Background: an optimization exercise with open tools, aiming at small area, a short achievable clock period and few clock cycles per item. Do not read the settings as production practice.
Where RTL was checked, it was by simulation tests only, not by an equivalence proof against the original.
Some runs may be left out. An edit can pass the tests and still lose a function that they never use.
No functional check of the RTL was part of runs 2 to 5, 8, 11 and 12.

==> design.v <==
module geofence ( clk,reset,X,Y,valid,is_inside);
  input clk;
  input reset;
  input [9:0] X;
  input [9:0] Y;
  output reg valid;
  output reg is_inside;
  reg  [3:0]  cnt;      
  reg  [9:0]  px, py;   
  reg  signed [10:0] v0x, v0y;    
  reg  signed [10:0] vsx, vsy;    
  reg  signed [10:0] vcx, vcy;    
  reg         gc;                 
  reg  signed [10:0] ax, ay, bx, by;    
  reg         has_l, has_r, hit;
  wire signed [10:0] dx = {1'b0, X} - {1'b0, px};
  wire signed [10:0] dy = {1'b0, Y} - {1'b0, py};
  reg last, c_act, use_b;    
  wire signed [10:0] s_px = last ? bx : vsx;
  wire signed [10:0] s_py = last ? by : vsy;
  wire signed [10:0] s_qx = last ? ax : v0x;
  wire signed [10:0] s_qy = last ? ay : v0y;
  wire s_neg, s_zero;
  xsign u_s (.ax(s_px), .ay(s_py), .bx(s_qx), .by(s_qy), .neg(s_neg), .zero(s_zero));
  wire signed [10:0] c_px = use_b ? bx : ax;
  wire signed [10:0] c_py = use_b ? by : ay;
  wire c_neg, c_zero;
  xsign u_c (.ax(c_px), .ay(c_py), .bx(vcx), .by(vcy), .neg(c_neg), .zero(c_zero));
  wire c_pos = ~c_neg & ~c_zero;
  wire upd_a = c_act & ~gc & (~has_l | c_neg);
  wire upd_b = c_act &  gc & (~has_r | c_pos);
  wire ok_ab = has_l & has_r & ~s_neg;
  wire ok_5  = gc ? (has_l & ~c_pos) : (has_r & ~c_neg);
  wire fin_l = has_l | ~gc;
  wire fin_r = has_r | gc;
  wire res = fin_l & fin_r & (hit | ok_ab | ok_5);
  always @(posedge clk or posedge reset) begin
    if (reset) begin
      cnt <= 4'd0;
    end else begin
      cnt <= (cnt == 4'd9) ? 4'd0 : cnt + 4'd1;
    end
  end
  always @(posedge clk) begin
    valid <= last;
    last <= (cnt == 4'd7);
    c_act <= (cnt >= 4'd3) && (cnt <= 4'd6);
    use_b <= s_neg ^ (cnt == 4'd7);
    is_inside <= res;
    vsx <= dx; vsy <= dy;
    vcx <= vsx; vcy <= vsy;
    gc <= s_neg;
    if (cnt == 4'd0) begin px <= X; py <= Y; end
    if (cnt == 4'd1) begin v0x <= dx; v0y <= dy; end
    if (cnt == 4'd1) hit <= 1'b0;
    else if (cnt >= 4'd2 && cnt <= 4'd6 && dx == 0 && dy == 0) hit <= 1'b1;
    if (cnt == 4'd3) begin has_l <= 1'b0; has_r <= 1'b0; end
    else begin
      if (upd_a) begin ax <= vcx; ay <= vcy; has_l <= 1'b1; end
      if (upd_b) begin bx <= vcx; by <= vcy; has_r <= 1'b1; end
    end
  end
endmodule
module xsign (input [10:0] ax, input [10:0] ay, input [10:0] bx, input [10:0] by, output neg, output zero);
  wire p1 = ax[0] & by[0];
  wire p2 = ax[0] & by[1];
  wire p3 = ax[0] & by[2];
  wire p4 = ax[0] & by[3];
  wire p5 = ax[0] & by[4];
  wire p6 = ax[0] & by[5];
  wire p7 = ax[0] & by[6];
  wire p8 = ax[0] & by[7];
  wire p9 = ax[0] & by[8];
  wire p10 = ax[0] & by[9];
  wire p11 = ~(ax[0] & by[10]);
  wire p12 = ax[1] & by[0];
  wire p13 = ax[1] & by[1];
  wire p14 = ax[1] & by[2];
  wire p15 = ax[1] & by[3];
  wire p16 = ax[1] & by[4];
  wire p17 = ax[1] & by[5];
  wire p18 = ax[1] & by[6];
  wire p19 = ax[1] & by[7];
  wire p20 = ax[1] & by[8];
  wire p21 = ax[1] & by[9];
  wire p22 = ~(ax[1] & by[10]);
  wire p23 = ax[2] & by[0];
  wire p24 = ax[2] & by[1];
  wire p25 = ax[2] & by[2];
  wire p26 = ax[2] & by[3];
  wire p27 = ax[2] & by[4];
  wire p28 = ax[2] & by[5];
  wire p29 = ax[2] & by[6];
  wire p30 = ax[2] & by[7];
  wire p31 = ax[2] & by[8];
  wire p32 = ax[2] & by[9];
  wire p33 = ~(ax[2] & by[10]);
  wire p34 = ax[3] & by[0];
  wire p35 = ax[3] & by[1];
  wire p36 = ax[3] & by[2];
  wire p37 = ax[3] & by[3];
  wire p38 = ax[3] & by[4];
  wire p39 = ax[3] & by[5];
  wire p40 = ax[3] & by[6];
  wire p41 = ax[3] & by[7];
  wire p42 = ax[3] & by[8];
  wire p43 = ax[3] & by[9];
  wire p44 = ~(ax[3] & by[10]);
  wire p45 = ax[4] & by[0];
  wire p46 = ax[4] & by[1];
  wire p47 = ax[4] & by[2];
  wire p48 = ax[4] & by[3];
  wire p49 = ax[4] & by[4];
  wire p50 = ax[4] & by[5];
  wire p51 = ax[4] & by[6];
  wire p52 = ax[4] & by[7];
  wire p53 = ax[4] & by[8];
  wire p54 = ax[4] & by[9];
  wire p55 = ~(ax[4] & by[10]);
  wire p56 = ax[5] & by[0];
  wire p57 = ax[5] & by[1];
  wire p58 = ax[5] & by[2];
  wire p59 = ax[5] & by[3];
  wire p60 = ax[5] & by[4];
  wire p61 = ax[5] & by[5];
  wire p62 = ax[5] & by[6];
  wire p63 = ax[5] & by[7];
  wire p64 = ax[5] & by[8];
  wire p65 = ax[5] & by[9];
  wire p66 = ~(ax[5] & by[10]);
  wire p67 = ax[6] & by[0];
  wire p68 = ax[6] & by[1];
  wire p69 = ax[6] & by[2];
  wire p70 = ax[6] & by[3];
  wire p71 = ax[6] & by[4];
  wire p72 = ax[6] & by[5];
  wire p73 = ax[6] & by[6];
  wire p74 = ax[6] & by[7];
  wire p75 = ax[6] & by[8];
  wire p76 = ax[6] & by[9];
  wire p77 = ~(ax[6] & by[10]);
  wire p78 = ax[7] & by[0];
  wire p79 = ax[7] & by[1];
  wire p80 = ax[7] & by[2];
  wire p81 = ax[7] & by[3];
  wire p82 = ax[7] & by[4];
  wire p83 = ax[7] & by[5];
  wire p84 = ax[7] & by[6];
  wire p85 = ax[7] & by[7];
  wire p86 = ax[7] & by[8];
  wire p87 = ax[7] & by[9];
  wire p88 = ~(ax[7] & by[10]);
  wire p89 = ax[8] & by[0];
  wire p90 = ax[8] & by[1];
  wire p91 = ax[8] & by[2];
  wire p92 = ax[8] & by[3];
  wire p93 = ax[8] & by[4];
  wire p94 = ax[8] & by[5];
  wire p95 = ax[8] & by[6];
  wire p96 = ax[8] & by[7];
  wire p97 = ax[8] & by[8];
  wire p98 = ax[8] & by[9];
  wire p99 = ~(ax[8] & by[10]);
  wire p100 = ax[9] & by[0];
  wire p101 = ax[9] & by[1];
  wire p102 = ax[9] & by[2];
  wire p103 = ax[9] & by[3];
  wire p104 = ax[9] & by[4];
  wire p105 = ax[9] & by[5];
  wire p106 = ax[9] & by[6];
  wire p107 = ax[9] & by[7];
  wire p108 = ax[9] & by[8];
  wire p109 = ax[9] & by[9];
  wire p110 = ~(ax[9] & by[10]);
  wire p111 = ~(ax[10] & by[0]);
  wire p112 = ~(ax[10] & by[1]);
  wire p113 = ~(ax[10] & by[2]);
  wire p114 = ~(ax[10] & by[3]);
  wire p115 = ~(ax[10] & by[4]);
  wire p116 = ~(ax[10] & by[5]);
  wire p117 = ~(ax[10] & by[6]);
  wire p118 = ~(ax[10] & by[7]);
  wire p119 = ~(ax[10] & by[8]);
  wire p120 = ~(ax[10] & by[9]);
  wire p121 = ax[10] & by[10];
  wire [10:0] nbx = ~bx;
  wire p122 = ay[0] & nbx[0];
  wire p123 = ay[0] & nbx[1];
  wire p124 = ay[0] & nbx[2];
  wire p125 = ay[0] & nbx[3];
  wire p126 = ay[0] & nbx[4];
  wire p127 = ay[0] & nbx[5];
  wire p128 = ay[0] & nbx[6];
  wire p129 = ay[0] & nbx[7];
  wire p130 = ay[0] & nbx[8];
  wire p131 = ay[0] & nbx[9];
  wire p132 = ~(ay[0] & nbx[10]);
  wire p133 = ay[1] & nbx[0];
  wire p134 = ay[1] & nbx[1];
  wire p135 = ay[1] & nbx[2];
  wire p136 = ay[1] & nbx[3];
  wire p137 = ay[1] & nbx[4];
  wire p138 = ay[1] & nbx[5];
  wire p139 = ay[1] & nbx[6];
  wire p140 = ay[1] & nbx[7];
  wire p141 = ay[1] & nbx[8];
  wire p142 = ay[1] & nbx[9];
  wire p143 = ~(ay[1] & nbx[10]);
  wire p144 = ay[2] & nbx[0];
  wire p145 = ay[2] & nbx[1];
  wire p146 = ay[2] & nbx[2];
  wire p147 = ay[2] & nbx[3];
  wire p148 = ay[2] & nbx[4];
  wire p149 = ay[2] & nbx[5];
  wire p150 = ay[2] & nbx[6];
  wire p151 = ay[2] & nbx[7];
  wire p152 = ay[2] & nbx[8];
  wire p153 = ay[2] & nbx[9];
  wire p154 = ~(ay[2] & nbx[10]);
  wire p155 = ay[3] & nbx[0];
  wire p156 = ay[3] & nbx[1];
  wire p157 = ay[3] & nbx[2];
  wire p158 = ay[3] & nbx[3];
  wire p159 = ay[3] & nbx[4];
  wire p160 = ay[3] & nbx[5];
  wire p161 = ay[3] & nbx[6];
  wire p162 = ay[3] & nbx[7];
  wire p163 = ay[3] & nbx[8];
  wire p164 = ay[3] & nbx[9];
  wire p165 = ~(ay[3] & nbx[10]);
  wire p166 = ay[4] & nbx[0];
  wire p167 = ay[4] & nbx[1];
  wire p168 = ay[4] & nbx[2];
  wire p169 = ay[4] & nbx[3];
  wire p170 = ay[4] & nbx[4];
  wire p171 = ay[4] & nbx[5];
  wire p172 = ay[4] & nbx[6];
  wire p173 = ay[4] & nbx[7];
  wire p174 = ay[4] & nbx[8];
  wire p175 = ay[4] & nbx[9];
  wire p176 = ~(ay[4] & nbx[10]);
  wire p177 = ay[5] & nbx[0];
  wire p178 = ay[5] & nbx[1];
  wire p179 = ay[5] & nbx[2];
  wire p180 = ay[5] & nbx[3];
  wire p181 = ay[5] & nbx[4];
  wire p182 = ay[5] & nbx[5];
  wire p183 = ay[5] & nbx[6];
  wire p184 = ay[5] & nbx[7];
  wire p185 = ay[5] & nbx[8];
  wire p186 = ay[5] & nbx[9];
  wire p187 = ~(ay[5] & nbx[10]);
  wire p188 = ay[6] & nbx[0];
  wire p189 = ay[6] & nbx[1];
  wire p190 = ay[6] & nbx[2];
  wire p191 = ay[6] & nbx[3];
  wire p192 = ay[6] & nbx[4];
  wire p193 = ay[6] & nbx[5];
  wire p194 = ay[6] & nbx[6];
  wire p195 = ay[6] & nbx[7];
  wire p196 = ay[6] & nbx[8];
  wire p197 = ay[6] & nbx[9];
  wire p198 = ~(ay[6] & nbx[10]);
  wire p199 = ay[7] & nbx[0];
  wire p200 = ay[7] & nbx[1];
  wire p201 = ay[7] & nbx[2];
  wire p202 = ay[7] & nbx[3];
  wire p203 = ay[7] & nbx[4];
  wire p204 = ay[7] & nbx[5];
  wire p205 = ay[7] & nbx[6];
  wire p206 = ay[7] & nbx[7];
  wire p207 = ay[7] & nbx[8];
  wire p208 = ay[7] & nbx[9];
  wire p209 = ~(ay[7] & nbx[10]);
  wire p210 = ay[8] & nbx[0];
  wire p211 = ay[8] & nbx[1];
  wire p212 = ay[8] & nbx[2];
  wire p213 = ay[8] & nbx[3];
  wire p214 = ay[8] & nbx[4];
  wire p215 = ay[8] & nbx[5];
  wire p216 = ay[8] & nbx[6];
  wire p217 = ay[8] & nbx[7];
  wire p218 = ay[8] & nbx[8];
  wire p219 = ay[8] & nbx[9];
  wire p220 = ~(ay[8] & nbx[10]);
  wire p221 = ay[9] & nbx[0];
  wire p222 = ay[9] & nbx[1];
  wire p223 = ay[9] & nbx[2];
  wire p224 = ay[9] & nbx[3];
  wire p225 = ay[9] & nbx[4];
  wire p226 = ay[9] & nbx[5];
  wire p227 = ay[9] & nbx[6];
  wire p228 = ay[9] & nbx[7];
  wire p229 = ay[9] & nbx[8];
  wire p230 = ay[9] & nbx[9];
  wire p231 = ~(ay[9] & nbx[10]);
  wire p232 = ~(ay[10] & nbx[0]);
  wire p233 = ~(ay[10] & nbx[1]);
  wire p234 = ~(ay[10] & nbx[2]);
  wire p235 = ~(ay[10] & nbx[3]);
  wire p236 = ~(ay[10] & nbx[4]);
  wire p237 = ~(ay[10] & nbx[5]);
  wire p238 = ~(ay[10] & nbx[6]);
  wire p239 = ~(ay[10] & nbx[7]);
  wire p240 = ~(ay[10] & nbx[8]);
  wire p241 = ~(ay[10] & nbx[9]);
  wire p242 = ay[10] & nbx[10];
  wire p243 = ~ay[10];
  wire s244 = p10 ^ p20 ^ p30;
  wire c245 = (p10 & p20) | (p10 & p30) | (p20 & p30);
  wire s246 = p11 ^ p21 ^ p31;
  wire c247 = (p11 & p21) | (p11 & p31) | (p21 & p31);
  wire s248 = p41 ^ p51 ^ p61;
  wire c249 = (p41 & p51) | (p41 & p61) | (p51 & p61);
  wire s250 = p71 ^ p81 ^ p91;
  wire c251 = (p71 & p81) | (p71 & p91) | (p81 & p91);
  wire s252 = p22 ^ p32 ^ p42;
  wire c253 = (p22 & p32) | (p22 & p42) | (p32 & p42);
  wire s254 = p52 ^ p62 ^ p72;
  wire c255 = (p52 & p62) | (p52 & p72) | (p62 & p72);
  wire s256 = p82 ^ p92;
  wire c257 = p82 & p92;
  wire s258 = p33 ^ p43 ^ p53;
  wire c259 = (p33 & p43) | (p33 & p53) | (p43 & p53);
  wire s260 = p7 ^ p17 ^ p27;
  wire c261 = (p7 & p17) | (p7 & p27) | (p17 & p27);
  wire s262 = p8 ^ p18 ^ p28;
  wire c263 = (p8 & p18) | (p8 & p28) | (p18 & p28);
  wire s264 = p38 ^ p48 ^ p58;
  wire c265 = (p38 & p48) | (p38 & p58) | (p48 & p58);
  wire s266 = p68 ^ p78;
  wire c267 = p68 & p78;
  wire s268 = p9 ^ p19 ^ p29;
  wire c269 = (p9 & p19) | (p9 & p29) | (p19 & p29);
  wire s270 = p39 ^ p49 ^ p59;
  wire c271 = (p39 & p49) | (p39 & p59) | (p49 & p59);
  wire s272 = p69 ^ p79 ^ p89;
  wire c273 = (p69 & p79) | (p69 & p89) | (p79 & p89);
  wire s274 = p130 ^ p140 ^ p150;
  wire c275 = (p130 & p140) | (p130 & p150) | (p140 & p150);
  wire s276 = p160 ^ p170;
  wire c277 = p160 & p170;
  wire s278 = p40 ^ p50 ^ p60;
  wire c279 = (p40 & p50) | (p40 & p60) | (p50 & p60);
  wire s280 = p70 ^ p80 ^ p90;
  wire c281 = (p70 & p80) | (p70 & p90) | (p80 & p90);
  wire s282 = p100 ^ p131 ^ p141;
  wire c283 = (p100 & p131) | (p100 & p141) | (p131 & p141);
  wire s284 = p151 ^ p161 ^ p171;
  wire c285 = (p151 & p161) | (p151 & p171) | (p161 & p171);
  wire s286 = p181 ^ p191 ^ p201;
  wire c287 = (p181 & p191) | (p181 & p201) | (p191 & p201);
  wire s288 = p211 ^ p221;
  wire c289 = p211 & p221;
  wire s290 = p101 ^ p111 ^ p132;
  wire c291 = (p101 & p111) | (p101 & p132) | (p111 & p132);
  wire s292 = p142 ^ p152 ^ p162;
  wire c293 = (p142 & p152) | (p142 & p162) | (p152 & p162);
  wire s294 = p172 ^ p182 ^ p192;
  wire c295 = (p172 & p182) | (p172 & p192) | (p182 & p192);
  wire s296 = p202 ^ p212 ^ p222;
  wire c297 = (p202 & p212) | (p202 & p222) | (p212 & p222);
  wire s298 = p232 ^ p243 ^ 1'b1;
  wire c299 = (p232 & p243) | (p232 & 1'b1) | (p243 & 1'b1);
  wire s300 = c245 ^ s246 ^ s248;
  wire c301 = (c245 & s246) | (c245 & s248) | (s246 & s248);
  wire s302 = p102 ^ p112 ^ p143;
  wire c303 = (p102 & p112) | (p102 & p143) | (p112 & p143);
  wire s304 = p153 ^ p163 ^ p173;
  wire c305 = (p153 & p163) | (p153 & p173) | (p163 & p173);
  wire s306 = p183 ^ p193 ^ p203;
  wire c307 = (p183 & p193) | (p183 & p203) | (p193 & p203);
  wire s308 = p213 ^ p223 ^ p233;
  wire c309 = (p213 & p223) | (p213 & p233) | (p223 & p233);
  wire s310 = 1'b1 ^ c247 ^ c249;
  wire c311 = (1'b1 & c247) | (1'b1 & c249) | (c247 & c249);
  wire s312 = c251 ^ s252 ^ s254;
  wire c313 = (c251 & s252) | (c251 & s254) | (s252 & s254);
  wire s314 = p63 ^ p73 ^ p83;
  wire c315 = (p63 & p73) | (p63 & p83) | (p73 & p83);
  wire s316 = p93 ^ p103 ^ p113;
  wire c317 = (p93 & p103) | (p93 & p113) | (p103 & p113);
  wire s318 = p154 ^ p164 ^ p174;
  wire c319 = (p154 & p164) | (p154 & p174) | (p164 & p174);
  wire s320 = p184 ^ p194 ^ p204;
  wire c321 = (p184 & p194) | (p184 & p204) | (p194 & p204);
  wire s322 = p214 ^ p224 ^ p234;
  wire c323 = (p214 & p224) | (p214 & p234) | (p224 & p234);
  wire s324 = c253 ^ c255 ^ c257;
  wire c325 = (c253 & c255) | (c253 & c257) | (c255 & c257);
  wire s326 = p44 ^ p54 ^ p64;
  wire c327 = (p44 & p54) | (p44 & p64) | (p54 & p64);
  wire s328 = p74 ^ p84 ^ p94;
  wire c329 = (p74 & p84) | (p74 & p94) | (p84 & p94);
  wire s330 = p104 ^ p114 ^ p165;
  wire c331 = (p104 & p114) | (p104 & p165) | (p114 & p165);
  wire s332 = p175 ^ p185 ^ p195;
  wire c333 = (p175 & p185) | (p175 & p195) | (p185 & p195);
  wire s334 = p205 ^ p215 ^ p225;
  wire c335 = (p205 & p215) | (p205 & p225) | (p215 & p225);
  wire s336 = p55 ^ p65 ^ p75;
  wire c337 = (p55 & p65) | (p55 & p75) | (p65 & p75);
  wire s338 = p85 ^ p95 ^ p105;
  wire c339 = (p85 & p95) | (p85 & p105) | (p95 & p105);
  wire s340 = p115 ^ p176 ^ p186;
  wire c341 = (p115 & p176) | (p115 & p186) | (p176 & p186);
  wire s342 = p66 ^ p76 ^ p86;
  wire c343 = (p66 & p76) | (p66 & p86) | (p76 & p86);
  wire s344 = p5 ^ p15 ^ p25;
  wire c345 = (p5 & p15) | (p5 & p25) | (p15 & p25);
  wire s346 = p6 ^ p16 ^ p26;
  wire c347 = (p6 & p16) | (p6 & p26) | (p16 & p26);
  wire s348 = p36 ^ p46 ^ p56;
  wire c349 = (p36 & p46) | (p36 & p56) | (p46 & p56);
  wire s350 = p127 ^ p137;
  wire c351 = p127 & p137;
  wire s352 = p37 ^ p47 ^ p57;
  wire c353 = (p37 & p47) | (p37 & p57) | (p47 & p57);
  wire s354 = p67 ^ p128 ^ p138;
  wire c355 = (p67 & p128) | (p67 & p138) | (p128 & p138);
  wire s356 = p148 ^ p158 ^ p168;
  wire c357 = (p148 & p158) | (p148 & p168) | (p158 & p168);
  wire s358 = p178 ^ p188;
  wire c359 = p178 & p188;
  wire s360 = p129 ^ p139 ^ p149;
  wire c361 = (p129 & p139) | (p129 & p149) | (p139 & p149);
  wire s362 = p159 ^ p169 ^ p179;
  wire c363 = (p159 & p169) | (p159 & p179) | (p169 & p179);
  wire s364 = p189 ^ p199 ^ ay[7];
  wire c365 = (p189 & p199) | (p189 & ay[7]) | (p199 & ay[7]);
  wire s366 = c261 ^ s262 ^ s264;
  wire c367 = (c261 & s262) | (c261 & s264) | (s262 & s264);
  wire s368 = p180 ^ p190 ^ p200;
  wire c369 = (p180 & p190) | (p180 & p200) | (p190 & p200);
  wire s370 = p210 ^ ay[8] ^ c263;
  wire c371 = (p210 & ay[8]) | (p210 & c263) | (ay[8] & c263);
  wire s372 = c265 ^ c267 ^ s268;
  wire c373 = (c265 & c267) | (c265 & s268) | (c267 & s268);
  wire s374 = s270 ^ s272 ^ s274;
  wire c375 = (s270 & s272) | (s270 & s274) | (s272 & s274);
  wire s376 = ay[9] ^ c269 ^ c271;
  wire c377 = (ay[9] & c269) | (ay[9] & c271) | (c269 & c271);
  wire s378 = c273 ^ c275 ^ c277;
  wire c379 = (c273 & c275) | (c273 & c277) | (c275 & c277);
  wire s380 = s278 ^ s280 ^ s282;
  wire c381 = (s278 & s280) | (s278 & s282) | (s280 & s282);
  wire s382 = s284 ^ s286 ^ s288;
  wire c383 = (s284 & s286) | (s284 & s288) | (s286 & s288);
  wire s384 = c279 ^ c281 ^ c283;
  wire c385 = (c279 & c281) | (c279 & c283) | (c281 & c283);
  wire s386 = c285 ^ c287 ^ c289;
  wire c387 = (c285 & c287) | (c285 & c289) | (c287 & c289);
  wire s388 = s290 ^ s292 ^ s294;
  wire c389 = (s290 & s292) | (s290 & s294) | (s292 & s294);
  wire s390 = s296 ^ s298 ^ s250;
  wire c391 = (s296 & s298) | (s296 & s250) | (s298 & s250);
  wire s392 = c291 ^ c293 ^ c295;
  wire c393 = (c291 & c293) | (c291 & c295) | (c293 & c295);
  wire s394 = c297 ^ c299 ^ s302;
  wire c395 = (c297 & c299) | (c297 & s302) | (c299 & s302);
  wire s396 = s304 ^ s306 ^ s308;
  wire c397 = (s304 & s306) | (s304 & s308) | (s306 & s308);
  wire s398 = s256 ^ c301 ^ s310;
  wire c399 = (s256 & c301) | (s256 & s310) | (c301 & s310);
  wire s400 = c303 ^ c305 ^ c307;
  wire c401 = (c303 & c305) | (c303 & c307) | (c305 & c307);
  wire s402 = c309 ^ s314 ^ s316;
  wire c403 = (c309 & s314) | (c309 & s316) | (s314 & s316);
  wire s404 = s318 ^ s320 ^ s322;
  wire c405 = (s318 & s320) | (s318 & s322) | (s320 & s322);
  wire s406 = s258 ^ c311 ^ c313;
  wire c407 = (s258 & c311) | (s258 & c313) | (c311 & c313);
  wire s408 = p235 ^ c315 ^ c317;
  wire c409 = (p235 & c315) | (p235 & c317) | (c315 & c317);
  wire s410 = c319 ^ c321 ^ c323;
  wire c411 = (c319 & c321) | (c319 & c323) | (c321 & c323);
  wire s412 = s326 ^ s328 ^ s330;
  wire c413 = (s326 & s328) | (s326 & s330) | (s328 & s330);
  wire s414 = s332 ^ s334 ^ c259;
  wire c415 = (s332 & s334) | (s332 & c259) | (s334 & c259);
  wire s416 = p196 ^ p206 ^ p216;
  wire c417 = (p196 & p206) | (p196 & p216) | (p206 & p216);
  wire s418 = p226 ^ p236 ^ c327;
  wire c419 = (p226 & p236) | (p226 & c327) | (p236 & c327);
  wire s420 = c329 ^ c331 ^ c333;
  wire c421 = (c329 & c331) | (c329 & c333) | (c331 & c333);
  wire s422 = c335 ^ s336 ^ s338;
  wire c423 = (c335 & s336) | (c335 & s338) | (s336 & s338);
  wire s424 = p96 ^ p106 ^ p116;
  wire c425 = (p96 & p106) | (p96 & p116) | (p106 & p116);
  wire s426 = p187 ^ p197 ^ p207;
  wire c427 = (p187 & p197) | (p187 & p207) | (p197 & p207);
  wire s428 = p217 ^ p227 ^ p237;
  wire c429 = (p217 & p227) | (p217 & p237) | (p227 & p237);
  wire s430 = c337 ^ c339 ^ c341;
  wire c431 = (c337 & c339) | (c337 & c341) | (c339 & c341);
  wire s432 = p77 ^ p87 ^ p97;
  wire c433 = (p77 & p87) | (p77 & p97) | (p87 & p97);
  wire s434 = p107 ^ p117 ^ p198;
  wire c435 = (p107 & p117) | (p107 & p198) | (p117 & p198);
  wire s436 = p208 ^ p218 ^ p228;
  wire c437 = (p208 & p218) | (p208 & p228) | (p218 & p228);
  wire s438 = p88 ^ p98 ^ p108;
  wire c439 = (p88 & p98) | (p88 & p108) | (p98 & p108);
  wire s440 = p3 ^ p13;
  wire c441 = p3 & p13;
  wire s442 = p4 ^ p14 ^ p24;
  wire c443 = (p4 & p14) | (p4 & p24) | (p14 & p24);
  wire s444 = p34 ^ p125 ^ p135;
  wire c445 = (p34 & p125) | (p34 & p135) | (p125 & p135);
  wire s446 = p35 ^ p45 ^ p126;
  wire c447 = (p35 & p45) | (p35 & p126) | (p45 & p126);
  wire s448 = p136 ^ p146 ^ p156;
  wire c449 = (p136 & p146) | (p136 & p156) | (p146 & p156);
  wire s450 = p166 ^ ay[4];
  wire c451 = p166 & ay[4];
  wire s452 = p147 ^ p157 ^ p167;
  wire c453 = (p147 & p157) | (p147 & p167) | (p157 & p167);
  wire s454 = p177 ^ ay[5] ^ c345;
  wire c455 = (p177 & ay[5]) | (p177 & c345) | (ay[5] & c345);
  wire s456 = s346 ^ s348 ^ s350;
  wire c457 = (s346 & s348) | (s346 & s350) | (s348 & s350);
  wire s458 = ay[6] ^ c347 ^ c349;
  wire c459 = (ay[6] & c347) | (ay[6] & c349) | (c347 & c349);
  wire s460 = c351 ^ s352 ^ s354;
  wire c461 = (c351 & s352) | (c351 & s354) | (s352 & s354);
  wire s462 = s356 ^ s358 ^ s260;
  wire c463 = (s356 & s358) | (s356 & s260) | (s358 & s260);
  wire s464 = c353 ^ c355 ^ c357;
  wire c465 = (c353 & c355) | (c353 & c357) | (c355 & c357);
  wire s466 = c359 ^ s360 ^ s362;
  wire c467 = (c359 & s360) | (c359 & s362) | (s360 & s362);
  wire s468 = s364 ^ s266 ^ s366;
  wire c469 = (s364 & s266) | (s364 & s366) | (s266 & s366);
  wire s470 = c361 ^ c363 ^ c365;
  wire c471 = (c361 & c363) | (c361 & c365) | (c363 & c365);
  wire s472 = s368 ^ s276 ^ c367;
  wire c473 = (s368 & s276) | (s368 & c367) | (s276 & c367);
  wire s474 = s370 ^ s372 ^ s374;
  wire c475 = (s370 & s372) | (s370 & s374) | (s372 & s374);
  wire s476 = c369 ^ s244 ^ c371;
  wire c477 = (c369 & s244) | (c369 & c371) | (s244 & c371);
  wire s478 = c373 ^ c375 ^ s376;
  wire c479 = (c373 & c375) | (c373 & s376) | (c375 & s376);
  wire s480 = s378 ^ s380 ^ s382;
  wire c481 = (s378 & s380) | (s378 & s382) | (s380 & s382);
  wire s482 = c377 ^ c379 ^ c381;
  wire c483 = (c377 & c379) | (c377 & c381) | (c379 & c381);
  wire s484 = c383 ^ s384 ^ s386;
  wire c485 = (c383 & s384) | (c383 & s386) | (s384 & s386);
  wire s486 = s388 ^ s390 ^ s300;
  wire c487 = (s388 & s390) | (s388 & s300) | (s390 & s300);
  wire s488 = c385 ^ c387 ^ c389;
  wire c489 = (c385 & c387) | (c385 & c389) | (c387 & c389);
  wire s490 = c391 ^ s392 ^ s394;
  wire c491 = (c391 & s392) | (c391 & s394) | (s392 & s394);
  wire s492 = s396 ^ s312 ^ s398;
  wire c493 = (s396 & s312) | (s396 & s398) | (s312 & s398);
  wire s494 = c393 ^ c395 ^ c397;
  wire c495 = (c393 & c395) | (c393 & c397) | (c395 & c397);
  wire s496 = s400 ^ s402 ^ s404;
  wire c497 = (s400 & s402) | (s400 & s404) | (s402 & s404);
  wire s498 = s324 ^ c399 ^ s406;
  wire c499 = (s324 & c399) | (s324 & s406) | (c399 & s406);
  wire s500 = c401 ^ c403 ^ c405;
  wire c501 = (c401 & c403) | (c401 & c405) | (c403 & c405);
  wire s502 = s408 ^ s410 ^ s412;
  wire c503 = (s408 & s410) | (s408 & s412) | (s410 & s412);
  wire s504 = s414 ^ c325 ^ c407;
  wire c505 = (s414 & c325) | (s414 & c407) | (c325 & c407);
  wire s506 = s416 ^ s340 ^ c409;
  wire c507 = (s416 & s340) | (s416 & c409) | (s340 & c409);
  wire s508 = c411 ^ c413 ^ c415;
  wire c509 = (c411 & c413) | (c411 & c415) | (c413 & c415);
  wire s510 = s418 ^ s420 ^ s422;
  wire c511 = (s418 & s420) | (s418 & s422) | (s420 & s422);
  wire s512 = c417 ^ s424 ^ s426;
  wire c513 = (c417 & s424) | (c417 & s426) | (s424 & s426);
  wire s514 = s428 ^ s342 ^ c419;
  wire c515 = (s428 & s342) | (s428 & c419) | (s342 & c419);
  wire s516 = c421 ^ c423 ^ s430;
  wire c517 = (c421 & c423) | (c421 & s430) | (c423 & s430);
  wire s518 = p238 ^ c425 ^ c427;
  wire c519 = (p238 & c425) | (p238 & c427) | (c425 & c427);
  wire s520 = c429 ^ s432 ^ s434;
  wire c521 = (c429 & s432) | (c429 & s434) | (s432 & s434);
  wire s522 = s436 ^ c343 ^ c431;
  wire c523 = (s436 & c343) | (s436 & c431) | (c343 & c431);
  wire s524 = p118 ^ p209 ^ p219;
  wire c525 = (p118 & p209) | (p118 & p219) | (p209 & p219);
  wire s526 = p229 ^ p239 ^ c433;
  wire c527 = (p229 & p239) | (p229 & c433) | (p239 & c433);
  wire s528 = c435 ^ c437 ^ s438;
  wire c529 = (c435 & c437) | (c435 & s438) | (c437 & s438);
  wire s530 = p99 ^ p109 ^ p119;
  wire c531 = (p99 & p109) | (p99 & p119) | (p109 & p119);
  wire s532 = p220 ^ p230 ^ p240;
  wire c533 = (p220 & p230) | (p220 & p240) | (p230 & p240);
  wire s534 = p2 ^ p12;
  wire c535 = p2 & p12;
  wire s536 = p23 ^ p124 ^ p134;
  wire c537 = (p23 & p124) | (p23 & p134) | (p124 & p134);
  wire s538 = p144 ^ ay[2];
  wire c539 = p144 & ay[2];
  wire s540 = p145 ^ p155 ^ ay[3];
  wire c541 = (p145 & p155) | (p145 & ay[3]) | (p155 & ay[3]);
  wire s542 = c441 ^ s442 ^ s444;
  wire c543 = (c441 & s442) | (c441 & s444) | (s442 & s444);
  wire s544 = c443 ^ c445 ^ s446;
  wire c545 = (c443 & c445) | (c443 & s446) | (c445 & s446);
  wire s546 = s448 ^ s450 ^ s344;
  wire c547 = (s448 & s450) | (s448 & s344) | (s450 & s344);
  wire s548 = c447 ^ c449 ^ c451;
  wire c549 = (c447 & c449) | (c447 & c451) | (c449 & c451);
  wire s550 = s452 ^ s454 ^ s456;
  wire c551 = (s452 & s454) | (s452 & s456) | (s454 & s456);
  wire s552 = c453 ^ c455 ^ c457;
  wire c553 = (c453 & c455) | (c453 & c457) | (c455 & c457);
  wire s554 = s458 ^ s460 ^ s462;
  wire c555 = (s458 & s460) | (s458 & s462) | (s460 & s462);
  wire s556 = c459 ^ c461 ^ c463;
  wire c557 = (c459 & c461) | (c459 & c463) | (c461 & c463);
  wire s558 = s464 ^ s466 ^ s468;
  wire c559 = (s464 & s466) | (s464 & s468) | (s466 & s468);
  wire s560 = c465 ^ c467 ^ s470;
  wire c561 = (c465 & c467) | (c465 & s470) | (c467 & s470);
  wire s562 = c469 ^ s472 ^ s474;
  wire c563 = (c469 & s472) | (c469 & s474) | (s472 & s474);
  wire s564 = c471 ^ c473 ^ c475;
  wire c565 = (c471 & c473) | (c471 & c475) | (c473 & c475);
  wire s566 = s476 ^ s478 ^ s480;
  wire c567 = (s476 & s478) | (s476 & s480) | (s478 & s480);
  wire s568 = c477 ^ c479 ^ c481;
  wire c569 = (c477 & c479) | (c477 & c481) | (c479 & c481);
  wire s570 = s482 ^ s484 ^ s486;
  wire c571 = (s482 & s484) | (s482 & s486) | (s484 & s486);
  wire s572 = c483 ^ c485 ^ c487;
  wire c573 = (c483 & c485) | (c483 & c487) | (c485 & c487);
  wire s574 = s488 ^ s490 ^ s492;
  wire c575 = (s488 & s490) | (s488 & s492) | (s490 & s492);
  wire s576 = c489 ^ c491 ^ s494;
  wire c577 = (c489 & c491) | (c489 & s494) | (c491 & s494);
  wire s578 = s496 ^ c493 ^ s498;
  wire c579 = (s496 & c493) | (s496 & s498) | (c493 & s498);
  wire s580 = c495 ^ c497 ^ s500;
  wire c581 = (c495 & c497) | (c495 & s500) | (c497 & s500);
  wire s582 = s502 ^ c499 ^ s504;
  wire c583 = (s502 & c499) | (s502 & s504) | (c499 & s504);
  wire s584 = c501 ^ c503 ^ s506;
  wire c585 = (c501 & c503) | (c501 & s506) | (c503 & s506);
  wire s586 = s508 ^ s510 ^ c505;
  wire c587 = (s508 & s510) | (s508 & c505) | (s510 & c505);
  wire s588 = s512 ^ c507 ^ c509;
  wire c589 = (s512 & c507) | (s512 & c509) | (c507 & c509);
  wire s590 = c511 ^ s514 ^ s516;
  wire c591 = (c511 & s514) | (c511 & s516) | (s514 & s516);
  wire s592 = c513 ^ s518 ^ s520;
  wire c593 = (c513 & s518) | (c513 & s520) | (s518 & s520);
  wire s594 = c515 ^ c517 ^ s522;
  wire c595 = (c515 & c517) | (c515 & s522) | (c517 & s522);
  wire s596 = s524 ^ c519 ^ c521;
  wire c597 = (s524 & c519) | (s524 & c521) | (c519 & c521);
  wire s598 = s526 ^ s528 ^ c523;
  wire c599 = (s526 & s528) | (s526 & c523) | (s528 & c523);
  wire s600 = c525 ^ s530 ^ s532;
  wire c601 = (c525 & s530) | (c525 & s532) | (s530 & s532);
  wire s602 = c439 ^ c527 ^ c529;
  wire c603 = (c439 & c527) | (c439 & c529) | (c527 & c529);
  wire s604 = p110 ^ p120 ^ p231;
  wire c605 = (p110 & p120) | (p110 & p231) | (p120 & p231);
  wire s606 = p241 ^ c531 ^ c533;
  wire c607 = (p241 & c531) | (p241 & c533) | (c531 & c533);
  wire s608 = p123 ^ p133;
  wire c609 = p123 & p133;
  wire s610 = c535 ^ s536 ^ s538;
  wire c611 = (c535 & s536) | (c535 & s538) | (s536 & s538);
  wire s612 = c537 ^ c539 ^ s540;
  wire c613 = (c537 & c539) | (c537 & s540) | (c539 & s540);
  wire s614 = c541 ^ c543 ^ s544;
  wire c615 = (c541 & c543) | (c541 & s544) | (c543 & s544);
  wire s616 = c545 ^ c547 ^ s548;
  wire c617 = (c545 & c547) | (c545 & s548) | (c547 & s548);
  wire s618 = c549 ^ c551 ^ s552;
  wire c619 = (c549 & c551) | (c549 & s552) | (c551 & s552);
  wire s620 = c553 ^ c555 ^ s556;
  wire c621 = (c553 & c555) | (c553 & s556) | (c555 & s556);
  wire s622 = c557 ^ s560 ^ c559;
  wire c623 = (c557 & s560) | (c557 & c559) | (s560 & c559);
  wire s624 = c561 ^ c563 ^ s564;
  wire c625 = (c561 & c563) | (c561 & s564) | (c563 & s564);
  wire s626 = c565 ^ c567 ^ s568;
  wire c627 = (c565 & c567) | (c565 & s568) | (c567 & s568);
  wire s628 = c569 ^ c571 ^ s572;
  wire c629 = (c569 & c571) | (c569 & s572) | (c571 & s572);
  wire s630 = c573 ^ s576 ^ c575;
  wire c631 = (c573 & s576) | (c573 & c575) | (s576 & c575);
  wire s632 = c577 ^ s580 ^ c579;
  wire c633 = (c577 & s580) | (c577 & c579) | (s580 & c579);
  wire s634 = c581 ^ s584 ^ c583;
  wire c635 = (c581 & s584) | (c581 & c583) | (s584 & c583);
  wire s636 = c585 ^ s588 ^ s590;
  wire c637 = (c585 & s588) | (c585 & s590) | (s588 & s590);
  wire s638 = s592 ^ c589 ^ c591;
  wire c639 = (s592 & c589) | (s592 & c591) | (c589 & c591);
  wire s640 = c593 ^ s596 ^ c595;
  wire c641 = (c593 & s596) | (c593 & c595) | (s596 & c595);
  wire s642 = s600 ^ c597 ^ s602;
  wire c643 = (s600 & c597) | (s600 & s602) | (c597 & s602);
  wire s644 = s604 ^ c601 ^ s606;
  wire c645 = (s604 & c601) | (s604 & s606) | (c601 & s606);
  wire s646 = p121 ^ p242 ^ c605;
  wire c647 = (p121 & p242) | (p121 & c605) | (p242 & c605);
  wire s648 = p1 ^ p122;
  wire c649 = p1 & p122;
  wire s650 = ay[1] ^ s608 ^ s534;
  wire c651 = (ay[1] & s608) | (ay[1] & s534) | (s608 & s534);
  wire s652 = c609 ^ s440 ^ s610;
  wire c653 = (c609 & s440) | (c609 & s610) | (s440 & s610);
  wire s654 = c611 ^ s612 ^ s542;
  wire c655 = (c611 & s612) | (c611 & s542) | (s612 & s542);
  wire s656 = c613 ^ s546 ^ s614;
  wire c657 = (c613 & s546) | (c613 & s614) | (s546 & s614);
  wire s658 = c615 ^ s616 ^ s550;
  wire c659 = (c615 & s616) | (c615 & s550) | (s616 & s550);
  wire s660 = c617 ^ s554 ^ s618;
  wire c661 = (c617 & s554) | (c617 & s618) | (s554 & s618);
  wire s662 = c619 ^ s620 ^ s558;
  wire c663 = (c619 & s620) | (c619 & s558) | (s620 & s558);
  wire s664 = c621 ^ s562 ^ s622;
  wire c665 = (c621 & s562) | (c621 & s622) | (s562 & s622);
  wire s666 = s566 ^ c623 ^ s624;
  wire c667 = (s566 & c623) | (s566 & s624) | (c623 & s624);
  wire s668 = s570 ^ c625 ^ s626;
  wire c669 = (s570 & c625) | (s570 & s626) | (c625 & s626);
  wire s670 = c627 ^ s628 ^ s574;
  wire c671 = (c627 & s628) | (c627 & s574) | (s628 & s574);
  wire s672 = c629 ^ s578 ^ s630;
  wire c673 = (c629 & s578) | (c629 & s630) | (s578 & s630);
  wire s674 = s582 ^ c631 ^ s632;
  wire c675 = (s582 & c631) | (s582 & s632) | (c631 & s632);
  wire s676 = s586 ^ c633 ^ s634;
  wire c677 = (s586 & c633) | (s586 & s634) | (c633 & s634);
  wire s678 = s636 ^ c587 ^ c635;
  wire c679 = (s636 & c587) | (s636 & c635) | (c587 & c635);
  wire s680 = s594 ^ c637 ^ s638;
  wire c681 = (s594 & c637) | (s594 & s638) | (c637 & s638);
  wire s682 = s598 ^ c639 ^ s640;
  wire c683 = (s598 & c639) | (s598 & s640) | (c639 & s640);
  wire s684 = s642 ^ c599 ^ c641;
  wire c685 = (s642 & c599) | (s642 & c641) | (c599 & c641);
  wire s686 = s644 ^ c603 ^ c643;
  wire c687 = (s644 & c603) | (s644 & c643) | (c603 & c643);
  wire s688 = s646 ^ c607 ^ c645;
  wire c689 = (s646 & c607) | (s646 & c645) | (c607 & c645);
  wire [21:0] r0 = {c689, c687, c685, c683, c681, c679, c677, c675, c673, c671, c669, c667, c665, c663, c661, c659, c657, c655, c653, c651, c649, s648};
  wire [21:0] r1 = {c647, s688, s686, s684, s682, s680, s678, s676, s674, s672, s670, s668, s666, s664, s662, s660, s658, s656, s654, s652, s650, ay[0]};
  wire [21:0] sum = r0 + r1;
  assign neg = sum[21];
  wire [21:0] zc = {r0[20:0] | r1[20:0], 1'b0};
  assign zero = &(~(r0 ^ r1 ^ zc));
endmodule
==> run.sh <==
#!/bin/bash
# synth_recipe.tcl (not shown) runs the flow's synth.tcl, then flattens the netlist and writes it again
# the make line also repeats each setting of config.mk as NAME=value (left out here)
make -C /OpenROAD-flow-scripts/flow DESIGN_CONFIG=/design/flow/config.mk WORK_HOME=/design/flow/orfs CLKGATE_MAP_FILE= SYNTH_SCRIPT=/design/flow/synth_recipe.tcl finish
==> config.mk <==
export PLATFORM = sky130hd
export DESIGN_NAME = geofence
export DESIGN_NICKNAME = geofence
export VERILOG_FILES = /design/flow/design.v
export SDC_FILE = /design/flow/constraint.sdc
export NUM_CORES = 4
export LEC_CHECK = 0
export CAP_MARGIN = 20
export CORE_MARGIN = 2
export CORE_UTILIZATION = 40
export SLEW_MARGIN = 20
==> constraint.sdc <==
create_clock -name core_clock -period 12.0 [get_ports {clk}]
set_input_delay 2.4000 -clock core_clock [delete_from_list [all_inputs] [get_ports {clk}]]
set_output_delay 2.4000 -clock core_clock [all_outputs]
set_load 0.01 [all_outputs]
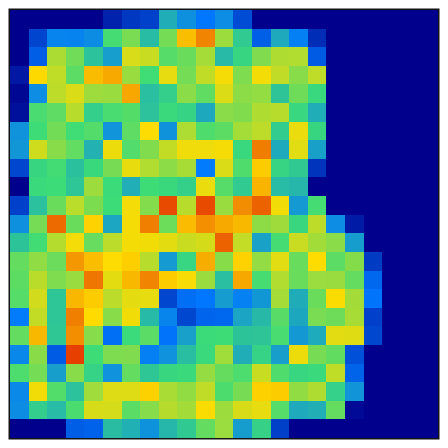
**Above:** run 1 (placement density heat map).
23 x 23 tiles, from dark blue (low) to red (high), 0 to 100% covered.
tiles over 75% full: 7.8%
fullest tile: 93%
emptiest ninth of the die: upper right
densest ninth of the die: center
mean over tiles: 40%
nearly empty tiles: 25%
Starting Density: 0.404
Core ar.: 50000 µm²

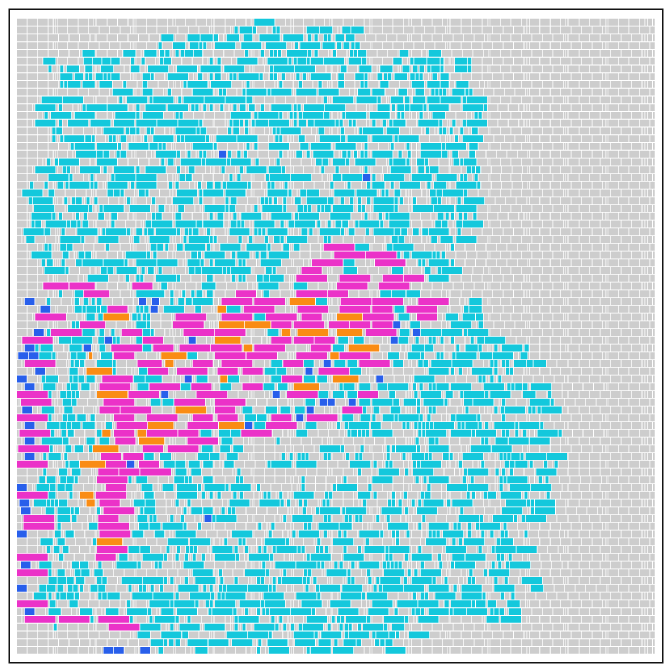
**Above:** run 1 (placement by cell class).
Fill, decap, tap and diode cells in gray.
legend:
  registers:
    color: magenta
    cells: 143
    share_of_their_area: 18%
  remaining buffers and delay cells:
    color: blue
    cells: 48
    share_of_their_area: 2.0%
  clock drivers and dummy loads:
    color: orange
    cells: 32
    share_of_their_area: 3.0%
  remaining logic cells:
    color: cyan
    cells: 1824
    share_of_their_area: 77%
Layout Utilization: 0.439
Final Cell Area: 21900 µm²

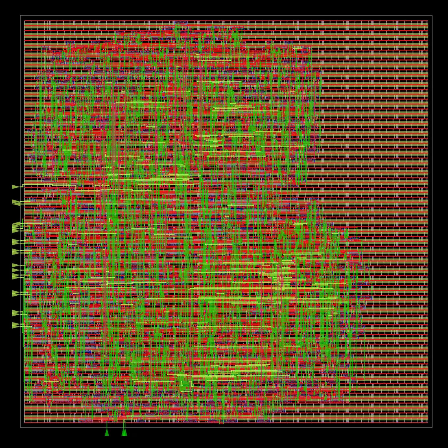
**Above:** run 1 (the routed nets).
met3 wire length: 2740 µm
wire length per cell: 19.8 µm
WL final: 53800 µm
Metal-1 WL: 22900 µm

==> flow_metrics.py, run 1 <==
metrics = {
    "outcome": {
        "status": "no timing/DRC/antenna violations",
    },
    "clock_network": {
        "clock_path_buffers": 2,
        "htreeDepth": 4,
    },
    "sta": {
        "hold_viol_final": 0,
        "tightest_slew_ps": 1070,
        "worst_clock_skew_ps": 15.5,
        "whs_ps": 352,
    },
    "worst_hold_path": {
        "hold_class": "flop to flop",
    },
    "logic_synthesis": {
        "ys_seq_elements": 143,
        "synthTopCellsByCount": "475 x inv_1, 412 x fa_1, 213 x nor2_1, 185 x nand2_1, 108 x ha_1",
        "synth.avg_cell_area_um2": 9.96,
        "ys_async_sr_fraction": 0.0280,
        "synth_edf_count": 86,
    },
    "critical_path": {
        "reg2reg_to": "by[4]",
        "cp-endpoint": "by[4]",
        "path_cells": "buf_4 -> mux2i_2 -> nor2_1 -> fa_1 -> inv_1 -> fa_1 -> inv_1 -> fa_1 -> inv_1 -> fa_1 -> fa_1 -> inv_1 -> fa_1 -> ha_1 -> a21oi_1 -> o21ai_0 -> a211oi_1 -> o31ai_1 -> mux2i_1 -> nor2_1 -> nor3_2 -> buf_4",
        "end_kind": "flop",
        "critPathKind": "flop to flop",
    },
    "floorplanning": {
        "io_pins": 24,
    },
    "route": {
        "vias": 13500,
        "drcViolationCount": 0,
        "dr.pass1.iters": 6,
    },
    "finish": {
        "layout_commonest_cell": "inv_1",
        "area_delta_synth_final_pct": 8.47,
        "final_cell_mix": "475 x inv_1, 412 x fa_1, 213 x nor2_1, 185 x nand2_1, 108 x ha_1",
        "n_antenna_cell": 0,
        "stdcell_count": 2719,
    },
    "placed_design": {
        "dp_hpwl_um": 44700,
    },
}
Testbench counts for the RTL of run 1, summed over its fixed seeds: cycles 9,592, items 960.
-- run 1: final cells by class --
cell class	count	area (µm²)
clock buffers	19	443
clock inverters	13	198
fillers	4825	28100
inverters	475	1780
multi-input cells	1349	14500
flip-flops and latches	143	3750
well taps	672	841
repair buffers	48	418
-- run 1: cells by family after synthesis --
family                   synth area share
AND/OR/NAND/NOR                     0.132
buffers and inverters               0.100
adder cells (fa/ha/maj)             0.475
flip-flops                          0.185
multiplexers                       0.0562
AO/OA/AOI/OAI                      0.0296
XOR/XNOR                           0.0212
-- run 1: registers in the layout, indices dropped and copies added (netlist names), 4 cells and up --
name,flops
v0y,11
py,10
bx,11
vcx,11
vsx,11
by,11
vsy,11
vcy,11
ax,11
px,10
cnt,4
v0x,11
ay,11
-- run 1: worst min path at each step --
| stage | cells past startpoint | endpoint | slack [ps] |
|---|---|---|---|
| 2_1_floorplan | 0 | vcy[6] | 330 |
| 3_3_place_gp | 0 | vcy[9] | 340 |
| 3_5_place_dp | 0 | vcy[9] | 340 |
| 4_1_cts | 0 | vcy[1] | 350 |
| 5_1_grt | 0 | vcy[1] | 360 |
| 6_report | 0 | vcy[1] | 350 |
**Run 1: sizing map**

The bar under the picture is 50 µm long.
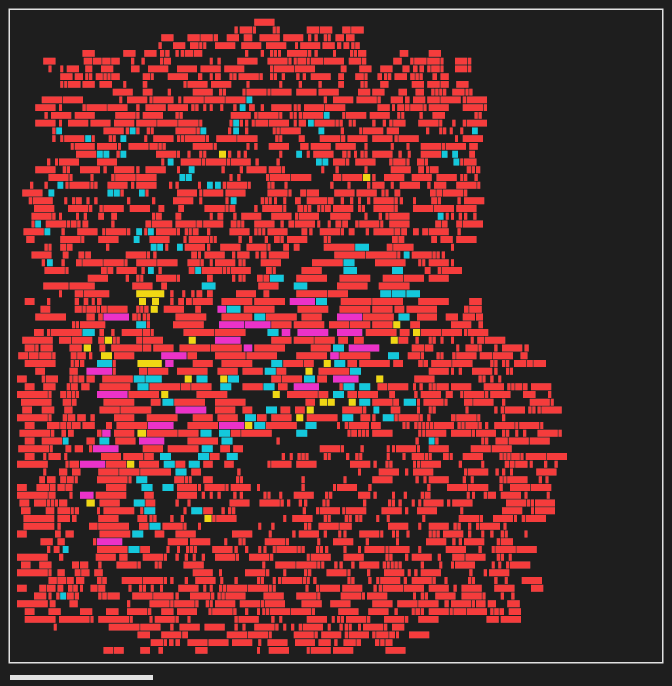

## Run 2: files that changed since run 1, shown whole
==> design.v <==
module geofence ( clk,reset,X,Y,valid,is_inside);
  input clk;
  input reset;
  input [9:0] X;
  input [9:0] Y;
  output reg valid;
  output reg is_inside;
  reg  [3:0]  cnt;
  reg  [9:0]  px, py;                   
  reg  [10:0] spx, spy, sqx, sqy;       
  reg  [10:0] cpx, cpy;                 
  reg  [10:0] vcx, vcy;                 
  reg         gc;                       
  reg  [10:0] ax, ay, bx, by;           
  reg         has_l, has_r, hit;
  reg         last, c_act;              
  wire [10:0] dx = {1'b0, X} - {1'b0, px};
  wire [10:0] dy = {1'b0, Y} - {1'b0, py};
  wire s_neg, s_zero;
  xsign u_s (.ax(spx), .ay(spy), .bx(sqx), .by(sqy), .neg(s_neg), .zero(s_zero));
  wire c_neg, c_zero;
  xsign u_c (.ax(cpx), .ay(cpy), .bx(vcx), .by(vcy), .neg(c_neg), .zero(c_zero));
  wire c_pos = ~c_neg & ~c_zero;
  wire upd_a = c_act & ~gc & (~has_l | c_neg);
  wire upd_b = c_act &  gc & (~has_r | c_pos);
  wire [10:0] ax_n = upd_a ? vcx : ax;
  wire [10:0] ay_n = upd_a ? vcy : ay;
  wire [10:0] bx_n = upd_b ? vcx : bx;
  wire [10:0] by_n = upd_b ? vcy : by;
  wire pre_last = (cnt == 4'd7);
  wire use_b_n = s_neg ^ pre_last;      
  wire ok_ab = has_l & has_r & ~s_neg;
  wire ok_5  = gc ? (has_l & ~c_pos) : (has_r & ~c_neg);
  wire fin_l = has_l | ~gc;
  wire fin_r = has_r | gc;
  wire res = fin_l & fin_r & (hit | ok_ab | ok_5);
  always @(posedge clk or posedge reset) begin
    if (reset) begin
      cnt <= 4'd0;
    end else begin
      cnt <= (cnt == 4'd9) ? 4'd0 : cnt + 4'd1;
    end
  end
  always @(posedge clk) begin
    valid <= last;
    is_inside <= res;
    last <= pre_last;
    c_act <= (cnt >= 4'd3) && (cnt <= 4'd6);
    if (cnt == 4'd0) begin px <= X; py <= Y; end
    if (pre_last) begin spx <= bx_n; spy <= by_n; end
    else begin spx <= dx; spy <= dy; end
    if (cnt == 4'd1) begin sqx <= dx; sqy <= dy; end
    else if (pre_last) begin sqx <= ax_n; sqy <= ay_n; end
    vcx <= spx; vcy <= spy;
    gc <= s_neg;
    if (use_b_n) begin cpx <= bx_n; cpy <= by_n; end
    else begin cpx <= ax_n; cpy <= ay_n; end
    ax <= ax_n; ay <= ay_n; bx <= bx_n; by <= by_n;
    if (cnt == 4'd1) hit <= 1'b0;
    else if (cnt >= 4'd2 && cnt <= 4'd6 && dx == 11'd0 && dy == 11'd0) hit <= 1'b1;
    if (cnt == 4'd3) begin has_l <= 1'b0; has_r <= 1'b0; end
    else begin
      if (upd_a) has_l <= 1'b1;
      if (upd_b) has_r <= 1'b1;
    end
  end
endmodule
module xsign (input [10:0] ax, input [10:0] ay, input [10:0] bx, input [10:0] by, output neg, output zero);
  wire p1 = ax[0] & by[0];
  wire p2 = ax[0] & by[1];
  wire p3 = ax[0] & by[2];
  wire p4 = ax[0] & by[3];
  wire p5 = ax[0] & by[4];
  wire p6 = ax[0] & by[5];
  wire p7 = ax[0] & by[6];
  wire p8 = ax[0] & by[7];
  wire p9 = ax[0] & by[8];
  wire p10 = ax[0] & by[9];
  wire p11 = ~(ax[0] & by[10]);
  wire p12 = ax[1] & by[0];
  wire p13 = ax[1] & by[1];
  wire p14 = ax[1] & by[2];
  wire p15 = ax[1] & by[3];
  wire p16 = ax[1] & by[4];
  wire p17 = ax[1] & by[5];
  wire p18 = ax[1] & by[6];
  wire p19 = ax[1] & by[7];
  wire p20 = ax[1] & by[8];
  wire p21 = ax[1] & by[9];
  wire p22 = ~(ax[1] & by[10]);
  wire p23 = ax[2] & by[0];
  wire p24 = ax[2] & by[1];
  wire p25 = ax[2] & by[2];
  wire p26 = ax[2] & by[3];
  wire p27 = ax[2] & by[4];
  wire p28 = ax[2] & by[5];
  wire p29 = ax[2] & by[6];
  wire p30 = ax[2] & by[7];
  wire p31 = ax[2] & by[8];
  wire p32 = ax[2] & by[9];
  wire p33 = ~(ax[2] & by[10]);
  wire p34 = ax[3] & by[0];
  wire p35 = ax[3] & by[1];
  wire p36 = ax[3] & by[2];
  wire p37 = ax[3] & by[3];
  wire p38 = ax[3] & by[4];
  wire p39 = ax[3] & by[5];
  wire p40 = ax[3] & by[6];
  wire p41 = ax[3] & by[7];
  wire p42 = ax[3] & by[8];
  wire p43 = ax[3] & by[9];
  wire p44 = ~(ax[3] & by[10]);
  wire p45 = ax[4] & by[0];
  wire p46 = ax[4] & by[1];
  wire p47 = ax[4] & by[2];
  wire p48 = ax[4] & by[3];
  wire p49 = ax[4] & by[4];
  wire p50 = ax[4] & by[5];
  wire p51 = ax[4] & by[6];
  wire p52 = ax[4] & by[7];
  wire p53 = ax[4] & by[8];
  wire p54 = ax[4] & by[9];
  wire p55 = ~(ax[4] & by[10]);
  wire p56 = ax[5] & by[0];
  wire p57 = ax[5] & by[1];
  wire p58 = ax[5] & by[2];
  wire p59 = ax[5] & by[3];
  wire p60 = ax[5] & by[4];
  wire p61 = ax[5] & by[5];
  wire p62 = ax[5] & by[6];
  wire p63 = ax[5] & by[7];
  wire p64 = ax[5] & by[8];
  wire p65 = ax[5] & by[9];
  wire p66 = ~(ax[5] & by[10]);
  wire p67 = ax[6] & by[0];
  wire p68 = ax[6] & by[1];
  wire p69 = ax[6] & by[2];
  wire p70 = ax[6] & by[3];
  wire p71 = ax[6] & by[4];
  wire p72 = ax[6] & by[5];
  wire p73 = ax[6] & by[6];
  wire p74 = ax[6] & by[7];
  wire p75 = ax[6] & by[8];
  wire p76 = ax[6] & by[9];
  wire p77 = ~(ax[6] & by[10]);
  wire p78 = ax[7] & by[0];
  wire p79 = ax[7] & by[1];
  wire p80 = ax[7] & by[2];
  wire p81 = ax[7] & by[3];
  wire p82 = ax[7] & by[4];
  wire p83 = ax[7] & by[5];
  wire p84 = ax[7] & by[6];
  wire p85 = ax[7] & by[7];
  wire p86 = ax[7] & by[8];
  wire p87 = ax[7] & by[9];
  wire p88 = ~(ax[7] & by[10]);
  wire p89 = ax[8] & by[0];
  wire p90 = ax[8] & by[1];
  wire p91 = ax[8] & by[2];
  wire p92 = ax[8] & by[3];
  wire p93 = ax[8] & by[4];
  wire p94 = ax[8] & by[5];
  wire p95 = ax[8] & by[6];
  wire p96 = ax[8] & by[7];
  wire p97 = ax[8] & by[8];
  wire p98 = ax[8] & by[9];
  wire p99 = ~(ax[8] & by[10]);
  wire p100 = ax[9] & by[0];
  wire p101 = ax[9] & by[1];
  wire p102 = ax[9] & by[2];
  wire p103 = ax[9] & by[3];
  wire p104 = ax[9] & by[4];
  wire p105 = ax[9] & by[5];
  wire p106 = ax[9] & by[6];
  wire p107 = ax[9] & by[7];
  wire p108 = ax[9] & by[8];
  wire p109 = ax[9] & by[9];
  wire p110 = ~(ax[9] & by[10]);
  wire p111 = ~(ax[10] & by[0]);
  wire p112 = ~(ax[10] & by[1]);
  wire p113 = ~(ax[10] & by[2]);
  wire p114 = ~(ax[10] & by[3]);
  wire p115 = ~(ax[10] & by[4]);
  wire p116 = ~(ax[10] & by[5]);
  wire p117 = ~(ax[10] & by[6]);
  wire p118 = ~(ax[10] & by[7]);
  wire p119 = ~(ax[10] & by[8]);
  wire p120 = ~(ax[10] & by[9]);
  wire p121 = ax[10] & by[10];
  wire [10:0] nbx = ~bx;
  wire p122 = ay[0] & nbx[0];
  wire p123 = ay[0] & nbx[1];
  wire p124 = ay[0] & nbx[2];
  wire p125 = ay[0] & nbx[3];
  wire p126 = ay[0] & nbx[4];
  wire p127 = ay[0] & nbx[5];
  wire p128 = ay[0] & nbx[6];
  wire p129 = ay[0] & nbx[7];
  wire p130 = ay[0] & nbx[8];
  wire p131 = ay[0] & nbx[9];
  wire p132 = ~(ay[0] & nbx[10]);
  wire p133 = ay[1] & nbx[0];
  wire p134 = ay[1] & nbx[1];
  wire p135 = ay[1] & nbx[2];
  wire p136 = ay[1] & nbx[3];
  wire p137 = ay[1] & nbx[4];
  wire p138 = ay[1] & nbx[5];
  wire p139 = ay[1] & nbx[6];
  wire p140 = ay[1] & nbx[7];
  wire p141 = ay[1] & nbx[8];
  wire p142 = ay[1] & nbx[9];
  wire p143 = ~(ay[1] & nbx[10]);
  wire p144 = ay[2] & nbx[0];
  wire p145 = ay[2] & nbx[1];
  wire p146 = ay[2] & nbx[2];
  wire p147 = ay[2] & nbx[3];
  wire p148 = ay[2] & nbx[4];
  wire p149 = ay[2] & nbx[5];
  wire p150 = ay[2] & nbx[6];
  wire p151 = ay[2] & nbx[7];
  wire p152 = ay[2] & nbx[8];
  wire p153 = ay[2] & nbx[9];
  wire p154 = ~(ay[2] & nbx[10]);
  wire p155 = ay[3] & nbx[0];
  wire p156 = ay[3] & nbx[1];
  wire p157 = ay[3] & nbx[2];
  wire p158 = ay[3] & nbx[3];
  wire p159 = ay[3] & nbx[4];
  wire p160 = ay[3] & nbx[5];
  wire p161 = ay[3] & nbx[6];
  wire p162 = ay[3] & nbx[7];
  wire p163 = ay[3] & nbx[8];
  wire p164 = ay[3] & nbx[9];
  wire p165 = ~(ay[3] & nbx[10]);
  wire p166 = ay[4] & nbx[0];
  wire p167 = ay[4] & nbx[1];
  wire p168 = ay[4] & nbx[2];
  wire p169 = ay[4] & nbx[3];
  wire p170 = ay[4] & nbx[4];
  wire p171 = ay[4] & nbx[5];
  wire p172 = ay[4] & nbx[6];
  wire p173 = ay[4] & nbx[7];
  wire p174 = ay[4] & nbx[8];
  wire p175 = ay[4] & nbx[9];
  wire p176 = ~(ay[4] & nbx[10]);
  wire p177 = ay[5] & nbx[0];
  wire p178 = ay[5] & nbx[1];
  wire p179 = ay[5] & nbx[2];
  wire p180 = ay[5] & nbx[3];
  wire p181 = ay[5] & nbx[4];
  wire p182 = ay[5] & nbx[5];
  wire p183 = ay[5] & nbx[6];
  wire p184 = ay[5] & nbx[7];
  wire p185 = ay[5] & nbx[8];
  wire p186 = ay[5] & nbx[9];
  wire p187 = ~(ay[5] & nbx[10]);
  wire p188 = ay[6] & nbx[0];
  wire p189 = ay[6] & nbx[1];
  wire p190 = ay[6] & nbx[2];
  wire p191 = ay[6] & nbx[3];
  wire p192 = ay[6] & nbx[4];
  wire p193 = ay[6] & nbx[5];
  wire p194 = ay[6] & nbx[6];
  wire p195 = ay[6] & nbx[7];
  wire p196 = ay[6] & nbx[8];
  wire p197 = ay[6] & nbx[9];
  wire p198 = ~(ay[6] & nbx[10]);
  wire p199 = ay[7] & nbx[0];
  wire p200 = ay[7] & nbx[1];
  wire p201 = ay[7] & nbx[2];
  wire p202 = ay[7] & nbx[3];
  wire p203 = ay[7] & nbx[4];
  wire p204 = ay[7] & nbx[5];
  wire p205 = ay[7] & nbx[6];
  wire p206 = ay[7] & nbx[7];
  wire p207 = ay[7] & nbx[8];
  wire p208 = ay[7] & nbx[9];
  wire p209 = ~(ay[7] & nbx[10]);
  wire p210 = ay[8] & nbx[0];
  wire p211 = ay[8] & nbx[1];
  wire p212 = ay[8] & nbx[2];
  wire p213 = ay[8] & nbx[3];
  wire p214 = ay[8] & nbx[4];
  wire p215 = ay[8] & nbx[5];
  wire p216 = ay[8] & nbx[6];
  wire p217 = ay[8] & nbx[7];
  wire p218 = ay[8] & nbx[8];
  wire p219 = ay[8] & nbx[9];
  wire p220 = ~(ay[8] & nbx[10]);
  wire p221 = ay[9] & nbx[0];
  wire p222 = ay[9] & nbx[1];
  wire p223 = ay[9] & nbx[2];
  wire p224 = ay[9] & nbx[3];
  wire p225 = ay[9] & nbx[4];
  wire p226 = ay[9] & nbx[5];
  wire p227 = ay[9] & nbx[6];
  wire p228 = ay[9] & nbx[7];
  wire p229 = ay[9] & nbx[8];
  wire p230 = ay[9] & nbx[9];
  wire p231 = ~(ay[9] & nbx[10]);
  wire p232 = ~(ay[10] & nbx[0]);
  wire p233 = ~(ay[10] & nbx[1]);
  wire p234 = ~(ay[10] & nbx[2]);
  wire p235 = ~(ay[10] & nbx[3]);
  wire p236 = ~(ay[10] & nbx[4]);
  wire p237 = ~(ay[10] & nbx[5]);
  wire p238 = ~(ay[10] & nbx[6]);
  wire p239 = ~(ay[10] & nbx[7]);
  wire p240 = ~(ay[10] & nbx[8]);
  wire p241 = ~(ay[10] & nbx[9]);
  wire p242 = ay[10] & nbx[10];
  wire p243 = ~ay[10];
  wire s244, c245;
  assign {c245, s244} = p10 + p20 + p30;
  wire s246, c247;
  assign {c247, s246} = p11 + p21 + p31;
  wire s248, c249;
  assign {c249, s248} = p41 + p51 + p61;
  wire s250, c251;
  assign {c251, s250} = p71 + p81 + p91;
  wire s252, c253;
  assign {c253, s252} = p22 + p32 + p42;
  wire s254, c255;
  assign {c255, s254} = p52 + p62 + p72;
  wire s256 = p82 ^ p92;
  wire c257 = p82 & p92;
  wire s258, c259;
  assign {c259, s258} = p33 + p43 + p53;
  wire s260, c261;
  assign {c261, s260} = p7 + p17 + p27;
  wire s262, c263;
  assign {c263, s262} = p8 + p18 + p28;
  wire s264, c265;
  assign {c265, s264} = p38 + p48 + p58;
  wire s266 = p68 ^ p78;
  wire c267 = p68 & p78;
  wire s268, c269;
  assign {c269, s268} = p9 + p19 + p29;
  wire s270, c271;
  assign {c271, s270} = p39 + p49 + p59;
  wire s272, c273;
  assign {c273, s272} = p69 + p79 + p89;
  wire s274, c275;
  assign {c275, s274} = p130 + p140 + p150;
  wire s276 = p160 ^ p170;
  wire c277 = p160 & p170;
  wire s278, c279;
  assign {c279, s278} = p40 + p50 + p60;
  wire s280, c281;
  assign {c281, s280} = p70 + p80 + p90;
  wire s282, c283;
  assign {c283, s282} = p100 + p131 + p141;
  wire s284, c285;
  assign {c285, s284} = p151 + p161 + p171;
  wire s286, c287;
  assign {c287, s286} = p181 + p191 + p201;
  wire s288 = p211 ^ p221;
  wire c289 = p211 & p221;
  wire s290, c291;
  assign {c291, s290} = p101 + p111 + p132;
  wire s292, c293;
  assign {c293, s292} = p142 + p152 + p162;
  wire s294, c295;
  assign {c295, s294} = p172 + p182 + p192;
  wire s296, c297;
  assign {c297, s296} = p202 + p212 + p222;
  wire s298, c299;
  assign {c299, s298} = p232 + p243 + 1'b1;
  wire s300, c301;
  assign {c301, s300} = c245 + s246 + s248;
  wire s302, c303;
  assign {c303, s302} = p102 + p112 + p143;
  wire s304, c305;
  assign {c305, s304} = p153 + p163 + p173;
  wire s306, c307;
  assign {c307, s306} = p183 + p193 + p203;
  wire s308, c309;
  assign {c309, s308} = p213 + p223 + p233;
  wire s310, c311;
  assign {c311, s310} = 1'b1 + c247 + c249;
  wire s312, c313;
  assign {c313, s312} = c251 + s252 + s254;
  wire s314, c315;
  assign {c315, s314} = p63 + p73 + p83;
  wire s316, c317;
  assign {c317, s316} = p93 + p103 + p113;
  wire s318, c319;
  assign {c319, s318} = p154 + p164 + p174;
  wire s320, c321;
  assign {c321, s320} = p184 + p194 + p204;
  wire s322, c323;
  assign {c323, s322} = p214 + p224 + p234;
  wire s324, c325;
  assign {c325, s324} = c253 + c255 + c257;
  wire s326, c327;
  assign {c327, s326} = p44 + p54 + p64;
  wire s328, c329;
  assign {c329, s328} = p74 + p84 + p94;
  wire s330, c331;
  assign {c331, s330} = p104 + p114 + p165;
  wire s332, c333;
  assign {c333, s332} = p175 + p185 + p195;
  wire s334, c335;
  assign {c335, s334} = p205 + p215 + p225;
  wire s336, c337;
  assign {c337, s336} = p55 + p65 + p75;
  wire s338, c339;
  assign {c339, s338} = p85 + p95 + p105;
  wire s340, c341;
  assign {c341, s340} = p115 + p176 + p186;
  wire s342, c343;
  assign {c343, s342} = p66 + p76 + p86;
  wire s344, c345;
  assign {c345, s344} = p5 + p15 + p25;
  wire s346, c347;
  assign {c347, s346} = p6 + p16 + p26;
  wire s348, c349;
  assign {c349, s348} = p36 + p46 + p56;
  wire s350 = p127 ^ p137;
  wire c351 = p127 & p137;
  wire s352, c353;
  assign {c353, s352} = p37 + p47 + p57;
  wire s354, c355;
  assign {c355, s354} = p67 + p128 + p138;
  wire s356, c357;
  assign {c357, s356} = p148 + p158 + p168;
  wire s358 = p178 ^ p188;
  wire c359 = p178 & p188;
  wire s360, c361;
  assign {c361, s360} = p129 + p139 + p149;
  wire s362, c363;
  assign {c363, s362} = p159 + p169 + p179;
  wire s364, c365;
  assign {c365, s364} = p189 + p199 + ay[7];
  wire s366, c367;
  assign {c367, s366} = c261 + s262 + s264;
  wire s368, c369;
  assign {c369, s368} = p180 + p190 + p200;
  wire s370, c371;
  assign {c371, s370} = p210 + ay[8] + c263;
  wire s372, c373;
  assign {c373, s372} = c265 + c267 + s268;
  wire s374, c375;
  assign {c375, s374} = s270 + s272 + s274;
  wire s376, c377;
  assign {c377, s376} = ay[9] + c269 + c271;
  wire s378, c379;
  assign {c379, s378} = c273 + c275 + c277;
  wire s380, c381;
  assign {c381, s380} = s278 + s280 + s282;
  wire s382, c383;
  assign {c383, s382} = s284 + s286 + s288;
  wire s384, c385;
  assign {c385, s384} = c279 + c281 + c283;
  wire s386, c387;
  assign {c387, s386} = c285 + c287 + c289;
  wire s388, c389;
  assign {c389, s388} = s290 + s292 + s294;
  wire s390, c391;
  assign {c391, s390} = s296 + s298 + s250;
  wire s392, c393;
  assign {c393, s392} = c291 + c293 + c295;
  wire s394, c395;
  assign {c395, s394} = c297 + c299 + s302;
  wire s396, c397;
  assign {c397, s396} = s304 + s306 + s308;
  wire s398, c399;
  assign {c399, s398} = s256 + c301 + s310;
  wire s400, c401;
  assign {c401, s400} = c303 + c305 + c307;
  wire s402, c403;
  assign {c403, s402} = c309 + s314 + s316;
  wire s404, c405;
  assign {c405, s404} = s318 + s320 + s322;
  wire s406, c407;
  assign {c407, s406} = s258 + c311 + c313;
  wire s408, c409;
  assign {c409, s408} = p235 + c315 + c317;
  wire s410, c411;
  assign {c411, s410} = c319 + c321 + c323;
  wire s412, c413;
  assign {c413, s412} = s326 + s328 + s330;
  wire s414, c415;
  assign {c415, s414} = s332 + s334 + c259;
  wire s416, c417;
  assign {c417, s416} = p196 + p206 + p216;
  wire s418, c419;
  assign {c419, s418} = p226 + p236 + c327;
  wire s420, c421;
  assign {c421, s420} = c329 + c331 + c333;
  wire s422, c423;
  assign {c423, s422} = c335 + s336 + s338;
  wire s424, c425;
  assign {c425, s424} = p96 + p106 + p116;
  wire s426, c427;
  assign {c427, s426} = p187 + p197 + p207;
  wire s428, c429;
  assign {c429, s428} = p217 + p227 + p237;
  wire s430, c431;
  assign {c431, s430} = c337 + c339 + c341;
  wire s432, c433;
  assign {c433, s432} = p77 + p87 + p97;
  wire s434, c435;
  assign {c435, s434} = p107 + p117 + p198;
  wire s436, c437;
  assign {c437, s436} = p208 + p218 + p228;
  wire s438, c439;
  assign {c439, s438} = p88 + p98 + p108;
  wire s440 = p3 ^ p13;
  wire c441 = p3 & p13;
  wire s442, c443;
  assign {c443, s442} = p4 + p14 + p24;
  wire s444, c445;
  assign {c445, s444} = p34 + p125 + p135;
  wire s446, c447;
  assign {c447, s446} = p35 + p45 + p126;
  wire s448, c449;
  assign {c449, s448} = p136 + p146 + p156;
  wire s450 = p166 ^ ay[4];
  wire c451 = p166 & ay[4];
  wire s452, c453;
  assign {c453, s452} = p147 + p157 + p167;
  wire s454, c455;
  assign {c455, s454} = p177 + ay[5] + c345;
  wire s456, c457;
  assign {c457, s456} = s346 + s348 + s350;
  wire s458, c459;
  assign {c459, s458} = ay[6] + c347 + c349;
  wire s460, c461;
  assign {c461, s460} = c351 + s352 + s354;
  wire s462, c463;
  assign {c463, s462} = s356 + s358 + s260;
  wire s464, c465;
  assign {c465, s464} = c353 + c355 + c357;
  wire s466, c467;
  assign {c467, s466} = c359 + s360 + s362;
  wire s468, c469;
  assign {c469, s468} = s364 + s266 + s366;
  wire s470, c471;
  assign {c471, s470} = c361 + c363 + c365;
  wire s472, c473;
  assign {c473, s472} = s368 + s276 + c367;
  wire s474, c475;
  assign {c475, s474} = s370 + s372 + s374;
  wire s476, c477;
  assign {c477, s476} = c369 + s244 + c371;
  wire s478, c479;
  assign {c479, s478} = c373 + c375 + s376;
  wire s480, c481;
  assign {c481, s480} = s378 + s380 + s382;
  wire s482, c483;
  assign {c483, s482} = c377 + c379 + c381;
  wire s484, c485;
  assign {c485, s484} = c383 + s384 + s386;
  wire s486, c487;
  assign {c487, s486} = s388 + s390 + s300;
  wire s488, c489;
  assign {c489, s488} = c385 + c387 + c389;
  wire s490, c491;
  assign {c491, s490} = c391 + s392 + s394;
  wire s492, c493;
  assign {c493, s492} = s396 + s312 + s398;
  wire s494, c495;
  assign {c495, s494} = c393 + c395 + c397;
  wire s496, c497;
  assign {c497, s496} = s400 + s402 + s404;
  wire s498, c499;
  assign {c499, s498} = s324 + c399 + s406;
  wire s500, c501;
  assign {c501, s500} = c401 + c403 + c405;
  wire s502, c503;
  assign {c503, s502} = s408 + s410 + s412;
  wire s504, c505;
  assign {c505, s504} = s414 + c325 + c407;
  wire s506, c507;
  assign {c507, s506} = s416 + s340 + c409;
  wire s508, c509;
  assign {c509, s508} = c411 + c413 + c415;
  wire s510, c511;
  assign {c511, s510} = s418 + s420 + s422;
  wire s512, c513;
  assign {c513, s512} = c417 + s424 + s426;
  wire s514, c515;
  assign {c515, s514} = s428 + s342 + c419;
  wire s516, c517;
  assign {c517, s516} = c421 + c423 + s430;
  wire s518, c519;
  assign {c519, s518} = p238 + c425 + c427;
  wire s520, c521;
  assign {c521, s520} = c429 + s432 + s434;
  wire s522, c523;
  assign {c523, s522} = s436 + c343 + c431;
  wire s524, c525;
  assign {c525, s524} = p118 + p209 + p219;
  wire s526, c527;
  assign {c527, s526} = p229 + p239 + c433;
  wire s528, c529;
  assign {c529, s528} = c435 + c437 + s438;
  wire s530, c531;
  assign {c531, s530} = p99 + p109 + p119;
  wire s532, c533;
  assign {c533, s532} = p220 + p230 + p240;
  wire s534 = p2 ^ p12;
  wire c535 = p2 & p12;
  wire s536, c537;
  assign {c537, s536} = p23 + p124 + p134;
  wire s538 = p144 ^ ay[2];
  wire c539 = p144 & ay[2];
  wire s540, c541;
  assign {c541, s540} = p145 + p155 + ay[3];
  wire s542, c543;
  assign {c543, s542} = c441 + s442 + s444;
  wire s544, c545;
  assign {c545, s544} = c443 + c445 + s446;
  wire s546, c547;
  assign {c547, s546} = s448 + s450 + s344;
  wire s548, c549;
  assign {c549, s548} = c447 + c449 + c451;
  wire s550, c551;
  assign {c551, s550} = s452 + s454 + s456;
  wire s552, c553;
  assign {c553, s552} = c453 + c455 + c457;
  wire s554, c555;
  assign {c555, s554} = s458 + s460 + s462;
  wire s556, c557;
  assign {c557, s556} = c459 + c461 + c463;
  wire s558, c559;
  assign {c559, s558} = s464 + s466 + s468;
  wire s560, c561;
  assign {c561, s560} = c465 + c467 + s470;
  wire s562, c563;
  assign {c563, s562} = c469 + s472 + s474;
  wire s564, c565;
  assign {c565, s564} = c471 + c473 + c475;
  wire s566, c567;
  assign {c567, s566} = s476 + s478 + s480;
  wire s568, c569;
  assign {c569, s568} = c477 + c479 + c481;
  wire s570, c571;
  assign {c571, s570} = s482 + s484 + s486;
  wire s572, c573;
  assign {c573, s572} = c483 + c485 + c487;
  wire s574, c575;
  assign {c575, s574} = s488 + s490 + s492;
  wire s576, c577;
  assign {c577, s576} = c489 + c491 + s494;
  wire s578, c579;
  assign {c579, s578} = s496 + c493 + s498;
  wire s580, c581;
  assign {c581, s580} = c495 + c497 + s500;
  wire s582, c583;
  assign {c583, s582} = s502 + c499 + s504;
  wire s584, c585;
  assign {c585, s584} = c501 + c503 + s506;
  wire s586, c587;
  assign {c587, s586} = s508 + s510 + c505;
  wire s588, c589;
  assign {c589, s588} = s512 + c507 + c509;
  wire s590, c591;
  assign {c591, s590} = c511 + s514 + s516;
  wire s592, c593;
  assign {c593, s592} = c513 + s518 + s520;
  wire s594, c595;
  assign {c595, s594} = c515 + c517 + s522;
  wire s596, c597;
  assign {c597, s596} = s524 + c519 + c521;
  wire s598, c599;
  assign {c599, s598} = s526 + s528 + c523;
  wire s600, c601;
  assign {c601, s600} = c525 + s530 + s532;
  wire s602, c603;
  assign {c603, s602} = c439 + c527 + c529;
  wire s604, c605;
  assign {c605, s604} = p110 + p120 + p231;
  wire s606, c607;
  assign {c607, s606} = p241 + c531 + c533;
  wire s608 = p123 ^ p133;
  wire c609 = p123 & p133;
  wire s610, c611;
  assign {c611, s610} = c535 + s536 + s538;
  wire s612, c613;
  assign {c613, s612} = c537 + c539 + s540;
  wire s614, c615;
  assign {c615, s614} = c541 + c543 + s544;
  wire s616, c617;
  assign {c617, s616} = c545 + c547 + s548;
  wire s618, c619;
  assign {c619, s618} = c549 + c551 + s552;
  wire s620, c621;
  assign {c621, s620} = c553 + c555 + s556;
  wire s622, c623;
  assign {c623, s622} = c557 + s560 + c559;
  wire s624, c625;
  assign {c625, s624} = c561 + c563 + s564;
  wire s626, c627;
  assign {c627, s626} = c565 + c567 + s568;
  wire s628, c629;
  assign {c629, s628} = c569 + c571 + s572;
  wire s630, c631;
  assign {c631, s630} = c573 + s576 + c575;
  wire s632, c633;
  assign {c633, s632} = c577 + s580 + c579;
  wire s634, c635;
  assign {c635, s634} = c581 + s584 + c583;
  wire s636, c637;
  assign {c637, s636} = c585 + s588 + s590;
  wire s638, c639;
  assign {c639, s638} = s592 + c589 + c591;
  wire s640, c641;
  assign {c641, s640} = c593 + s596 + c595;
  wire s642, c643;
  assign {c643, s642} = s600 + c597 + s602;
  wire s644, c645;
  assign {c645, s644} = s604 + c601 + s606;
  wire s646, c647;
  assign {c647, s646} = p121 + p242 + c605;
  wire s648 = p1 ^ p122;
  wire c649 = p1 & p122;
  wire s650, c651;
  assign {c651, s650} = ay[1] + s608 + s534;
  wire s652, c653;
  assign {c653, s652} = c609 + s440 + s610;
  wire s654, c655;
  assign {c655, s654} = c611 + s612 + s542;
  wire s656, c657;
  assign {c657, s656} = c613 + s546 + s614;
  wire s658, c659;
  assign {c659, s658} = c615 + s616 + s550;
  wire s660, c661;
  assign {c661, s660} = c617 + s554 + s618;
  wire s662, c663;
  assign {c663, s662} = c619 + s620 + s558;
  wire s664, c665;
  assign {c665, s664} = c621 + s562 + s622;
  wire s666, c667;
  assign {c667, s666} = s566 + c623 + s624;
  wire s668, c669;
  assign {c669, s668} = s570 + c625 + s626;
  wire s670, c671;
  assign {c671, s670} = c627 + s628 + s574;
  wire s672, c673;
  assign {c673, s672} = c629 + s578 + s630;
  wire s674, c675;
  assign {c675, s674} = s582 + c631 + s632;
  wire s676, c677;
  assign {c677, s676} = s586 + c633 + s634;
  wire s678, c679;
  assign {c679, s678} = s636 + c587 + c635;
  wire s680, c681;
  assign {c681, s680} = s594 + c637 + s638;
  wire s682, c683;
  assign {c683, s682} = s598 + c639 + s640;
  wire s684, c685;
  assign {c685, s684} = s642 + c599 + c641;
  wire s686, c687;
  assign {c687, s686} = s644 + c603 + c643;
  wire s688, c689;
  assign {c689, s688} = s646 + c607 + c645;
  wire [21:0] r0 = {c689, c687, c685, c683, c681, c679, c677, c675, c673, c671, c669, c667, c665, c663, c661, c659, c657, c655, c653, c651, c649, s648};
  wire [21:0] r1 = {c647, s688, s686, s684, s682, s680, s678, s676, s674, s672, s670, s668, s666, s664, s662, s660, s658, s656, s654, s652, s650, ay[0]};
  wire [21:0] sum = r0 + r1;
  assign neg = sum[21];
  wire [21:0] zc = {r0[20:0] | r1[20:0], 1'b0};
  assign zero = &(~(r0 ^ r1 ^ zc));
endmodule
==> config.mk <==
export PLATFORM = sky130hd
export DESIGN_NAME = geofence
export DESIGN_NICKNAME = geofence
export VERILOG_FILES = /design/flow/design.v
export SDC_FILE = /design/flow/constraint.sdc
export NUM_CORES = 4
export LEC_CHECK = 0
export ABC_CLOCK_PERIOD_IN_PS = 5000
export CAP_MARGIN = 20
export CORE_MARGIN = 2
export CORE_UTILIZATION = 40
export SETUP_SLACK_MARGIN = 5
export SLEW_MARGIN = 20
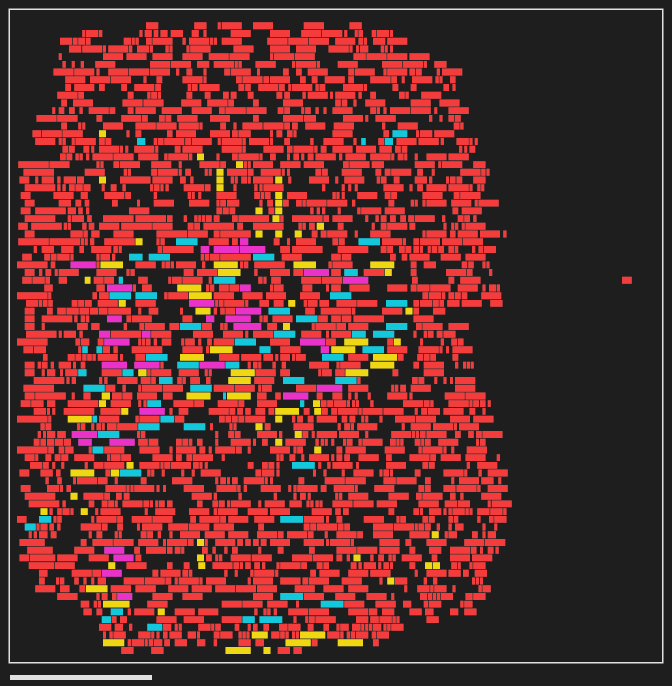
**Above:** run 2 (sizing map).
The bar under the picture is 50 µm long.
legend:
  x1 and smaller:
    color: red
    cells: 1832
    share: 91%
    most_used: fa_1
  x2:
    color: cyan
    cells: 60
    share: 3.0%
    most_used: dfxtp_2
  x3 and x4:
    color: yellow
    cells: 82
    share: 4.1%
    most_used: buf_4
  x6 and larger:
    color: magenta
    cells: 33
    share: 1.6%
    most_used: clkbuf_16
Non-Clock Buffer Count: 76
setup ws final: 5190 ps
Final Cell Area: 22500 µm²

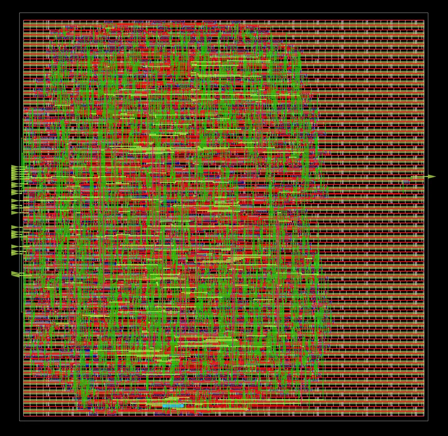
**Above:** run 2 (the routed nets).
total vias in the final route: 13400
Metal-1 WL: 21900 µm
global-route usage over all layers: 0.208
WL final: 52800 µm

==> run 2 against run 1 <==
Design area increased by 2.6%. Highest routed layer is now met5. Fmax up 16%. Sequential cell count rose by 21. Critical endpoint is now sqy[5]. Still clean. First-iteration DRC count is 29% lower. Synthesized cell count down 1.4%.
==> flow_metrics.py, run 2 <==
metrics = {
    "floorplanning": {
        "io_pins": 24,
        "dieArea_um2": 52900,
    },
    "worst_hold_path": {
        "holdPathStages": 0,
        "hold_class": "flop to flop",
        "holdPathEnd": "valid",
    },
    "sta": {
        "tightest_slew_ps": 865,
        "setup_viol": 0,
        "report.final.slew_viol_count": 0,
        "whs_ps": 336,
        "worst_clock_skew_ps": 12.9,
        "hold_viol_final": 0,
    },
    "logic_synthesis": {
        "ys_async_sr_fraction": 0.0244,
        "synth_xor_area_frac": 0.0174,
        "synth.avg_cell_area_um2": 10.2,
        "synthMuxAreaShare": 0.0415,
        "synth_edf_count": 42,
        "synthAdderAreaFrac": 0.475,
        "yosys-top-cells-area": "fa_1 41%, dfxtp_1 12%, inv_1 6.7%, ha_1 6.4%, edfxtp_1 6.2%",
        "synth-compound-area-share": 0.0329,
    },
    "route": {
        "route.met3.wl_um": 2650,
        "drcViolationCount": 0,
        "dr.pass1.iters": 5,
    },
    "critical_path": {
        "end_kind": "flop",
        "crit_path_start_kind": "flop",
        "critPathKind": "flop to flop",
        "cp-endpoint": "sqy[5]",
        "path_cells": "nand2_1 -> fa_1 -> fa_1 -> fa_1 -> fa_1 -> fa_1 -> fa_1 -> inv_1 -> ha_1 -> nand4_1 -> nor3_4 -> o211ai_1 -> buf_4 -> and4_2 -> o31ai_4 -> buf_12 -> buf_12 -> mux2_2 -> nand2_1 -> o21ai_1",
        "reg2reg_to": "sqy[5]",
    },
    "finish": {
        "final_cell_mix": "415 x fa_1, 364 x inv_1, 154 x nor2b_1, 147 x and2_1, 133 x nand2_1",
        "drive_gt1_frac": 0.0872,
        "n_antenna_cell": 0,
        "fin_nets": 2540,
        "layout_commonest_cell": "fa_1",
        "area_delta_synth_final_pct": 10.1,
        "stdcell_count": 2679,
    },
    "outcome": {
        "status": "no timing/DRC/antenna violations",
    },
    "clock_network": {
        "ctsHoldBuffers": 0,
        "htreeDepth": 4,
        "clock_path_buffers": 2,
    },
}
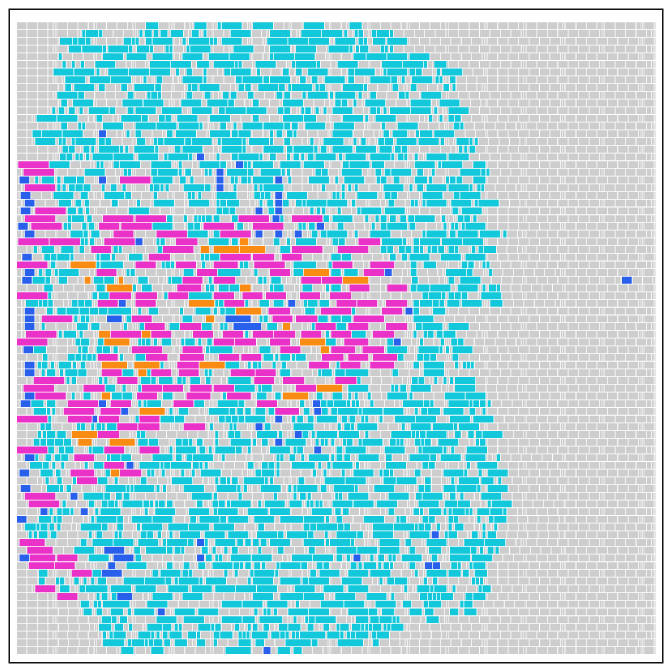
**Above:** run 2 (placement by cell class).
Fill, decap, tap and diode cells in gray.
legend:
  registers:
    color: magenta
    cells: 164
    share_of_their_area: 18%
  clock drivers and dummy loads:
    color: orange
    cells: 32
    share_of_their_area: 2.7%
  remaining buffers and delay cells:
    color: blue
    cells: 76
    share_of_their_area: 3.3%
  remaining logic cells:
    color: cyan
    cells: 1735
    share_of_their_area: 76%
Layout Utilization: 0.447
Core ar.: 50300 µm²
Seq area share: 0.169

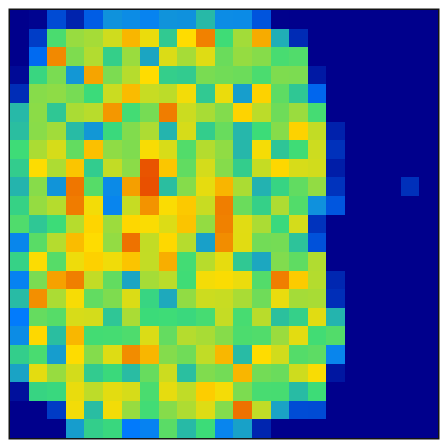
**Above:** run 2 (placement density heat map).
23 x 23 tiles, from dark blue (low) to red (high), 0 to 100% covered.
fullest tile: 91%
mean over tiles: 41%
nearly empty tiles: 27%
tiles over 75% full: 9.5%
Starting Density: 0.406

==> run 2: repair_timing <==
| item | in CTS | in global routing |
|---|---|---|
| endpoints found under the setup margin | 110 | 107 |
| resized for setup | 51 | 61 |
| pin swaps | 6 | 11 |
| cloned | 1 | 1 |
| setup buffers | 4 | 34 |
| hold endpoints to repair | 0 | 0 |
==> run 2: logic make-up after synthesis <==
logic type / count (synthesis)
simple gates: 614
xor+xnor: 39
mux: 84
compound gates: 105
fa+ha+maj: 524
flops: 164
buf+inv: 470
==> run 2: layout make-up <==
| type | instances | area, µm² |
|---|---|---|
| Clock buffer | 19 | 464 |
| Clock inverter | 13 | 111 |
| Fill cell | 4769 | 27800 |
| Inverter | 369 | 1400 |
| Multi-Input combinational cell | 1366 | 15100 |
| Sequential cell | 164 | 3810 |
| Tap cell | 672 | 841 |
| Timing Repair Buffer | 76 | 716 |
==> run 2: per-layer routing <==
metal	up-vias	GRT usage
met5	-	0
met4	2	0.0556
met3	86	0.0306
met2	347	0.365
met1	6970	0.267
li1	5984	-
**Run 2: M3 wires**

The bar under the picture is 50 µm long.
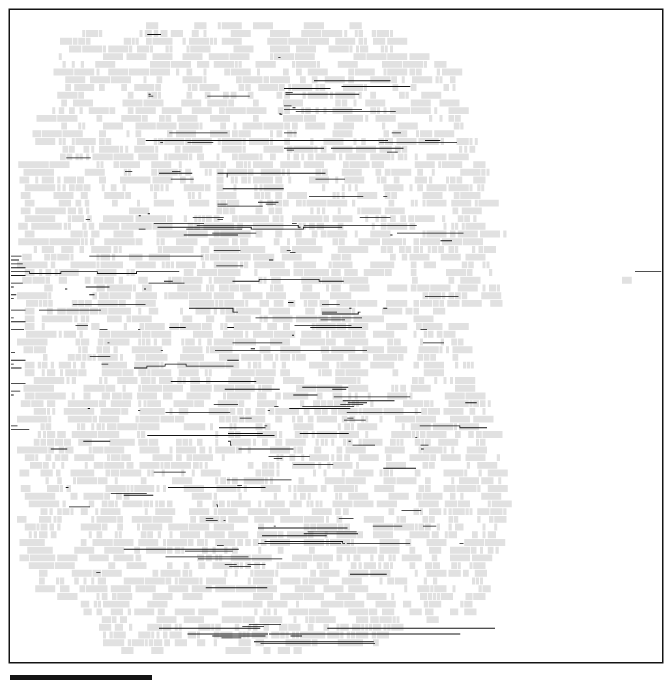

--- run 3 (diff from run 2) ---
--- a/config.mk
+++ b/config.mk
@@ -6,8 +6,6 @@
 export NUM_CORES = 4
 export LEC_CHECK = 0
-export ABC_CLOCK_PERIOD_IN_PS = 5000
 export CAP_MARGIN = 20
 export CORE_MARGIN = 2
 export CORE_UTILIZATION = 40
-export SETUP_SLACK_MARGIN = 5
 export SLEW_MARGIN = 20
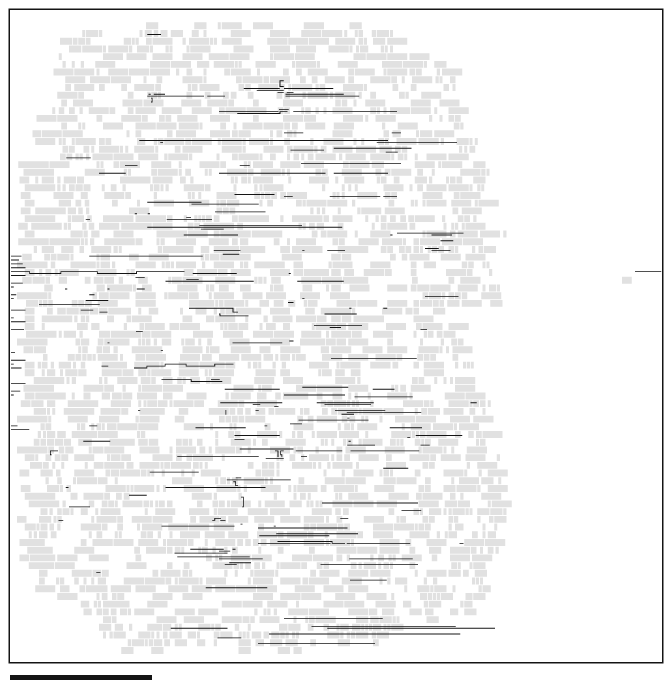
**Above:** run 3 (M3 wires).
The bar under the picture is 50 µm long.
wire length on this layer: 2500 µm
nets with wire on the layer: 123
main direction: horizontal
share of all routed wire: 4.8%
longest straight run: 87.4 µm
met3 global-route usage: 0.0306
WL final: 51800 µm
total vias in the final route: 13200

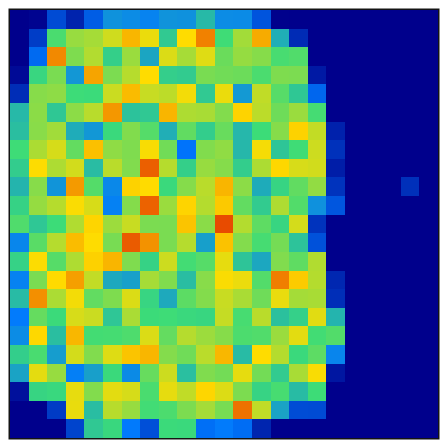
**Above:** run 3 (placement density heat map).
23 x 23 tiles, from dark blue (low) to red (high), 0 to 100% covered.
emptiest ninth of the die: upper right
mean over tiles: 40%
fullest tile: 92%
nearly empty tiles: 27%
Layout Utilization: 0.433

==> run 3 against run 2 <==
Via count shrank 1.4%. Global-route usage shrank 0.19 points. Sequential cell count is the same. Worst hold slack is essentially flat.
==> flow_metrics.py, run 3 <==
metrics = {
    "finish": {
        "drive_gt1_frac": 0.0300,
        "fin_nets": 2500,
        "final_cell_mix": "420 x fa_1, 366 x inv_1, 154 x nor2b_1, 147 x and2_1, 133 x nand2_1",
        "layout_commonest_cell": "fa_1",
        "stdcell_count": 2640,
    },
    "floorplanning": {
        "initial_utilization": 0.406,
        "dieArea_um2": 52900,
        "fp.coreArea_um2": 50300,
        "io_pins": 24,
    },
    "logic_synthesis": {
        "yosys-top-cells-area": "fa_1 41%, dfxtp_1 12%, inv_1 6.7%, ha_1 6.4%, edfxtp_1 6.2%",
        "synth_xor_area_frac": 0.0174,
        "synth.avg_cell_area_um2": 10.2,
        "synth_top_family_by_area": "adder cells",
        "synthMuxAreaShare": 0.0415,
        "yosysWarnings": 1,
        "synthAdderAreaFrac": 0.475,
        "synth-compound-area-share": 0.0329,
        "synth_edf_count": 42,
    },
    "clock_network": {
        "cts_resized": 0,
        "cts_sinks": 164,
        "postCtsSetupRepairBufs": 0,
        "cts_tree": "yes",
        "clock_path_buffers": 2,
        "clock-root-buffer": "clkbuf_16",
        "htreeDepth": 4,
        "ctsHoldBuffers": 0,
    },
    "route": {
        "drcViolationCount": 0,
        "dr.pass1.iters": 5,
    },
    "sta": {
        "worst_clock_skew_ps": 12.9,
        "hold_viol_final": 0,
        "report.final.slew_viol_count": 0,
        "setup_viol": 0,
        "tightest_slew_ps": 868,
    },
    "critical_path": {
        "reg2reg_to": "sqy[5]",
        "crit_path_start_kind": "flop",
        "end_kind": "flop",
        "critPathKind": "flop to flop",
        "cp_max_fo": 22,
        "path_cells": "nand2_1 -> fa_1 -> fa_1 -> fa_1 -> fa_1 -> fa_1 -> fa_1 -> inv_1 -> fa_1 -> inv_1 -> ha_1 -> nand4_1 -> nor3_2 -> o211ai_1 -> and4_1 -> o31ai_4 -> buf_4 -> mux2_2 -> nand2_1 -> o21ai_0",
    },
    "placed_design": {
        "numPlacedInstances": 2607,
    },
    "outcome": {
        "status": "no timing/DRC/antenna violations",
    },
    "worst_hold_path": {
        "holdPathStages": 0,
        "hold_class": "flop to flop",
    },
    "grt": {
        "grt_pass1_wl_um": 83100,
        "grt_pass1_vias": 14700,
    },
}
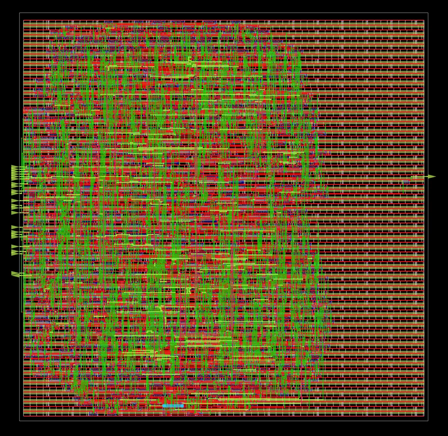
**Above:** run 3 (the routed nets).
global-route usage over all layers: 0.206
wire length per cell: 19.6 µm
Metal-1 WL: 21400 µm
Top Layer Used: met5

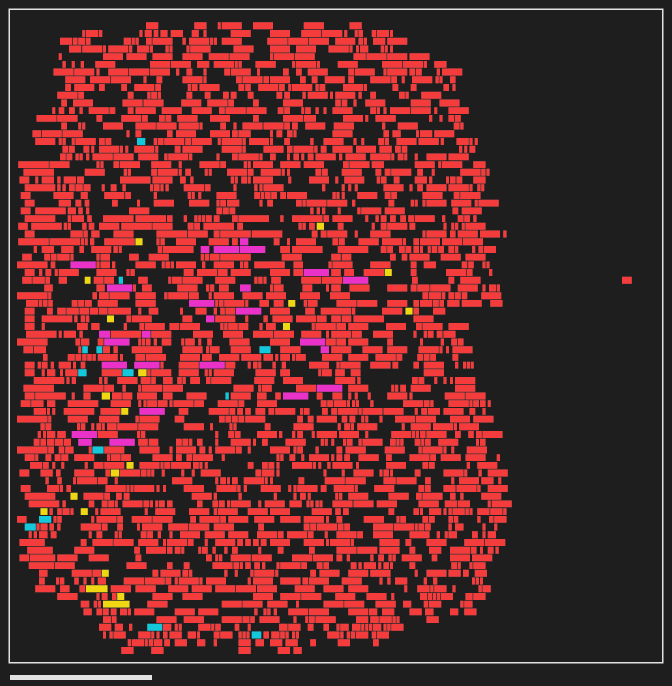
**Above:** run 3 (sizing map).
The bar under the picture is 50 µm long.
legend:
  x2:
    color: cyan
    cells: 13
    share: 0.66%
    most_used: mux2_2
  x1 and smaller:
    color: red
    cells: 1908
    share: 97%
    most_used: fa_1
  x6 and larger:
    color: magenta
    cells: 26
    share: 1.3%
    most_used: clkbuf_16
  x3 and x4:
    color: yellow
    cells: 20
    share: 1.0%
    most_used: buf_4
area grow syn2layout: 6.62%
Final Cell Area: 21800 µm²
setup ws final: 4340 ps
Non-Clock Buffer Count: 36

run 3: cell counts after synthesis:
Identical to the previous run, type by type.
run 3: how the worst max path moves through the flow:
stage	start	endpoint	slack (ps)
global placement	vcy[5]	sqy[5]	4430
floorplan	vcy[5]	sqx[0]	5420
global route	vcy[5]	sqx[4]	4050
CTS	vcy[5]	sqy[5]	4370
finish	vcy[5]	sqy[5]	4340
detailed placement	vcy[5]	sqy[5]	4390
run 3: cell type report:
| class | instances | area (µm²) |
|---|---|---|
| tap | 672 | 841 |
| antenna | 1 | 2.50 |
| multi-input combinational | 1366 | 14900 |
| timing repair buffer | 36 | 328 |
| sequential | 164 | 3720 |
| clock inverter | 13 | 111 |
| clock buffer | 19 | 464 |
| inverter | 369 | 1390 |
| fill | 4832 | 28500 |
run 3: stage by stage:
stage	util	worst slack [ps]	hold WS, ps
floorplan	-	5420	310
global placement	0.422	4430	313
detailed placement	0.422	4390	321
CTS	0.433	4370	337
global route	0.433	4050	356
finish	0.433	4340	336
run 3: metal layers:
layer	track usage	routed length [µm]
met4	0.0528	1230
met5	0	10
met2	0.363	26600
met1	0.264	21400
met3	0.0306	2500
## Run 4: files that changed since run 3, shown whole
==> design.v <==
module geofence ( clk,reset,X,Y,valid,is_inside);
  input clk;
  input reset;
  input [9:0] X;
  input [9:0] Y;
  output reg valid;
  output reg is_inside;
  parameter RST    = 3'b000,
            GET    = 3'b001,
            SORT   = 3'b010,
            DETECT = 3'b011,
            VALID  = 3'b100;
  reg [9:0] DUT_X;
  reg [9:0] DUT_Y;
  reg [9:0] receiver_x [0:5];
  reg [9:0] receiver_y [0:5];
  reg [2:0] counter;
  reg [2:0] state;
  reg [2:0] n_state;
  reg [2:0] index1;
  reg [2:0] index2;
  wire signed [10:0] x0;
  wire signed [10:0] y0;
  wire signed [10:0] x1;
  wire signed [10:0] y1;
  wire signed [10:0] x2;
  wire signed [10:0] y2;
  wire signed [10:0] Ax;
  wire signed [10:0] Ay;
  wire signed [10:0] Bx;
  wire signed [10:0] By;
  wire signed [20:0] mul_Ax_By;
  wire signed [20:0] mul_Ay_Bx;
  assign x0 = (state==SORT)?{1'b0, receiver_x[0]}:{1'b0, DUT_X};
  assign y0 = (state==SORT)?{1'b0, receiver_y[0]}:{1'b0, DUT_Y};
  assign x1 = {1'b0, receiver_x[index1]};
  assign y1 = {1'b0, receiver_y[index1]};
  assign x2 = {1'b0, receiver_x[index2]};
  assign y2 = {1'b0, receiver_y[index2]};
  assign Ax = x1 - x0;
  assign Ay = y1 - y0;
  assign Bx = x2 - x0;
  assign By = y2 - y0;
  assign mul_Ax_By = Ax * By;
  assign mul_Ay_Bx = Ay * Bx;
  always@(posedge clk or posedge reset)begin
    if(reset)begin
      state <= RST;
    end else begin
      state <= n_state;
    end
  end
  always@(posedge clk)begin
    if(state==RST)begin
      counter <= 3'd0;
    end else if(state!=n_state)begin
      counter <= 3'd0;
    end else begin
      counter <= counter + 3'd1;
    end
  end
  always@(posedge clk)begin
    if(state==RST)begin
      DUT_X <= X;
      DUT_Y <= Y;
    end
  end
  always@(posedge clk)begin
    if(state==GET)begin
      receiver_x[counter] <= X;
      receiver_y[counter] <= Y;
    end else if(state==SORT && mul_Ax_By>mul_Ay_Bx)begin
      receiver_x[index1] <= x2[9:0];
      receiver_y[index1] <= y2[9:0];
      receiver_x[index2] <= x1[9:0];
      receiver_y[index2] <= y1[9:0];
    end
  end
  always@(posedge clk)begin
    if(state==GET)begin
      index1 <= 3'd1;
    end else if(state==SORT && n_state==DETECT)begin
      index1 <= 3'd0;
    end else if(state==DETECT || index2==3'd5)begin
      index1 <= index1 + 3'd1;
    end else begin
      index1 <= index1;
    end
  end
  always@(posedge clk)begin
    if(state==GET)begin
      index2 <= 3'd2;
    end else if(state==SORT && n_state==DETECT)begin
      index2 <= 3'd1;
    end else if(state==DETECT)begin
      index2 <= (index2==3'd5)?3'd0:index2 + 3'd1;
    end else if(index2==3'd5)begin
      index2 <= index1 + 3'd2;
    end else begin
      index2 <= index2 + 3'd1;
    end
  end
  always@(posedge clk)begin
    if(mul_Ax_By<mul_Ay_Bx && index1==3'd5)begin
      is_inside <= 1'b1;
    end else begin
      is_inside <= 1'b0;
    end
  end
  always@(*)begin
    case(state)
      RST:begin
        valid = 1'b0;
        n_state = GET;
      end
      GET:begin
        valid = 1'b0;
        n_state = (counter==3'd5)?SORT:GET;
      end
      SORT:begin
        valid = 1'b0;
        n_state = (index1==3'd4 && index2==3'd5)?DETECT:SORT;
      end
      DETECT:begin
        valid = 1'b0;
        n_state = (mul_Ax_By>mul_Ay_Bx || index1==3'd5)?VALID:DETECT;
      end
      VALID:begin
        valid = 1'b1;
        n_state = RST;
      end
      default:begin
        valid = 1'b0;
        n_state = RST;
      end
    endcase
  end
endmodule
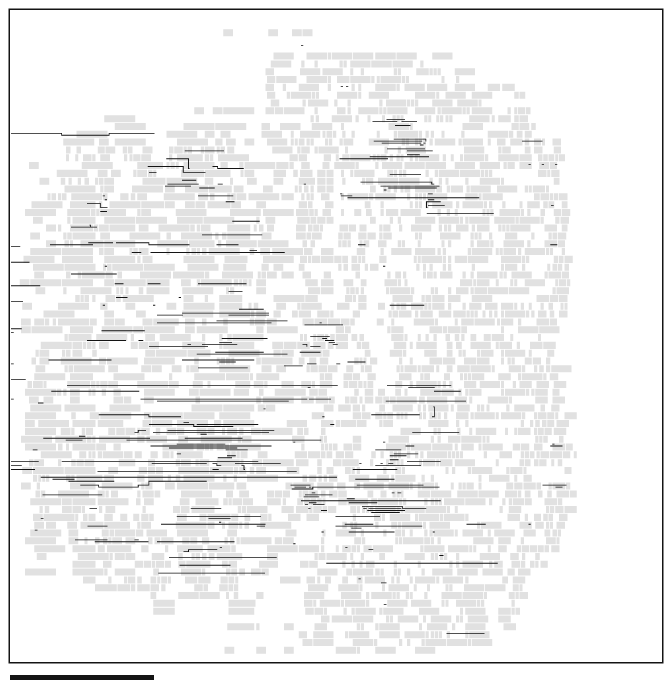
**Above:** run 4 (M3 wires).
The bar under the picture is 50 µm long.
longest straight run: 103 µm
main direction: horizontal
share of all routed wire: 5.5%
nets with wire on the layer: 168
total vias in the final route: 14700
met3 global-route usage: 0.0209
WL final: 53800 µm

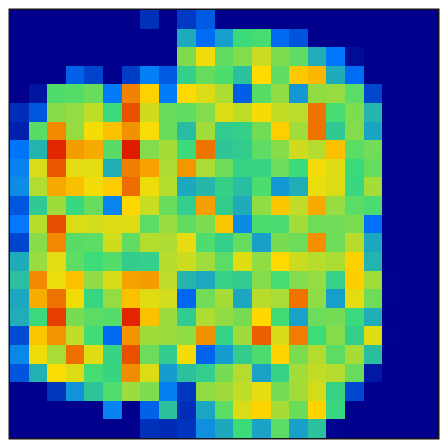
**Above:** run 4 (placement density heat map).
23 x 23 tiles, from dark blue (low) to red (high), 0 to 100% covered.
emptiest ninth of the die: upper right
nearly empty tiles: 26%
tiles over 75% full: 12%
mean over tiles: 41%
Starting Density: 0.406
Core ar.: 49000 µm²
Layout Utilization: 0.450

==> run 4 against run 3 <==
Design area rose by 1.2%. Non-clock buffer count rose by 78. Still clean on timing, DRC and antenna. Fmax fell by 32%. Sequential cell count fell by 11.
==> flow_metrics.py, run 4 <==
metrics = {
    "outcome": {
        "status": "no timing/DRC/antenna violations",
    },
    "finish": {
        "stdcell_count": 2776,
        "layout_commonest_cell": "inv_1",
        "top_regs": "receiver_x: 60 flops, receiver_y: 60 flops",
        "drive_gt1_frac": 0.0999,
        "n_antenna_cell": 0,
        "fin_nets": 2509,
        "final_cell_mix": "359 x inv_1, 238 x nor2_1, 230 x fa_1, 157 x ha_1, 142 x mux2i_1",
        "n_fill_cell": 4624,
    },
    "logic_synthesis": {
        "synth.avg_cell_area_um2": 9.74,
        "yosys-top-cells-area": "fa_1 23%, edfxtp_1 21%, ha_1 9.9%, mux2i_1 7.2%, inv_1 6.8%",
        "yosysWarnings": 1,
        "synth_edf_count": 140,
    },
    "clock_network": {
        "htreeDepth": 4,
        "postCtsSetupRepairBufs": 0,
        "ctsHoldBuffers": 0,
        "cts_resized": 0,
        "cts_tree": "yes",
        "clock_path_buffers": 2,
        "clock-root-buffer": "clkbuf_16",
        "cts_sinks": 153,
    },
    "critical_path": {
        "critPathKind": "flop to flop",
        "reg2reg_to": "receiver_x[4][8]",
        "end_kind": "flop",
        "crit_path_start_kind": "flop",
        "rr_worst_depth": 43,
        "cp_max_fo": 25,
        "startpoint": "index2[0]",
        "rr_startpoint": "index2[0]",
        "cp-endpoint": "receiver_x[4][8]",
    },
    "floorplanning": {
        "io_pins": 24,
        "dieArea_um2": 51500,
    },
    "grt": {
        "grt_usage": 0.218,
        "grt_pass1_wl_um": 85400,
        "grt_pass1_vias": 15400,
    },
    "worst_hold_path": {
        "hold_class": "flop to flop",
        "holdPathStages": 1,
    },
    "sta": {
        "setup_viol": 0,
        "hold_viol_final": 0,
        "report.final.slew_viol_count": 0,
        "worst_clock_skew_ps": 11.5,
        "whs_ps": 604,
        "tightest_slew_ps": 1020,
        "maxSlewHeadroom": 0.314,
    },
    "placed_design": {
        "placed_area_um2": 21400,
        "preCtsSetupSlack_ps": 438,
        "numPlacedInstances": 2745,
    },
    "route": {
        "wl_per_cell_um": 19.4,
        "drcViolationCount": 0,
        "dr.pass1.iters": 5,
    },
}
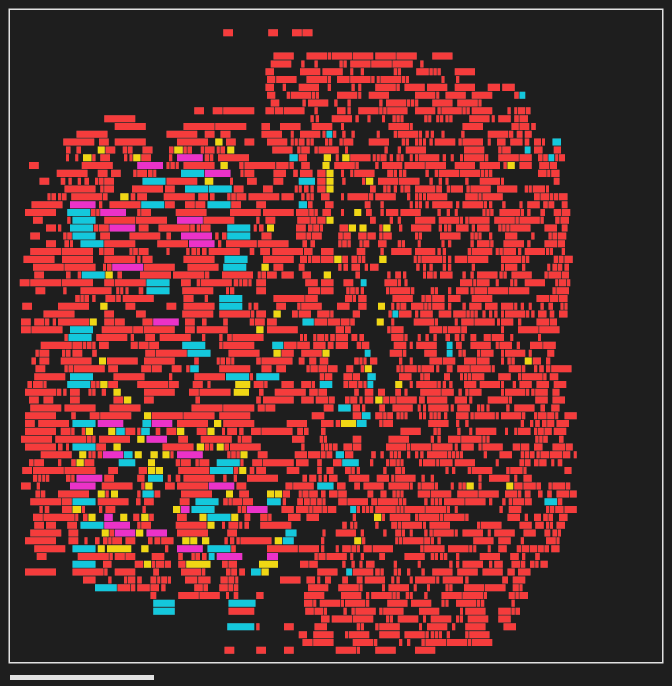
**Above:** run 4 (sizing map).
The bar under the picture is 50 µm long.
legend:
  x6 and larger:
    color: magenta
    cells: 28
    share: 1.3%
    most_used: clkbuf_16
  x1 and smaller:
    color: red
    cells: 1901
    share: 90%
    most_used: inv_1
  x2:
    color: cyan
    cells: 85
    share: 4.0%
    most_used: mux4_2
  x3 and x4:
    color: yellow
    cells: 98
    share: 4.6%
    most_used: buf_4
setup ws final: 725 ps
Final Cell Area: 22000 µm²
Non-Clock Buffer Count: 114
area grow syn2layout: 10.9%

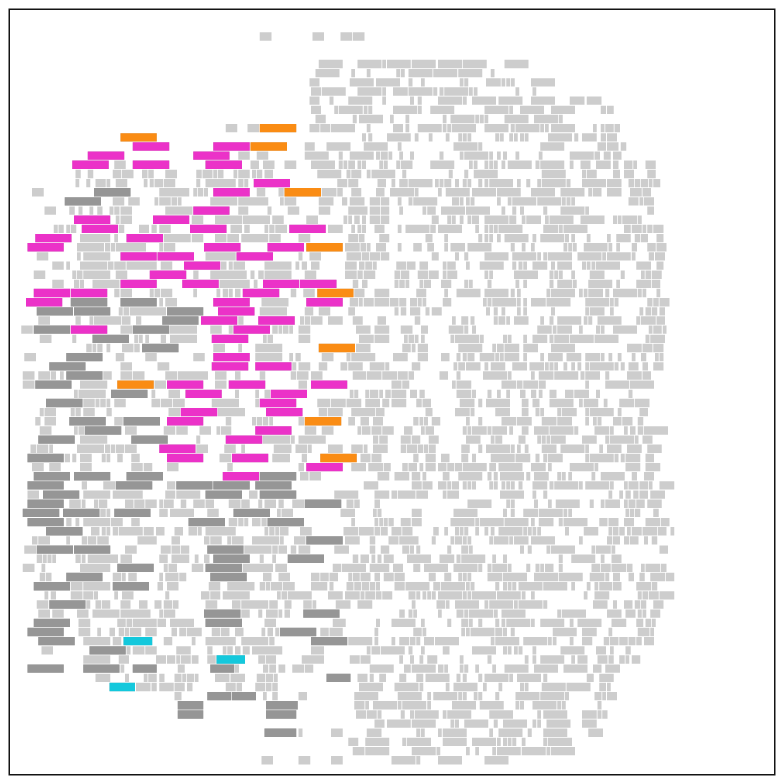
**Above:** run 4 (sequential cells grouped by signal name).
Other sequential cells in the stronger gray, the rest of the logic in the fainter gray.
legend:
  index1:
    color: cyan
    placed_flops: 3
  DUT_X:
    color: orange
    placed_flops: 10
  receiver_x:
    color: magenta
    placed_flops: 60
Reg area: 4490 µm²
Seq area share: 0.204

run 4: cell types whose count changed in the layout (fill, tap and decap cells not counted), sizes merged, moves of 53 or more:
cell	previous run	this run
mux2i	79	143
buf	13	91
dfxtp	118	10
nor2b	154	18
fa	420	230
nor2	72	238
edfxtp	42	140
and2	147	6
ha	104	157
a21oi	37	119
run 4: metal layers:
metal / routed length (µm) / vias up / part of all wire / global-route usage
li1: - / 6852 / - / -
met1: 22500 / 7272 / 0.42 / 0.283
met2: 26500 / 442 / 0.49 / 0.377
met3: 2970 / 87 / 0.055 / 0.0209
met4: 1890 / 0 / 0.035 / 0.0840
met5: 0 / - / 0 / 0
run 4: logic make-up (layout without fill, tap and decap cells):
group           after synthesis  in the layout  share of synthesized area
flops                       153            153                      0.226
buf+inv                     433            505                     0.0833
simple gates                526            526                      0.118
mux                         190            190                      0.122
compound gates              258            258                     0.0801
xor+xnor                     92             92                     0.0406
fa+ha+maj                   388            388                      0.331
run 4: cell type report:
cell class                 instances  area [µm²]  area share
clock inverter                    13         148     0.00670
tap                              664         831      0.0377
inverter                         360        1350      0.0613
sequential                       153        4490       0.204
timing repair buffer             114         992      0.0450
multi-input combinational       1454       13800       0.626
clock buffer                      18         429      0.0195
**Run 4: the routed nets**

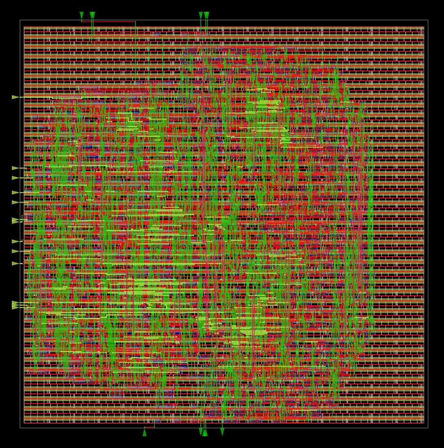

--- run 5 (diff from run 4) ---
==> design.v (replaced) <==
module geofence ( clk,reset,X,Y,valid,is_inside);
  input clk;
  input reset;
  input [9:0] X;
  input [9:0] Y;
  output reg valid;
  output reg is_inside;
  reg  [3:0]  cnt;      
  reg  [9:0]  px, py;   
  reg  signed [10:0] v0x, v0y;    
  reg  signed [10:0] vsx, vsy;    
  reg  signed [10:0] vcx, vcy;    
  reg         gc;                 
  reg  signed [10:0] ax, ay, bx, by;    
  reg         has_l, has_r, hit;
  wire signed [10:0] dx = $signed({1'b0, X}) - $signed({1'b0, px});
  wire signed [10:0] dy = $signed({1'b0, Y}) - $signed({1'b0, py});
  wire last = (cnt == 4'd8);
  wire signed [10:0] s_px = last ? bx : vsx;
  wire signed [10:0] s_py = last ? by : vsy;
  wire signed [10:0] s_qx = last ? ax : v0x;
  wire signed [10:0] s_qy = last ? ay : v0y;
  wire signed [21:0] s_d = s_px * s_qy - s_py * s_qx;
  wire s_neg = s_d[21];
  wire use_b = gc ^ last;
  wire signed [10:0] c_px = use_b ? bx : ax;
  wire signed [10:0] c_py = use_b ? by : ay;
  wire signed [21:0] c_d = c_px * vcy - c_py * vcx;
  wire c_neg = c_d[21];
  wire c_pos = ~c_d[21] & (|c_d);
  wire c_act = (cnt >= 4'd4) && (cnt <= 4'd7);
  wire upd_a = c_act & ~gc & (~has_l | c_neg);
  wire upd_b = c_act &  gc & (~has_r | c_pos);
  wire ok_ab = has_l & has_r & ~s_neg;
  wire ok_5  = gc ? (has_l & ~c_pos) : (has_r & ~c_neg);
  wire fin_l = has_l | ~gc;
  wire fin_r = has_r | gc;
  wire res = fin_l & fin_r & (hit | ok_ab | ok_5);
  always @(posedge clk or posedge reset) begin
    if (reset) begin
      cnt <= 4'd0;
    end else begin
      cnt <= (cnt == 4'd9) ? 4'd0 : cnt + 4'd1;
    end
  end
  always @(posedge clk) begin
    valid <= last;
    is_inside <= res;
    vsx <= dx; vsy <= dy;
    vcx <= vsx; vcy <= vsy;
    gc <= s_neg;
    if (cnt == 4'd0) begin px <= X; py <= Y; end
    if (cnt == 4'd1) begin v0x <= dx; v0y <= dy; end
    if (cnt == 4'd1) hit <= 1'b0;
    else if (cnt >= 4'd2 && cnt <= 4'd6 && dx == 0 && dy == 0) hit <= 1'b1;
    if (cnt == 4'd3) begin has_l <= 1'b0; has_r <= 1'b0; end
    else begin
      if (upd_a) begin ax <= vcx; ay <= vcy; has_l <= 1'b1; end
      if (upd_b) begin bx <= vcx; by <= vcy; has_r <= 1'b1; end
    end
  end
endmodule
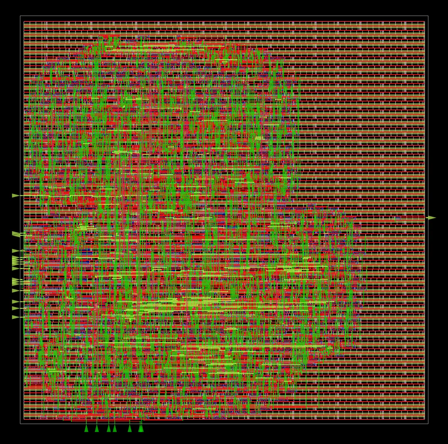
**Above:** run 5 (the routed nets).
global-route usage over all layers: 0.195
WL final: 57600 µm

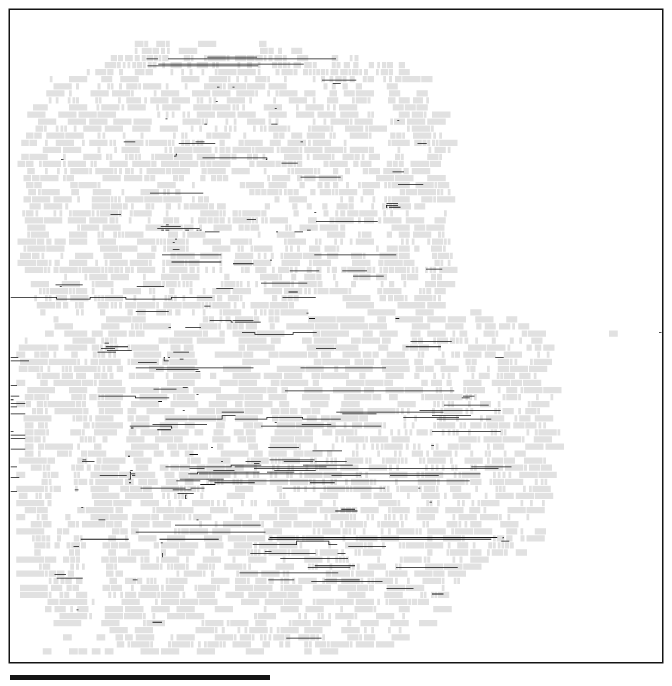
**Above:** run 5 (M3 wires).
The bar under the picture is 100 µm long.
nets with wire on the layer: 153
main direction: horizontal
met3 global-route usage: 0.0218
total vias in the final route: 15800

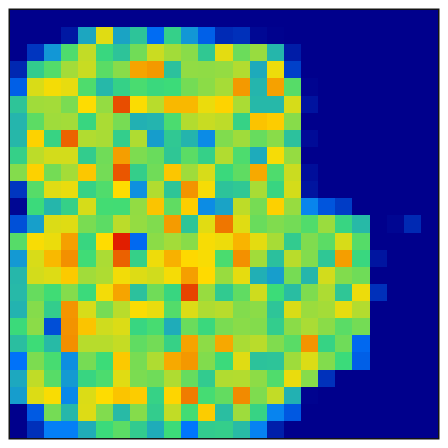
**Above:** run 5 (placement density heat map).
25 x 25 tiles, from dark blue (low) to red (high), 0 to 100% covered.
nearly empty tiles: 29%
tiles over 75% full: 9.0%
fullest tile: 97%
emptiest ninth of the die: upper right
mean over tiles: 40%
Starting Density: 0.404
Core ar.: 60400 µm²

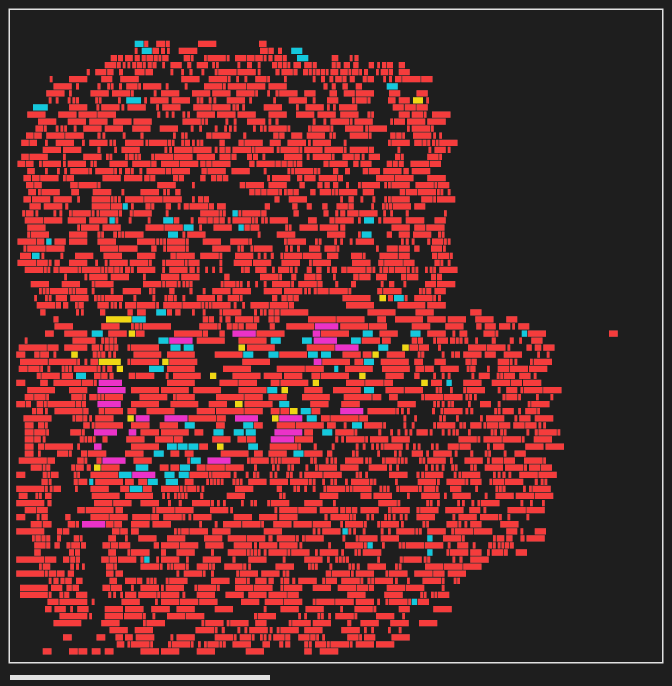
**Above:** run 5 (sizing map).
The bar under the picture is 100 µm long.
legend:
  x2:
    color: cyan
    cells: 75
    share: 3.1%
    most_used: mux2_2
  x6 and larger:
    color: magenta
    cells: 24
    share: 1.0%
    most_used: clkbuf_16
  x3 and x4:
    color: yellow
    cells: 22
    share: 0.92%
    most_used: buf_4
  x1 and smaller:
    color: red
    cells: 2282
    share: 95%
    most_used: inv_1
area grow syn2layout: 6.81%
Final Cell Area: 26100 µm²
Non-Clock Buffer Count: 39
setup ws final: 1900 ps

==> run 5 against run 4 <==
Sequential cell count down 13. Critical endpoint is now by[3]. Clock-buffer cell count up 2. Register-to-register slack better by 1200 ps. Die area increased by 22%. Synthesized area grew 23%. Wire length up 7.1%. Critical path depth down 16. First-iteration DRC count shrank 17%. Clock skew fell by 0.98 ps.
==> flow_metrics.py, run 5 <==
metrics = {
    "sta": {
        "maxSlewHeadroom": 0.298,
        "report.final.slew_viol_count": 0,
        "whs_ps": 351,
        "tightest_slew_ps": 1020,
    },
    "clock_network": {
        "cts_tree": "yes",
        "ctsHoldBuffers": 0,
        "cts_sinks": 140,
        "cts_resized": 0,
    },
    "floorplanning": {
        "dieArea_um2": 63000,
        "io_pins": 24,
    },
    "critical_path": {
        "crit_path_start_kind": "flop",
        "end_kind": "flop",
        "startpoint": "cnt[3]",
        "critPathKind": "flop to flop",
        "rr_startpoint": "cnt[3]",
    },
    "placed_design": {
        "preCtsSetupSlack_ps": 1790,
        "placed_area_um2": 25500,
    },
    "logic_synthesis": {
        "synth.avg_cell_area_um2": 10.1,
        "synth_edf_count": 86,
    },
    "finish": {
        "regArea_um2": 3680,
        "n_fill_cell": 5793,
        "drive_gt1_frac": 0.0504,
    },
    "route": {
        "wl_met2_um": 28700,
        "wl_per_cell_um": 18.1,
        "route.met3.wl_um": 2790,
    },
    "grt": {
        "grt_pass1_vias": 17800,
        "top_usage_layer": "met2",
        "grt_pass1_wl_um": 95400,
    },
    "outcome": {
        "status": "no timing/DRC/antenna violations",
    },
}
-- run 5: kinds of logic (layout without fill, tap and decap cells) --
group,after synthesis,after routing,share of synthesized area
other,0,1,0
flip-flops,140,140,0.151
XOR/XNOR,63,63,0.0232
AND/OR/NAND/NOR,608,608,0.121
adder cells (fa/ha/maj),711,711,0.528
buffers and inverters,672,667,0.104
multiplexers,99,99,0.0430
AO/OA/AOI/OAI,115,115,0.0304
-- run 5: how the worst max path moves through the flow --
stage,to,cells past startpoint
3_3_place_gp,bx[0],27
6_report,by[3],27
2_1_floorplan,ax[0],27
5_1_grt,by[5],27
4_1_cts,by[3],27
3_5_place_dp,bx[0],27
-- run 5: area by class of cell --
class / instances / area share
multi-input cells: 1596 / 0.700
clock inverters: 12 / 0.00528
flip-flops and latches: 140 / 0.141
inverters: 596 / 0.0858
clock buffers: 20 / 0.0167
well taps: 782 / 0.0375
repair buffers: 39 / 0.0137
diodes: 1 / 0.0000960
**Run 5: placement by cell class**

Fill, decap, tap and diode cells in gray.
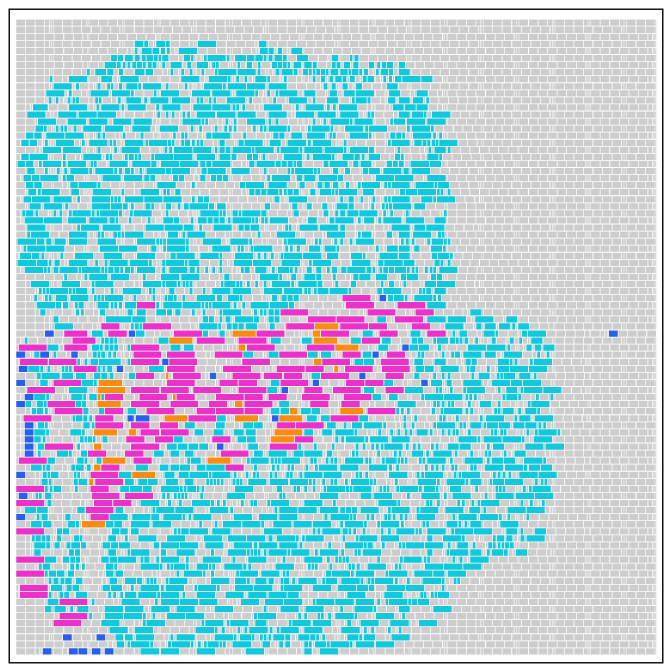

## Run 6: files that changed since run 5, shown whole
==> design.v <==
module geofence ( clk,reset,X,Y,valid,is_inside);
  input clk;
  input reset;
  input [9:0] X;
  input [9:0] Y;
  output reg valid;
  output reg is_inside;
  reg  [3:0]  cnt;
  reg  [9:0]  px, py;                   
  reg  [10:0] spx, spy, sqx, sqy;       
  reg  [10:0] cpx, cpy;                 
  reg  [10:0] vcx, vcy;                 
  reg         gc;                       
  reg  [10:0] ax, ay, bx, by;           
  reg         has_l, has_r, hit;
  reg         last, c_act;              
  wire [10:0] dx1 = {1'b0, X} - {1'b0, px};
  wire [10:0] dy1 = {1'b0, Y} - {1'b0, py};
  wire [9:0]  dx2 = px - X;
  wire [9:0]  dy2 = py - Y;
  wire [10:0] dx = {dx1[10], dx1[10] ? dx2 : dx1[9:0]};
  wire [10:0] dy = {dy1[10], dy1[10] ? dy2 : dy1[9:0]};
  wire s_neg, s_zero;
  xsm u_s (.ax(spx), .ay(spy), .bx(sqx), .by(sqy), .neg(s_neg), .zero(s_zero));
  wire c_neg, c_zero;
  xsm u_c (.ax(cpx), .ay(cpy), .bx(vcx), .by(vcy), .neg(c_neg), .zero(c_zero));
  wire c_pos = ~c_neg & ~c_zero;
  wire upd_a = c_act & ~gc & (~has_l | c_neg);
  wire upd_b = c_act &  gc & (~has_r | c_pos);
  wire [10:0] ax_n = upd_a ? vcx : ax;
  wire [10:0] ay_n = upd_a ? vcy : ay;
  wire [10:0] bx_n = upd_b ? vcx : bx;
  wire [10:0] by_n = upd_b ? vcy : by;
  wire pre_last = (cnt == 4'd7);
  wire use_b_n = s_neg ^ pre_last;      
  wire ok_ab = has_l & has_r & ~s_neg;
  wire ok_5  = gc ? (has_l & ~c_pos) : (has_r & ~c_neg);
  wire fin_l = has_l | ~gc;
  wire fin_r = has_r | gc;
  wire res = fin_l & fin_r & (hit | ok_ab | ok_5);
  always @(posedge clk or posedge reset) begin
    if (reset) begin
      cnt <= 4'd0;
    end else begin
      cnt <= (cnt == 4'd9) ? 4'd0 : cnt + 4'd1;
    end
  end
  always @(posedge clk) begin
    valid <= last;
    is_inside <= res;
    last <= pre_last;
    c_act <= (cnt >= 4'd3) && (cnt <= 4'd6);
    if (cnt == 4'd0) begin px <= X; py <= Y; end
    if (pre_last) begin spx <= bx_n; spy <= by_n; end
    else begin spx <= dx; spy <= dy; end
    if (cnt == 4'd1) begin sqx <= dx; sqy <= dy; end
    else if (pre_last) begin sqx <= ax_n; sqy <= ay_n; end
    vcx <= spx; vcy <= spy;
    gc <= s_neg;
    if (use_b_n) begin cpx <= bx_n; cpy <= by_n; end
    else begin cpx <= ax_n; cpy <= ay_n; end
    ax <= ax_n; ay <= ay_n; bx <= bx_n; by <= by_n;
    if (cnt == 4'd1) hit <= 1'b0;
    else if (cnt >= 4'd2 && cnt <= 4'd6 && X == px && Y == py) hit <= 1'b1;
    if (cnt == 4'd3) begin has_l <= 1'b0; has_r <= 1'b0; end
    else begin
      if (upd_a) has_l <= 1'b1;
      if (upd_b) has_r <= 1'b1;
    end
  end
endmodule
module xsm (input [10:0] ax, input [10:0] ay, input [10:0] bx, input [10:0] by, output neg, output zero);
  wire p1 = ax[0] & by[0];
  wire p2 = ax[0] & by[1];
  wire p3 = ax[0] & by[2];
  wire p4 = ax[0] & by[3];
  wire p5 = ax[0] & by[4];
  wire p6 = ax[0] & by[5];
  wire p7 = ax[0] & by[6];
  wire p8 = ax[0] & by[7];
  wire p9 = ax[0] & by[8];
  wire p10 = ax[0] & by[9];
  wire p11 = ax[1] & by[0];
  wire p12 = ax[1] & by[1];
  wire p13 = ax[1] & by[2];
  wire p14 = ax[1] & by[3];
  wire p15 = ax[1] & by[4];
  wire p16 = ax[1] & by[5];
  wire p17 = ax[1] & by[6];
  wire p18 = ax[1] & by[7];
  wire p19 = ax[1] & by[8];
  wire p20 = ax[1] & by[9];
  wire p21 = ax[2] & by[0];
  wire p22 = ax[2] & by[1];
  wire p23 = ax[2] & by[2];
  wire p24 = ax[2] & by[3];
  wire p25 = ax[2] & by[4];
  wire p26 = ax[2] & by[5];
  wire p27 = ax[2] & by[6];
  wire p28 = ax[2] & by[7];
  wire p29 = ax[2] & by[8];
  wire p30 = ax[2] & by[9];
  wire p31 = ax[3] & by[0];
  wire p32 = ax[3] & by[1];
  wire p33 = ax[3] & by[2];
  wire p34 = ax[3] & by[3];
  wire p35 = ax[3] & by[4];
  wire p36 = ax[3] & by[5];
  wire p37 = ax[3] & by[6];
  wire p38 = ax[3] & by[7];
  wire p39 = ax[3] & by[8];
  wire p40 = ax[3] & by[9];
  wire p41 = ax[4] & by[0];
  wire p42 = ax[4] & by[1];
  wire p43 = ax[4] & by[2];
  wire p44 = ax[4] & by[3];
  wire p45 = ax[4] & by[4];
  wire p46 = ax[4] & by[5];
  wire p47 = ax[4] & by[6];
  wire p48 = ax[4] & by[7];
  wire p49 = ax[4] & by[8];
  wire p50 = ax[4] & by[9];
  wire p51 = ax[5] & by[0];
  wire p52 = ax[5] & by[1];
  wire p53 = ax[5] & by[2];
  wire p54 = ax[5] & by[3];
  wire p55 = ax[5] & by[4];
  wire p56 = ax[5] & by[5];
  wire p57 = ax[5] & by[6];
  wire p58 = ax[5] & by[7];
  wire p59 = ax[5] & by[8];
  wire p60 = ax[5] & by[9];
  wire p61 = ax[6] & by[0];
  wire p62 = ax[6] & by[1];
  wire p63 = ax[6] & by[2];
  wire p64 = ax[6] & by[3];
  wire p65 = ax[6] & by[4];
  wire p66 = ax[6] & by[5];
  wire p67 = ax[6] & by[6];
  wire p68 = ax[6] & by[7];
  wire p69 = ax[6] & by[8];
  wire p70 = ax[6] & by[9];
  wire p71 = ax[7] & by[0];
  wire p72 = ax[7] & by[1];
  wire p73 = ax[7] & by[2];
  wire p74 = ax[7] & by[3];
  wire p75 = ax[7] & by[4];
  wire p76 = ax[7] & by[5];
  wire p77 = ax[7] & by[6];
  wire p78 = ax[7] & by[7];
  wire p79 = ax[7] & by[8];
  wire p80 = ax[7] & by[9];
  wire p81 = ax[8] & by[0];
  wire p82 = ax[8] & by[1];
  wire p83 = ax[8] & by[2];
  wire p84 = ax[8] & by[3];
  wire p85 = ax[8] & by[4];
  wire p86 = ax[8] & by[5];
  wire p87 = ax[8] & by[6];
  wire p88 = ax[8] & by[7];
  wire p89 = ax[8] & by[8];
  wire p90 = ax[8] & by[9];
  wire p91 = ax[9] & by[0];
  wire p92 = ax[9] & by[1];
  wire p93 = ax[9] & by[2];
  wire p94 = ax[9] & by[3];
  wire p95 = ax[9] & by[4];
  wire p96 = ax[9] & by[5];
  wire p97 = ax[9] & by[6];
  wire p98 = ax[9] & by[7];
  wire p99 = ax[9] & by[8];
  wire p100 = ax[9] & by[9];
  wire p101 = ~(ay[0] & bx[0]);
  wire p102 = ~(ay[0] & bx[1]);
  wire p103 = ~(ay[0] & bx[2]);
  wire p104 = ~(ay[0] & bx[3]);
  wire p105 = ~(ay[0] & bx[4]);
  wire p106 = ~(ay[0] & bx[5]);
  wire p107 = ~(ay[0] & bx[6]);
  wire p108 = ~(ay[0] & bx[7]);
  wire p109 = ~(ay[0] & bx[8]);
  wire p110 = ~(ay[0] & bx[9]);
  wire p111 = ~(ay[1] & bx[0]);
  wire p112 = ~(ay[1] & bx[1]);
  wire p113 = ~(ay[1] & bx[2]);
  wire p114 = ~(ay[1] & bx[3]);
  wire p115 = ~(ay[1] & bx[4]);
  wire p116 = ~(ay[1] & bx[5]);
  wire p117 = ~(ay[1] & bx[6]);
  wire p118 = ~(ay[1] & bx[7]);
  wire p119 = ~(ay[1] & bx[8]);
  wire p120 = ~(ay[1] & bx[9]);
  wire p121 = ~(ay[2] & bx[0]);
  wire p122 = ~(ay[2] & bx[1]);
  wire p123 = ~(ay[2] & bx[2]);
  wire p124 = ~(ay[2] & bx[3]);
  wire p125 = ~(ay[2] & bx[4]);
  wire p126 = ~(ay[2] & bx[5]);
  wire p127 = ~(ay[2] & bx[6]);
  wire p128 = ~(ay[2] & bx[7]);
  wire p129 = ~(ay[2] & bx[8]);
  wire p130 = ~(ay[2] & bx[9]);
  wire p131 = ~(ay[3] & bx[0]);
  wire p132 = ~(ay[3] & bx[1]);
  wire p133 = ~(ay[3] & bx[2]);
  wire p134 = ~(ay[3] & bx[3]);
  wire p135 = ~(ay[3] & bx[4]);
  wire p136 = ~(ay[3] & bx[5]);
  wire p137 = ~(ay[3] & bx[6]);
  wire p138 = ~(ay[3] & bx[7]);
  wire p139 = ~(ay[3] & bx[8]);
  wire p140 = ~(ay[3] & bx[9]);
  wire p141 = ~(ay[4] & bx[0]);
  wire p142 = ~(ay[4] & bx[1]);
  wire p143 = ~(ay[4] & bx[2]);
  wire p144 = ~(ay[4] & bx[3]);
  wire p145 = ~(ay[4] & bx[4]);
  wire p146 = ~(ay[4] & bx[5]);
  wire p147 = ~(ay[4] & bx[6]);
  wire p148 = ~(ay[4] & bx[7]);
  wire p149 = ~(ay[4] & bx[8]);
  wire p150 = ~(ay[4] & bx[9]);
  wire p151 = ~(ay[5] & bx[0]);
  wire p152 = ~(ay[5] & bx[1]);
  wire p153 = ~(ay[5] & bx[2]);
  wire p154 = ~(ay[5] & bx[3]);
  wire p155 = ~(ay[5] & bx[4]);
  wire p156 = ~(ay[5] & bx[5]);
  wire p157 = ~(ay[5] & bx[6]);
  wire p158 = ~(ay[5] & bx[7]);
  wire p159 = ~(ay[5] & bx[8]);
  wire p160 = ~(ay[5] & bx[9]);
  wire p161 = ~(ay[6] & bx[0]);
  wire p162 = ~(ay[6] & bx[1]);
  wire p163 = ~(ay[6] & bx[2]);
  wire p164 = ~(ay[6] & bx[3]);
  wire p165 = ~(ay[6] & bx[4]);
  wire p166 = ~(ay[6] & bx[5]);
  wire p167 = ~(ay[6] & bx[6]);
  wire p168 = ~(ay[6] & bx[7]);
  wire p169 = ~(ay[6] & bx[8]);
  wire p170 = ~(ay[6] & bx[9]);
  wire p171 = ~(ay[7] & bx[0]);
  wire p172 = ~(ay[7] & bx[1]);
  wire p173 = ~(ay[7] & bx[2]);
  wire p174 = ~(ay[7] & bx[3]);
  wire p175 = ~(ay[7] & bx[4]);
  wire p176 = ~(ay[7] & bx[5]);
  wire p177 = ~(ay[7] & bx[6]);
  wire p178 = ~(ay[7] & bx[7]);
  wire p179 = ~(ay[7] & bx[8]);
  wire p180 = ~(ay[7] & bx[9]);
  wire p181 = ~(ay[8] & bx[0]);
  wire p182 = ~(ay[8] & bx[1]);
  wire p183 = ~(ay[8] & bx[2]);
  wire p184 = ~(ay[8] & bx[3]);
  wire p185 = ~(ay[8] & bx[4]);
  wire p186 = ~(ay[8] & bx[5]);
  wire p187 = ~(ay[8] & bx[6]);
  wire p188 = ~(ay[8] & bx[7]);
  wire p189 = ~(ay[8] & bx[8]);
  wire p190 = ~(ay[8] & bx[9]);
  wire p191 = ~(ay[9] & bx[0]);
  wire p192 = ~(ay[9] & bx[1]);
  wire p193 = ~(ay[9] & bx[2]);
  wire p194 = ~(ay[9] & bx[3]);
  wire p195 = ~(ay[9] & bx[4]);
  wire p196 = ~(ay[9] & bx[5]);
  wire p197 = ~(ay[9] & bx[6]);
  wire p198 = ~(ay[9] & bx[7]);
  wire p199 = ~(ay[9] & bx[8]);
  wire p200 = ~(ay[9] & bx[9]);
  wire s201, c202;
  assign {c202, s201} = p10 + p19 + p28;
  wire s203 = p20 ^ p29;
  wire c204 = p20 & p29;
  wire s205, c206;
  assign {c206, s205} = p7 + p16 + p25;
  wire s207, c208;
  assign {c208, s207} = p8 + p17 + p26;
  wire s209, c210;
  assign {c210, s209} = p35 + p44 + p53;
  wire s211 = p62 ^ p71;
  wire c212 = p62 & p71;
  wire s213, c214;
  assign {c214, s213} = p9 + p18 + p27;
  wire s215, c216;
  assign {c216, s215} = p36 + p45 + p54;
  wire s217, c218;
  assign {c218, s217} = p63 + p72 + p81;
  wire s219, c220;
  assign {c220, s219} = p109 + p118 + p127;
  wire s221 = p136 ^ p145;
  wire c222 = p136 & p145;
  wire s223, c224;
  assign {c224, s223} = p37 + p46 + p55;
  wire s225, c226;
  assign {c226, s225} = p64 + p73 + p82;
  wire s227, c228;
  assign {c228, s227} = p91 + p110 + p119;
  wire s229, c230;
  assign {c230, s229} = p128 + p137 + p146;
  wire s231, c232;
  assign {c232, s231} = p155 + p164 + p173;
  wire s233 = p182 ^ p191;
  wire c234 = p182 & p191;
  wire s235, c236;
  assign {c236, s235} = p38 + p47 + p56;
  wire s237, c238;
  assign {c238, s237} = p65 + p74 + p83;
  wire s239, c240;
  assign {c240, s239} = p92 + p120 + p129;
  wire s241, c242;
  assign {c242, s241} = p138 + p147 + p156;
  wire s243, c244;
  assign {c244, s243} = p165 + p174 + p183;
  wire s245, c246;
  assign {c246, s245} = p192 + 1'b1 + c202;
  wire s247, c248;
  assign {c248, s247} = p30 + p39 + p48;
  wire s249, c250;
  assign {c250, s249} = p57 + p66 + p75;
  wire s251, c252;
  assign {c252, s251} = p84 + p93 + p130;
  wire s253, c254;
  assign {c254, s253} = p139 + p148 + p157;
  wire s255, c256;
  assign {c256, s255} = p166 + p175 + p184;
  wire s257, c258;
  assign {c258, s257} = p40 + p49 + p58;
  wire s259, c260;
  assign {c260, s259} = p67 + p76 + p85;
  wire s261, c262;
  assign {c262, s261} = p94 + p140 + p149;
  wire s263, c264;
  assign {c264, s263} = p50 + p59 + p68;
  wire s265, c266;
  assign {c266, s265} = p5 + p14 + p23;
  wire s267, c268;
  assign {c268, s267} = p6 + p15 + p24;
  wire s269, c270;
  assign {c270, s269} = p33 + p42 + p51;
  wire s271 = p106 ^ p115;
  wire c272 = p106 & p115;
  wire s273, c274;
  assign {c274, s273} = p34 + p43 + p52;
  wire s275, c276;
  assign {c276, s275} = p61 + p107 + p116;
  wire s277, c278;
  assign {c278, s277} = p125 + p134 + p143;
  wire s279 = p152 ^ p161;
  wire c280 = p152 & p161;
  wire s281, c282;
  assign {c282, s281} = p108 + p117 + p126;
  wire s283, c284;
  assign {c284, s283} = p135 + p144 + p153;
  wire s285, c286;
  assign {c286, s285} = p162 + p171 + 1'b1;
  wire s287, c288;
  assign {c288, s287} = c206 + s207 + s209;
  wire s289, c290;
  assign {c290, s289} = p154 + p163 + p172;
  wire s291, c292;
  assign {c292, s291} = p181 + 1'b1 + c208;
  wire s293, c294;
  assign {c294, s293} = c210 + c212 + s213;
  wire s295, c296;
  assign {c296, s295} = s215 + s217 + s219;
  wire s297, c298;
  assign {c298, s297} = 1'b1 + c214 + c216;
  wire s299, c300;
  assign {c300, s299} = c218 + c220 + c222;
  wire s301, c302;
  assign {c302, s301} = s223 + s225 + s227;
  wire s303, c304;
  assign {c304, s303} = s229 + s231 + s233;
  wire s305, c306;
  assign {c306, s305} = c224 + c226 + c228;
  wire s307, c308;
  assign {c308, s307} = c230 + c232 + c234;
  wire s309, c310;
  assign {c310, s309} = s235 + s237 + s239;
  wire s311, c312;
  assign {c312, s311} = s241 + s243 + s203;
  wire s313, c314;
  assign {c314, s313} = p193 + c236 + c238;
  wire s315, c316;
  assign {c316, s315} = c240 + c242 + c244;
  wire s317, c318;
  assign {c318, s317} = s247 + s249 + s251;
  wire s319, c320;
  assign {c320, s319} = s253 + s255 + c204;
  wire s321, c322;
  assign {c322, s321} = p158 + p167 + p176;
  wire s323, c324;
  assign {c324, s323} = p185 + p194 + c248;
  wire s325, c326;
  assign {c326, s325} = c250 + c252 + c254;
  wire s327, c328;
  assign {c328, s327} = c256 + s257 + s259;
  wire s329, c330;
  assign {c330, s329} = p77 + p86 + p95;
  wire s331, c332;
  assign {c332, s331} = p150 + p159 + p168;
  wire s333, c334;
  assign {c334, s333} = p177 + p186 + p195;
  wire s335, c336;
  assign {c336, s335} = c258 + c260 + c262;
  wire s337, c338;
  assign {c338, s337} = p60 + p69 + p78;
  wire s339, c340;
  assign {c340, s339} = p87 + p96 + p160;
  wire s341, c342;
  assign {c342, s341} = p169 + p178 + p187;
  wire s343, c344;
  assign {c344, s343} = p70 + p79 + p88;
  wire s345 = p3 ^ p12;
  wire c346 = p3 & p12;
  wire s347, c348;
  assign {c348, s347} = p4 + p13 + p22;
  wire s349, c350;
  assign {c350, s349} = p31 + p104 + p113;
  wire s351, c352;
  assign {c352, s351} = p32 + p41 + p105;
  wire s353, c354;
  assign {c354, s353} = p114 + p123 + p132;
  wire s355 = p141 ^ 1'b1;
  wire c356 = p141 & 1'b1;
  wire s357, c358;
  assign {c358, s357} = p124 + p133 + p142;
  wire s359, c360;
  assign {c360, s359} = p151 + 1'b1 + c266;
  wire s361, c362;
  assign {c362, s361} = s267 + s269 + s271;
  wire s363, c364;
  assign {c364, s363} = 1'b1 + c268 + c270;
  wire s365, c366;
  assign {c366, s365} = c272 + s273 + s275;
  wire s367, c368;
  assign {c368, s367} = s277 + s279 + s205;
  wire s369, c370;
  assign {c370, s369} = c274 + c276 + c278;
  wire s371, c372;
  assign {c372, s371} = c280 + s281 + s283;
  wire s373, c374;
  assign {c374, s373} = s285 + s211 + s287;
  wire s375, c376;
  assign {c376, s375} = c282 + c284 + c286;
  wire s377, c378;
  assign {c378, s377} = s289 + s221 + c288;
  wire s379, c380;
  assign {c380, s379} = s291 + s293 + s295;
  wire s381, c382;
  assign {c382, s381} = c290 + s201 + c292;
  wire s383, c384;
  assign {c384, s383} = c294 + c296 + s297;
  wire s385, c386;
  assign {c386, s385} = s299 + s301 + s303;
  wire s387, c388;
  assign {c388, s387} = c298 + c300 + c302;
  wire s389, c390;
  assign {c390, s389} = c304 + s305 + s307;
  wire s391, c392;
  assign {c392, s391} = s309 + s311 + s245;
  wire s393, c394;
  assign {c394, s393} = c306 + c308 + c310;
  wire s395, c396;
  assign {c396, s395} = c312 + s313 + s315;
  wire s397, c398;
  assign {c398, s397} = s317 + s319 + c246;
  wire s399, c400;
  assign {c400, s399} = s321 + s261 + c314;
  wire s401, c402;
  assign {c402, s401} = c316 + c318 + c320;
  wire s403, c404;
  assign {c404, s403} = s323 + s325 + s327;
  wire s405, c406;
  assign {c406, s405} = c322 + s329 + s331;
  wire s407, c408;
  assign {c408, s407} = s333 + s263 + c324;
  wire s409, c410;
  assign {c410, s409} = c326 + c328 + s335;
  wire s411, c412;
  assign {c412, s411} = p196 + c330 + c332;
  wire s413, c414;
  assign {c414, s413} = c334 + s337 + s339;
  wire s415, c416;
  assign {c416, s415} = s341 + c264 + c336;
  wire s417, c418;
  assign {c418, s417} = p97 + p170 + p179;
  wire s419, c420;
  assign {c420, s419} = p188 + p197 + c338;
  wire s421, c422;
  assign {c422, s421} = c340 + c342 + s343;
  wire s423, c424;
  assign {c424, s423} = p80 + p89 + p98;
  wire s425, c426;
  assign {c426, s425} = p180 + p189 + p198;
  wire s427 = p2 ^ p11;
  wire c428 = p2 & p11;
  wire s429, c430;
  assign {c430, s429} = p21 + p103 + p112;
  wire s431 = p121 ^ 1'b1;
  wire c432 = p121 & 1'b1;
  wire s433, c434;
  assign {c434, s433} = p122 + p131 + 1'b1;
  wire s435, c436;
  assign {c436, s435} = c346 + s347 + s349;
  wire s437, c438;
  assign {c438, s437} = c348 + c350 + s351;
  wire s439, c440;
  assign {c440, s439} = s353 + s355 + s265;
  wire s441, c442;
  assign {c442, s441} = c352 + c354 + c356;
  wire s443, c444;
  assign {c444, s443} = s357 + s359 + s361;
  wire s445, c446;
  assign {c446, s445} = c358 + c360 + c362;
  wire s447, c448;
  assign {c448, s447} = s363 + s365 + s367;
  wire s449, c450;
  assign {c450, s449} = c364 + c366 + c368;
  wire s451, c452;
  assign {c452, s451} = s369 + s371 + s373;
  wire s453, c454;
  assign {c454, s453} = c370 + c372 + s375;
  wire s455, c456;
  assign {c456, s455} = c374 + s377 + s379;
  wire s457, c458;
  assign {c458, s457} = c376 + c378 + c380;
  wire s459, c460;
  assign {c460, s459} = s381 + s383 + s385;
  wire s461, c462;
  assign {c462, s461} = c382 + c384 + c386;
  wire s463, c464;
  assign {c464, s463} = s387 + s389 + s391;
  wire s465, c466;
  assign {c466, s465} = c388 + c390 + c392;
  wire s467, c468;
  assign {c468, s467} = s393 + s395 + s397;
  wire s469, c470;
  assign {c470, s469} = c394 + c396 + c398;
  wire s471, c472;
  assign {c472, s471} = s399 + s401 + s403;
  wire s473, c474;
  assign {c474, s473} = s405 + c400 + c402;
  wire s475, c476;
  assign {c476, s475} = c404 + s407 + s409;
  wire s477, c478;
  assign {c478, s477} = c406 + s411 + s413;
  wire s479, c480;
  assign {c480, s479} = c408 + c410 + s415;
  wire s481, c482;
  assign {c482, s481} = s417 + c412 + c414;
  wire s483, c484;
  assign {c484, s483} = s419 + s421 + c416;
  wire s485, c486;
  assign {c486, s485} = c418 + s423 + s425;
  wire s487, c488;
  assign {c488, s487} = c344 + c420 + c422;
  wire s489, c490;
  assign {c490, s489} = p90 + p99 + p190;
  wire s491, c492;
  assign {c492, s491} = p199 + c424 + c426;
  wire s493 = p102 ^ p111;
  wire c494 = p102 & p111;
  wire s495, c496;
  assign {c496, s495} = c428 + s429 + s431;
  wire s497, c498;
  assign {c498, s497} = c430 + c432 + s433;
  wire s499, c500;
  assign {c500, s499} = c434 + c436 + s437;
  wire s501, c502;
  assign {c502, s501} = c438 + c440 + s441;
  wire s503, c504;
  assign {c504, s503} = c442 + c444 + s445;
  wire s505, c506;
  assign {c506, s505} = c446 + c448 + s449;
  wire s507, c508;
  assign {c508, s507} = c450 + s453 + c452;
  wire s509, c510;
  assign {c510, s509} = c454 + c456 + s457;
  wire s511, c512;
  assign {c512, s511} = c458 + c460 + s461;
  wire s513, c514;
  assign {c514, s513} = c462 + c464 + s465;
  wire s515, c516;
  assign {c516, s515} = c466 + c468 + s469;
  wire s517, c518;
  assign {c518, s517} = c470 + c472 + s473;
  wire s519, c520;
  assign {c520, s519} = s477 + c474 + c476;
  wire s521, c522;
  assign {c522, s521} = c478 + s481 + c480;
  wire s523, c524;
  assign {c524, s523} = s485 + c482 + s487;
  wire s525, c526;
  assign {c526, s525} = s489 + c486 + s491;
  wire s527, c528;
  assign {c528, s527} = p100 + p200 + c490;
  wire s529 = p1 ^ p101;
  wire c530 = p1 & p101;
  wire s531, c532;
  assign {c532, s531} = 1'b1 + s493 + s427;
  wire s533, c534;
  assign {c534, s533} = c494 + s345 + s495;
  wire s535, c536;
  assign {c536, s535} = c496 + s497 + s435;
  wire s537, c538;
  assign {c538, s537} = c498 + s439 + s499;
  wire s539, c540;
  assign {c540, s539} = c500 + s501 + s443;
  wire s541, c542;
  assign {c542, s541} = c502 + s447 + s503;
  wire s543, c544;
  assign {c544, s543} = c504 + s505 + s451;
  wire s545, c546;
  assign {c546, s545} = c506 + s455 + s507;
  wire s547, c548;
  assign {c548, s547} = s459 + c508 + s509;
  wire s549, c550;
  assign {c550, s549} = s463 + c510 + s511;
  wire s551, c552;
  assign {c552, s551} = s467 + c512 + s513;
  wire s553, c554;
  assign {c554, s553} = s471 + c514 + s515;
  wire s555, c556;
  assign {c556, s555} = s475 + c516 + s517;
  wire s557, c558;
  assign {c558, s557} = s479 + c518 + s519;
  wire s559, c560;
  assign {c560, s559} = s483 + c520 + s521;
  wire s561, c562;
  assign {c562, s561} = s523 + c484 + c522;
  wire s563, c564;
  assign {c564, s563} = s525 + c488 + c524;
  wire s565, c566;
  assign {c566, s565} = s527 + c492 + c526;
  wire [20:0] r0 = {1'b1, c566, c564, c562, c560, c558, c556, c554, c552, c550, c548, c546, c544, c542, c540, c538, c536, c534, c532, c530, s529};
  wire [20:0] r1 = {1'b0, c528, s565, s563, s561, s559, s557, s555, s553, s551, s549, s547, s545, s543, s541, s539, s537, s535, s533, s531, 1'b1};
  wire [20:0] e = r0 + r1;
  wire e_neg = e[20];
  wire [20:0] zc = {r0[19:0] | r1[19:0], 1'b0};
  wire e_zero = &(~(r0 ^ r1 ^ zc));
  wire s1 = ax[10] ^ by[10];
  wire s2 = ~(ay[10] ^ bx[10]);
  wire z1 = ~(|ax[9:0]) | ~(|by[9:0]);
  wire z2 = ~(|ay[9:0]) | ~(|bx[9:0]);
  assign zero = (s1 == s2) ? (z1 & z2) : e_zero;
  assign neg = (s1 == s2) ? (s1 & ~(z1 & z2)) : (s1 ? (~e_neg & ~e_zero) : e_neg);
endmodule
==> config.mk <==
export PLATFORM = sky130hd
export DESIGN_NAME = geofence
export DESIGN_NICKNAME = geofence
export VERILOG_FILES = /design/flow/design.v
export SDC_FILE = /design/flow/constraint.sdc
export NUM_CORES = 4
export LEC_CHECK = 0
export ABC_CLOCK_PERIOD_IN_PS = 5000
export CAP_MARGIN = 20
export CORE_MARGIN = 2
export CORE_UTILIZATION = 40
export SETUP_SLACK_MARGIN = 5
export SLEW_MARGIN = 20
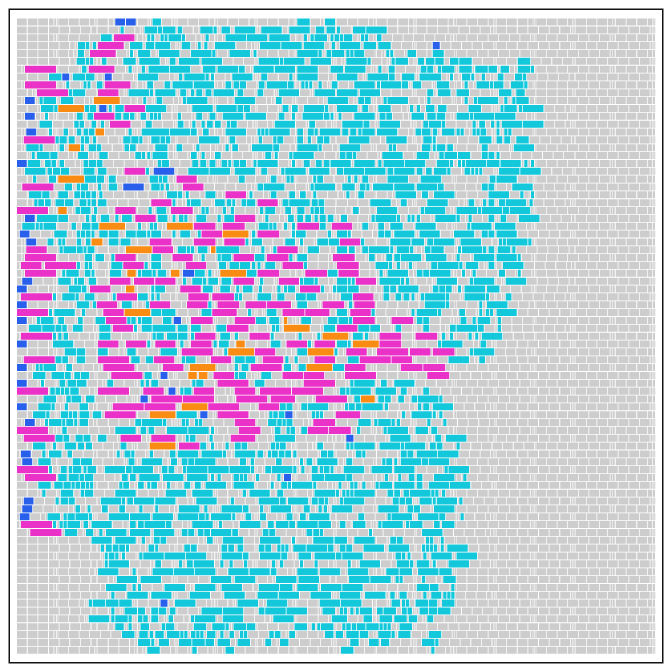
**Above:** run 6 (placement by cell class).
Fill, decap, tap and diode cells in gray.
legend:
  registers:
    color: magenta
    cells: 164
    share_of_their_area: 19%
  clock drivers and dummy loads:
    color: orange
    cells: 32
    share_of_their_area: 2.9%
  remaining buffers and delay cells:
    color: blue
    cells: 39
    share_of_their_area: 1.9%
  remaining logic cells:
    color: cyan
    cells: 1728
    share_of_their_area: 77%
Final Cell Area: 21300 µm²
Seq area share: 0.178
Core ar.: 48700 µm²
Layout Utilization: 0.436
row cnt: 81

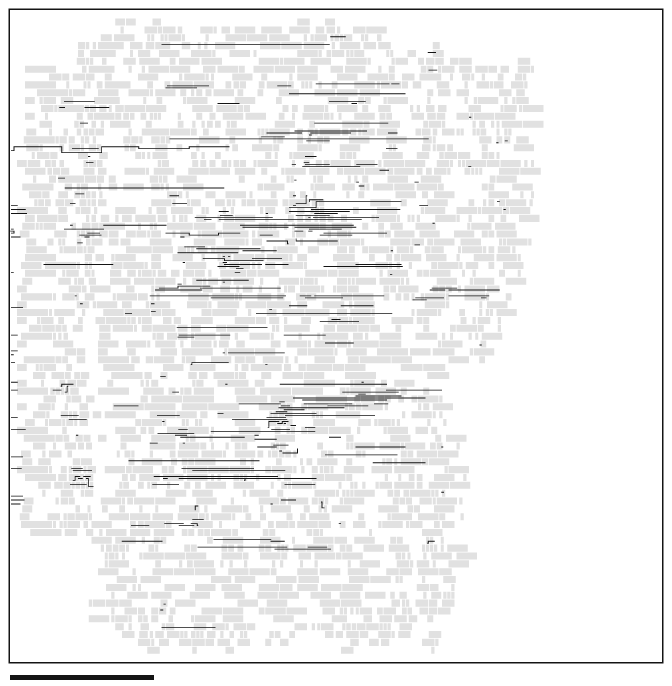
**Above:** run 6 (M3 wires).
The bar under the picture is 50 µm long.
longest straight run: 89.5 µm
share of all routed wire: 5.2%
main direction: horizontal
total vias in the final route: 13700
WL final: 52600 µm

==> run 6 against run 5 <==
Still clean. Via count decreased by 13%. Sequential share of layout area up 3.7 points. Fmax rose by 49%. Setup slack improved by 3300 ps.
==> flow_metrics.py, run 6 <==
metrics = {
    "outcome": {
        "status": "no timing/DRC/antenna violations",
    },
    "logic_synthesis": {
        "synth-compound-area-share": 0.0580,
        "synthSimpleGateAreaFrac": 0.158,
        "synthAdderAreaFrac": 0.431,
        "synth.avg_cell_area_um2": 9.89,
        "synth_top_family_by_area": "adder cells",
        "synth_xor_area_frac": 0.0262,
    },
    "grt": {
        "grt_pass1_wl_um": 84400,
        "grt_pass1_vias": 15000,
    },
    "placed_design": {
        "placed_area_um2": 20400,
        "preCtsSetupSlack_ps": 3830,
    },
    "finish": {
        "area_delta_synth_final_pct": 7.93,
        "n_antenna_cell": 0,
    },
    "sta": {
        "maxSlewHeadroom": 0.306,
        "report.final.slew_viol_count": 0,
        "fin_ws_ps": 5240,
        "tightest_slew_ps": 1040,
    },
    "floorplanning": {
        "dieArea_um2": 51000,
    },
    "critical_path": {
        "critPathKind": "flop to flop",
        "crit_path_start_kind": "flop",
        "startpoint": "sqx[2]",
    },
    "clock_network": {
        "ctsHoldBuffers": 0,
        "cts_resized": 49,
        "cts_tree": "yes",
    },
}
Testbench counts for the RTL of run 6, summed over its fixed seeds: cycles 9,592, items 960.
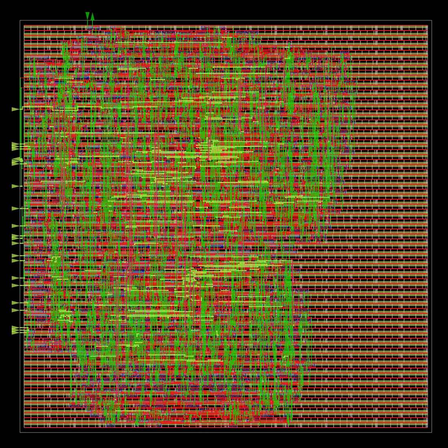
**Above:** run 6 (the routed nets).
Metal-1 WL: 21400 µm
met3 wire length: 2740 µm
Top Layer Used: met4
global-route usage over all layers: 0.217
wire length per cell: 20.0 µm

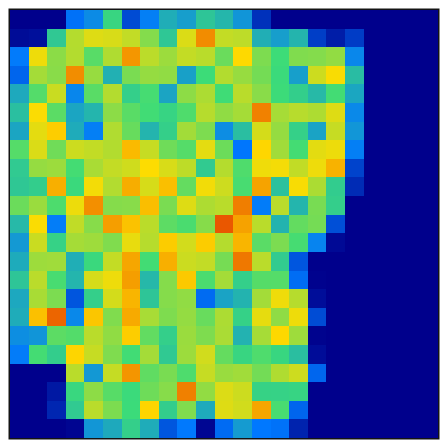
**Above:** run 6 (placement density heat map).
23 x 23 tiles, from dark blue (low) to red (high), 0 to 100% covered.
fullest tile: 90%
mean over tiles: 40%
tiles over 75% full: 7.6%
emptiest ninth of the die: lower right
Starting Density: 0.404

==> run 6: cell types whose count changed after synthesis, moves of 44 or more <==
cell | previous run | this run
fa_1 | 532 | 330
edfxtp_1 | 86 | 42
inv_1 | 595 | 370
and2_1 | 107 | 287
dfxtp_1 | 50 | 118
nor2_1 | 168 | 23
nor2b_1 | 60 | 11
==> run 6: layout make-up <==
type                    count  area (µm²)  share of cell area
inverters                 371        1390              0.0655
flip-flops and latches    164        3790               0.178
repair buffers             39         379              0.0178
well taps                 664         831              0.0391
clock buffers              21         493              0.0232
clock inverters            11        97.6             0.00459
multi-input cells        1357       14300               0.672
==> run 6: path summary, 6_finish.rpt <==
path / slack (ps) / end / cells past startpoint
setup / recovery: 5240 / cpx[3] / 19
hold / removal: 330 / valid / 0
setup reg to reg: 5240 / cpx[3] / 19
hold reg to reg: 330 / valid / 0
max in group asynchronous: 9700 / cnt[3] / 2
min in group asynchronous: 2150 / cnt[1] / 2
==> run 6: routing by layer <==
layer  up-vias  global-route usage
li1       6109                   -
met1      7049               0.274
met2       458               0.389
met3       102              0.0235
met4         0              0.0681
met5         -                   0
--- run 7 (diff from run 6) ---
--- a/config.mk
+++ b/config.mk
@@ -6,5 +6,4 @@
 export NUM_CORES = 4
 export LEC_CHECK = 0
-export ABC_CLOCK_PERIOD_IN_PS = 5000
 export CAP_MARGIN = 20
 export CORE_MARGIN = 2
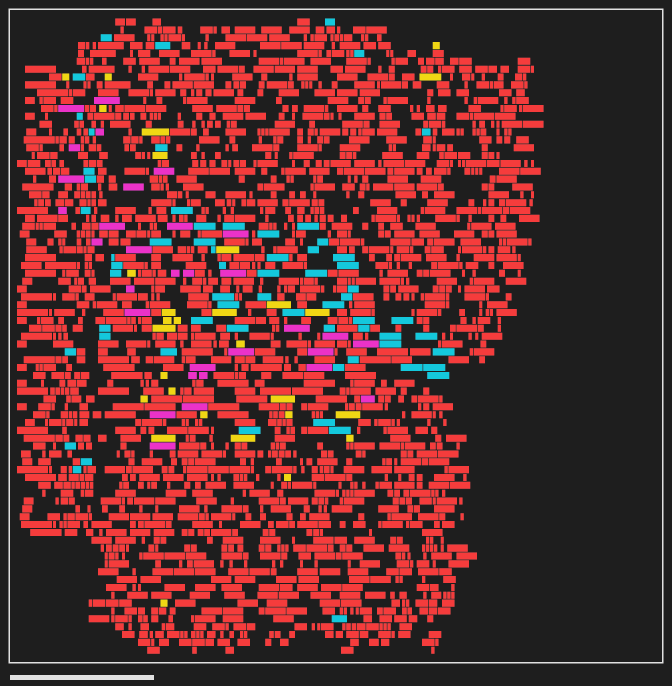
**Above:** run 7 (sizing map).
The bar under the picture is 50 µm long.
legend:
  x1 and smaller:
    color: red
    cells: 1839
    share: 94%
    most_used: inv_1
  x2:
    color: cyan
    cells: 64
    share: 3.3%
    most_used: dfxtp_2
  x3 and x4:
    color: yellow
    cells: 29
    share: 1.5%
    most_used: buf_4
  x6 and larger:
    color: magenta
    cells: 31
    share: 1.6%
    most_used: clkbuf_16
area grow syn2layout: 7.93%
setup ws final: 5240 ps

==> run 7 against run 6 <==
Still clean on timing, DRC and antenna. Register-to-register slack about the same. Fmax unchanged. Worst hold slack unchanged. Sequential cell count unchanged. Wire length unchanged. Setup slack is the same. Highest routed layer unchanged.
==> flow_metrics.py, run 7 <==
metrics = {
    "clock_network": {
        "cts_resized": 49,
        "cts_tree": "yes",
        "ctsHoldBuffers": 0,
    },
    "critical_path": {
        "startpoint": "sqx[2]",
        "crit_path_start_kind": "flop",
        "critPathKind": "flop to flop",
        "rrSetupSlack_ps": 5240,
        "cp-endpoint": "cpx[3]",
        "cp.depth": 19,
        "reg2reg_to": "cpx[3]",
        "rr_worst_depth": 19,
    },
    "finish": {
        "drive_gt1_frac": 0.0632,
        "n_antenna_cell": 0,
        "inv_count": 371,
        "multi_input_area_um2": 14300,
        "clkCellAreaFrac": 0.0278,
        "nNonClkBuffers": 39,
        "regArea_um2": 3790,
        "dominant_cells": "multi-input gates",
        "nMultiInputCombCells": 1357,
        "seq_area_frac": 0.178,
    },
    "sta": {
        "min_period_ps": 6760,
        "report.final.slew_viol_count": 0,
        "tightest_slew_ps": 1040,
        "maxSlewHeadroom": 0.306,
    },
    "outcome": {
        "status": "no timing/DRC/antenna violations",
    },
    "grt": {
        "grt_pass1_wl_um": 84400,
        "grt_pass1_vias": 15000,
        "grt_usage": 0.217,
    },
    "floorplanning": {
        "fp.coreArea_um2": 48700,
        "num_rows": 81,
        "dieArea_um2": 51000,
        "nWellTaps": 664,
        "initial_utilization": 0.404,
    },
    "logic_synthesis": {
        "synth.avg_cell_area_um2": 9.89,
    },
    "route": {
        "vias": 13700,
        "wl_per_cell_um": 20.0,
    },
    "placed_design": {
        "numPlacedInstances": 2583,
        "preCtsSetupSlack_ps": 3830,
    },
    "worst_hold_path": {
        "holdPathEnd": "valid",
        "holdPathStages": 0,
    },
}
==> run 7: through the flow <==
stage / cell area (µm²)
after detailed placement: 20400
after CTS: 21100
after global placement: 20400
after global routing: 21300
final: 21300
after floorplan: 19700
==> run 7: cells by family (layout without fill, tap and decap cells) <==
logic type                 after synthesis  after routing  synth area share
adders and majority gates              480            480             0.431
and+or+nand+nor                        573            574             0.158
muxes                                   87             89            0.0456
AOI/OAI and AO/OA                      155            155            0.0580
DFF                                    164            164             0.189
xor gates and xnor gates                59             59            0.0262
buffers and inverters                  473            442            0.0926
==> run 7: metal layers <==
metal	wire [µm]	up-vias	global-route usage
li1	-	6109	-
met1	21400	7049	0.274
met2	26800	458	0.389
met3	2740	102	0.0235
met4	1610	0	0.0681
met5	0	-	0
--- run 8 (changed files replaced; the others as in run 7) ---
==> design.v <==
module geofence ( clk,reset,X,Y,valid,is_inside);
  input clk;
  input reset;
  input [9:0] X;
  input [9:0] Y;
  output reg valid;
  output reg is_inside;
  reg  [3:0]  cnt;
  reg  [9:0]  px, py;                   
  reg  [10:0] spx, spy, sqx, sqy;       
  reg  [10:0] vcx, vcy;                 
  reg         gc;                       
  reg  [10:0] curx, cury, othx, othy;   
  reg         has_cur, has_oth, hit;
  reg         last, c_act;              
  wire [10:0] dx1 = {1'b0, X} - {1'b0, px};
  wire [10:0] dy1 = {1'b0, Y} - {1'b0, py};
  wire [9:0]  dx2 = px - X;
  wire [9:0]  dy2 = py - Y;
  wire [10:0] dx = {dx1[10], dx1[10] ? dx2 : dx1[9:0]};
  wire [10:0] dy = {dy1[10], dy1[10] ? dy2 : dy1[9:0]};
  wire s_neg, s_zero;
  xsm u_s (.ax(spx), .ay(spy), .bx(sqx), .by(sqy), .neg(s_neg), .zero(s_zero));
  wire c_neg, c_zero;
  xsm u_c (.ax(curx), .ay(cury), .bx(vcx), .by(vcy), .neg(c_neg), .zero(c_zero));
  wire c_pos = ~c_neg & ~c_zero;
  wire upd = c_act & (~has_cur | (gc ? c_pos : c_neg));
  wire [10:0] nx = upd ? vcx : curx;    
  wire [10:0] ny = upd ? vcy : cury;
  wire n_has = has_cur | c_act;
  wire pre_last = (cnt == 4'd7);
  wire g_next = s_neg ^ pre_last;
  wire keep = (g_next == gc);
  wire [10:0] curx_n = keep ? nx : othx;
  wire [10:0] cury_n = keep ? ny : othy;
  wire [10:0] othx_n = keep ? othx : nx;
  wire [10:0] othy_n = keep ? othy : ny;
  wire has_cur_n = keep ? n_has : has_oth;
  wire has_oth_n = keep ? has_oth : n_has;
  wire ok_ab = has_cur & has_oth & ~s_neg;
  wire ok_5  = gc ? ~c_pos : ~c_neg;
  wire res = has_cur & (hit | ok_ab | ok_5);
  always @(posedge clk or posedge reset) begin
    if (reset) begin
      cnt <= 4'd0;
    end else begin
      cnt <= (cnt == 4'd9) ? 4'd0 : cnt + 4'd1;
    end
  end
  always @(posedge clk) begin
    valid <= last;
    is_inside <= res;
    last <= pre_last;
    c_act <= (cnt >= 4'd3) && (cnt <= 4'd6);
    if (cnt == 4'd0) begin px <= X; py <= Y; end
    if (pre_last) begin
      spx <= s_neg ? othx_n : curx_n; spy <= s_neg ? othy_n : cury_n;
      sqx <= s_neg ? curx_n : othx_n; sqy <= s_neg ? cury_n : othy_n;
    end else begin
      spx <= dx; spy <= dy;
      if (cnt == 4'd1) begin sqx <= dx; sqy <= dy; end
    end
    vcx <= spx; vcy <= spy;
    gc <= s_neg;
    curx <= curx_n; cury <= cury_n; othx <= othx_n; othy <= othy_n;
    if (cnt == 4'd3) begin has_cur <= 1'b0; has_oth <= 1'b0; end
    else begin has_cur <= has_cur_n; has_oth <= has_oth_n; end
    if (cnt == 4'd1) hit <= 1'b0;
    else if (cnt >= 4'd2 && cnt <= 4'd6 && X == px && Y == py) hit <= 1'b1;
  end
endmodule
module xsm (input [10:0] ax, input [10:0] ay, input [10:0] bx, input [10:0] by, output neg, output zero);
  wire p1 = ax[0] & by[0];
  wire p2 = ax[0] & by[1];
  wire p3 = ax[0] & by[2];
  wire p4 = ax[0] & by[3];
  wire p5 = ax[0] & by[4];
  wire p6 = ax[0] & by[5];
  wire p7 = ax[0] & by[6];
  wire p8 = ax[0] & by[7];
  wire p9 = ax[0] & by[8];
  wire p10 = ax[0] & by[9];
  wire p11 = ax[1] & by[0];
  wire p12 = ax[1] & by[1];
  wire p13 = ax[1] & by[2];
  wire p14 = ax[1] & by[3];
  wire p15 = ax[1] & by[4];
  wire p16 = ax[1] & by[5];
  wire p17 = ax[1] & by[6];
  wire p18 = ax[1] & by[7];
  wire p19 = ax[1] & by[8];
  wire p20 = ax[1] & by[9];
  wire p21 = ax[2] & by[0];
  wire p22 = ax[2] & by[1];
  wire p23 = ax[2] & by[2];
  wire p24 = ax[2] & by[3];
  wire p25 = ax[2] & by[4];
  wire p26 = ax[2] & by[5];
  wire p27 = ax[2] & by[6];
  wire p28 = ax[2] & by[7];
  wire p29 = ax[2] & by[8];
  wire p30 = ax[2] & by[9];
  wire p31 = ax[3] & by[0];
  wire p32 = ax[3] & by[1];
  wire p33 = ax[3] & by[2];
  wire p34 = ax[3] & by[3];
  wire p35 = ax[3] & by[4];
  wire p36 = ax[3] & by[5];
  wire p37 = ax[3] & by[6];
  wire p38 = ax[3] & by[7];
  wire p39 = ax[3] & by[8];
  wire p40 = ax[3] & by[9];
  wire p41 = ax[4] & by[0];
  wire p42 = ax[4] & by[1];
  wire p43 = ax[4] & by[2];
  wire p44 = ax[4] & by[3];
  wire p45 = ax[4] & by[4];
  wire p46 = ax[4] & by[5];
  wire p47 = ax[4] & by[6];
  wire p48 = ax[4] & by[7];
  wire p49 = ax[4] & by[8];
  wire p50 = ax[4] & by[9];
  wire p51 = ax[5] & by[0];
  wire p52 = ax[5] & by[1];
  wire p53 = ax[5] & by[2];
  wire p54 = ax[5] & by[3];
  wire p55 = ax[5] & by[4];
  wire p56 = ax[5] & by[5];
  wire p57 = ax[5] & by[6];
  wire p58 = ax[5] & by[7];
  wire p59 = ax[5] & by[8];
  wire p60 = ax[5] & by[9];
  wire p61 = ax[6] & by[0];
  wire p62 = ax[6] & by[1];
  wire p63 = ax[6] & by[2];
  wire p64 = ax[6] & by[3];
  wire p65 = ax[6] & by[4];
  wire p66 = ax[6] & by[5];
  wire p67 = ax[6] & by[6];
  wire p68 = ax[6] & by[7];
  wire p69 = ax[6] & by[8];
  wire p70 = ax[6] & by[9];
  wire p71 = ax[7] & by[0];
  wire p72 = ax[7] & by[1];
  wire p73 = ax[7] & by[2];
  wire p74 = ax[7] & by[3];
  wire p75 = ax[7] & by[4];
  wire p76 = ax[7] & by[5];
  wire p77 = ax[7] & by[6];
  wire p78 = ax[7] & by[7];
  wire p79 = ax[7] & by[8];
  wire p80 = ax[7] & by[9];
  wire p81 = ax[8] & by[0];
  wire p82 = ax[8] & by[1];
  wire p83 = ax[8] & by[2];
  wire p84 = ax[8] & by[3];
  wire p85 = ax[8] & by[4];
  wire p86 = ax[8] & by[5];
  wire p87 = ax[8] & by[6];
  wire p88 = ax[8] & by[7];
  wire p89 = ax[8] & by[8];
  wire p90 = ax[8] & by[9];
  wire p91 = ax[9] & by[0];
  wire p92 = ax[9] & by[1];
  wire p93 = ax[9] & by[2];
  wire p94 = ax[9] & by[3];
  wire p95 = ax[9] & by[4];
  wire p96 = ax[9] & by[5];
  wire p97 = ax[9] & by[6];
  wire p98 = ax[9] & by[7];
  wire p99 = ax[9] & by[8];
  wire p100 = ax[9] & by[9];
  wire p101 = ~(ay[0] & bx[0]);
  wire p102 = ~(ay[0] & bx[1]);
  wire p103 = ~(ay[0] & bx[2]);
  wire p104 = ~(ay[0] & bx[3]);
  wire p105 = ~(ay[0] & bx[4]);
  wire p106 = ~(ay[0] & bx[5]);
  wire p107 = ~(ay[0] & bx[6]);
  wire p108 = ~(ay[0] & bx[7]);
  wire p109 = ~(ay[0] & bx[8]);
  wire p110 = ~(ay[0] & bx[9]);
  wire p111 = ~(ay[1] & bx[0]);
  wire p112 = ~(ay[1] & bx[1]);
  wire p113 = ~(ay[1] & bx[2]);
  wire p114 = ~(ay[1] & bx[3]);
  wire p115 = ~(ay[1] & bx[4]);
  wire p116 = ~(ay[1] & bx[5]);
  wire p117 = ~(ay[1] & bx[6]);
  wire p118 = ~(ay[1] & bx[7]);
  wire p119 = ~(ay[1] & bx[8]);
  wire p120 = ~(ay[1] & bx[9]);
  wire p121 = ~(ay[2] & bx[0]);
  wire p122 = ~(ay[2] & bx[1]);
  wire p123 = ~(ay[2] & bx[2]);
  wire p124 = ~(ay[2] & bx[3]);
  wire p125 = ~(ay[2] & bx[4]);
  wire p126 = ~(ay[2] & bx[5]);
  wire p127 = ~(ay[2] & bx[6]);
  wire p128 = ~(ay[2] & bx[7]);
  wire p129 = ~(ay[2] & bx[8]);
  wire p130 = ~(ay[2] & bx[9]);
  wire p131 = ~(ay[3] & bx[0]);
  wire p132 = ~(ay[3] & bx[1]);
  wire p133 = ~(ay[3] & bx[2]);
  wire p134 = ~(ay[3] & bx[3]);
  wire p135 = ~(ay[3] & bx[4]);
  wire p136 = ~(ay[3] & bx[5]);
  wire p137 = ~(ay[3] & bx[6]);
  wire p138 = ~(ay[3] & bx[7]);
  wire p139 = ~(ay[3] & bx[8]);
  wire p140 = ~(ay[3] & bx[9]);
  wire p141 = ~(ay[4] & bx[0]);
  wire p142 = ~(ay[4] & bx[1]);
  wire p143 = ~(ay[4] & bx[2]);
  wire p144 = ~(ay[4] & bx[3]);
  wire p145 = ~(ay[4] & bx[4]);
  wire p146 = ~(ay[4] & bx[5]);
  wire p147 = ~(ay[4] & bx[6]);
  wire p148 = ~(ay[4] & bx[7]);
  wire p149 = ~(ay[4] & bx[8]);
  wire p150 = ~(ay[4] & bx[9]);
  wire p151 = ~(ay[5] & bx[0]);
  wire p152 = ~(ay[5] & bx[1]);
  wire p153 = ~(ay[5] & bx[2]);
  wire p154 = ~(ay[5] & bx[3]);
  wire p155 = ~(ay[5] & bx[4]);
  wire p156 = ~(ay[5] & bx[5]);
  wire p157 = ~(ay[5] & bx[6]);
  wire p158 = ~(ay[5] & bx[7]);
  wire p159 = ~(ay[5] & bx[8]);
  wire p160 = ~(ay[5] & bx[9]);
  wire p161 = ~(ay[6] & bx[0]);
  wire p162 = ~(ay[6] & bx[1]);
  wire p163 = ~(ay[6] & bx[2]);
  wire p164 = ~(ay[6] & bx[3]);
  wire p165 = ~(ay[6] & bx[4]);
  wire p166 = ~(ay[6] & bx[5]);
  wire p167 = ~(ay[6] & bx[6]);
  wire p168 = ~(ay[6] & bx[7]);
  wire p169 = ~(ay[6] & bx[8]);
  wire p170 = ~(ay[6] & bx[9]);
  wire p171 = ~(ay[7] & bx[0]);
  wire p172 = ~(ay[7] & bx[1]);
  wire p173 = ~(ay[7] & bx[2]);
  wire p174 = ~(ay[7] & bx[3]);
  wire p175 = ~(ay[7] & bx[4]);
  wire p176 = ~(ay[7] & bx[5]);
  wire p177 = ~(ay[7] & bx[6]);
  wire p178 = ~(ay[7] & bx[7]);
  wire p179 = ~(ay[7] & bx[8]);
  wire p180 = ~(ay[7] & bx[9]);
  wire p181 = ~(ay[8] & bx[0]);
  wire p182 = ~(ay[8] & bx[1]);
  wire p183 = ~(ay[8] & bx[2]);
  wire p184 = ~(ay[8] & bx[3]);
  wire p185 = ~(ay[8] & bx[4]);
  wire p186 = ~(ay[8] & bx[5]);
  wire p187 = ~(ay[8] & bx[6]);
  wire p188 = ~(ay[8] & bx[7]);
  wire p189 = ~(ay[8] & bx[8]);
  wire p190 = ~(ay[8] & bx[9]);
  wire p191 = ~(ay[9] & bx[0]);
  wire p192 = ~(ay[9] & bx[1]);
  wire p193 = ~(ay[9] & bx[2]);
  wire p194 = ~(ay[9] & bx[3]);
  wire p195 = ~(ay[9] & bx[4]);
  wire p196 = ~(ay[9] & bx[5]);
  wire p197 = ~(ay[9] & bx[6]);
  wire p198 = ~(ay[9] & bx[7]);
  wire p199 = ~(ay[9] & bx[8]);
  wire p200 = ~(ay[9] & bx[9]);
  wire s201, c202;
  fa1 us201 (.a(p10), .b(p19), .ci(p28), .s(s201), .co(c202));
  wire s203 = p20 ^ p29;
  wire c204 = p20 & p29;
  wire s205, c206;
  fa1 us205 (.a(p7), .b(p16), .ci(p25), .s(s205), .co(c206));
  wire s207, c208;
  fa1 us207 (.a(p8), .b(p17), .ci(p26), .s(s207), .co(c208));
  wire s209, c210;
  fa1 us209 (.a(p35), .b(p44), .ci(p53), .s(s209), .co(c210));
  wire s211 = p62 ^ p71;
  wire c212 = p62 & p71;
  wire s213, c214;
  fa1 us213 (.a(p9), .b(p18), .ci(p27), .s(s213), .co(c214));
  wire s215, c216;
  fa1 us215 (.a(p36), .b(p45), .ci(p54), .s(s215), .co(c216));
  wire s217, c218;
  fa1 us217 (.a(p63), .b(p72), .ci(p81), .s(s217), .co(c218));
  wire s219, c220;
  fa1 us219 (.a(p109), .b(p118), .ci(p127), .s(s219), .co(c220));
  wire s221 = p136 ^ p145;
  wire c222 = p136 & p145;
  wire s223, c224;
  fa1 us223 (.a(p37), .b(p46), .ci(p55), .s(s223), .co(c224));
  wire s225, c226;
  fa1 us225 (.a(p64), .b(p73), .ci(p82), .s(s225), .co(c226));
  wire s227, c228;
  fa1 us227 (.a(p91), .b(p110), .ci(p119), .s(s227), .co(c228));
  wire s229, c230;
  fa1 us229 (.a(p128), .b(p137), .ci(p146), .s(s229), .co(c230));
  wire s231, c232;
  fa1 us231 (.a(p155), .b(p164), .ci(p173), .s(s231), .co(c232));
  wire s233 = p182 ^ p191;
  wire c234 = p182 & p191;
  wire s235, c236;
  fa1 us235 (.a(p38), .b(p47), .ci(p56), .s(s235), .co(c236));
  wire s237, c238;
  fa1 us237 (.a(p65), .b(p74), .ci(p83), .s(s237), .co(c238));
  wire s239, c240;
  fa1 us239 (.a(p92), .b(p120), .ci(p129), .s(s239), .co(c240));
  wire s241, c242;
  fa1 us241 (.a(p138), .b(p147), .ci(p156), .s(s241), .co(c242));
  wire s243, c244;
  fa1 us243 (.a(p165), .b(p174), .ci(p183), .s(s243), .co(c244));
  wire s245, c246;
  fa1 us245 (.a(p192), .b(1'b1), .ci(c202), .s(s245), .co(c246));
  wire s247, c248;
  fa1 us247 (.a(p30), .b(p39), .ci(p48), .s(s247), .co(c248));
  wire s249, c250;
  fa1 us249 (.a(p57), .b(p66), .ci(p75), .s(s249), .co(c250));
  wire s251, c252;
  fa1 us251 (.a(p84), .b(p93), .ci(p130), .s(s251), .co(c252));
  wire s253, c254;
  fa1 us253 (.a(p139), .b(p148), .ci(p157), .s(s253), .co(c254));
  wire s255, c256;
  fa1 us255 (.a(p166), .b(p175), .ci(p184), .s(s255), .co(c256));
  wire s257, c258;
  fa1 us257 (.a(p40), .b(p49), .ci(p58), .s(s257), .co(c258));
  wire s259, c260;
  fa1 us259 (.a(p67), .b(p76), .ci(p85), .s(s259), .co(c260));
  wire s261, c262;
  fa1 us261 (.a(p94), .b(p140), .ci(p149), .s(s261), .co(c262));
  wire s263, c264;
  fa1 us263 (.a(p50), .b(p59), .ci(p68), .s(s263), .co(c264));
  wire s265, c266;
  fa1 us265 (.a(p5), .b(p14), .ci(p23), .s(s265), .co(c266));
  wire s267, c268;
  fa1 us267 (.a(p6), .b(p15), .ci(p24), .s(s267), .co(c268));
  wire s269, c270;
  fa1 us269 (.a(p33), .b(p42), .ci(p51), .s(s269), .co(c270));
  wire s271 = p106 ^ p115;
  wire c272 = p106 & p115;
  wire s273, c274;
  fa1 us273 (.a(p34), .b(p43), .ci(p52), .s(s273), .co(c274));
  wire s275, c276;
  fa1 us275 (.a(p61), .b(p107), .ci(p116), .s(s275), .co(c276));
  wire s277, c278;
  fa1 us277 (.a(p125), .b(p134), .ci(p143), .s(s277), .co(c278));
  wire s279 = p152 ^ p161;
  wire c280 = p152 & p161;
  wire s281, c282;
  fa1 us281 (.a(p108), .b(p117), .ci(p126), .s(s281), .co(c282));
  wire s283, c284;
  fa1 us283 (.a(p135), .b(p144), .ci(p153), .s(s283), .co(c284));
  wire s285, c286;
  fa1 us285 (.a(p162), .b(p171), .ci(1'b1), .s(s285), .co(c286));
  wire s287, c288;
  fa1 us287 (.a(c206), .b(s207), .ci(s209), .s(s287), .co(c288));
  wire s289, c290;
  fa1 us289 (.a(p154), .b(p163), .ci(p172), .s(s289), .co(c290));
  wire s291, c292;
  fa1 us291 (.a(p181), .b(1'b1), .ci(c208), .s(s291), .co(c292));
  wire s293, c294;
  fa1 us293 (.a(c210), .b(c212), .ci(s213), .s(s293), .co(c294));
  wire s295, c296;
  fa1 us295 (.a(s215), .b(s217), .ci(s219), .s(s295), .co(c296));
  wire s297, c298;
  fa1 us297 (.a(1'b1), .b(c214), .ci(c216), .s(s297), .co(c298));
  wire s299, c300;
  fa1 us299 (.a(c218), .b(c220), .ci(c222), .s(s299), .co(c300));
  wire s301, c302;
  fa1 us301 (.a(s223), .b(s225), .ci(s227), .s(s301), .co(c302));
  wire s303, c304;
  fa1 us303 (.a(s229), .b(s231), .ci(s233), .s(s303), .co(c304));
  wire s305, c306;
  fa1 us305 (.a(c224), .b(c226), .ci(c228), .s(s305), .co(c306));
  wire s307, c308;
  fa1 us307 (.a(c230), .b(c232), .ci(c234), .s(s307), .co(c308));
  wire s309, c310;
  fa1 us309 (.a(s235), .b(s237), .ci(s239), .s(s309), .co(c310));
  wire s311, c312;
  fa1 us311 (.a(s241), .b(s243), .ci(s203), .s(s311), .co(c312));
  wire s313, c314;
  fa1 us313 (.a(p193), .b(c236), .ci(c238), .s(s313), .co(c314));
  wire s315, c316;
  fa1 us315 (.a(c240), .b(c242), .ci(c244), .s(s315), .co(c316));
  wire s317, c318;
  fa1 us317 (.a(s247), .b(s249), .ci(s251), .s(s317), .co(c318));
  wire s319, c320;
  fa1 us319 (.a(s253), .b(s255), .ci(c204), .s(s319), .co(c320));
  wire s321, c322;
  fa1 us321 (.a(p158), .b(p167), .ci(p176), .s(s321), .co(c322));
  wire s323, c324;
  fa1 us323 (.a(p185), .b(p194), .ci(c248), .s(s323), .co(c324));
  wire s325, c326;
  fa1 us325 (.a(c250), .b(c252), .ci(c254), .s(s325), .co(c326));
  wire s327, c328;
  fa1 us327 (.a(c256), .b(s257), .ci(s259), .s(s327), .co(c328));
  wire s329, c330;
  fa1 us329 (.a(p77), .b(p86), .ci(p95), .s(s329), .co(c330));
  wire s331, c332;
  fa1 us331 (.a(p150), .b(p159), .ci(p168), .s(s331), .co(c332));
  wire s333, c334;
  fa1 us333 (.a(p177), .b(p186), .ci(p195), .s(s333), .co(c334));
  wire s335, c336;
  fa1 us335 (.a(c258), .b(c260), .ci(c262), .s(s335), .co(c336));
  wire s337, c338;
  fa1 us337 (.a(p60), .b(p69), .ci(p78), .s(s337), .co(c338));
  wire s339, c340;
  fa1 us339 (.a(p87), .b(p96), .ci(p160), .s(s339), .co(c340));
  wire s341, c342;
  fa1 us341 (.a(p169), .b(p178), .ci(p187), .s(s341), .co(c342));
  wire s343, c344;
  fa1 us343 (.a(p70), .b(p79), .ci(p88), .s(s343), .co(c344));
  wire s345 = p3 ^ p12;
  wire c346 = p3 & p12;
  wire s347, c348;
  fa1 us347 (.a(p4), .b(p13), .ci(p22), .s(s347), .co(c348));
  wire s349, c350;
  fa1 us349 (.a(p31), .b(p104), .ci(p113), .s(s349), .co(c350));
  wire s351, c352;
  fa1 us351 (.a(p32), .b(p41), .ci(p105), .s(s351), .co(c352));
  wire s353, c354;
  fa1 us353 (.a(p114), .b(p123), .ci(p132), .s(s353), .co(c354));
  wire s355 = p141 ^ 1'b1;
  wire c356 = p141 & 1'b1;
  wire s357, c358;
  fa1 us357 (.a(p124), .b(p133), .ci(p142), .s(s357), .co(c358));
  wire s359, c360;
  fa1 us359 (.a(p151), .b(1'b1), .ci(c266), .s(s359), .co(c360));
  wire s361, c362;
  fa1 us361 (.a(s267), .b(s269), .ci(s271), .s(s361), .co(c362));
  wire s363, c364;
  fa1 us363 (.a(1'b1), .b(c268), .ci(c270), .s(s363), .co(c364));
  wire s365, c366;
  fa1 us365 (.a(c272), .b(s273), .ci(s275), .s(s365), .co(c366));
  wire s367, c368;
  fa1 us367 (.a(s277), .b(s279), .ci(s205), .s(s367), .co(c368));
  wire s369, c370;
  fa1 us369 (.a(c274), .b(c276), .ci(c278), .s(s369), .co(c370));
  wire s371, c372;
  fa1 us371 (.a(c280), .b(s281), .ci(s283), .s(s371), .co(c372));
  wire s373, c374;
  fa1 us373 (.a(s285), .b(s211), .ci(s287), .s(s373), .co(c374));
  wire s375, c376;
  fa1 us375 (.a(c282), .b(c284), .ci(c286), .s(s375), .co(c376));
  wire s377, c378;
  fa1 us377 (.a(s289), .b(s221), .ci(c288), .s(s377), .co(c378));
  wire s379, c380;
  fa1 us379 (.a(s291), .b(s293), .ci(s295), .s(s379), .co(c380));
  wire s381, c382;
  fa1 us381 (.a(c290), .b(s201), .ci(c292), .s(s381), .co(c382));
  wire s383, c384;
  fa1 us383 (.a(c294), .b(c296), .ci(s297), .s(s383), .co(c384));
  wire s385, c386;
  fa1 us385 (.a(s299), .b(s301), .ci(s303), .s(s385), .co(c386));
  wire s387, c388;
  fa1 us387 (.a(c298), .b(c300), .ci(c302), .s(s387), .co(c388));
  wire s389, c390;
  fa1 us389 (.a(c304), .b(s305), .ci(s307), .s(s389), .co(c390));
  wire s391, c392;
  fa1 us391 (.a(s309), .b(s311), .ci(s245), .s(s391), .co(c392));
  wire s393, c394;
  fa1 us393 (.a(c306), .b(c308), .ci(c310), .s(s393), .co(c394));
  wire s395, c396;
  fa1 us395 (.a(c312), .b(s313), .ci(s315), .s(s395), .co(c396));
  wire s397, c398;
  fa1 us397 (.a(s317), .b(s319), .ci(c246), .s(s397), .co(c398));
  wire s399, c400;
  fa1 us399 (.a(s321), .b(s261), .ci(c314), .s(s399), .co(c400));
  wire s401, c402;
  fa1 us401 (.a(c316), .b(c318), .ci(c320), .s(s401), .co(c402));
  wire s403, c404;
  fa1 us403 (.a(s323), .b(s325), .ci(s327), .s(s403), .co(c404));
  wire s405, c406;
  fa1 us405 (.a(c322), .b(s329), .ci(s331), .s(s405), .co(c406));
  wire s407, c408;
  fa1 us407 (.a(s333), .b(s263), .ci(c324), .s(s407), .co(c408));
  wire s409, c410;
  fa1 us409 (.a(c326), .b(c328), .ci(s335), .s(s409), .co(c410));
  wire s411, c412;
  fa1 us411 (.a(p196), .b(c330), .ci(c332), .s(s411), .co(c412));
  wire s413, c414;
  fa1 us413 (.a(c334), .b(s337), .ci(s339), .s(s413), .co(c414));
  wire s415, c416;
  fa1 us415 (.a(s341), .b(c264), .ci(c336), .s(s415), .co(c416));
  wire s417, c418;
  fa1 us417 (.a(p97), .b(p170), .ci(p179), .s(s417), .co(c418));
  wire s419, c420;
  fa1 us419 (.a(p188), .b(p197), .ci(c338), .s(s419), .co(c420));
  wire s421, c422;
  fa1 us421 (.a(c340), .b(c342), .ci(s343), .s(s421), .co(c422));
  wire s423, c424;
  fa1 us423 (.a(p80), .b(p89), .ci(p98), .s(s423), .co(c424));
  wire s425, c426;
  fa1 us425 (.a(p180), .b(p189), .ci(p198), .s(s425), .co(c426));
  wire s427 = p2 ^ p11;
  wire c428 = p2 & p11;
  wire s429, c430;
  fa1 us429 (.a(p21), .b(p103), .ci(p112), .s(s429), .co(c430));
  wire s431 = p121 ^ 1'b1;
  wire c432 = p121 & 1'b1;
  wire s433, c434;
  fa1 us433 (.a(p122), .b(p131), .ci(1'b1), .s(s433), .co(c434));
  wire s435, c436;
  fa1 us435 (.a(c346), .b(s347), .ci(s349), .s(s435), .co(c436));
  wire s437, c438;
  fa1 us437 (.a(c348), .b(c350), .ci(s351), .s(s437), .co(c438));
  wire s439, c440;
  fa1 us439 (.a(s353), .b(s355), .ci(s265), .s(s439), .co(c440));
  wire s441, c442;
  fa1 us441 (.a(c352), .b(c354), .ci(c356), .s(s441), .co(c442));
  wire s443, c444;
  fa1 us443 (.a(s357), .b(s359), .ci(s361), .s(s443), .co(c444));
  wire s445, c446;
  fa1 us445 (.a(c358), .b(c360), .ci(c362), .s(s445), .co(c446));
  wire s447, c448;
  fa1 us447 (.a(s363), .b(s365), .ci(s367), .s(s447), .co(c448));
  wire s449, c450;
  fa1 us449 (.a(c364), .b(c366), .ci(c368), .s(s449), .co(c450));
  wire s451, c452;
  fa1 us451 (.a(s369), .b(s371), .ci(s373), .s(s451), .co(c452));
  wire s453, c454;
  fa1 us453 (.a(c370), .b(c372), .ci(s375), .s(s453), .co(c454));
  wire s455, c456;
  fa1 us455 (.a(c374), .b(s377), .ci(s379), .s(s455), .co(c456));
  wire s457, c458;
  fa1 us457 (.a(c376), .b(c378), .ci(c380), .s(s457), .co(c458));
  wire s459, c460;
  fa1 us459 (.a(s381), .b(s383), .ci(s385), .s(s459), .co(c460));
  wire s461, c462;
  fa1 us461 (.a(c382), .b(c384), .ci(c386), .s(s461), .co(c462));
  wire s463, c464;
  fa1 us463 (.a(s387), .b(s389), .ci(s391), .s(s463), .co(c464));
  wire s465, c466;
  fa1 us465 (.a(c388), .b(c390), .ci(c392), .s(s465), .co(c466));
  wire s467, c468;
  fa1 us467 (.a(s393), .b(s395), .ci(s397), .s(s467), .co(c468));
  wire s469, c470;
  fa1 us469 (.a(c394), .b(c396), .ci(c398), .s(s469), .co(c470));
  wire s471, c472;
  fa1 us471 (.a(s399), .b(s401), .ci(s403), .s(s471), .co(c472));
  wire s473, c474;
  fa1 us473 (.a(s405), .b(c400), .ci(c402), .s(s473), .co(c474));
  wire s475, c476;
  fa1 us475 (.a(c404), .b(s407), .ci(s409), .s(s475), .co(c476));
  wire s477, c478;
  fa1 us477 (.a(c406), .b(s411), .ci(s413), .s(s477), .co(c478));
  wire s479, c480;
  fa1 us479 (.a(c408), .b(c410), .ci(s415), .s(s479), .co(c480));
  wire s481, c482;
  fa1 us481 (.a(s417), .b(c412), .ci(c414), .s(s481), .co(c482));
  wire s483, c484;
  fa1 us483 (.a(s419), .b(s421), .ci(c416), .s(s483), .co(c484));
  wire s485, c486;
  fa1 us485 (.a(c418), .b(s423), .ci(s425), .s(s485), .co(c486));
  wire s487, c488;
  fa1 us487 (.a(c344), .b(c420), .ci(c422), .s(s487), .co(c488));
  wire s489, c490;
  fa1 us489 (.a(p90), .b(p99), .ci(p190), .s(s489), .co(c490));
  wire s491, c492;
  fa1 us491 (.a(p199), .b(c424), .ci(c426), .s(s491), .co(c492));
  wire s493 = p102 ^ p111;
  wire c494 = p102 & p111;
  wire s495, c496;
  fa1 us495 (.a(c428), .b(s429), .ci(s431), .s(s495), .co(c496));
  wire s497, c498;
  fa1 us497 (.a(c430), .b(c432), .ci(s433), .s(s497), .co(c498));
  wire s499, c500;
  fa1 us499 (.a(c434), .b(c436), .ci(s437), .s(s499), .co(c500));
  wire s501, c502;
  fa1 us501 (.a(c438), .b(c440), .ci(s441), .s(s501), .co(c502));
  wire s503, c504;
  fa1 us503 (.a(c442), .b(c444), .ci(s445), .s(s503), .co(c504));
  wire s505, c506;
  fa1 us505 (.a(c446), .b(c448), .ci(s449), .s(s505), .co(c506));
  wire s507, c508;
  fa1 us507 (.a(c450), .b(s453), .ci(c452), .s(s507), .co(c508));
  wire s509, c510;
  fa1 us509 (.a(c454), .b(c456), .ci(s457), .s(s509), .co(c510));
  wire s511, c512;
  fa1 us511 (.a(c458), .b(c460), .ci(s461), .s(s511), .co(c512));
  wire s513, c514;
  fa1 us513 (.a(c462), .b(c464), .ci(s465), .s(s513), .co(c514));
  wire s515, c516;
  fa1 us515 (.a(c466), .b(c468), .ci(s469), .s(s515), .co(c516));
  wire s517, c518;
  fa1 us517 (.a(c470), .b(c472), .ci(s473), .s(s517), .co(c518));
  wire s519, c520;
  fa1 us519 (.a(s477), .b(c474), .ci(c476), .s(s519), .co(c520));
  wire s521, c522;
  fa1 us521 (.a(c478), .b(s481), .ci(c480), .s(s521), .co(c522));
  wire s523, c524;
  fa1 us523 (.a(s485), .b(c482), .ci(s487), .s(s523), .co(c524));
  wire s525, c526;
  fa1 us525 (.a(s489), .b(c486), .ci(s491), .s(s525), .co(c526));
  wire s527, c528;
  fa1 us527 (.a(p100), .b(p200), .ci(c490), .s(s527), .co(c528));
  wire s529 = p1 ^ p101;
  wire c530 = p1 & p101;
  wire s531, c532;
  fa1 us531 (.a(1'b1), .b(s493), .ci(s427), .s(s531), .co(c532));
  wire s533, c534;
  fa1 us533 (.a(c494), .b(s345), .ci(s495), .s(s533), .co(c534));
  wire s535, c536;
  fa1 us535 (.a(c496), .b(s497), .ci(s435), .s(s535), .co(c536));
  wire s537, c538;
  fa1 us537 (.a(c498), .b(s439), .ci(s499), .s(s537), .co(c538));
  wire s539, c540;
  fa1 us539 (.a(c500), .b(s501), .ci(s443), .s(s539), .co(c540));
  wire s541, c542;
  fa1 us541 (.a(c502), .b(s447), .ci(s503), .s(s541), .co(c542));
  wire s543, c544;
  fa1 us543 (.a(c504), .b(s505), .ci(s451), .s(s543), .co(c544));
  wire s545, c546;
  fa1 us545 (.a(c506), .b(s455), .ci(s507), .s(s545), .co(c546));
  wire s547, c548;
  fa1 us547 (.a(s459), .b(c508), .ci(s509), .s(s547), .co(c548));
  wire s549, c550;
  fa1 us549 (.a(s463), .b(c510), .ci(s511), .s(s549), .co(c550));
  wire s551, c552;
  fa1 us551 (.a(s467), .b(c512), .ci(s513), .s(s551), .co(c552));
  wire s553, c554;
  fa1 us553 (.a(s471), .b(c514), .ci(s515), .s(s553), .co(c554));
  wire s555, c556;
  fa1 us555 (.a(s475), .b(c516), .ci(s517), .s(s555), .co(c556));
  wire s557, c558;
  fa1 us557 (.a(s479), .b(c518), .ci(s519), .s(s557), .co(c558));
  wire s559, c560;
  fa1 us559 (.a(s483), .b(c520), .ci(s521), .s(s559), .co(c560));
  wire s561, c562;
  fa1 us561 (.a(s523), .b(c484), .ci(c522), .s(s561), .co(c562));
  wire s563, c564;
  fa1 us563 (.a(s525), .b(c488), .ci(c524), .s(s563), .co(c564));
  wire s565, c566;
  fa1 us565 (.a(s527), .b(c492), .ci(c526), .s(s565), .co(c566));
  wire [20:0] r0 = {1'b1, c566, c564, c562, c560, c558, c556, c554, c552, c550, c548, c546, c544, c542, c540, c538, c536, c534, c532, c530, s529};
  wire [20:0] r1 = {1'b0, c528, s565, s563, s561, s559, s557, s555, s553, s551, s549, s547, s545, s543, s541, s539, s537, s535, s533, s531, 1'b1};
  wire [20:0] e = r0 + r1;
  wire e_neg = e[20];
  wire [20:0] zc = {r0[19:0] | r1[19:0], 1'b0};
  wire e_zero = &(~(r0 ^ r1 ^ zc));
  wire s1 = ax[10] ^ by[10];
  wire s2 = ~(ay[10] ^ bx[10]);
  wire z1 = ~(|ax[9:0]) | ~(|by[9:0]);
  wire z2 = ~(|ay[9:0]) | ~(|bx[9:0]);
  assign zero = (s1 == s2) ? (z1 & z2) : e_zero;
  assign neg = (s1 == s2) ? (s1 & ~(z1 & z2)) : (s1 ? (~e_neg & ~e_zero) : e_neg);
endmodule
module fa1 (input a, input b, input ci, output s, output co);
  assign {co, s} = a + b + ci;
endmodule
==> config.mk <==
export PLATFORM = sky130hd
export DESIGN_NAME = geofence
export DESIGN_NICKNAME = geofence
export VERILOG_FILES = /design/flow/design.v
export SDC_FILE = /design/flow/constraint.sdc
export NUM_CORES = 4
export LEC_CHECK = 0
export CAP_MARGIN = 20
export CORE_MARGIN = 2
export CORE_UTILIZATION = 40
export SETUP_SLACK_MARGIN = 5
export SLEW_MARGIN = 20
export SYNTH_HIERARCHICAL = 1
export SYNTH_MINIMUM_KEEP_SIZE = 0
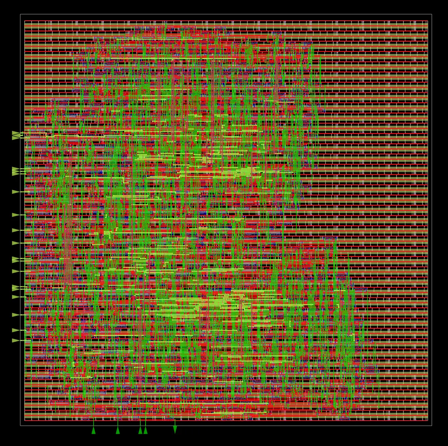
**Above:** run 8 (the routed nets).
total vias in the final route: 13100
met3 wire length: 2920 µm
wire length per cell: 20.0 µm
global-route usage over all layers: 0.215

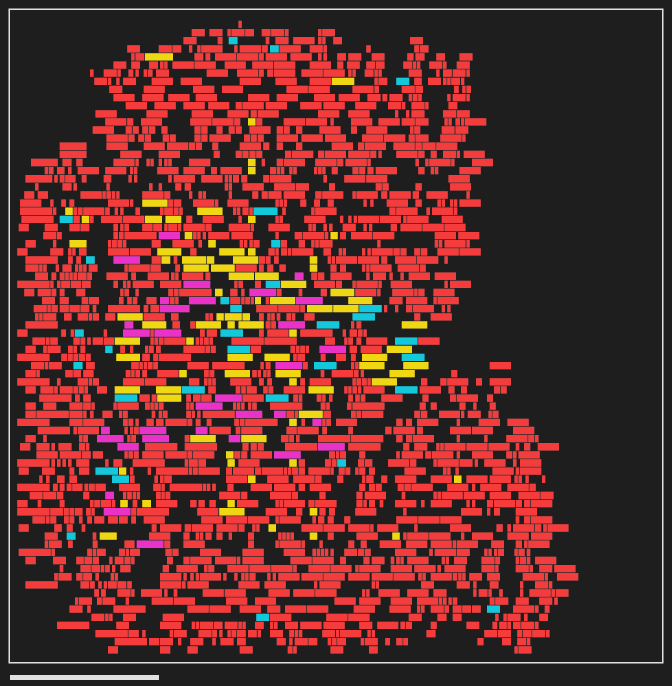
**Above:** run 8 (sizing map).
The bar under the picture is 50 µm long.
legend:
  x3 and x4:
    color: yellow
    cells: 85
    share: 4.6%
    most_used: buf_4
  x6 and larger:
    color: magenta
    cells: 32
    share: 1.7%
    most_used: clkbuf_16
  x1 and smaller:
    color: red
    cells: 1703
    share: 92%
    most_used: fa_1
  x2:
    color: cyan
    cells: 31
    share: 1.7%
    most_used: dfxtp_2
area grow syn2layout: 9.97%
setup ws final: 5210 ps
Final Cell Area: 20200 µm²
Non-Clock Buffer Count: 61

==> run 8 against run 7 <==
Still clean. Cell count decreased by 6.7%. Via count decreased by 4.7%. Synthesized cell count decreased by 6.6%. Die area decreased by 6.5%. Critical path type unchanged. Largest cell class unchanged. Highest routed layer unchanged.
==> flow_metrics.py, run 8 <==
metrics = {
    "floorplanning": {
        "fp.coreArea_um2": 45400,
        "dieArea_um2": 47700,
    },
    "sta": {
        "tightest_slew_ps": 1080,
        "maxSlewHeadroom": 0.280,
        "min_period_ps": 6790,
        "setup_viol": 0,
        "report.final.slew_viol_count": 0,
    },
    "critical_path": {
        "critPathKind": "flop to flop",
        "crit_path_start_kind": "flop",
        "startpoint": "vcy[1]",
        "rr_worst_depth": 22,
        "cp-endpoint": "sqy[5]",
        "cp.depth": 22,
        "reg2reg_to": "sqy[5]",
        "rrSetupSlack_ps": 5210,
    },
    "finish": {
        "final_util": 0.445,
        "n_antenna_cell": 0,
        "drive_gt1_frac": 0.0800,
    },
    "grt": {
        "grt_pass1_vias": 14300,
        "grt_pass1_wl_um": 78400,
    },
    "clock_network": {
        "ctsHoldBuffers": 0,
        "cts_tree": "yes",
    },
    "logic_synthesis": {
        "synth_area_um2": 18400,
        "yosysWarnings": 7,
        "synth.avg_cell_area_um2": 9.89,
    },
    "route": {
        "dr.pass1.iters": 5,
    },
    "outcome": {
        "status": "no timing/DRC/antenna violations",
    },
    "placed_design": {
        "placed_area_um2": 19000,
        "gp_congestion": 0.844,
    },
    "worst_hold_path": {
        "holdPathEnd": "valid",
        "holdPathStages": 0,
    },
}
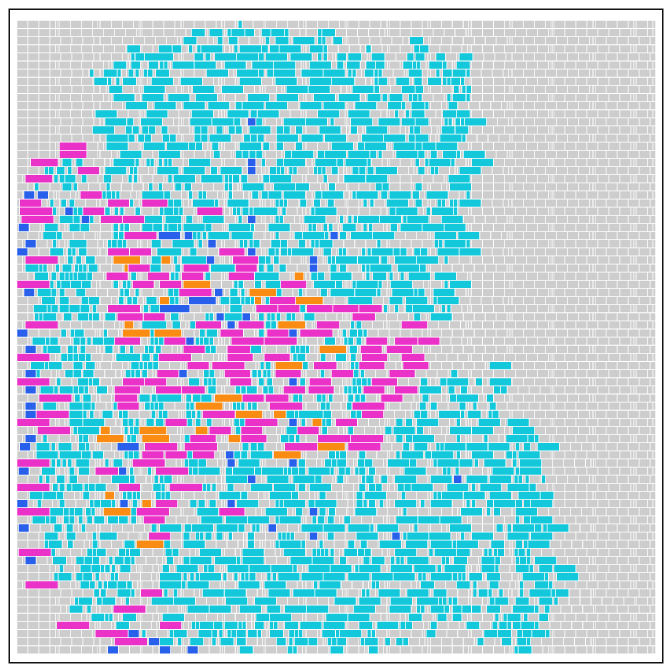
**Above:** run 8 (placement by cell class).
Fill, decap, tap and diode cells in gray.
legend:
  registers:
    color: magenta
    cells: 142
    share_of_their_area: 18%
  remaining buffers and delay cells:
    color: blue
    cells: 61
    share_of_their_area: 3.0%
  remaining logic cells:
    color: cyan
    cells: 1616
    share_of_their_area: 76%
  clock drivers and dummy loads:
    color: orange
    cells: 32
    share_of_their_area: 3.0%
row cnt: 78
Seq area share: 0.169

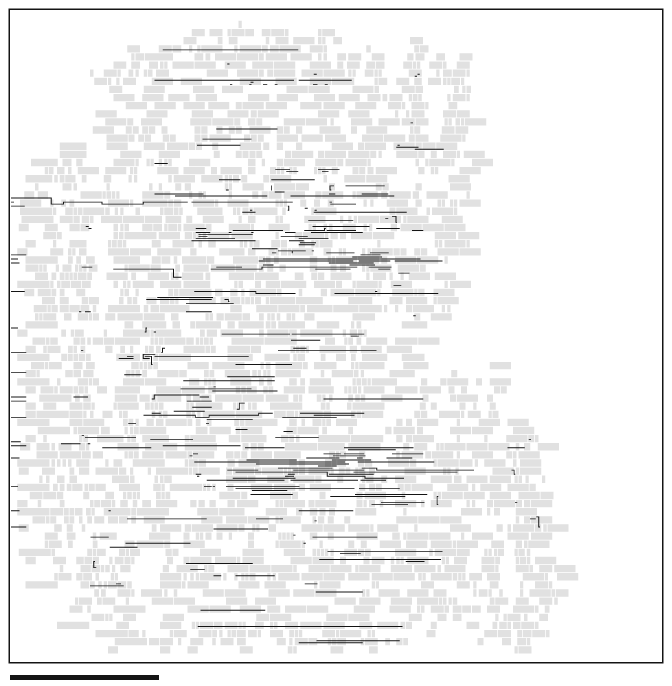
**Above:** run 8 (M3 wires).
The bar under the picture is 50 µm long.
nets with wire on the layer: 150
longest straight run: 68.3 µm
main direction: horizontal
wire length on this layer: 2920 µm
share of all routed wire: 5.9%
WL final: 49100 µm
met3 global-route usage: 0.0347

run 8: through the flow:
stage / hold slack (ps) / setup WS [ps] / cells
floorplan: 310 / 5720 / 1873
global placement: 333 / 3860 / 2388
detailed placement: 327 / 3970 / 2389
CTS: 342 / 5000 / 2426
global route: 348 / 4970 / 2451
finish: 337 / 5210 / 2451
run 8: layout make-up:
cell class,count,area (µm²),area share
timing repair buffer,61,578,0.0286
tap,600,751,0.0371
multi-input combinational,1480,14400,0.711
sequential,142,3420,0.169
clock inverter,12,110,0.00545
inverter,136,510,0.0253
clock buffer,20,479,0.0237
run 8: layer usage:
layer,part of all wire,track usage,up-vias,wire length [µm]
met5,0,0,-,0
met4,0.032,0.0755,0,1560
met3,0.059,0.0347,91,2920
met2,0.51,0.372,444,25000
met1,0.40,0.272,6636,19600
li1,-,-,5904,-
run 8: what timing repair did:
action / in CTS / in global routing
endpoints found under the setup margin: 90 / 90
hold endpoints to repair: 0 / 0
gates resized for setup: 49 / 63
pin swaps: 3 / 5
cloned: 1 / 1
buffers inserted: 4 / 24
**Run 8: placement density heat map**

22 x 22 tiles, from dark blue (low) to red (high), 0 to 100% covered.
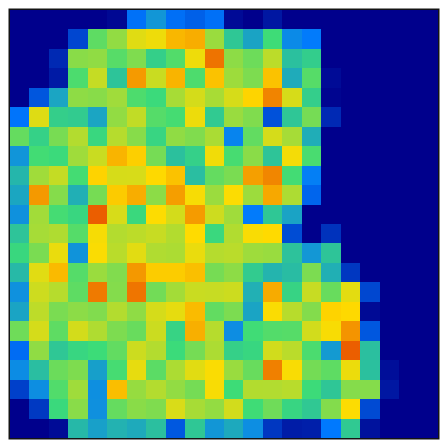

--- run 9 (diff from run 8) ---
--- a/design.v
+++ b/design.v
@@ -9,8 +9,9 @@
   reg  [9:0]  px, py;                   
   reg  [10:0] spx, spy, sqx, sqy;       
+  reg  [10:0] cpx, cpy;                 
   reg  [10:0] vcx, vcy;                 
   reg         gc;                       
-  reg  [10:0] curx, cury, othx, othy;   
-  reg         has_cur, has_oth, hit;
+  reg  [10:0] ax, ay, bx, by;           
+  reg         has_l, has_r, hit;
   reg         last, c_act;              
   wire [10:0] dx1 = {1'b0, X} - {1'b0, px};
@@ -23,22 +24,19 @@
   xsm u_s (.ax(spx), .ay(spy), .bx(sqx), .by(sqy), .neg(s_neg), .zero(s_zero));
   wire c_neg, c_zero;
-  xsm u_c (.ax(curx), .ay(cury), .bx(vcx), .by(vcy), .neg(c_neg), .zero(c_zero));
+  xsm u_c (.ax(cpx), .ay(cpy), .bx(vcx), .by(vcy), .neg(c_neg), .zero(c_zero));
   wire c_pos = ~c_neg & ~c_zero;
-  wire upd = c_act & (~has_cur | (gc ? c_pos : c_neg));
-  wire [10:0] nx = upd ? vcx : curx;    
-  wire [10:0] ny = upd ? vcy : cury;
-  wire n_has = has_cur | c_act;
+  wire upd_a = c_act & ~gc & (~has_l | c_neg);
+  wire upd_b = c_act &  gc & (~has_r | c_pos);
+  wire [10:0] ax_n = upd_a ? vcx : ax;
+  wire [10:0] ay_n = upd_a ? vcy : ay;
+  wire [10:0] bx_n = upd_b ? vcx : bx;
+  wire [10:0] by_n = upd_b ? vcy : by;
   wire pre_last = (cnt == 4'd7);
-  wire g_next = s_neg ^ pre_last;
-  wire keep = (g_next == gc);
-  wire [10:0] curx_n = keep ? nx : othx;
-  wire [10:0] cury_n = keep ? ny : othy;
-  wire [10:0] othx_n = keep ? othx : nx;
-  wire [10:0] othy_n = keep ? othy : ny;
-  wire has_cur_n = keep ? n_has : has_oth;
-  wire has_oth_n = keep ? has_oth : n_has;
-  wire ok_ab = has_cur & has_oth & ~s_neg;
-  wire ok_5  = gc ? ~c_pos : ~c_neg;
-  wire res = has_cur & (hit | ok_ab | ok_5);
+  wire use_b_n = s_neg ^ pre_last;      
+  wire ok_ab = has_l & has_r & ~s_neg;
+  wire ok_5  = gc ? (has_l & ~c_pos) : (has_r & ~c_neg);
+  wire fin_l = has_l | ~gc;
+  wire fin_r = has_r | gc;
+  wire res = fin_l & fin_r & (hit | ok_ab | ok_5);
   always @(posedge clk or posedge reset) begin
     if (reset) begin
@@ -54,18 +52,20 @@
     c_act <= (cnt >= 4'd3) && (cnt <= 4'd6);
     if (cnt == 4'd0) begin px <= X; py <= Y; end
-    if (pre_last) begin
-      spx <= s_neg ? othx_n : curx_n; spy <= s_neg ? othy_n : cury_n;
-      sqx <= s_neg ? curx_n : othx_n; sqy <= s_neg ? cury_n : othy_n;
-    end else begin
-      spx <= dx; spy <= dy;
-      if (cnt == 4'd1) begin sqx <= dx; sqy <= dy; end
-    end
+    if (pre_last) begin spx <= bx_n; spy <= by_n; end
+    else begin spx <= dx; spy <= dy; end
+    if (cnt == 4'd1) begin sqx <= dx; sqy <= dy; end
+    else if (pre_last) begin sqx <= ax_n; sqy <= ay_n; end
     vcx <= spx; vcy <= spy;
     gc <= s_neg;
-    curx <= curx_n; cury <= cury_n; othx <= othx_n; othy <= othy_n;
-    if (cnt == 4'd3) begin has_cur <= 1'b0; has_oth <= 1'b0; end
-    else begin has_cur <= has_cur_n; has_oth <= has_oth_n; end
+    if (use_b_n) begin cpx <= bx_n; cpy <= by_n; end
+    else begin cpx <= ax_n; cpy <= ay_n; end
+    ax <= ax_n; ay <= ay_n; bx <= bx_n; by <= by_n;
     if (cnt == 4'd1) hit <= 1'b0;
     else if (cnt >= 4'd2 && cnt <= 4'd6 && X == px && Y == py) hit <= 1'b1;
+    if (cnt == 4'd3) begin has_l <= 1'b0; has_r <= 1'b0; end
+    else begin
+      if (upd_a) has_l <= 1'b1;
+      if (upd_b) has_r <= 1'b1;
+    end
   end
 endmodule
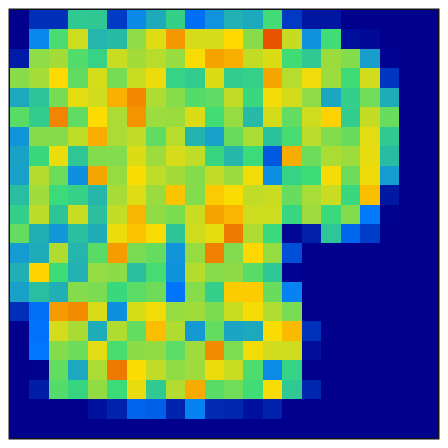
**Above:** run 9 (placement density heat map).
22 x 22 tiles, from dark blue (low) to red (high), 0 to 100% covered.
emptiest ninth of the die: lower right
nearly empty tiles: 26%
fullest tile: 91%
mean over tiles: 40%
tiles over 75% full: 7.4%
Starting Density: 0.403
Layout Utilization: 0.432
Core ar.: 46300 µm²

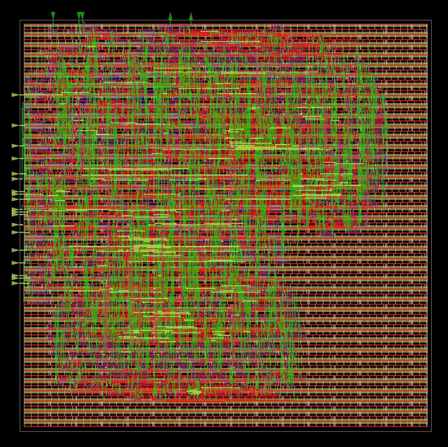
**Above:** run 9 (the routed nets).
total vias in the final route: 12200
global-route usage over all layers: 0.208
Metal-1 WL: 19900 µm
WL final: 47200 µm
met3 wire length: 2350 µm

==> run 9 against run 8 <==
First-iteration DRC count decreased by 26%. Critical path depth decreased by 3. Synthesized cell count fell by 5.0%. Sequential share of layout area up 2.0 points. Global-route usage decreased by 0.72 points. Design area shrank 1.0%. Synthesized area up 1.3%. Clock-buffer cell count decreased by 3. Cell count decreased by 4.4%.
==> flow_metrics.py, run 9 <==
metrics = {
    "outcome": {
        "status": "no timing/DRC/antenna violations",
    },
    "critical_path": {
        "rr_worst_depth": 19,
        "crit_path_start_kind": "flop",
        "rrSetupSlack_ps": 5240,
    },
    "sta": {
        "setup_viol": 0,
        "whs_ps": 328,
        "tightest_slew_ps": 799,
        "fin_ws_ps": 5240,
        "maxSlewHeadroom": 0.466,
        "min_period_ps": 6760,
        "report.final.slew_viol_count": 0,
    },
    "route": {
        "dr.pass1.iters": 5,
    },
    "placed_design": {
        "gp_congestion": 0.906,
        "numPlacedInstances": 2310,
        "preCtsSetupSlack_ps": 4810,
        "placed_area_um2": 19300,
    },
    "finish": {
        "stdcell_count": 2344,
        "n_antenna_cell": 0,
        "area_delta_synth_final_pct": 7.39,
    },
    "grt": {
        "grt_pass1_wl_um": 75900,
        "grt_pass1_vias": 13400,
    },
    "clock_network": {
        "cts_tree": "yes",
    },
    "logic_synthesis": {
        "yosysWarnings": 7,
        "synth.avg_cell_area_um2": 10.5,
    },
    "worst_hold_path": {
        "holdPathStages": 0,
    },
    "floorplanning": {
        "dieArea_um2": 48300,
    },
}
Testbench counts for the RTL of run 9, summed over its fixed seeds: cycles 9,592, items 960.
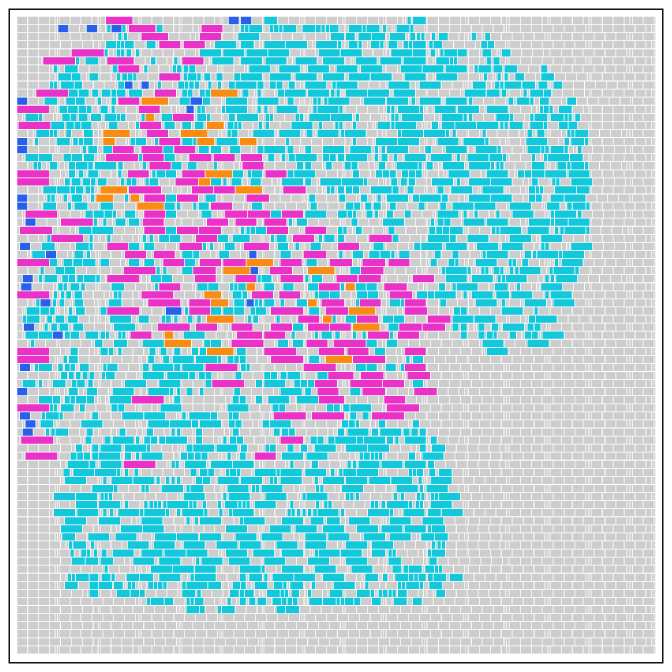
**Above:** run 9 (placement by cell class).
Fill, decap, tap and diode cells in gray.
legend:
  clock drivers and dummy loads:
    color: orange
    cells: 32
    share_of_their_area: 3.2%
  registers:
    color: magenta
    cells: 164
    share_of_their_area: 20%
  remaining logic cells:
    color: cyan
    cells: 1510
    share_of_their_area: 76%
  remaining buffers and delay cells:
    color: blue
    cells: 31
    share_of_their_area: 1.6%
Final Cell Area: 20000 µm²
row cnt: 79
Seq area share: 0.189

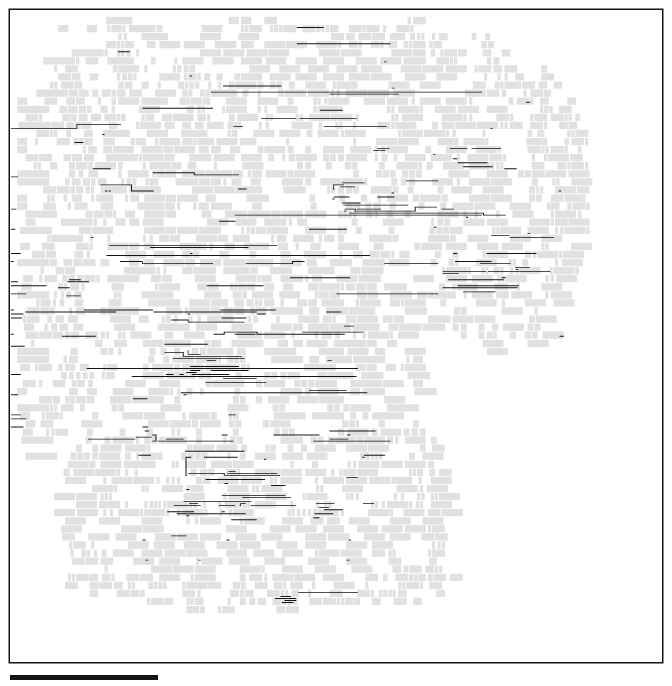
**Above:** run 9 (M3 wires).
The bar under the picture is 50 µm long.
wire length on this layer: 2350 µm
main direction: horizontal
met3 global-route usage: 0.0304

==> run 9: path summary, 6_finish.rpt <==
check	from	to
min in group asynchronous	reset	cnt[0]
hold / removal	last	valid
max in group asynchronous	reset	cnt[2]
setup reg to reg	sqy[9]	cpx[1]
hold reg to reg	last	valid
setup / recovery	sqy[9]	cpx[1]
==> run 9: cell type report <==
cell class	count	area [µm²]	area share
multi-input combinational	1329	13900	0.693
clock inverter	15	181	0.00907
tap	607	759	0.0380
sequential	164	3780	0.189
timing repair buffer	31	302	0.0151
clock buffer	17	425	0.0213
inverter	181	679	0.0340
==> run 9: layer usage <==
metal	part of all wire	routed length, µm	vias up	GRT usage
met4	0.028	1330	0	0.0633
met5	0	0	-	0
met3	0.050	2350	84	0.0304
met2	0.50	23600	335	0.359
li1	-	-	5478	-
met1	0.42	19900	6279	0.269
**Run 9: sizing map**

The bar under the picture is 50 µm long.
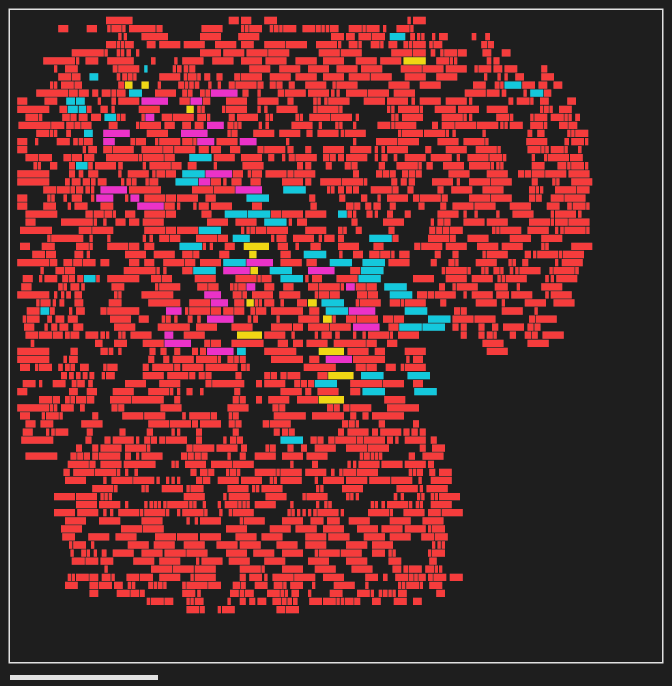

--- run 10 (diff from run 9) ---
--- a/config.mk
+++ b/config.mk
@@ -8,5 +8,5 @@
 export CAP_MARGIN = 20
 export CORE_MARGIN = 2
-export CORE_UTILIZATION = 40
+export CORE_UTILIZATION = 70
 export SETUP_SLACK_MARGIN = 5
 export SLEW_MARGIN = 20
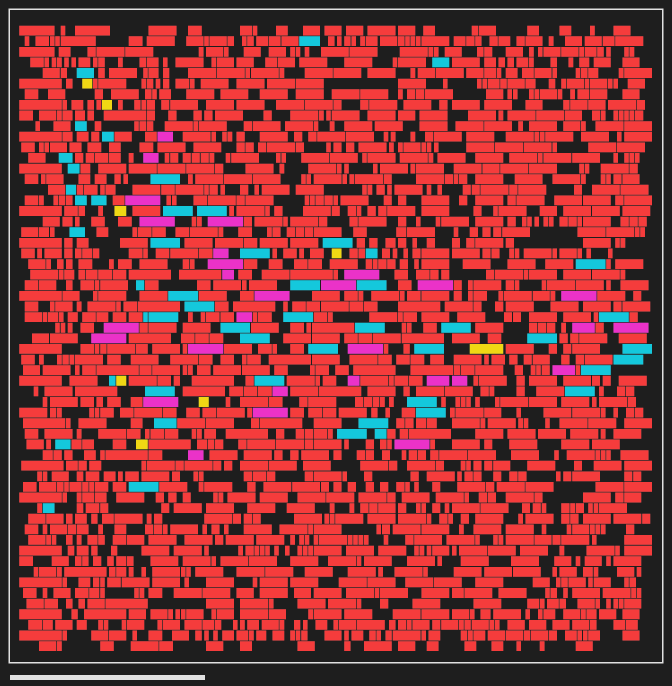
**Above:** run 10 (sizing map).
The bar under the picture is 50 µm long.
legend:
  x6 and larger:
    color: magenta
    cells: 29
    share: 1.7%
    most_used: clkbuf_16
  x1 and smaller:
    color: red
    cells: 1646
    share: 95%
    most_used: fa_1
  x3 and x4:
    color: yellow
    cells: 8
    share: 0.46%
    most_used: buf_4
  x2:
    color: cyan
    cells: 51
    share: 2.9%
    most_used: dfxtp_2
setup ws final: 5380 ps
Non-Clock Buffer Count: 28
Final Cell Area: 19600 µm²

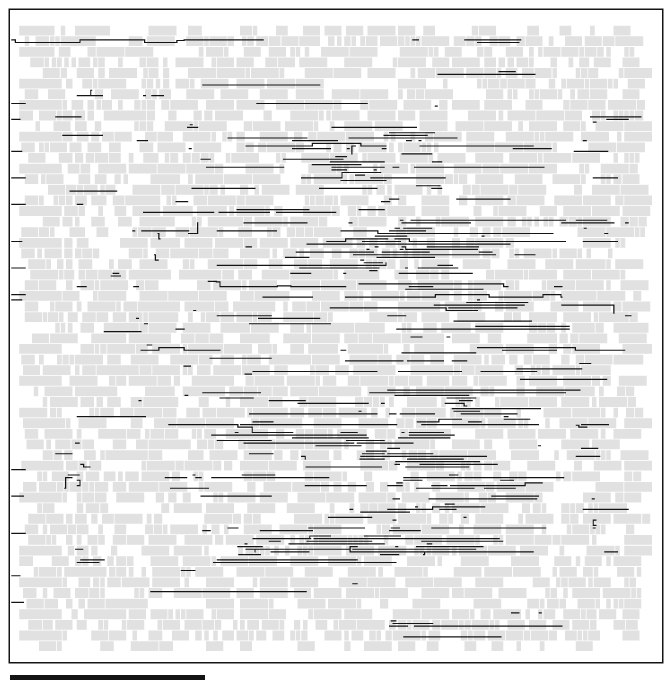
**Above:** run 10 (M3 wires).
The bar under the picture is 50 µm long.
longest straight run: 52.0 µm
share of all routed wire: 8.2%
nets with wire on the layer: 162
wire length on this layer: 3790 µm
WL final: 46100 µm
met3 global-route usage: 0.0659
total vias in the final route: 12700

==> run 10 against run 9 <==
Critical path depth grew 3. Sequential share of layout area grew 0.32 points. Register-to-register slack gained 140 ps. Largest cell class unchanged. Highest routed layer unchanged.
==> flow_metrics.py, run 10 <==
metrics = {
    "placed_design": {
        "dp_hpwl_um": 34600,
        "numPlacedInstances": 2037,
        "gp_congestion": 0.895,
    },
    "sta": {
        "tightest_slew_ps": 990,
        "min_period_ps": 6620,
        "report.final.slew_viol_count": 0,
        "rsz0062_at_grt": "no",
        "maxSlewHeadroom": 0.338,
        "tns_ps": 0,
        "hold_viol_final": 0,
        "setup_viol": 0,
    },
    "grt": {
        "grt_pass1_vias": 14100,
        "grt_usage": 0.354,
        "antenna_found_initial": 0,
        "grt_pass1_wl_um": 75700,
    },
    "route": {
        "drcViolationCount": 0,
        "dr.pass1.iters": 7,
    },
    "floorplanning": {
        "io_pins": 24,
        "num_rows": 59,
        "dieArea_um2": 27900,
    },
    "logic_synthesis": {
        "yosysWarnings": 7,
        "synth_area_um2": 18600,
        "synth.avg_cell_area_um2": 10.5,
    },
    "critical_path": {
        "worst_path_max_delay_cell": "dfxtp_2",
        "end_kind": "flop",
        "cp_max_fo": 22,
        "crit_path_start_kind": "flop",
    },
    "finish": {
        "area_delta_synth_final_pct": 5.11,
        "n_antenna_cell": 0,
        "layout_commonest_cell": "fa_1",
        "stdcell_count": 2069,
    },
    "clock_network": {
        "htreeDepth": 4,
        "cts_tree": "yes",
    },
    "worst_hold_path": {
        "hold_class": "flop to flop",
    },
    "outcome": {
        "status": "no timing/DRC/antenna violations",
    },
}
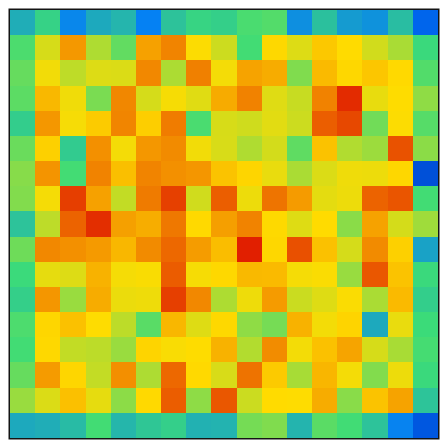
**Above:** run 10 (placement density heat map).
17 x 17 tiles, from dark blue (low) to red (high), 0 to 100% covered.
densest ninth of the die: center
mean over tiles: 69%
fullest tile: 96%
Core ar.: 26100 µm²
Starting Density: 0.715
Layout Utilization: 0.751

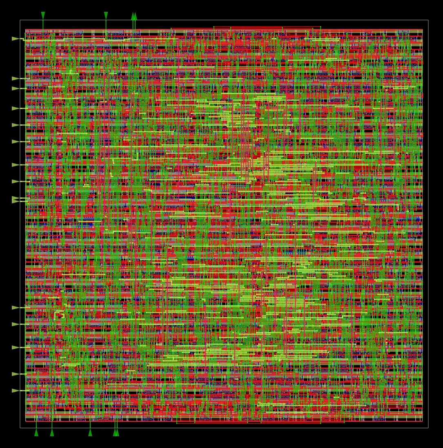
**Above:** run 10 (the routed nets).
wire length per cell: 22.3 µm
met3 wire length: 3790 µm
Met2 Wirelength: 22900 µm

==> run 10: cell type report <==
type	count	area, µm²
Multi-Input combinational cell	1329	13800
Fill cell	1853	6480
Sequential cell	164	3770
Inverter	181	679
Clock buffer	17	425
Tap cell	335	419
Timing Repair Buffer	28	275
Clock inverter	15	160
==> run 10: worst paths after layout <==
path / start / end / slack, ps / depth (start not counted)
setup / recovery: vcy[6] / sqx[6] / 5380 / 22
hold / removal: last / valid / 330 / 0
setup reg to reg: vcy[6] / sqx[6] / 5380 / 22
hold reg to reg: last / valid / 330 / 0
max in group asynchronous: reset / cnt[1] / 9730 / 2
min in group asynchronous: reset / cnt[2] / 2120 / 2
==> run 10: per-stage QoR <==
step | instance area [µm²] | hold WS, ps | setup WS, ps
after floorplan | 18700 | 310 | 5890
after global placement | 18900 | 310 | 5080
after detailed placement | 18900 | 314 | 5000
after CTS | 19500 | 334 | 5010
after global routing | 19600 | 349 | 5030
final | 19600 | 331 | 5380
==> run 10: metal layers <==
layer | routed length [µm] | GRT usage | part of all wire
met5 | 0 | 0 | 0
met4 | 1240 | 0.104 | 0.027
met3 | 3790 | 0.0659 | 0.082
met2 | 22900 | 0.598 | 0.50
met1 | 18200 | 0.471 | 0.39
**Run 10: placement by cell class**

Fill, decap, tap and diode cells in gray.
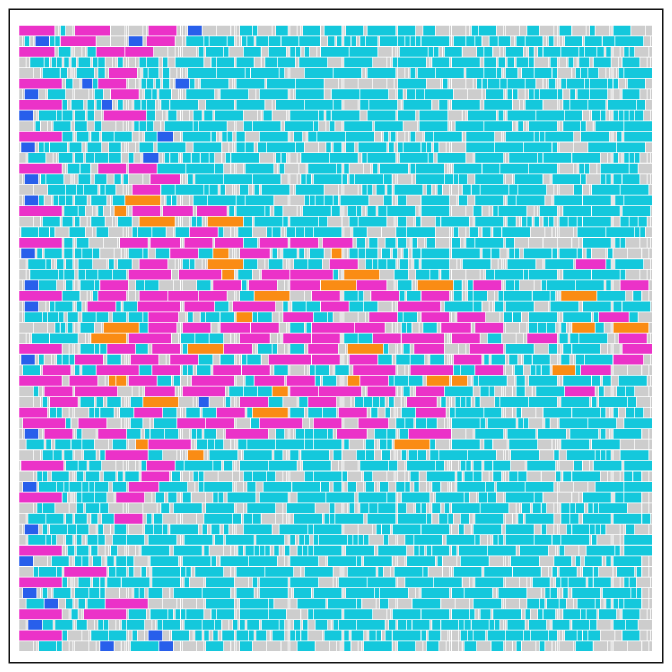

--- run 11 (diff from run 10) ---
--- a/design.v
+++ b/design.v
@@ -6,69 +6,146 @@
   output reg valid;
   output reg is_inside;
-  reg  [3:0]  cnt;
+  reg  [4:0]  cnt;
   reg  [9:0]  px, py;                   
-  reg  [10:0] spx, spy, sqx, sqy;       
-  reg  [10:0] cpx, cpy;                 
+  reg  [9:0]  rx, ry;                   
+  reg  [10:0] v0x, v0y;                 
+  reg  [10:0] max_, may, mbx, mby, mcx, mcy;   
+  reg  [10:0] uax, uay, ubx, uby;       
   reg  [10:0] vcx, vcy;                 
-  reg         gc;                       
   reg  [10:0] ax, ay, bx, by;           
-  reg         has_l, has_r, hit;
-  reg         last, c_act;              
-  wire [10:0] dx1 = {1'b0, X} - {1'b0, px};
-  wire [10:0] dy1 = {1'b0, Y} - {1'b0, py};
-  wire [9:0]  dx2 = px - X;
-  wire [9:0]  dy2 = py - Y;
-  wire [10:0] dx = {dx1[10], dx1[10] ? dx2 : dx1[9:0]};
-  wire [10:0] dy = {dy1[10], dy1[10] ? dy2 : dy1[9:0]};
-  wire s_neg, s_zero;
-  xsm u_s (.ax(spx), .ay(spy), .bx(sqx), .by(sqy), .neg(s_neg), .zero(s_zero));
-  wire c_neg, c_zero;
-  xsm u_c (.ax(cpx), .ay(cpy), .bx(vcx), .by(vcy), .neg(c_neg), .zero(c_zero));
-  wire c_pos = ~c_neg & ~c_zero;
-  wire upd_a = c_act & ~gc & (~has_l | c_neg);
-  wire upd_b = c_act &  gc & (~has_r | c_pos);
-  wire [10:0] ax_n = upd_a ? vcx : ax;
-  wire [10:0] ay_n = upd_a ? vcy : ay;
-  wire [10:0] bx_n = upd_b ? vcx : bx;
-  wire [10:0] by_n = upd_b ? vcy : by;
-  wire pre_last = (cnt == 4'd7);
-  wire use_b_n = s_neg ^ pre_last;      
-  wire ok_ab = has_l & has_r & ~s_neg;
-  wire ok_5  = gc ? (has_l & ~c_pos) : (has_r & ~c_neg);
-  wire fin_l = has_l | ~gc;
-  wire fin_r = has_r | gc;
-  wire res = fin_l & fin_r & (hit | ok_ab | ok_5);
+  reg         has_a, has_b, hit;
+  reg         g3, g4, g5, gop;          
+  reg         ok_ab;
+  wire [10:0] dx1 = {1'b0, rx} - {1'b0, px};
+  wire [10:0] dy1 = {1'b0, ry} - {1'b0, py};
+  wire [9:0]  dx2 = px - rx;
+  wire [9:0]  dy2 = py - ry;
+  wire [10:0] vx = {dx1[10], dx1[10] ? dx2 : dx1[9:0]};
+  wire [10:0] vy = {dy1[10], dy1[10] ? dy2 : dy1[9:0]};
+  wire neg, zero;
+  xsm u (.clk(clk), .ax(uax), .ay(uay), .bx(ubx), .by(uby), .neg(neg), .zero(zero));
+  wire pos = ~neg & ~zero;
+  wire r_init = (cnt == 5'd5);          
+  wire r_grp  = (cnt == 5'd6) | (cnt == 5'd7) | (cnt == 5'd9) | (cnt == 5'd11);
+  wire r_cmp  = (cnt == 5'd8) | (cnt == 5'd10) | (cnt == 5'd12);
+  wire upd = r_cmp & (gop ? (~has_b | pos) : (~has_a | neg));
+  wire set_a = (r_init & ~pos) | (upd & ~gop);
+  wire set_b = (r_init & pos) | (upd & gop);
+  wire [10:0] ax_n = set_a ? vcx : ax;
+  wire [10:0] ay_n = set_a ? vcy : ay;
+  wire [10:0] bx_n = set_b ? vcx : bx;
+  wire [10:0] by_n = set_b ? vcy : by;
+  reg  [10:0] uax_n, uay_n, ubx_n, uby_n;
+  reg         gop_n;
+  always @(*) begin
+    uax_n = v0x; uay_n = v0y; ubx_n = vx; uby_n = vy; gop_n = gop;
+    case (cnt)
+      5'd6:  begin gop_n = pos;                                    
+                   uax_n = pos ? bx_n : ax_n; uay_n = pos ? by_n : ay_n;
+                   ubx_n = max_; uby_n = may; end
+      5'd7:  begin ubx_n = mcx; uby_n = mcy; end                   
+      5'd8:  begin gop_n = g3;                                     
+                   uax_n = g3 ? bx_n : ax_n; uay_n = g3 ? by_n : ay_n;
+                   ubx_n = mbx; uby_n = mby; end
+      5'd9:  begin ubx_n = max_; uby_n = may; end                  
+      5'd10: begin gop_n = g4;                                     
+                   uax_n = g4 ? bx_n : ax_n; uay_n = g4 ? by_n : ay_n;
+                   ubx_n = mcx; uby_n = mcy; end
+      5'd12: begin uax_n = bx_n; uay_n = by_n; ubx_n = ax_n; uby_n = ay_n; end    
+      5'd13: begin uax_n = g5 ? ax : bx; uay_n = g5 ? ay : by;     
+                   ubx_n = max_; uby_n = may; end
+      default: ;
+    endcase
+  end
+  wire ok_5 = g5 ? (neg | zero) : ~neg;
+  wire has_o = g5 ? has_a : has_b;
+  wire res = has_o & (hit | ok_ab | ok_5);
   always @(posedge clk or posedge reset) begin
     if (reset) begin
-      cnt <= 4'd0;
+      cnt <= 5'd0;
     end else begin
-      cnt <= (cnt == 4'd9) ? 4'd0 : cnt + 4'd1;
+      cnt <= (cnt == 5'd16) ? 5'd0 : cnt + 5'd1;
     end
   end
   always @(posedge clk) begin
-    valid <= last;
+    valid <= (cnt == 5'd15);
     is_inside <= res;
-    last <= pre_last;
-    c_act <= (cnt >= 4'd3) && (cnt <= 4'd6);
-    if (cnt == 4'd0) begin px <= X; py <= Y; end
-    if (pre_last) begin spx <= bx_n; spy <= by_n; end
-    else begin spx <= dx; spy <= dy; end
-    if (cnt == 4'd1) begin sqx <= dx; sqy <= dy; end
-    else if (pre_last) begin sqx <= ax_n; sqy <= ay_n; end
-    vcx <= spx; vcy <= spy;
-    gc <= s_neg;
-    if (use_b_n) begin cpx <= bx_n; cpy <= by_n; end
-    else begin cpx <= ax_n; cpy <= ay_n; end
+    rx <= X; ry <= Y;
+    if (cnt == 5'd0) begin px <= X; py <= Y; end
+    if (cnt == 5'd2) begin v0x <= vx; v0y <= vy; end
+    if (cnt == 5'd4 || cnt == 5'd7) begin max_ <= vx; may <= vy; end    
+    if (cnt == 5'd5) begin mbx <= vx; mby <= vy; end                    
+    if (cnt == 5'd6) begin mcx <= vx; mcy <= vy; end                    
+    uax <= uax_n; uay <= uay_n; ubx <= ubx_n; uby <= uby_n;
+    gop <= gop_n;
+    vcx <= ubx; vcy <= uby;
     ax <= ax_n; ay <= ay_n; bx <= bx_n; by <= by_n;
-    if (cnt == 4'd1) hit <= 1'b0;
-    else if (cnt >= 4'd2 && cnt <= 4'd6 && X == px && Y == py) hit <= 1'b1;
-    if (cnt == 4'd3) begin has_l <= 1'b0; has_r <= 1'b0; end
-    else begin
-      if (upd_a) has_l <= 1'b1;
-      if (upd_b) has_r <= 1'b1;
-    end
+    if (r_init) begin has_a <= ~pos; has_b <= pos; end
+    else if (upd) begin if (gop) has_b <= 1'b1; else has_a <= 1'b1; end
+    if (cnt == 5'd7) g3 <= pos;
+    if (cnt == 5'd9) g4 <= pos;
+    if (cnt == 5'd11) g5 <= pos;
+    if (cnt == 5'd14) ok_ab <= has_a & has_b & ~neg;
+    if (cnt == 5'd2) hit <= 1'b0;
+    else if (cnt >= 5'd3 && cnt <= 5'd7 && rx == px && ry == py) hit <= 1'b1;
   end
 endmodule
-module xsm (input [10:0] ax, input [10:0] ay, input [10:0] bx, input [10:0] by, output neg, output zero);
+module xsm (input clk, input [10:0] ax, input [10:0] ay, input [10:0] bx, input [10:0] by, output neg, output zero);
+  reg q584;
+  reg q583;
+  reg q582;
+  reg q581;
+  reg q580;
+  reg q579;
+  reg q578;
+  reg q577;
+  reg q576;
+  reg q575;
+  reg q574;
+  reg q573;
+  reg q572;
+  reg q571;
+  reg q570;
+  reg q569;
+  reg q568;
+  reg q567;
+  reg q566;
+  reg q565;
+  reg q564;
+  reg q563;
+  reg q562;
+  reg q561;
+  reg q560;
+  reg q559;
+  reg q558;
+  reg q557;
+  reg q556;
+  reg q555;
+  reg q554;
+  reg q553;
+  reg q552;
+  reg q551;
+  reg q550;
+  reg q549;
+  reg q548;
+  reg q547;
+  reg q546;
+  reg q545;
+  reg q544;
+  reg q543;
+  reg q542;
+  reg q541;
+  reg q540;
+  reg q539;
+  reg q538;
+  reg q537;
+  reg q536;
+  reg q535;
+  reg q534;
+  reg q533;
+  reg q532;
+  reg q531;
+  reg q530;
+  reg q529;
   wire p1 = ax[0] & by[0];
   wire p2 = ax[0] & by[1];
@@ -599,52 +676,110 @@
   wire s527, c528;
   fa1 us527 (.a(p100), .b(p200), .ci(c490), .s(s527), .co(c528));
-  wire s529 = p1 ^ p101;
-  wire c530 = p1 & p101;
-  wire s531, c532;
-  fa1 us531 (.a(1'b1), .b(s493), .ci(s427), .s(s531), .co(c532));
-  wire s533, c534;
-  fa1 us533 (.a(c494), .b(s345), .ci(s495), .s(s533), .co(c534));
-  wire s535, c536;
-  fa1 us535 (.a(c496), .b(s497), .ci(s435), .s(s535), .co(c536));
-  wire s537, c538;
-  fa1 us537 (.a(c498), .b(s439), .ci(s499), .s(s537), .co(c538));
-  wire s539, c540;
-  fa1 us539 (.a(c500), .b(s501), .ci(s443), .s(s539), .co(c540));
-  wire s541, c542;
-  fa1 us541 (.a(c502), .b(s447), .ci(s503), .s(s541), .co(c542));
-  wire s543, c544;
-  fa1 us543 (.a(c504), .b(s505), .ci(s451), .s(s543), .co(c544));
-  wire s545, c546;
-  fa1 us545 (.a(c506), .b(s455), .ci(s507), .s(s545), .co(c546));
-  wire s547, c548;
-  fa1 us547 (.a(s459), .b(c508), .ci(s509), .s(s547), .co(c548));
-  wire s549, c550;
-  fa1 us549 (.a(s463), .b(c510), .ci(s511), .s(s549), .co(c550));
-  wire s551, c552;
-  fa1 us551 (.a(s467), .b(c512), .ci(s513), .s(s551), .co(c552));
-  wire s553, c554;
-  fa1 us553 (.a(s471), .b(c514), .ci(s515), .s(s553), .co(c554));
-  wire s555, c556;
-  fa1 us555 (.a(s475), .b(c516), .ci(s517), .s(s555), .co(c556));
-  wire s557, c558;
-  fa1 us557 (.a(s479), .b(c518), .ci(s519), .s(s557), .co(c558));
-  wire s559, c560;
-  fa1 us559 (.a(s483), .b(c520), .ci(s521), .s(s559), .co(c560));
-  wire s561, c562;
-  fa1 us561 (.a(s523), .b(c484), .ci(c522), .s(s561), .co(c562));
-  wire s563, c564;
-  fa1 us563 (.a(s525), .b(c488), .ci(c524), .s(s563), .co(c564));
-  wire s565, c566;
-  fa1 us565 (.a(s527), .b(c492), .ci(c526), .s(s565), .co(c566));
-  wire [20:0] r0 = {1'b1, c566, c564, c562, c560, c558, c556, c554, c552, c550, c548, c546, c544, c542, c540, c538, c536, c534, c532, c530, s529};
-  wire [20:0] r1 = {1'b0, c528, s565, s563, s561, s559, s557, s555, s553, s551, s549, s547, s545, s543, s541, s539, s537, s535, s533, s531, 1'b1};
+  wire s585 = q529 ^ q530;
+  wire c586 = q529 & q530;
+  wire s587, c588;
+  fa1 us587 (.a(q531), .b(1'b1), .ci(q532), .s(s587), .co(c588));
+  wire s589, c590;
+  fa1 us589 (.a(q533), .b(q534), .ci(q535), .s(s589), .co(c590));
+  wire s591, c592;
+  fa1 us591 (.a(q536), .b(q537), .ci(q538), .s(s591), .co(c592));
+  wire s593, c594;
+  fa1 us593 (.a(q539), .b(q540), .ci(q541), .s(s593), .co(c594));
+  wire s595, c596;
+  fa1 us595 (.a(q542), .b(q543), .ci(q544), .s(s595), .co(c596));
+  wire s597, c598;
+  fa1 us597 (.a(q545), .b(q546), .ci(q547), .s(s597), .co(c598));
+  wire s599, c600;
+  fa1 us599 (.a(q548), .b(q549), .ci(q550), .s(s599), .co(c600));
+  wire s601, c602;
+  fa1 us601 (.a(q551), .b(q552), .ci(q553), .s(s601), .co(c602));
+  wire s603, c604;
+  fa1 us603 (.a(q554), .b(q555), .ci(q556), .s(s603), .co(c604));
+  wire s605, c606;
+  fa1 us605 (.a(q557), .b(q558), .ci(q559), .s(s605), .co(c606));
+  wire s607, c608;
+  fa1 us607 (.a(q560), .b(q561), .ci(q562), .s(s607), .co(c608));
+  wire s609, c610;
+  fa1 us609 (.a(q563), .b(q564), .ci(q565), .s(s609), .co(c610));
+  wire s611, c612;
+  fa1 us611 (.a(q566), .b(q567), .ci(q568), .s(s611), .co(c612));
+  wire s613, c614;
+  fa1 us613 (.a(q569), .b(q570), .ci(q571), .s(s613), .co(c614));
+  wire s615, c616;
+  fa1 us615 (.a(q572), .b(q573), .ci(q574), .s(s615), .co(c616));
+  wire s617, c618;
+  fa1 us617 (.a(q575), .b(q576), .ci(q577), .s(s617), .co(c618));
+  wire s619, c620;
+  fa1 us619 (.a(q578), .b(q579), .ci(q580), .s(s619), .co(c620));
+  wire s621, c622;
+  fa1 us621 (.a(q581), .b(q582), .ci(q583), .s(s621), .co(c622));
+  reg s1r, s2r, z1r, z2r;
+  always @(posedge clk) begin
+    q529 <= p1;
+    q530 <= p101;
+    q531 <= s493;
+    q532 <= s427;
+    q533 <= c494;
+    q534 <= s495;
+    q535 <= s345;
+    q536 <= c496;
+    q537 <= s497;
+    q538 <= s435;
+    q539 <= c498;
+    q540 <= s499;
+    q541 <= s439;
+    q542 <= c500;
+    q543 <= s501;
+    q544 <= s443;
+    q545 <= c502;
+    q546 <= s503;
+    q547 <= s447;
+    q548 <= c504;
+    q549 <= s505;
+    q550 <= s451;
+    q551 <= c506;
+    q552 <= s507;
+    q553 <= s455;
+    q554 <= c508;
+    q555 <= s509;
+    q556 <= s459;
+    q557 <= c510;
+    q558 <= s511;
+    q559 <= s463;
+    q560 <= c512;
+    q561 <= s513;
+    q562 <= s467;
+    q563 <= c514;
+    q564 <= s515;
+    q565 <= s471;
+    q566 <= c516;
+    q567 <= s517;
+    q568 <= s475;
+    q569 <= c518;
+    q570 <= s519;
+    q571 <= s479;
+    q572 <= c520;
+    q573 <= s521;
+    q574 <= s483;
+    q575 <= c522;
+    q576 <= s523;
+    q577 <= c484;
+    q578 <= c524;
+    q579 <= s525;
+    q580 <= c488;
+    q581 <= c526;
+    q582 <= s527;
+    q583 <= c492;
+    q584 <= c528;
+    s1r <= ax[10] ^ by[10]; s2r <= ~(ay[10] ^ bx[10]);
+    z1r <= ~(|ax[9:0]) | ~(|by[9:0]); z2r <= ~(|ay[9:0]) | ~(|bx[9:0]);
+  end
+  wire [20:0] r0 = {1'b1, c622, c620, c618, c616, c614, c612, c610, c608, c606, c604, c602, c600, c598, c596, c594, c592, c590, c588, c586, s585};
+  wire [20:0] r1 = {1'b0, q584, s621, s619, s617, s615, s613, s611, s609, s607, s605, s603, s601, s599, s597, s595, s593, s591, s589, s587, 1'b1};
   wire [20:0] e = r0 + r1;
   wire e_neg = e[20];
   wire [20:0] zc = {r0[19:0] | r1[19:0], 1'b0};
   wire e_zero = &(~(r0 ^ r1 ^ zc));
-  wire s1 = ax[10] ^ by[10];
-  wire s2 = ~(ay[10] ^ bx[10]);
-  wire z1 = ~(|ax[9:0]) | ~(|by[9:0]);
-  wire z2 = ~(|ay[9:0]) | ~(|bx[9:0]);
+  wire s1 = s1r, s2 = s2r, z1 = z1r, z2 = z2r;
   assign zero = (s1 == s2) ? (z1 & z2) : e_zero;
   assign neg = (s1 == s2) ? (s1 & ~(z1 & z2)) : (s1 ? (~e_neg & ~e_zero) : e_neg);
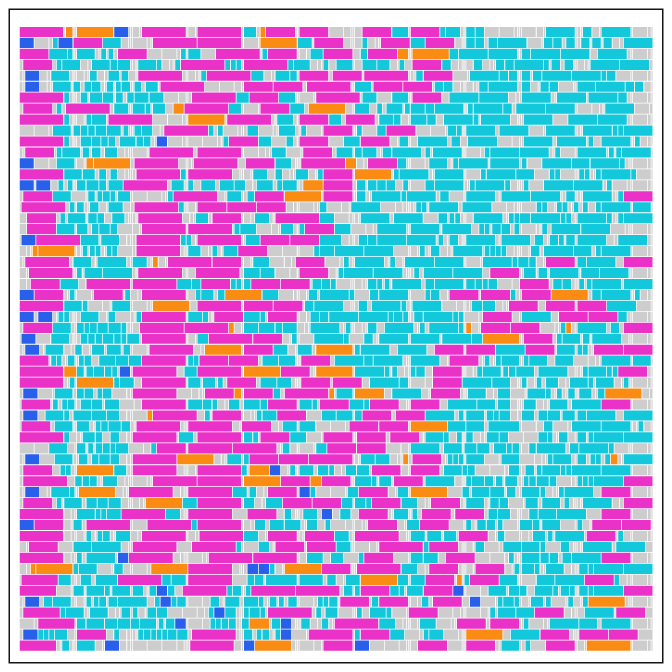
**Above:** run 11 (placement by cell class).
Fill, decap, tap and diode cells in gray.
legend:
  registers:
    color: magenta
    cells: 313
    share_of_their_area: 40%
  clock drivers and dummy loads:
    color: orange
    cells: 58
    share_of_their_area: 5.5%
  remaining buffers and delay cells:
    color: blue
    cells: 40
    share_of_their_area: 1.9%
  remaining logic cells:
    color: cyan
    cells: 1088
    share_of_their_area: 52%
Core ar.: 24400 µm²
Seq area share: 0.393
Final Cell Area: 18900 µm²

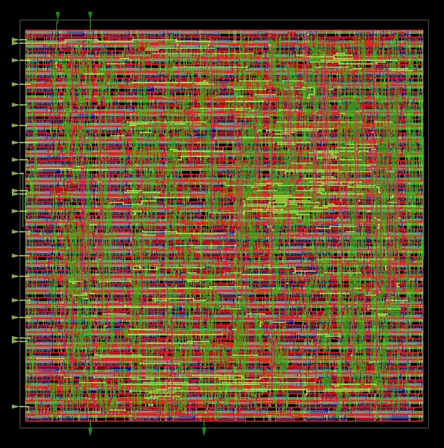
**Above:** run 11 (the routed nets).
wire length per cell: 21.4 µm
global-route usage over all layers: 0.309
Met2 Wirelength: 19100 µm

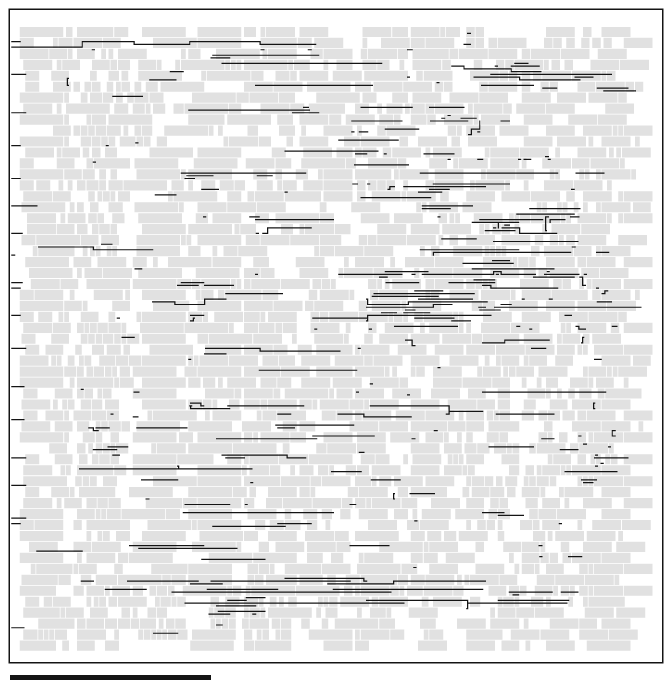
**Above:** run 11 (M3 wires).
The bar under the picture is 50 µm long.
nets with wire on the layer: 138
main direction: horizontal
longest straight run: 54.3 µm
share of all routed wire: 6.5%
met3 global-route usage: 0.0536
WL final: 39000 µm
total vias in the final route: 11200

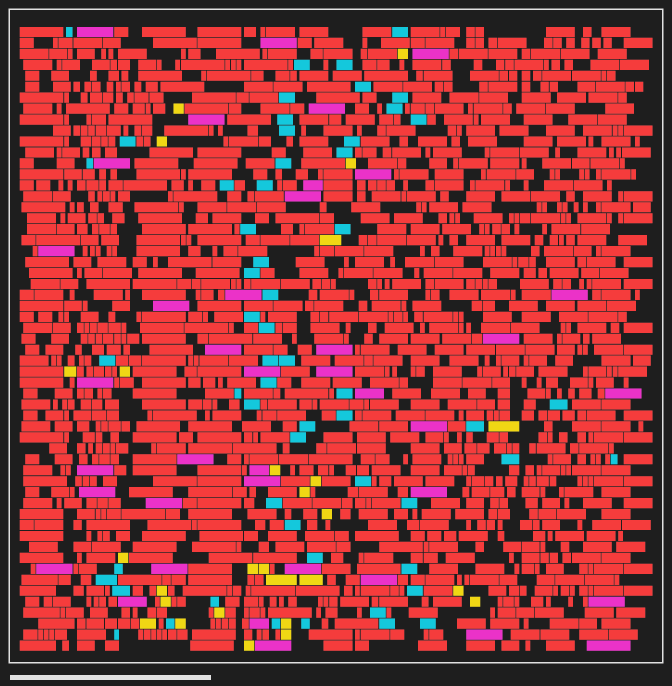
**Above:** run 11 (sizing map).
The bar under the picture is 50 µm long.
legend:
  x1 and smaller:
    color: red
    cells: 1376
    share: 92%
    most_used: dfxtp_1
  x6 and larger:
    color: magenta
    cells: 39
    share: 2.6%
    most_used: clkbuf_16
  x2:
    color: cyan
    cells: 57
    share: 3.8%
    most_used: mux2_2
  x3 and x4:
    color: yellow
    cells: 27
    share: 1.8%
    most_used: buf_4
setup ws final: 7520 ps
area grow syn2layout: 8.52%
Non-Clock Buffer Count: 40

==> run 11 against run 10 <==
Still clean. Design area shrank 3.3%. Cell count shrank 12%. Wire length shrank 15%. Utilization grew 2.5 points. Global-route usage shrank 4.5 points. Via count shrank 12%. Sequential share of layout area grew 20 points. Synthesized area shrank 6.3%. Setup slack gained 2100 ps. Fmax grew 48%. Critical path type unchanged.
==> flow_metrics.py, run 11 <==
metrics = {
    "sta": {
        "whs_ps": 375,
        "min_period_ps": 4480,
        "setup_viol": 0,
        "tightest_slew_ps": 1050,
        "tns_ps": 0,
        "report.final.slew_viol_count": 0,
        "maxSlewHeadroom": 0.296,
        "worst_clock_skew_ps": 8.88,
    },
    "placed_design": {
        "dp_hpwl_um": 27900,
        "gp_congestion": 0.835,
    },
    "route": {
        "drcViolationCount": 0,
        "dr.pass1.iters": 6,
    },
    "logic_synthesis": {
        "synth_top_family_by_area": "adder cells",
        "synth.avg_cell_area_um2": 11.9,
        "yosysWarnings": 8,
        "synth_area_um2": 17400,
    },
    "critical_path": {
        "worst_path_max_delay_cell": "a21oi_4",
        "cp-endpoint": "uax[6]",
        "end_kind": "flop",
        "rr_worst_depth": 13,
        "startpoint": "u.q581",
        "cp_max_fo": 22,
        "cp.depth": 13,
        "crit_path_start_kind": "flop",
        "rr_startpoint": "u.q581",
        "rrSetupSlack_ps": 7520,
    },
    "grt": {
        "grt_pass1_vias": 11900,
        "antenna_found_initial": 0,
    },
    "worst_hold_path": {
        "hold_class": "flop to flop",
        "holdPathEnd": "vcx[10]",
        "min-delay-start": "ubx[10]",
    },
    "finish": {
        "layout_commonest_cell": "dfxtp_1",
        "final_util": 0.776,
        "stdcell_count": 1824,
    },
    "clock_network": {
        "cts.clk_slew.worst_paths_ps": 70,
        "cts_tree": "yes",
    },
    "floorplanning": {
        "dieArea_um2": 26200,
        "io_pins": 24,
        "initial_utilization": 0.715,
        "num_rows": 57,
    },
    "outcome": {
        "status": "no timing/DRC/antenna violations",
    },
}
==> run 11: modules after synthesis (local to each module, per instance) <==
module,cell area (µm²),cells,flip-flops and latches,copies in the design
geofence,10300,828,253,1
xsm,3680,470,60,1
fa1,20.0,1,0,171
==> run 11: per-layer routing <==
metal,vias to the layer above,GRT usage,part of all wire,routed length (µm)
met1,5555,0.391,0.39,15000
met5,-,0,0,0
met2,473,0.516,0.49,19100
li1,4995,-,-,-
met3,158,0.0536,0.065,2550
met4,0,0.161,0.059,2300
==> run 11: cell type report <==
| type | count | area (µm²) |
|---|---|---|
| diodes | 1 | 2.50 |
| clock buffers | 46 | 908 |
| fillers | 1554 | 5460 |
| flip-flops and latches | 313 | 7440 |
| repair buffers | 40 | 358 |
| clock inverters | 12 | 109 |
| well taps | 324 | 405 |
| multi-input cells | 967 | 9250 |
| inverters | 121 | 454 |
==> run 11: per-stage QoR <==
step	setup slack [ps]	cell area, µm²
6_report	7520	18900
5_1_grt	7250	18900
4_1_cts	7550	18900
3_5_place_dp	7560	17900
3_3_place_gp	7630	17900
2_1_floorplan	8240	17500
**Run 11: placement density heat map**

16 x 16 tiles, from dark blue (low) to red (high), 0 to 100% covered.
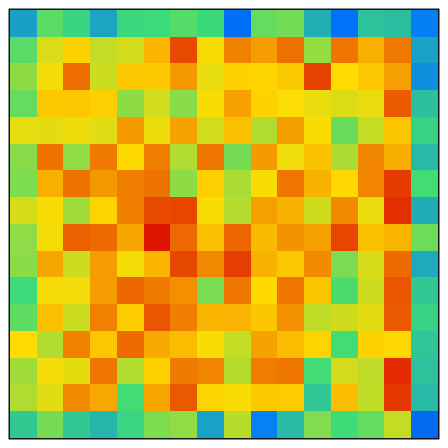

--- run 12 (diff from run 11) ---
--- a/design.v
+++ b/design.v
@@ -27,35 +27,35 @@
   wire pos = ~neg & ~zero;
   wire r_init = (cnt == 5'd5);          
-  wire r_grp  = (cnt == 5'd6) | (cnt == 5'd7) | (cnt == 5'd9) | (cnt == 5'd11);
   wire r_cmp  = (cnt == 5'd8) | (cnt == 5'd10) | (cnt == 5'd12);
-  wire upd = r_cmp & (gop ? (~has_b | pos) : (~has_a | neg));
-  wire set_a = (r_init & ~pos) | (upd & ~gop);
-  wire set_b = (r_init & pos) | (upd & gop);
-  wire [10:0] ax_n = set_a ? vcx : ax;
-  wire [10:0] ay_n = set_a ? vcy : ay;
-  wire [10:0] bx_n = set_b ? vcx : bx;
-  wire [10:0] by_n = set_b ? vcy : by;
-  reg  [10:0] uax_n, uay_n, ubx_n, uby_n;
-  reg         gop_n;
+  wire repl = r_cmp & (gop ? (~has_b | pos) : (~has_a | neg));
+  wire set_a = (r_init & ~pos) | (repl & ~gop);
+  wire set_b = (r_init & pos) | (repl & gop);
+  reg  [10:0] ua_ex, ua_ey, ub_ex, ub_ey;
+  reg         same_a, same_b;           
   always @(*) begin
-    uax_n = v0x; uay_n = v0y; ubx_n = vx; uby_n = vy; gop_n = gop;
+    ua_ex = v0x; ua_ey = v0y; ub_ex = vx; ub_ey = vy; same_a = 1'b0; same_b = 1'b0;
     case (cnt)
-      5'd6:  begin gop_n = pos;                                    
-                   uax_n = pos ? bx_n : ax_n; uay_n = pos ? by_n : ay_n;
-                   ubx_n = max_; uby_n = may; end
-      5'd7:  begin ubx_n = mcx; uby_n = mcy; end                   
-      5'd8:  begin gop_n = g3;                                     
-                   uax_n = g3 ? bx_n : ax_n; uay_n = g3 ? by_n : ay_n;
-                   ubx_n = mbx; uby_n = mby; end
-      5'd9:  begin ubx_n = max_; uby_n = may; end                  
-      5'd10: begin gop_n = g4;                                     
-                   uax_n = g4 ? bx_n : ax_n; uay_n = g4 ? by_n : ay_n;
-                   ubx_n = mcx; uby_n = mcy; end
-      5'd12: begin uax_n = bx_n; uay_n = by_n; ubx_n = ax_n; uby_n = ay_n; end    
-      5'd13: begin uax_n = g5 ? ax : bx; uay_n = g5 ? ay : by;     
-                   ubx_n = max_; uby_n = may; end
+      5'd6:  begin ua_ex = ax; ua_ey = ay; ub_ex = max_; ub_ey = may; end   
+      5'd7:  begin ub_ex = mcx; ub_ey = mcy; end                           
+      5'd8:  begin ua_ex = g3 ? bx : ax; ua_ey = g3 ? by : ay;             
+                   same_a = (g3 == gop); ub_ex = mbx; ub_ey = mby; end
+      5'd9:  begin ub_ex = max_; ub_ey = may; end                          
+      5'd10: begin ua_ex = g4 ? bx : ax; ua_ey = g4 ? by : ay;             
+                   same_a = (g4 == gop); ub_ex = mcx; ub_ey = mcy; end
+      5'd12: begin ua_ex = bx; ua_ey = by; ub_ex = ax; ub_ey = ay;         
+                   same_a = gop; same_b = ~gop; end
+      5'd13: begin ua_ex = g5 ? ax : bx; ua_ey = g5 ? ay : by;             
+                   ub_ex = max_; ub_ey = may; end
       default: ;
     endcase
   end
+  wire take_a = repl & same_a;
+  wire take_b = repl & same_b;
+  wire pick_b = (cnt == 5'd6) & pos;    
+  wire [10:0] uax_n = take_a ? vcx : (pick_b ? bx : ua_ex);
+  wire [10:0] uay_n = take_a ? vcy : (pick_b ? by : ua_ey);
+  wire [10:0] ubx_n = take_b ? vcx : ub_ex;
+  wire [10:0] uby_n = take_b ? vcy : ub_ey;
+  wire gop_n = (cnt == 5'd6) ? pos : (cnt == 5'd8) ? g3 : (cnt == 5'd10) ? g4 : gop;
   wire ok_5 = g5 ? (neg | zero) : ~neg;
   wire has_o = g5 ? has_a : has_b;
@@ -80,7 +80,8 @@
     gop <= gop_n;
     vcx <= ubx; vcy <= uby;
-    ax <= ax_n; ay <= ay_n; bx <= bx_n; by <= by_n;
+    if (set_a) begin ax <= vcx; ay <= vcy; end
+    if (set_b) begin bx <= vcx; by <= vcy; end
     if (r_init) begin has_a <= ~pos; has_b <= pos; end
-    else if (upd) begin if (gop) has_b <= 1'b1; else has_a <= 1'b1; end
+    else if (repl) begin if (gop) has_b <= 1'b1; else has_a <= 1'b1; end
     if (cnt == 5'd7) g3 <= pos;
     if (cnt == 5'd9) g4 <= pos;
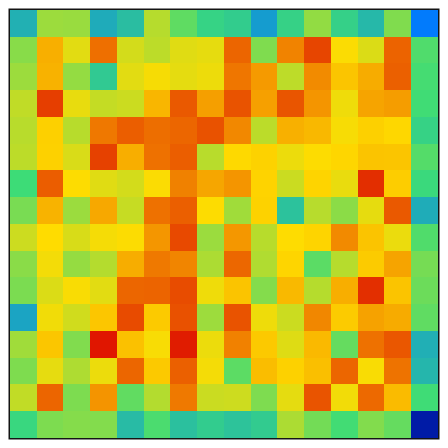
**Above:** run 12 (placement density heat map).
16 x 16 tiles, from dark blue (low) to red (high), 0 to 100% covered.
mean over tiles: 71%
tiles over 75% full: 43%
fullest tile: 98%
Starting Density: 0.710
Layout Utilization: 0.772
Core ar.: 25100 µm²

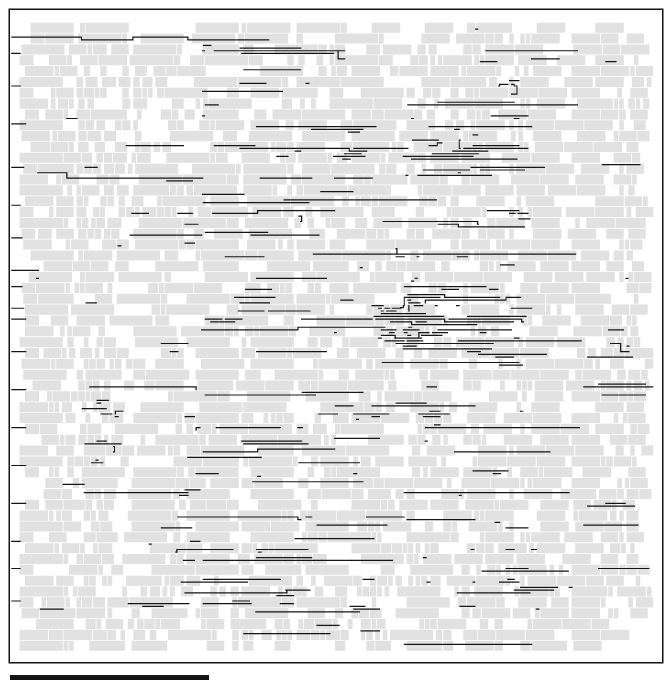
**Above:** run 12 (M3 wires).
The bar under the picture is 50 µm long.
longest straight run: 65.8 µm
share of all routed wire: 6.9%
main direction: horizontal
wire length on this layer: 2820 µm
nets with wire on the layer: 145
total vias in the final route: 11600
WL final: 40700 µm
met3 global-route usage: 0.0500

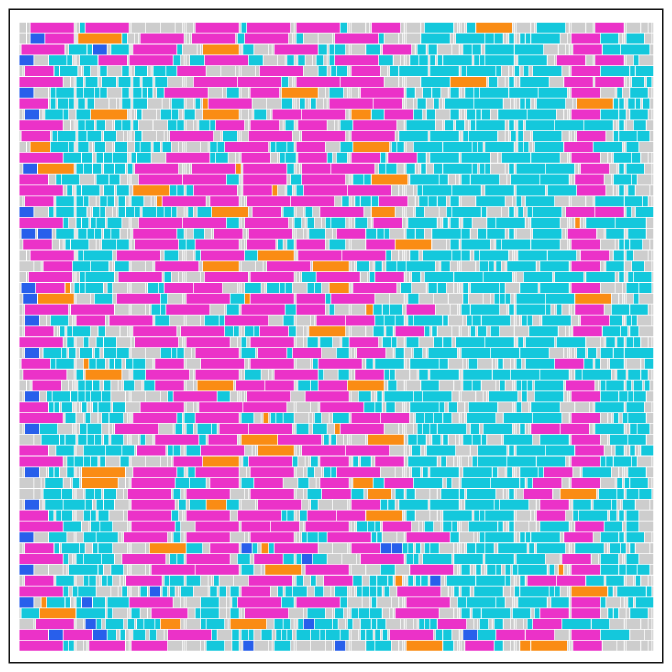
**Above:** run 12 (placement by cell class).
Fill, decap, tap and diode cells in gray.
legend:
  remaining logic cells:
    color: cyan
    cells: 1135
    share_of_their_area: 51%
  remaining buffers and delay cells:
    color: blue
    cells: 34
    share_of_their_area: 1.6%
  clock drivers and dummy loads:
    color: orange
    cells: 62
    share_of_their_area: 6.0%
  registers:
    color: magenta
    cells: 313
    share_of_their_area: 42%
Seq area share: 0.407
Final Cell Area: 19400 µm²

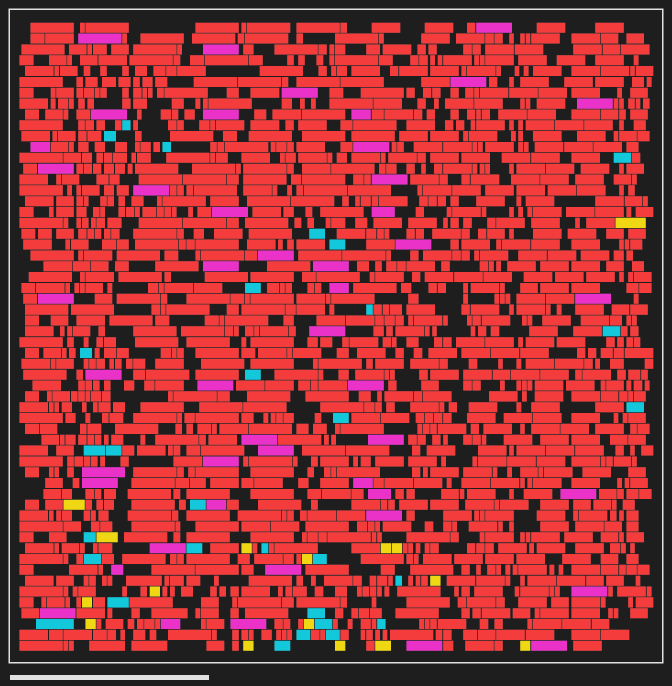
**Above:** run 12 (sizing map).
The bar under the picture is 50 µm long.
legend:
  x6 and larger:
    color: magenta
    cells: 47
    share: 3.0%
    most_used: clkbuf_16
  x2:
    color: cyan
    cells: 30
    share: 1.9%
    most_used: mux2_2
  x1 and smaller:
    color: red
    cells: 1451
    share: 94%
    most_used: nand2_1
  x3 and x4:
    color: yellow
    cells: 16
    share: 1.0%
    most_used: buf_4
Non-Clock Buffer Count: 34
setup ws final: 6720 ps
area grow syn2layout: 8.70%

==> run 12 against run 11 <==
Global-route usage grew 0.86 points. Setup slack lost 790 ps. Wire length grew 4.4%. Clock-buffer cell count grew 6. Register-to-register slack lost 790 ps. Die area grew 2.1%. Critical endpoint is now uax[4]. Non-clock buffer count shrank 6. Synthesized cell count grew 4.2%.
==> flow_metrics.py, run 12 <==
metrics = {
    "clock_network": {
        "cts.clk_slew.worst_paths_ps": 60,
    },
    "grt": {
        "global_route.usage.met1": 0.401,
    },
    "finish": {
        "multi_input_area_um2": 9270,
        "layout_commonest_cell": "nand2_1",
    },
    "placed_design": {
        "preCtsSetupSlack_ps": 6940,
        "placed_area_um2": 18200,
    },
    "outcome": {
        "status": "no timing/DRC/antenna violations",
    },
    "critical_path": {
        "rr_startpoint": "u.q557",
    },
}
run 12: worst max-delay path by stage:
stage                     depth (start not counted)  slack (ps)     end  startpoint
after CTS                                        13        6800  uax[4]      u.q557
after detailed placement                         13        6940  uay[4]      u.q557
after global placement                           13        7240  uay[7]      u.q557
after floorplan                                   4        8410   px[0]      cnt[2]
after global routing                             13        6520  uax[4]      u.q557
final                                            13        6720  uax[4]      u.q557

static timing again, ports no longer ideal:
The results above use ideal ports. As a check the final layouts listed here were re-extracted and re-timed, cells and wires unchanged. Step 1 assumes that a clkbuf_16 drives the clock port and a buf_2 every other input. Step 2 adds t to the input delays and takes it off the output delays; t is the mean of the earliest and latest rising clock arrival at the registers after step 1. Input paths then give back, and output paths get back, about the clock's delay inside the block. Three values: no drivers, after step 1, after step 2; two values: the first two.
run | t, ns | setup slack, ns | hold slack, ns | clock arrival spread, ns
run 1 | 0.463 | 4.121 / 4.121 / 4.121 | 0.352 / 0.352 / 0.352 | 0.015 / 0.016
run 2 | 0.464 | 5.186 / 5.186 / 5.186 | 0.336 / 0.336 / 0.336 | 0.012 / 0.013
run 3 | 0.463 | 4.340 / 4.340 / 4.340 | 0.336 / 0.336 / 0.336 | 0.013 / 0.013
run 4 | 0.468 | 0.725 / 0.725 / 0.725 | 0.604 / 0.604 / 0.604 | 0.012 / 0.011
run 5 | 0.464 | 1.899 / 1.899 / 1.899 | 0.351 / 0.351 / 0.351 | 0.012 / 0.011
run 6 | 0.476 | 5.241 / 5.241 / 5.241 | 0.332 / 0.332 / 0.332 | 0.014 / 0.014
run 7 | 0.476 | 5.241 / 5.241 / 5.241 | 0.332 / 0.332 / 0.332 | 0.014 / 0.014
run 8 | 0.474 | 5.205 / 5.205 / 5.205 | 0.337 / 0.337 / 0.337 | 0.014 / 0.014
run 9 | 0.469 | 5.237 / 5.237 / 5.237 | 0.328 / 0.328 / 0.328 | 0.014 / 0.015
run 10 | 0.483 | 5.379 / 5.379 / 5.379 | 0.331 / 0.331 / 0.331 | 0.018 / 0.017
run 11 | 0.623 | 7.516 / 7.516 / 7.516 | 0.375 / 0.375 / 0.375 | 0.010 / 0.009
run 12 | 0.560 | 6.723 / 6.723 / 6.723 | 0.382 / 0.382 / 0.382 | 0.018 / 0.018
After both steps setup and hold are still met in every run listed.
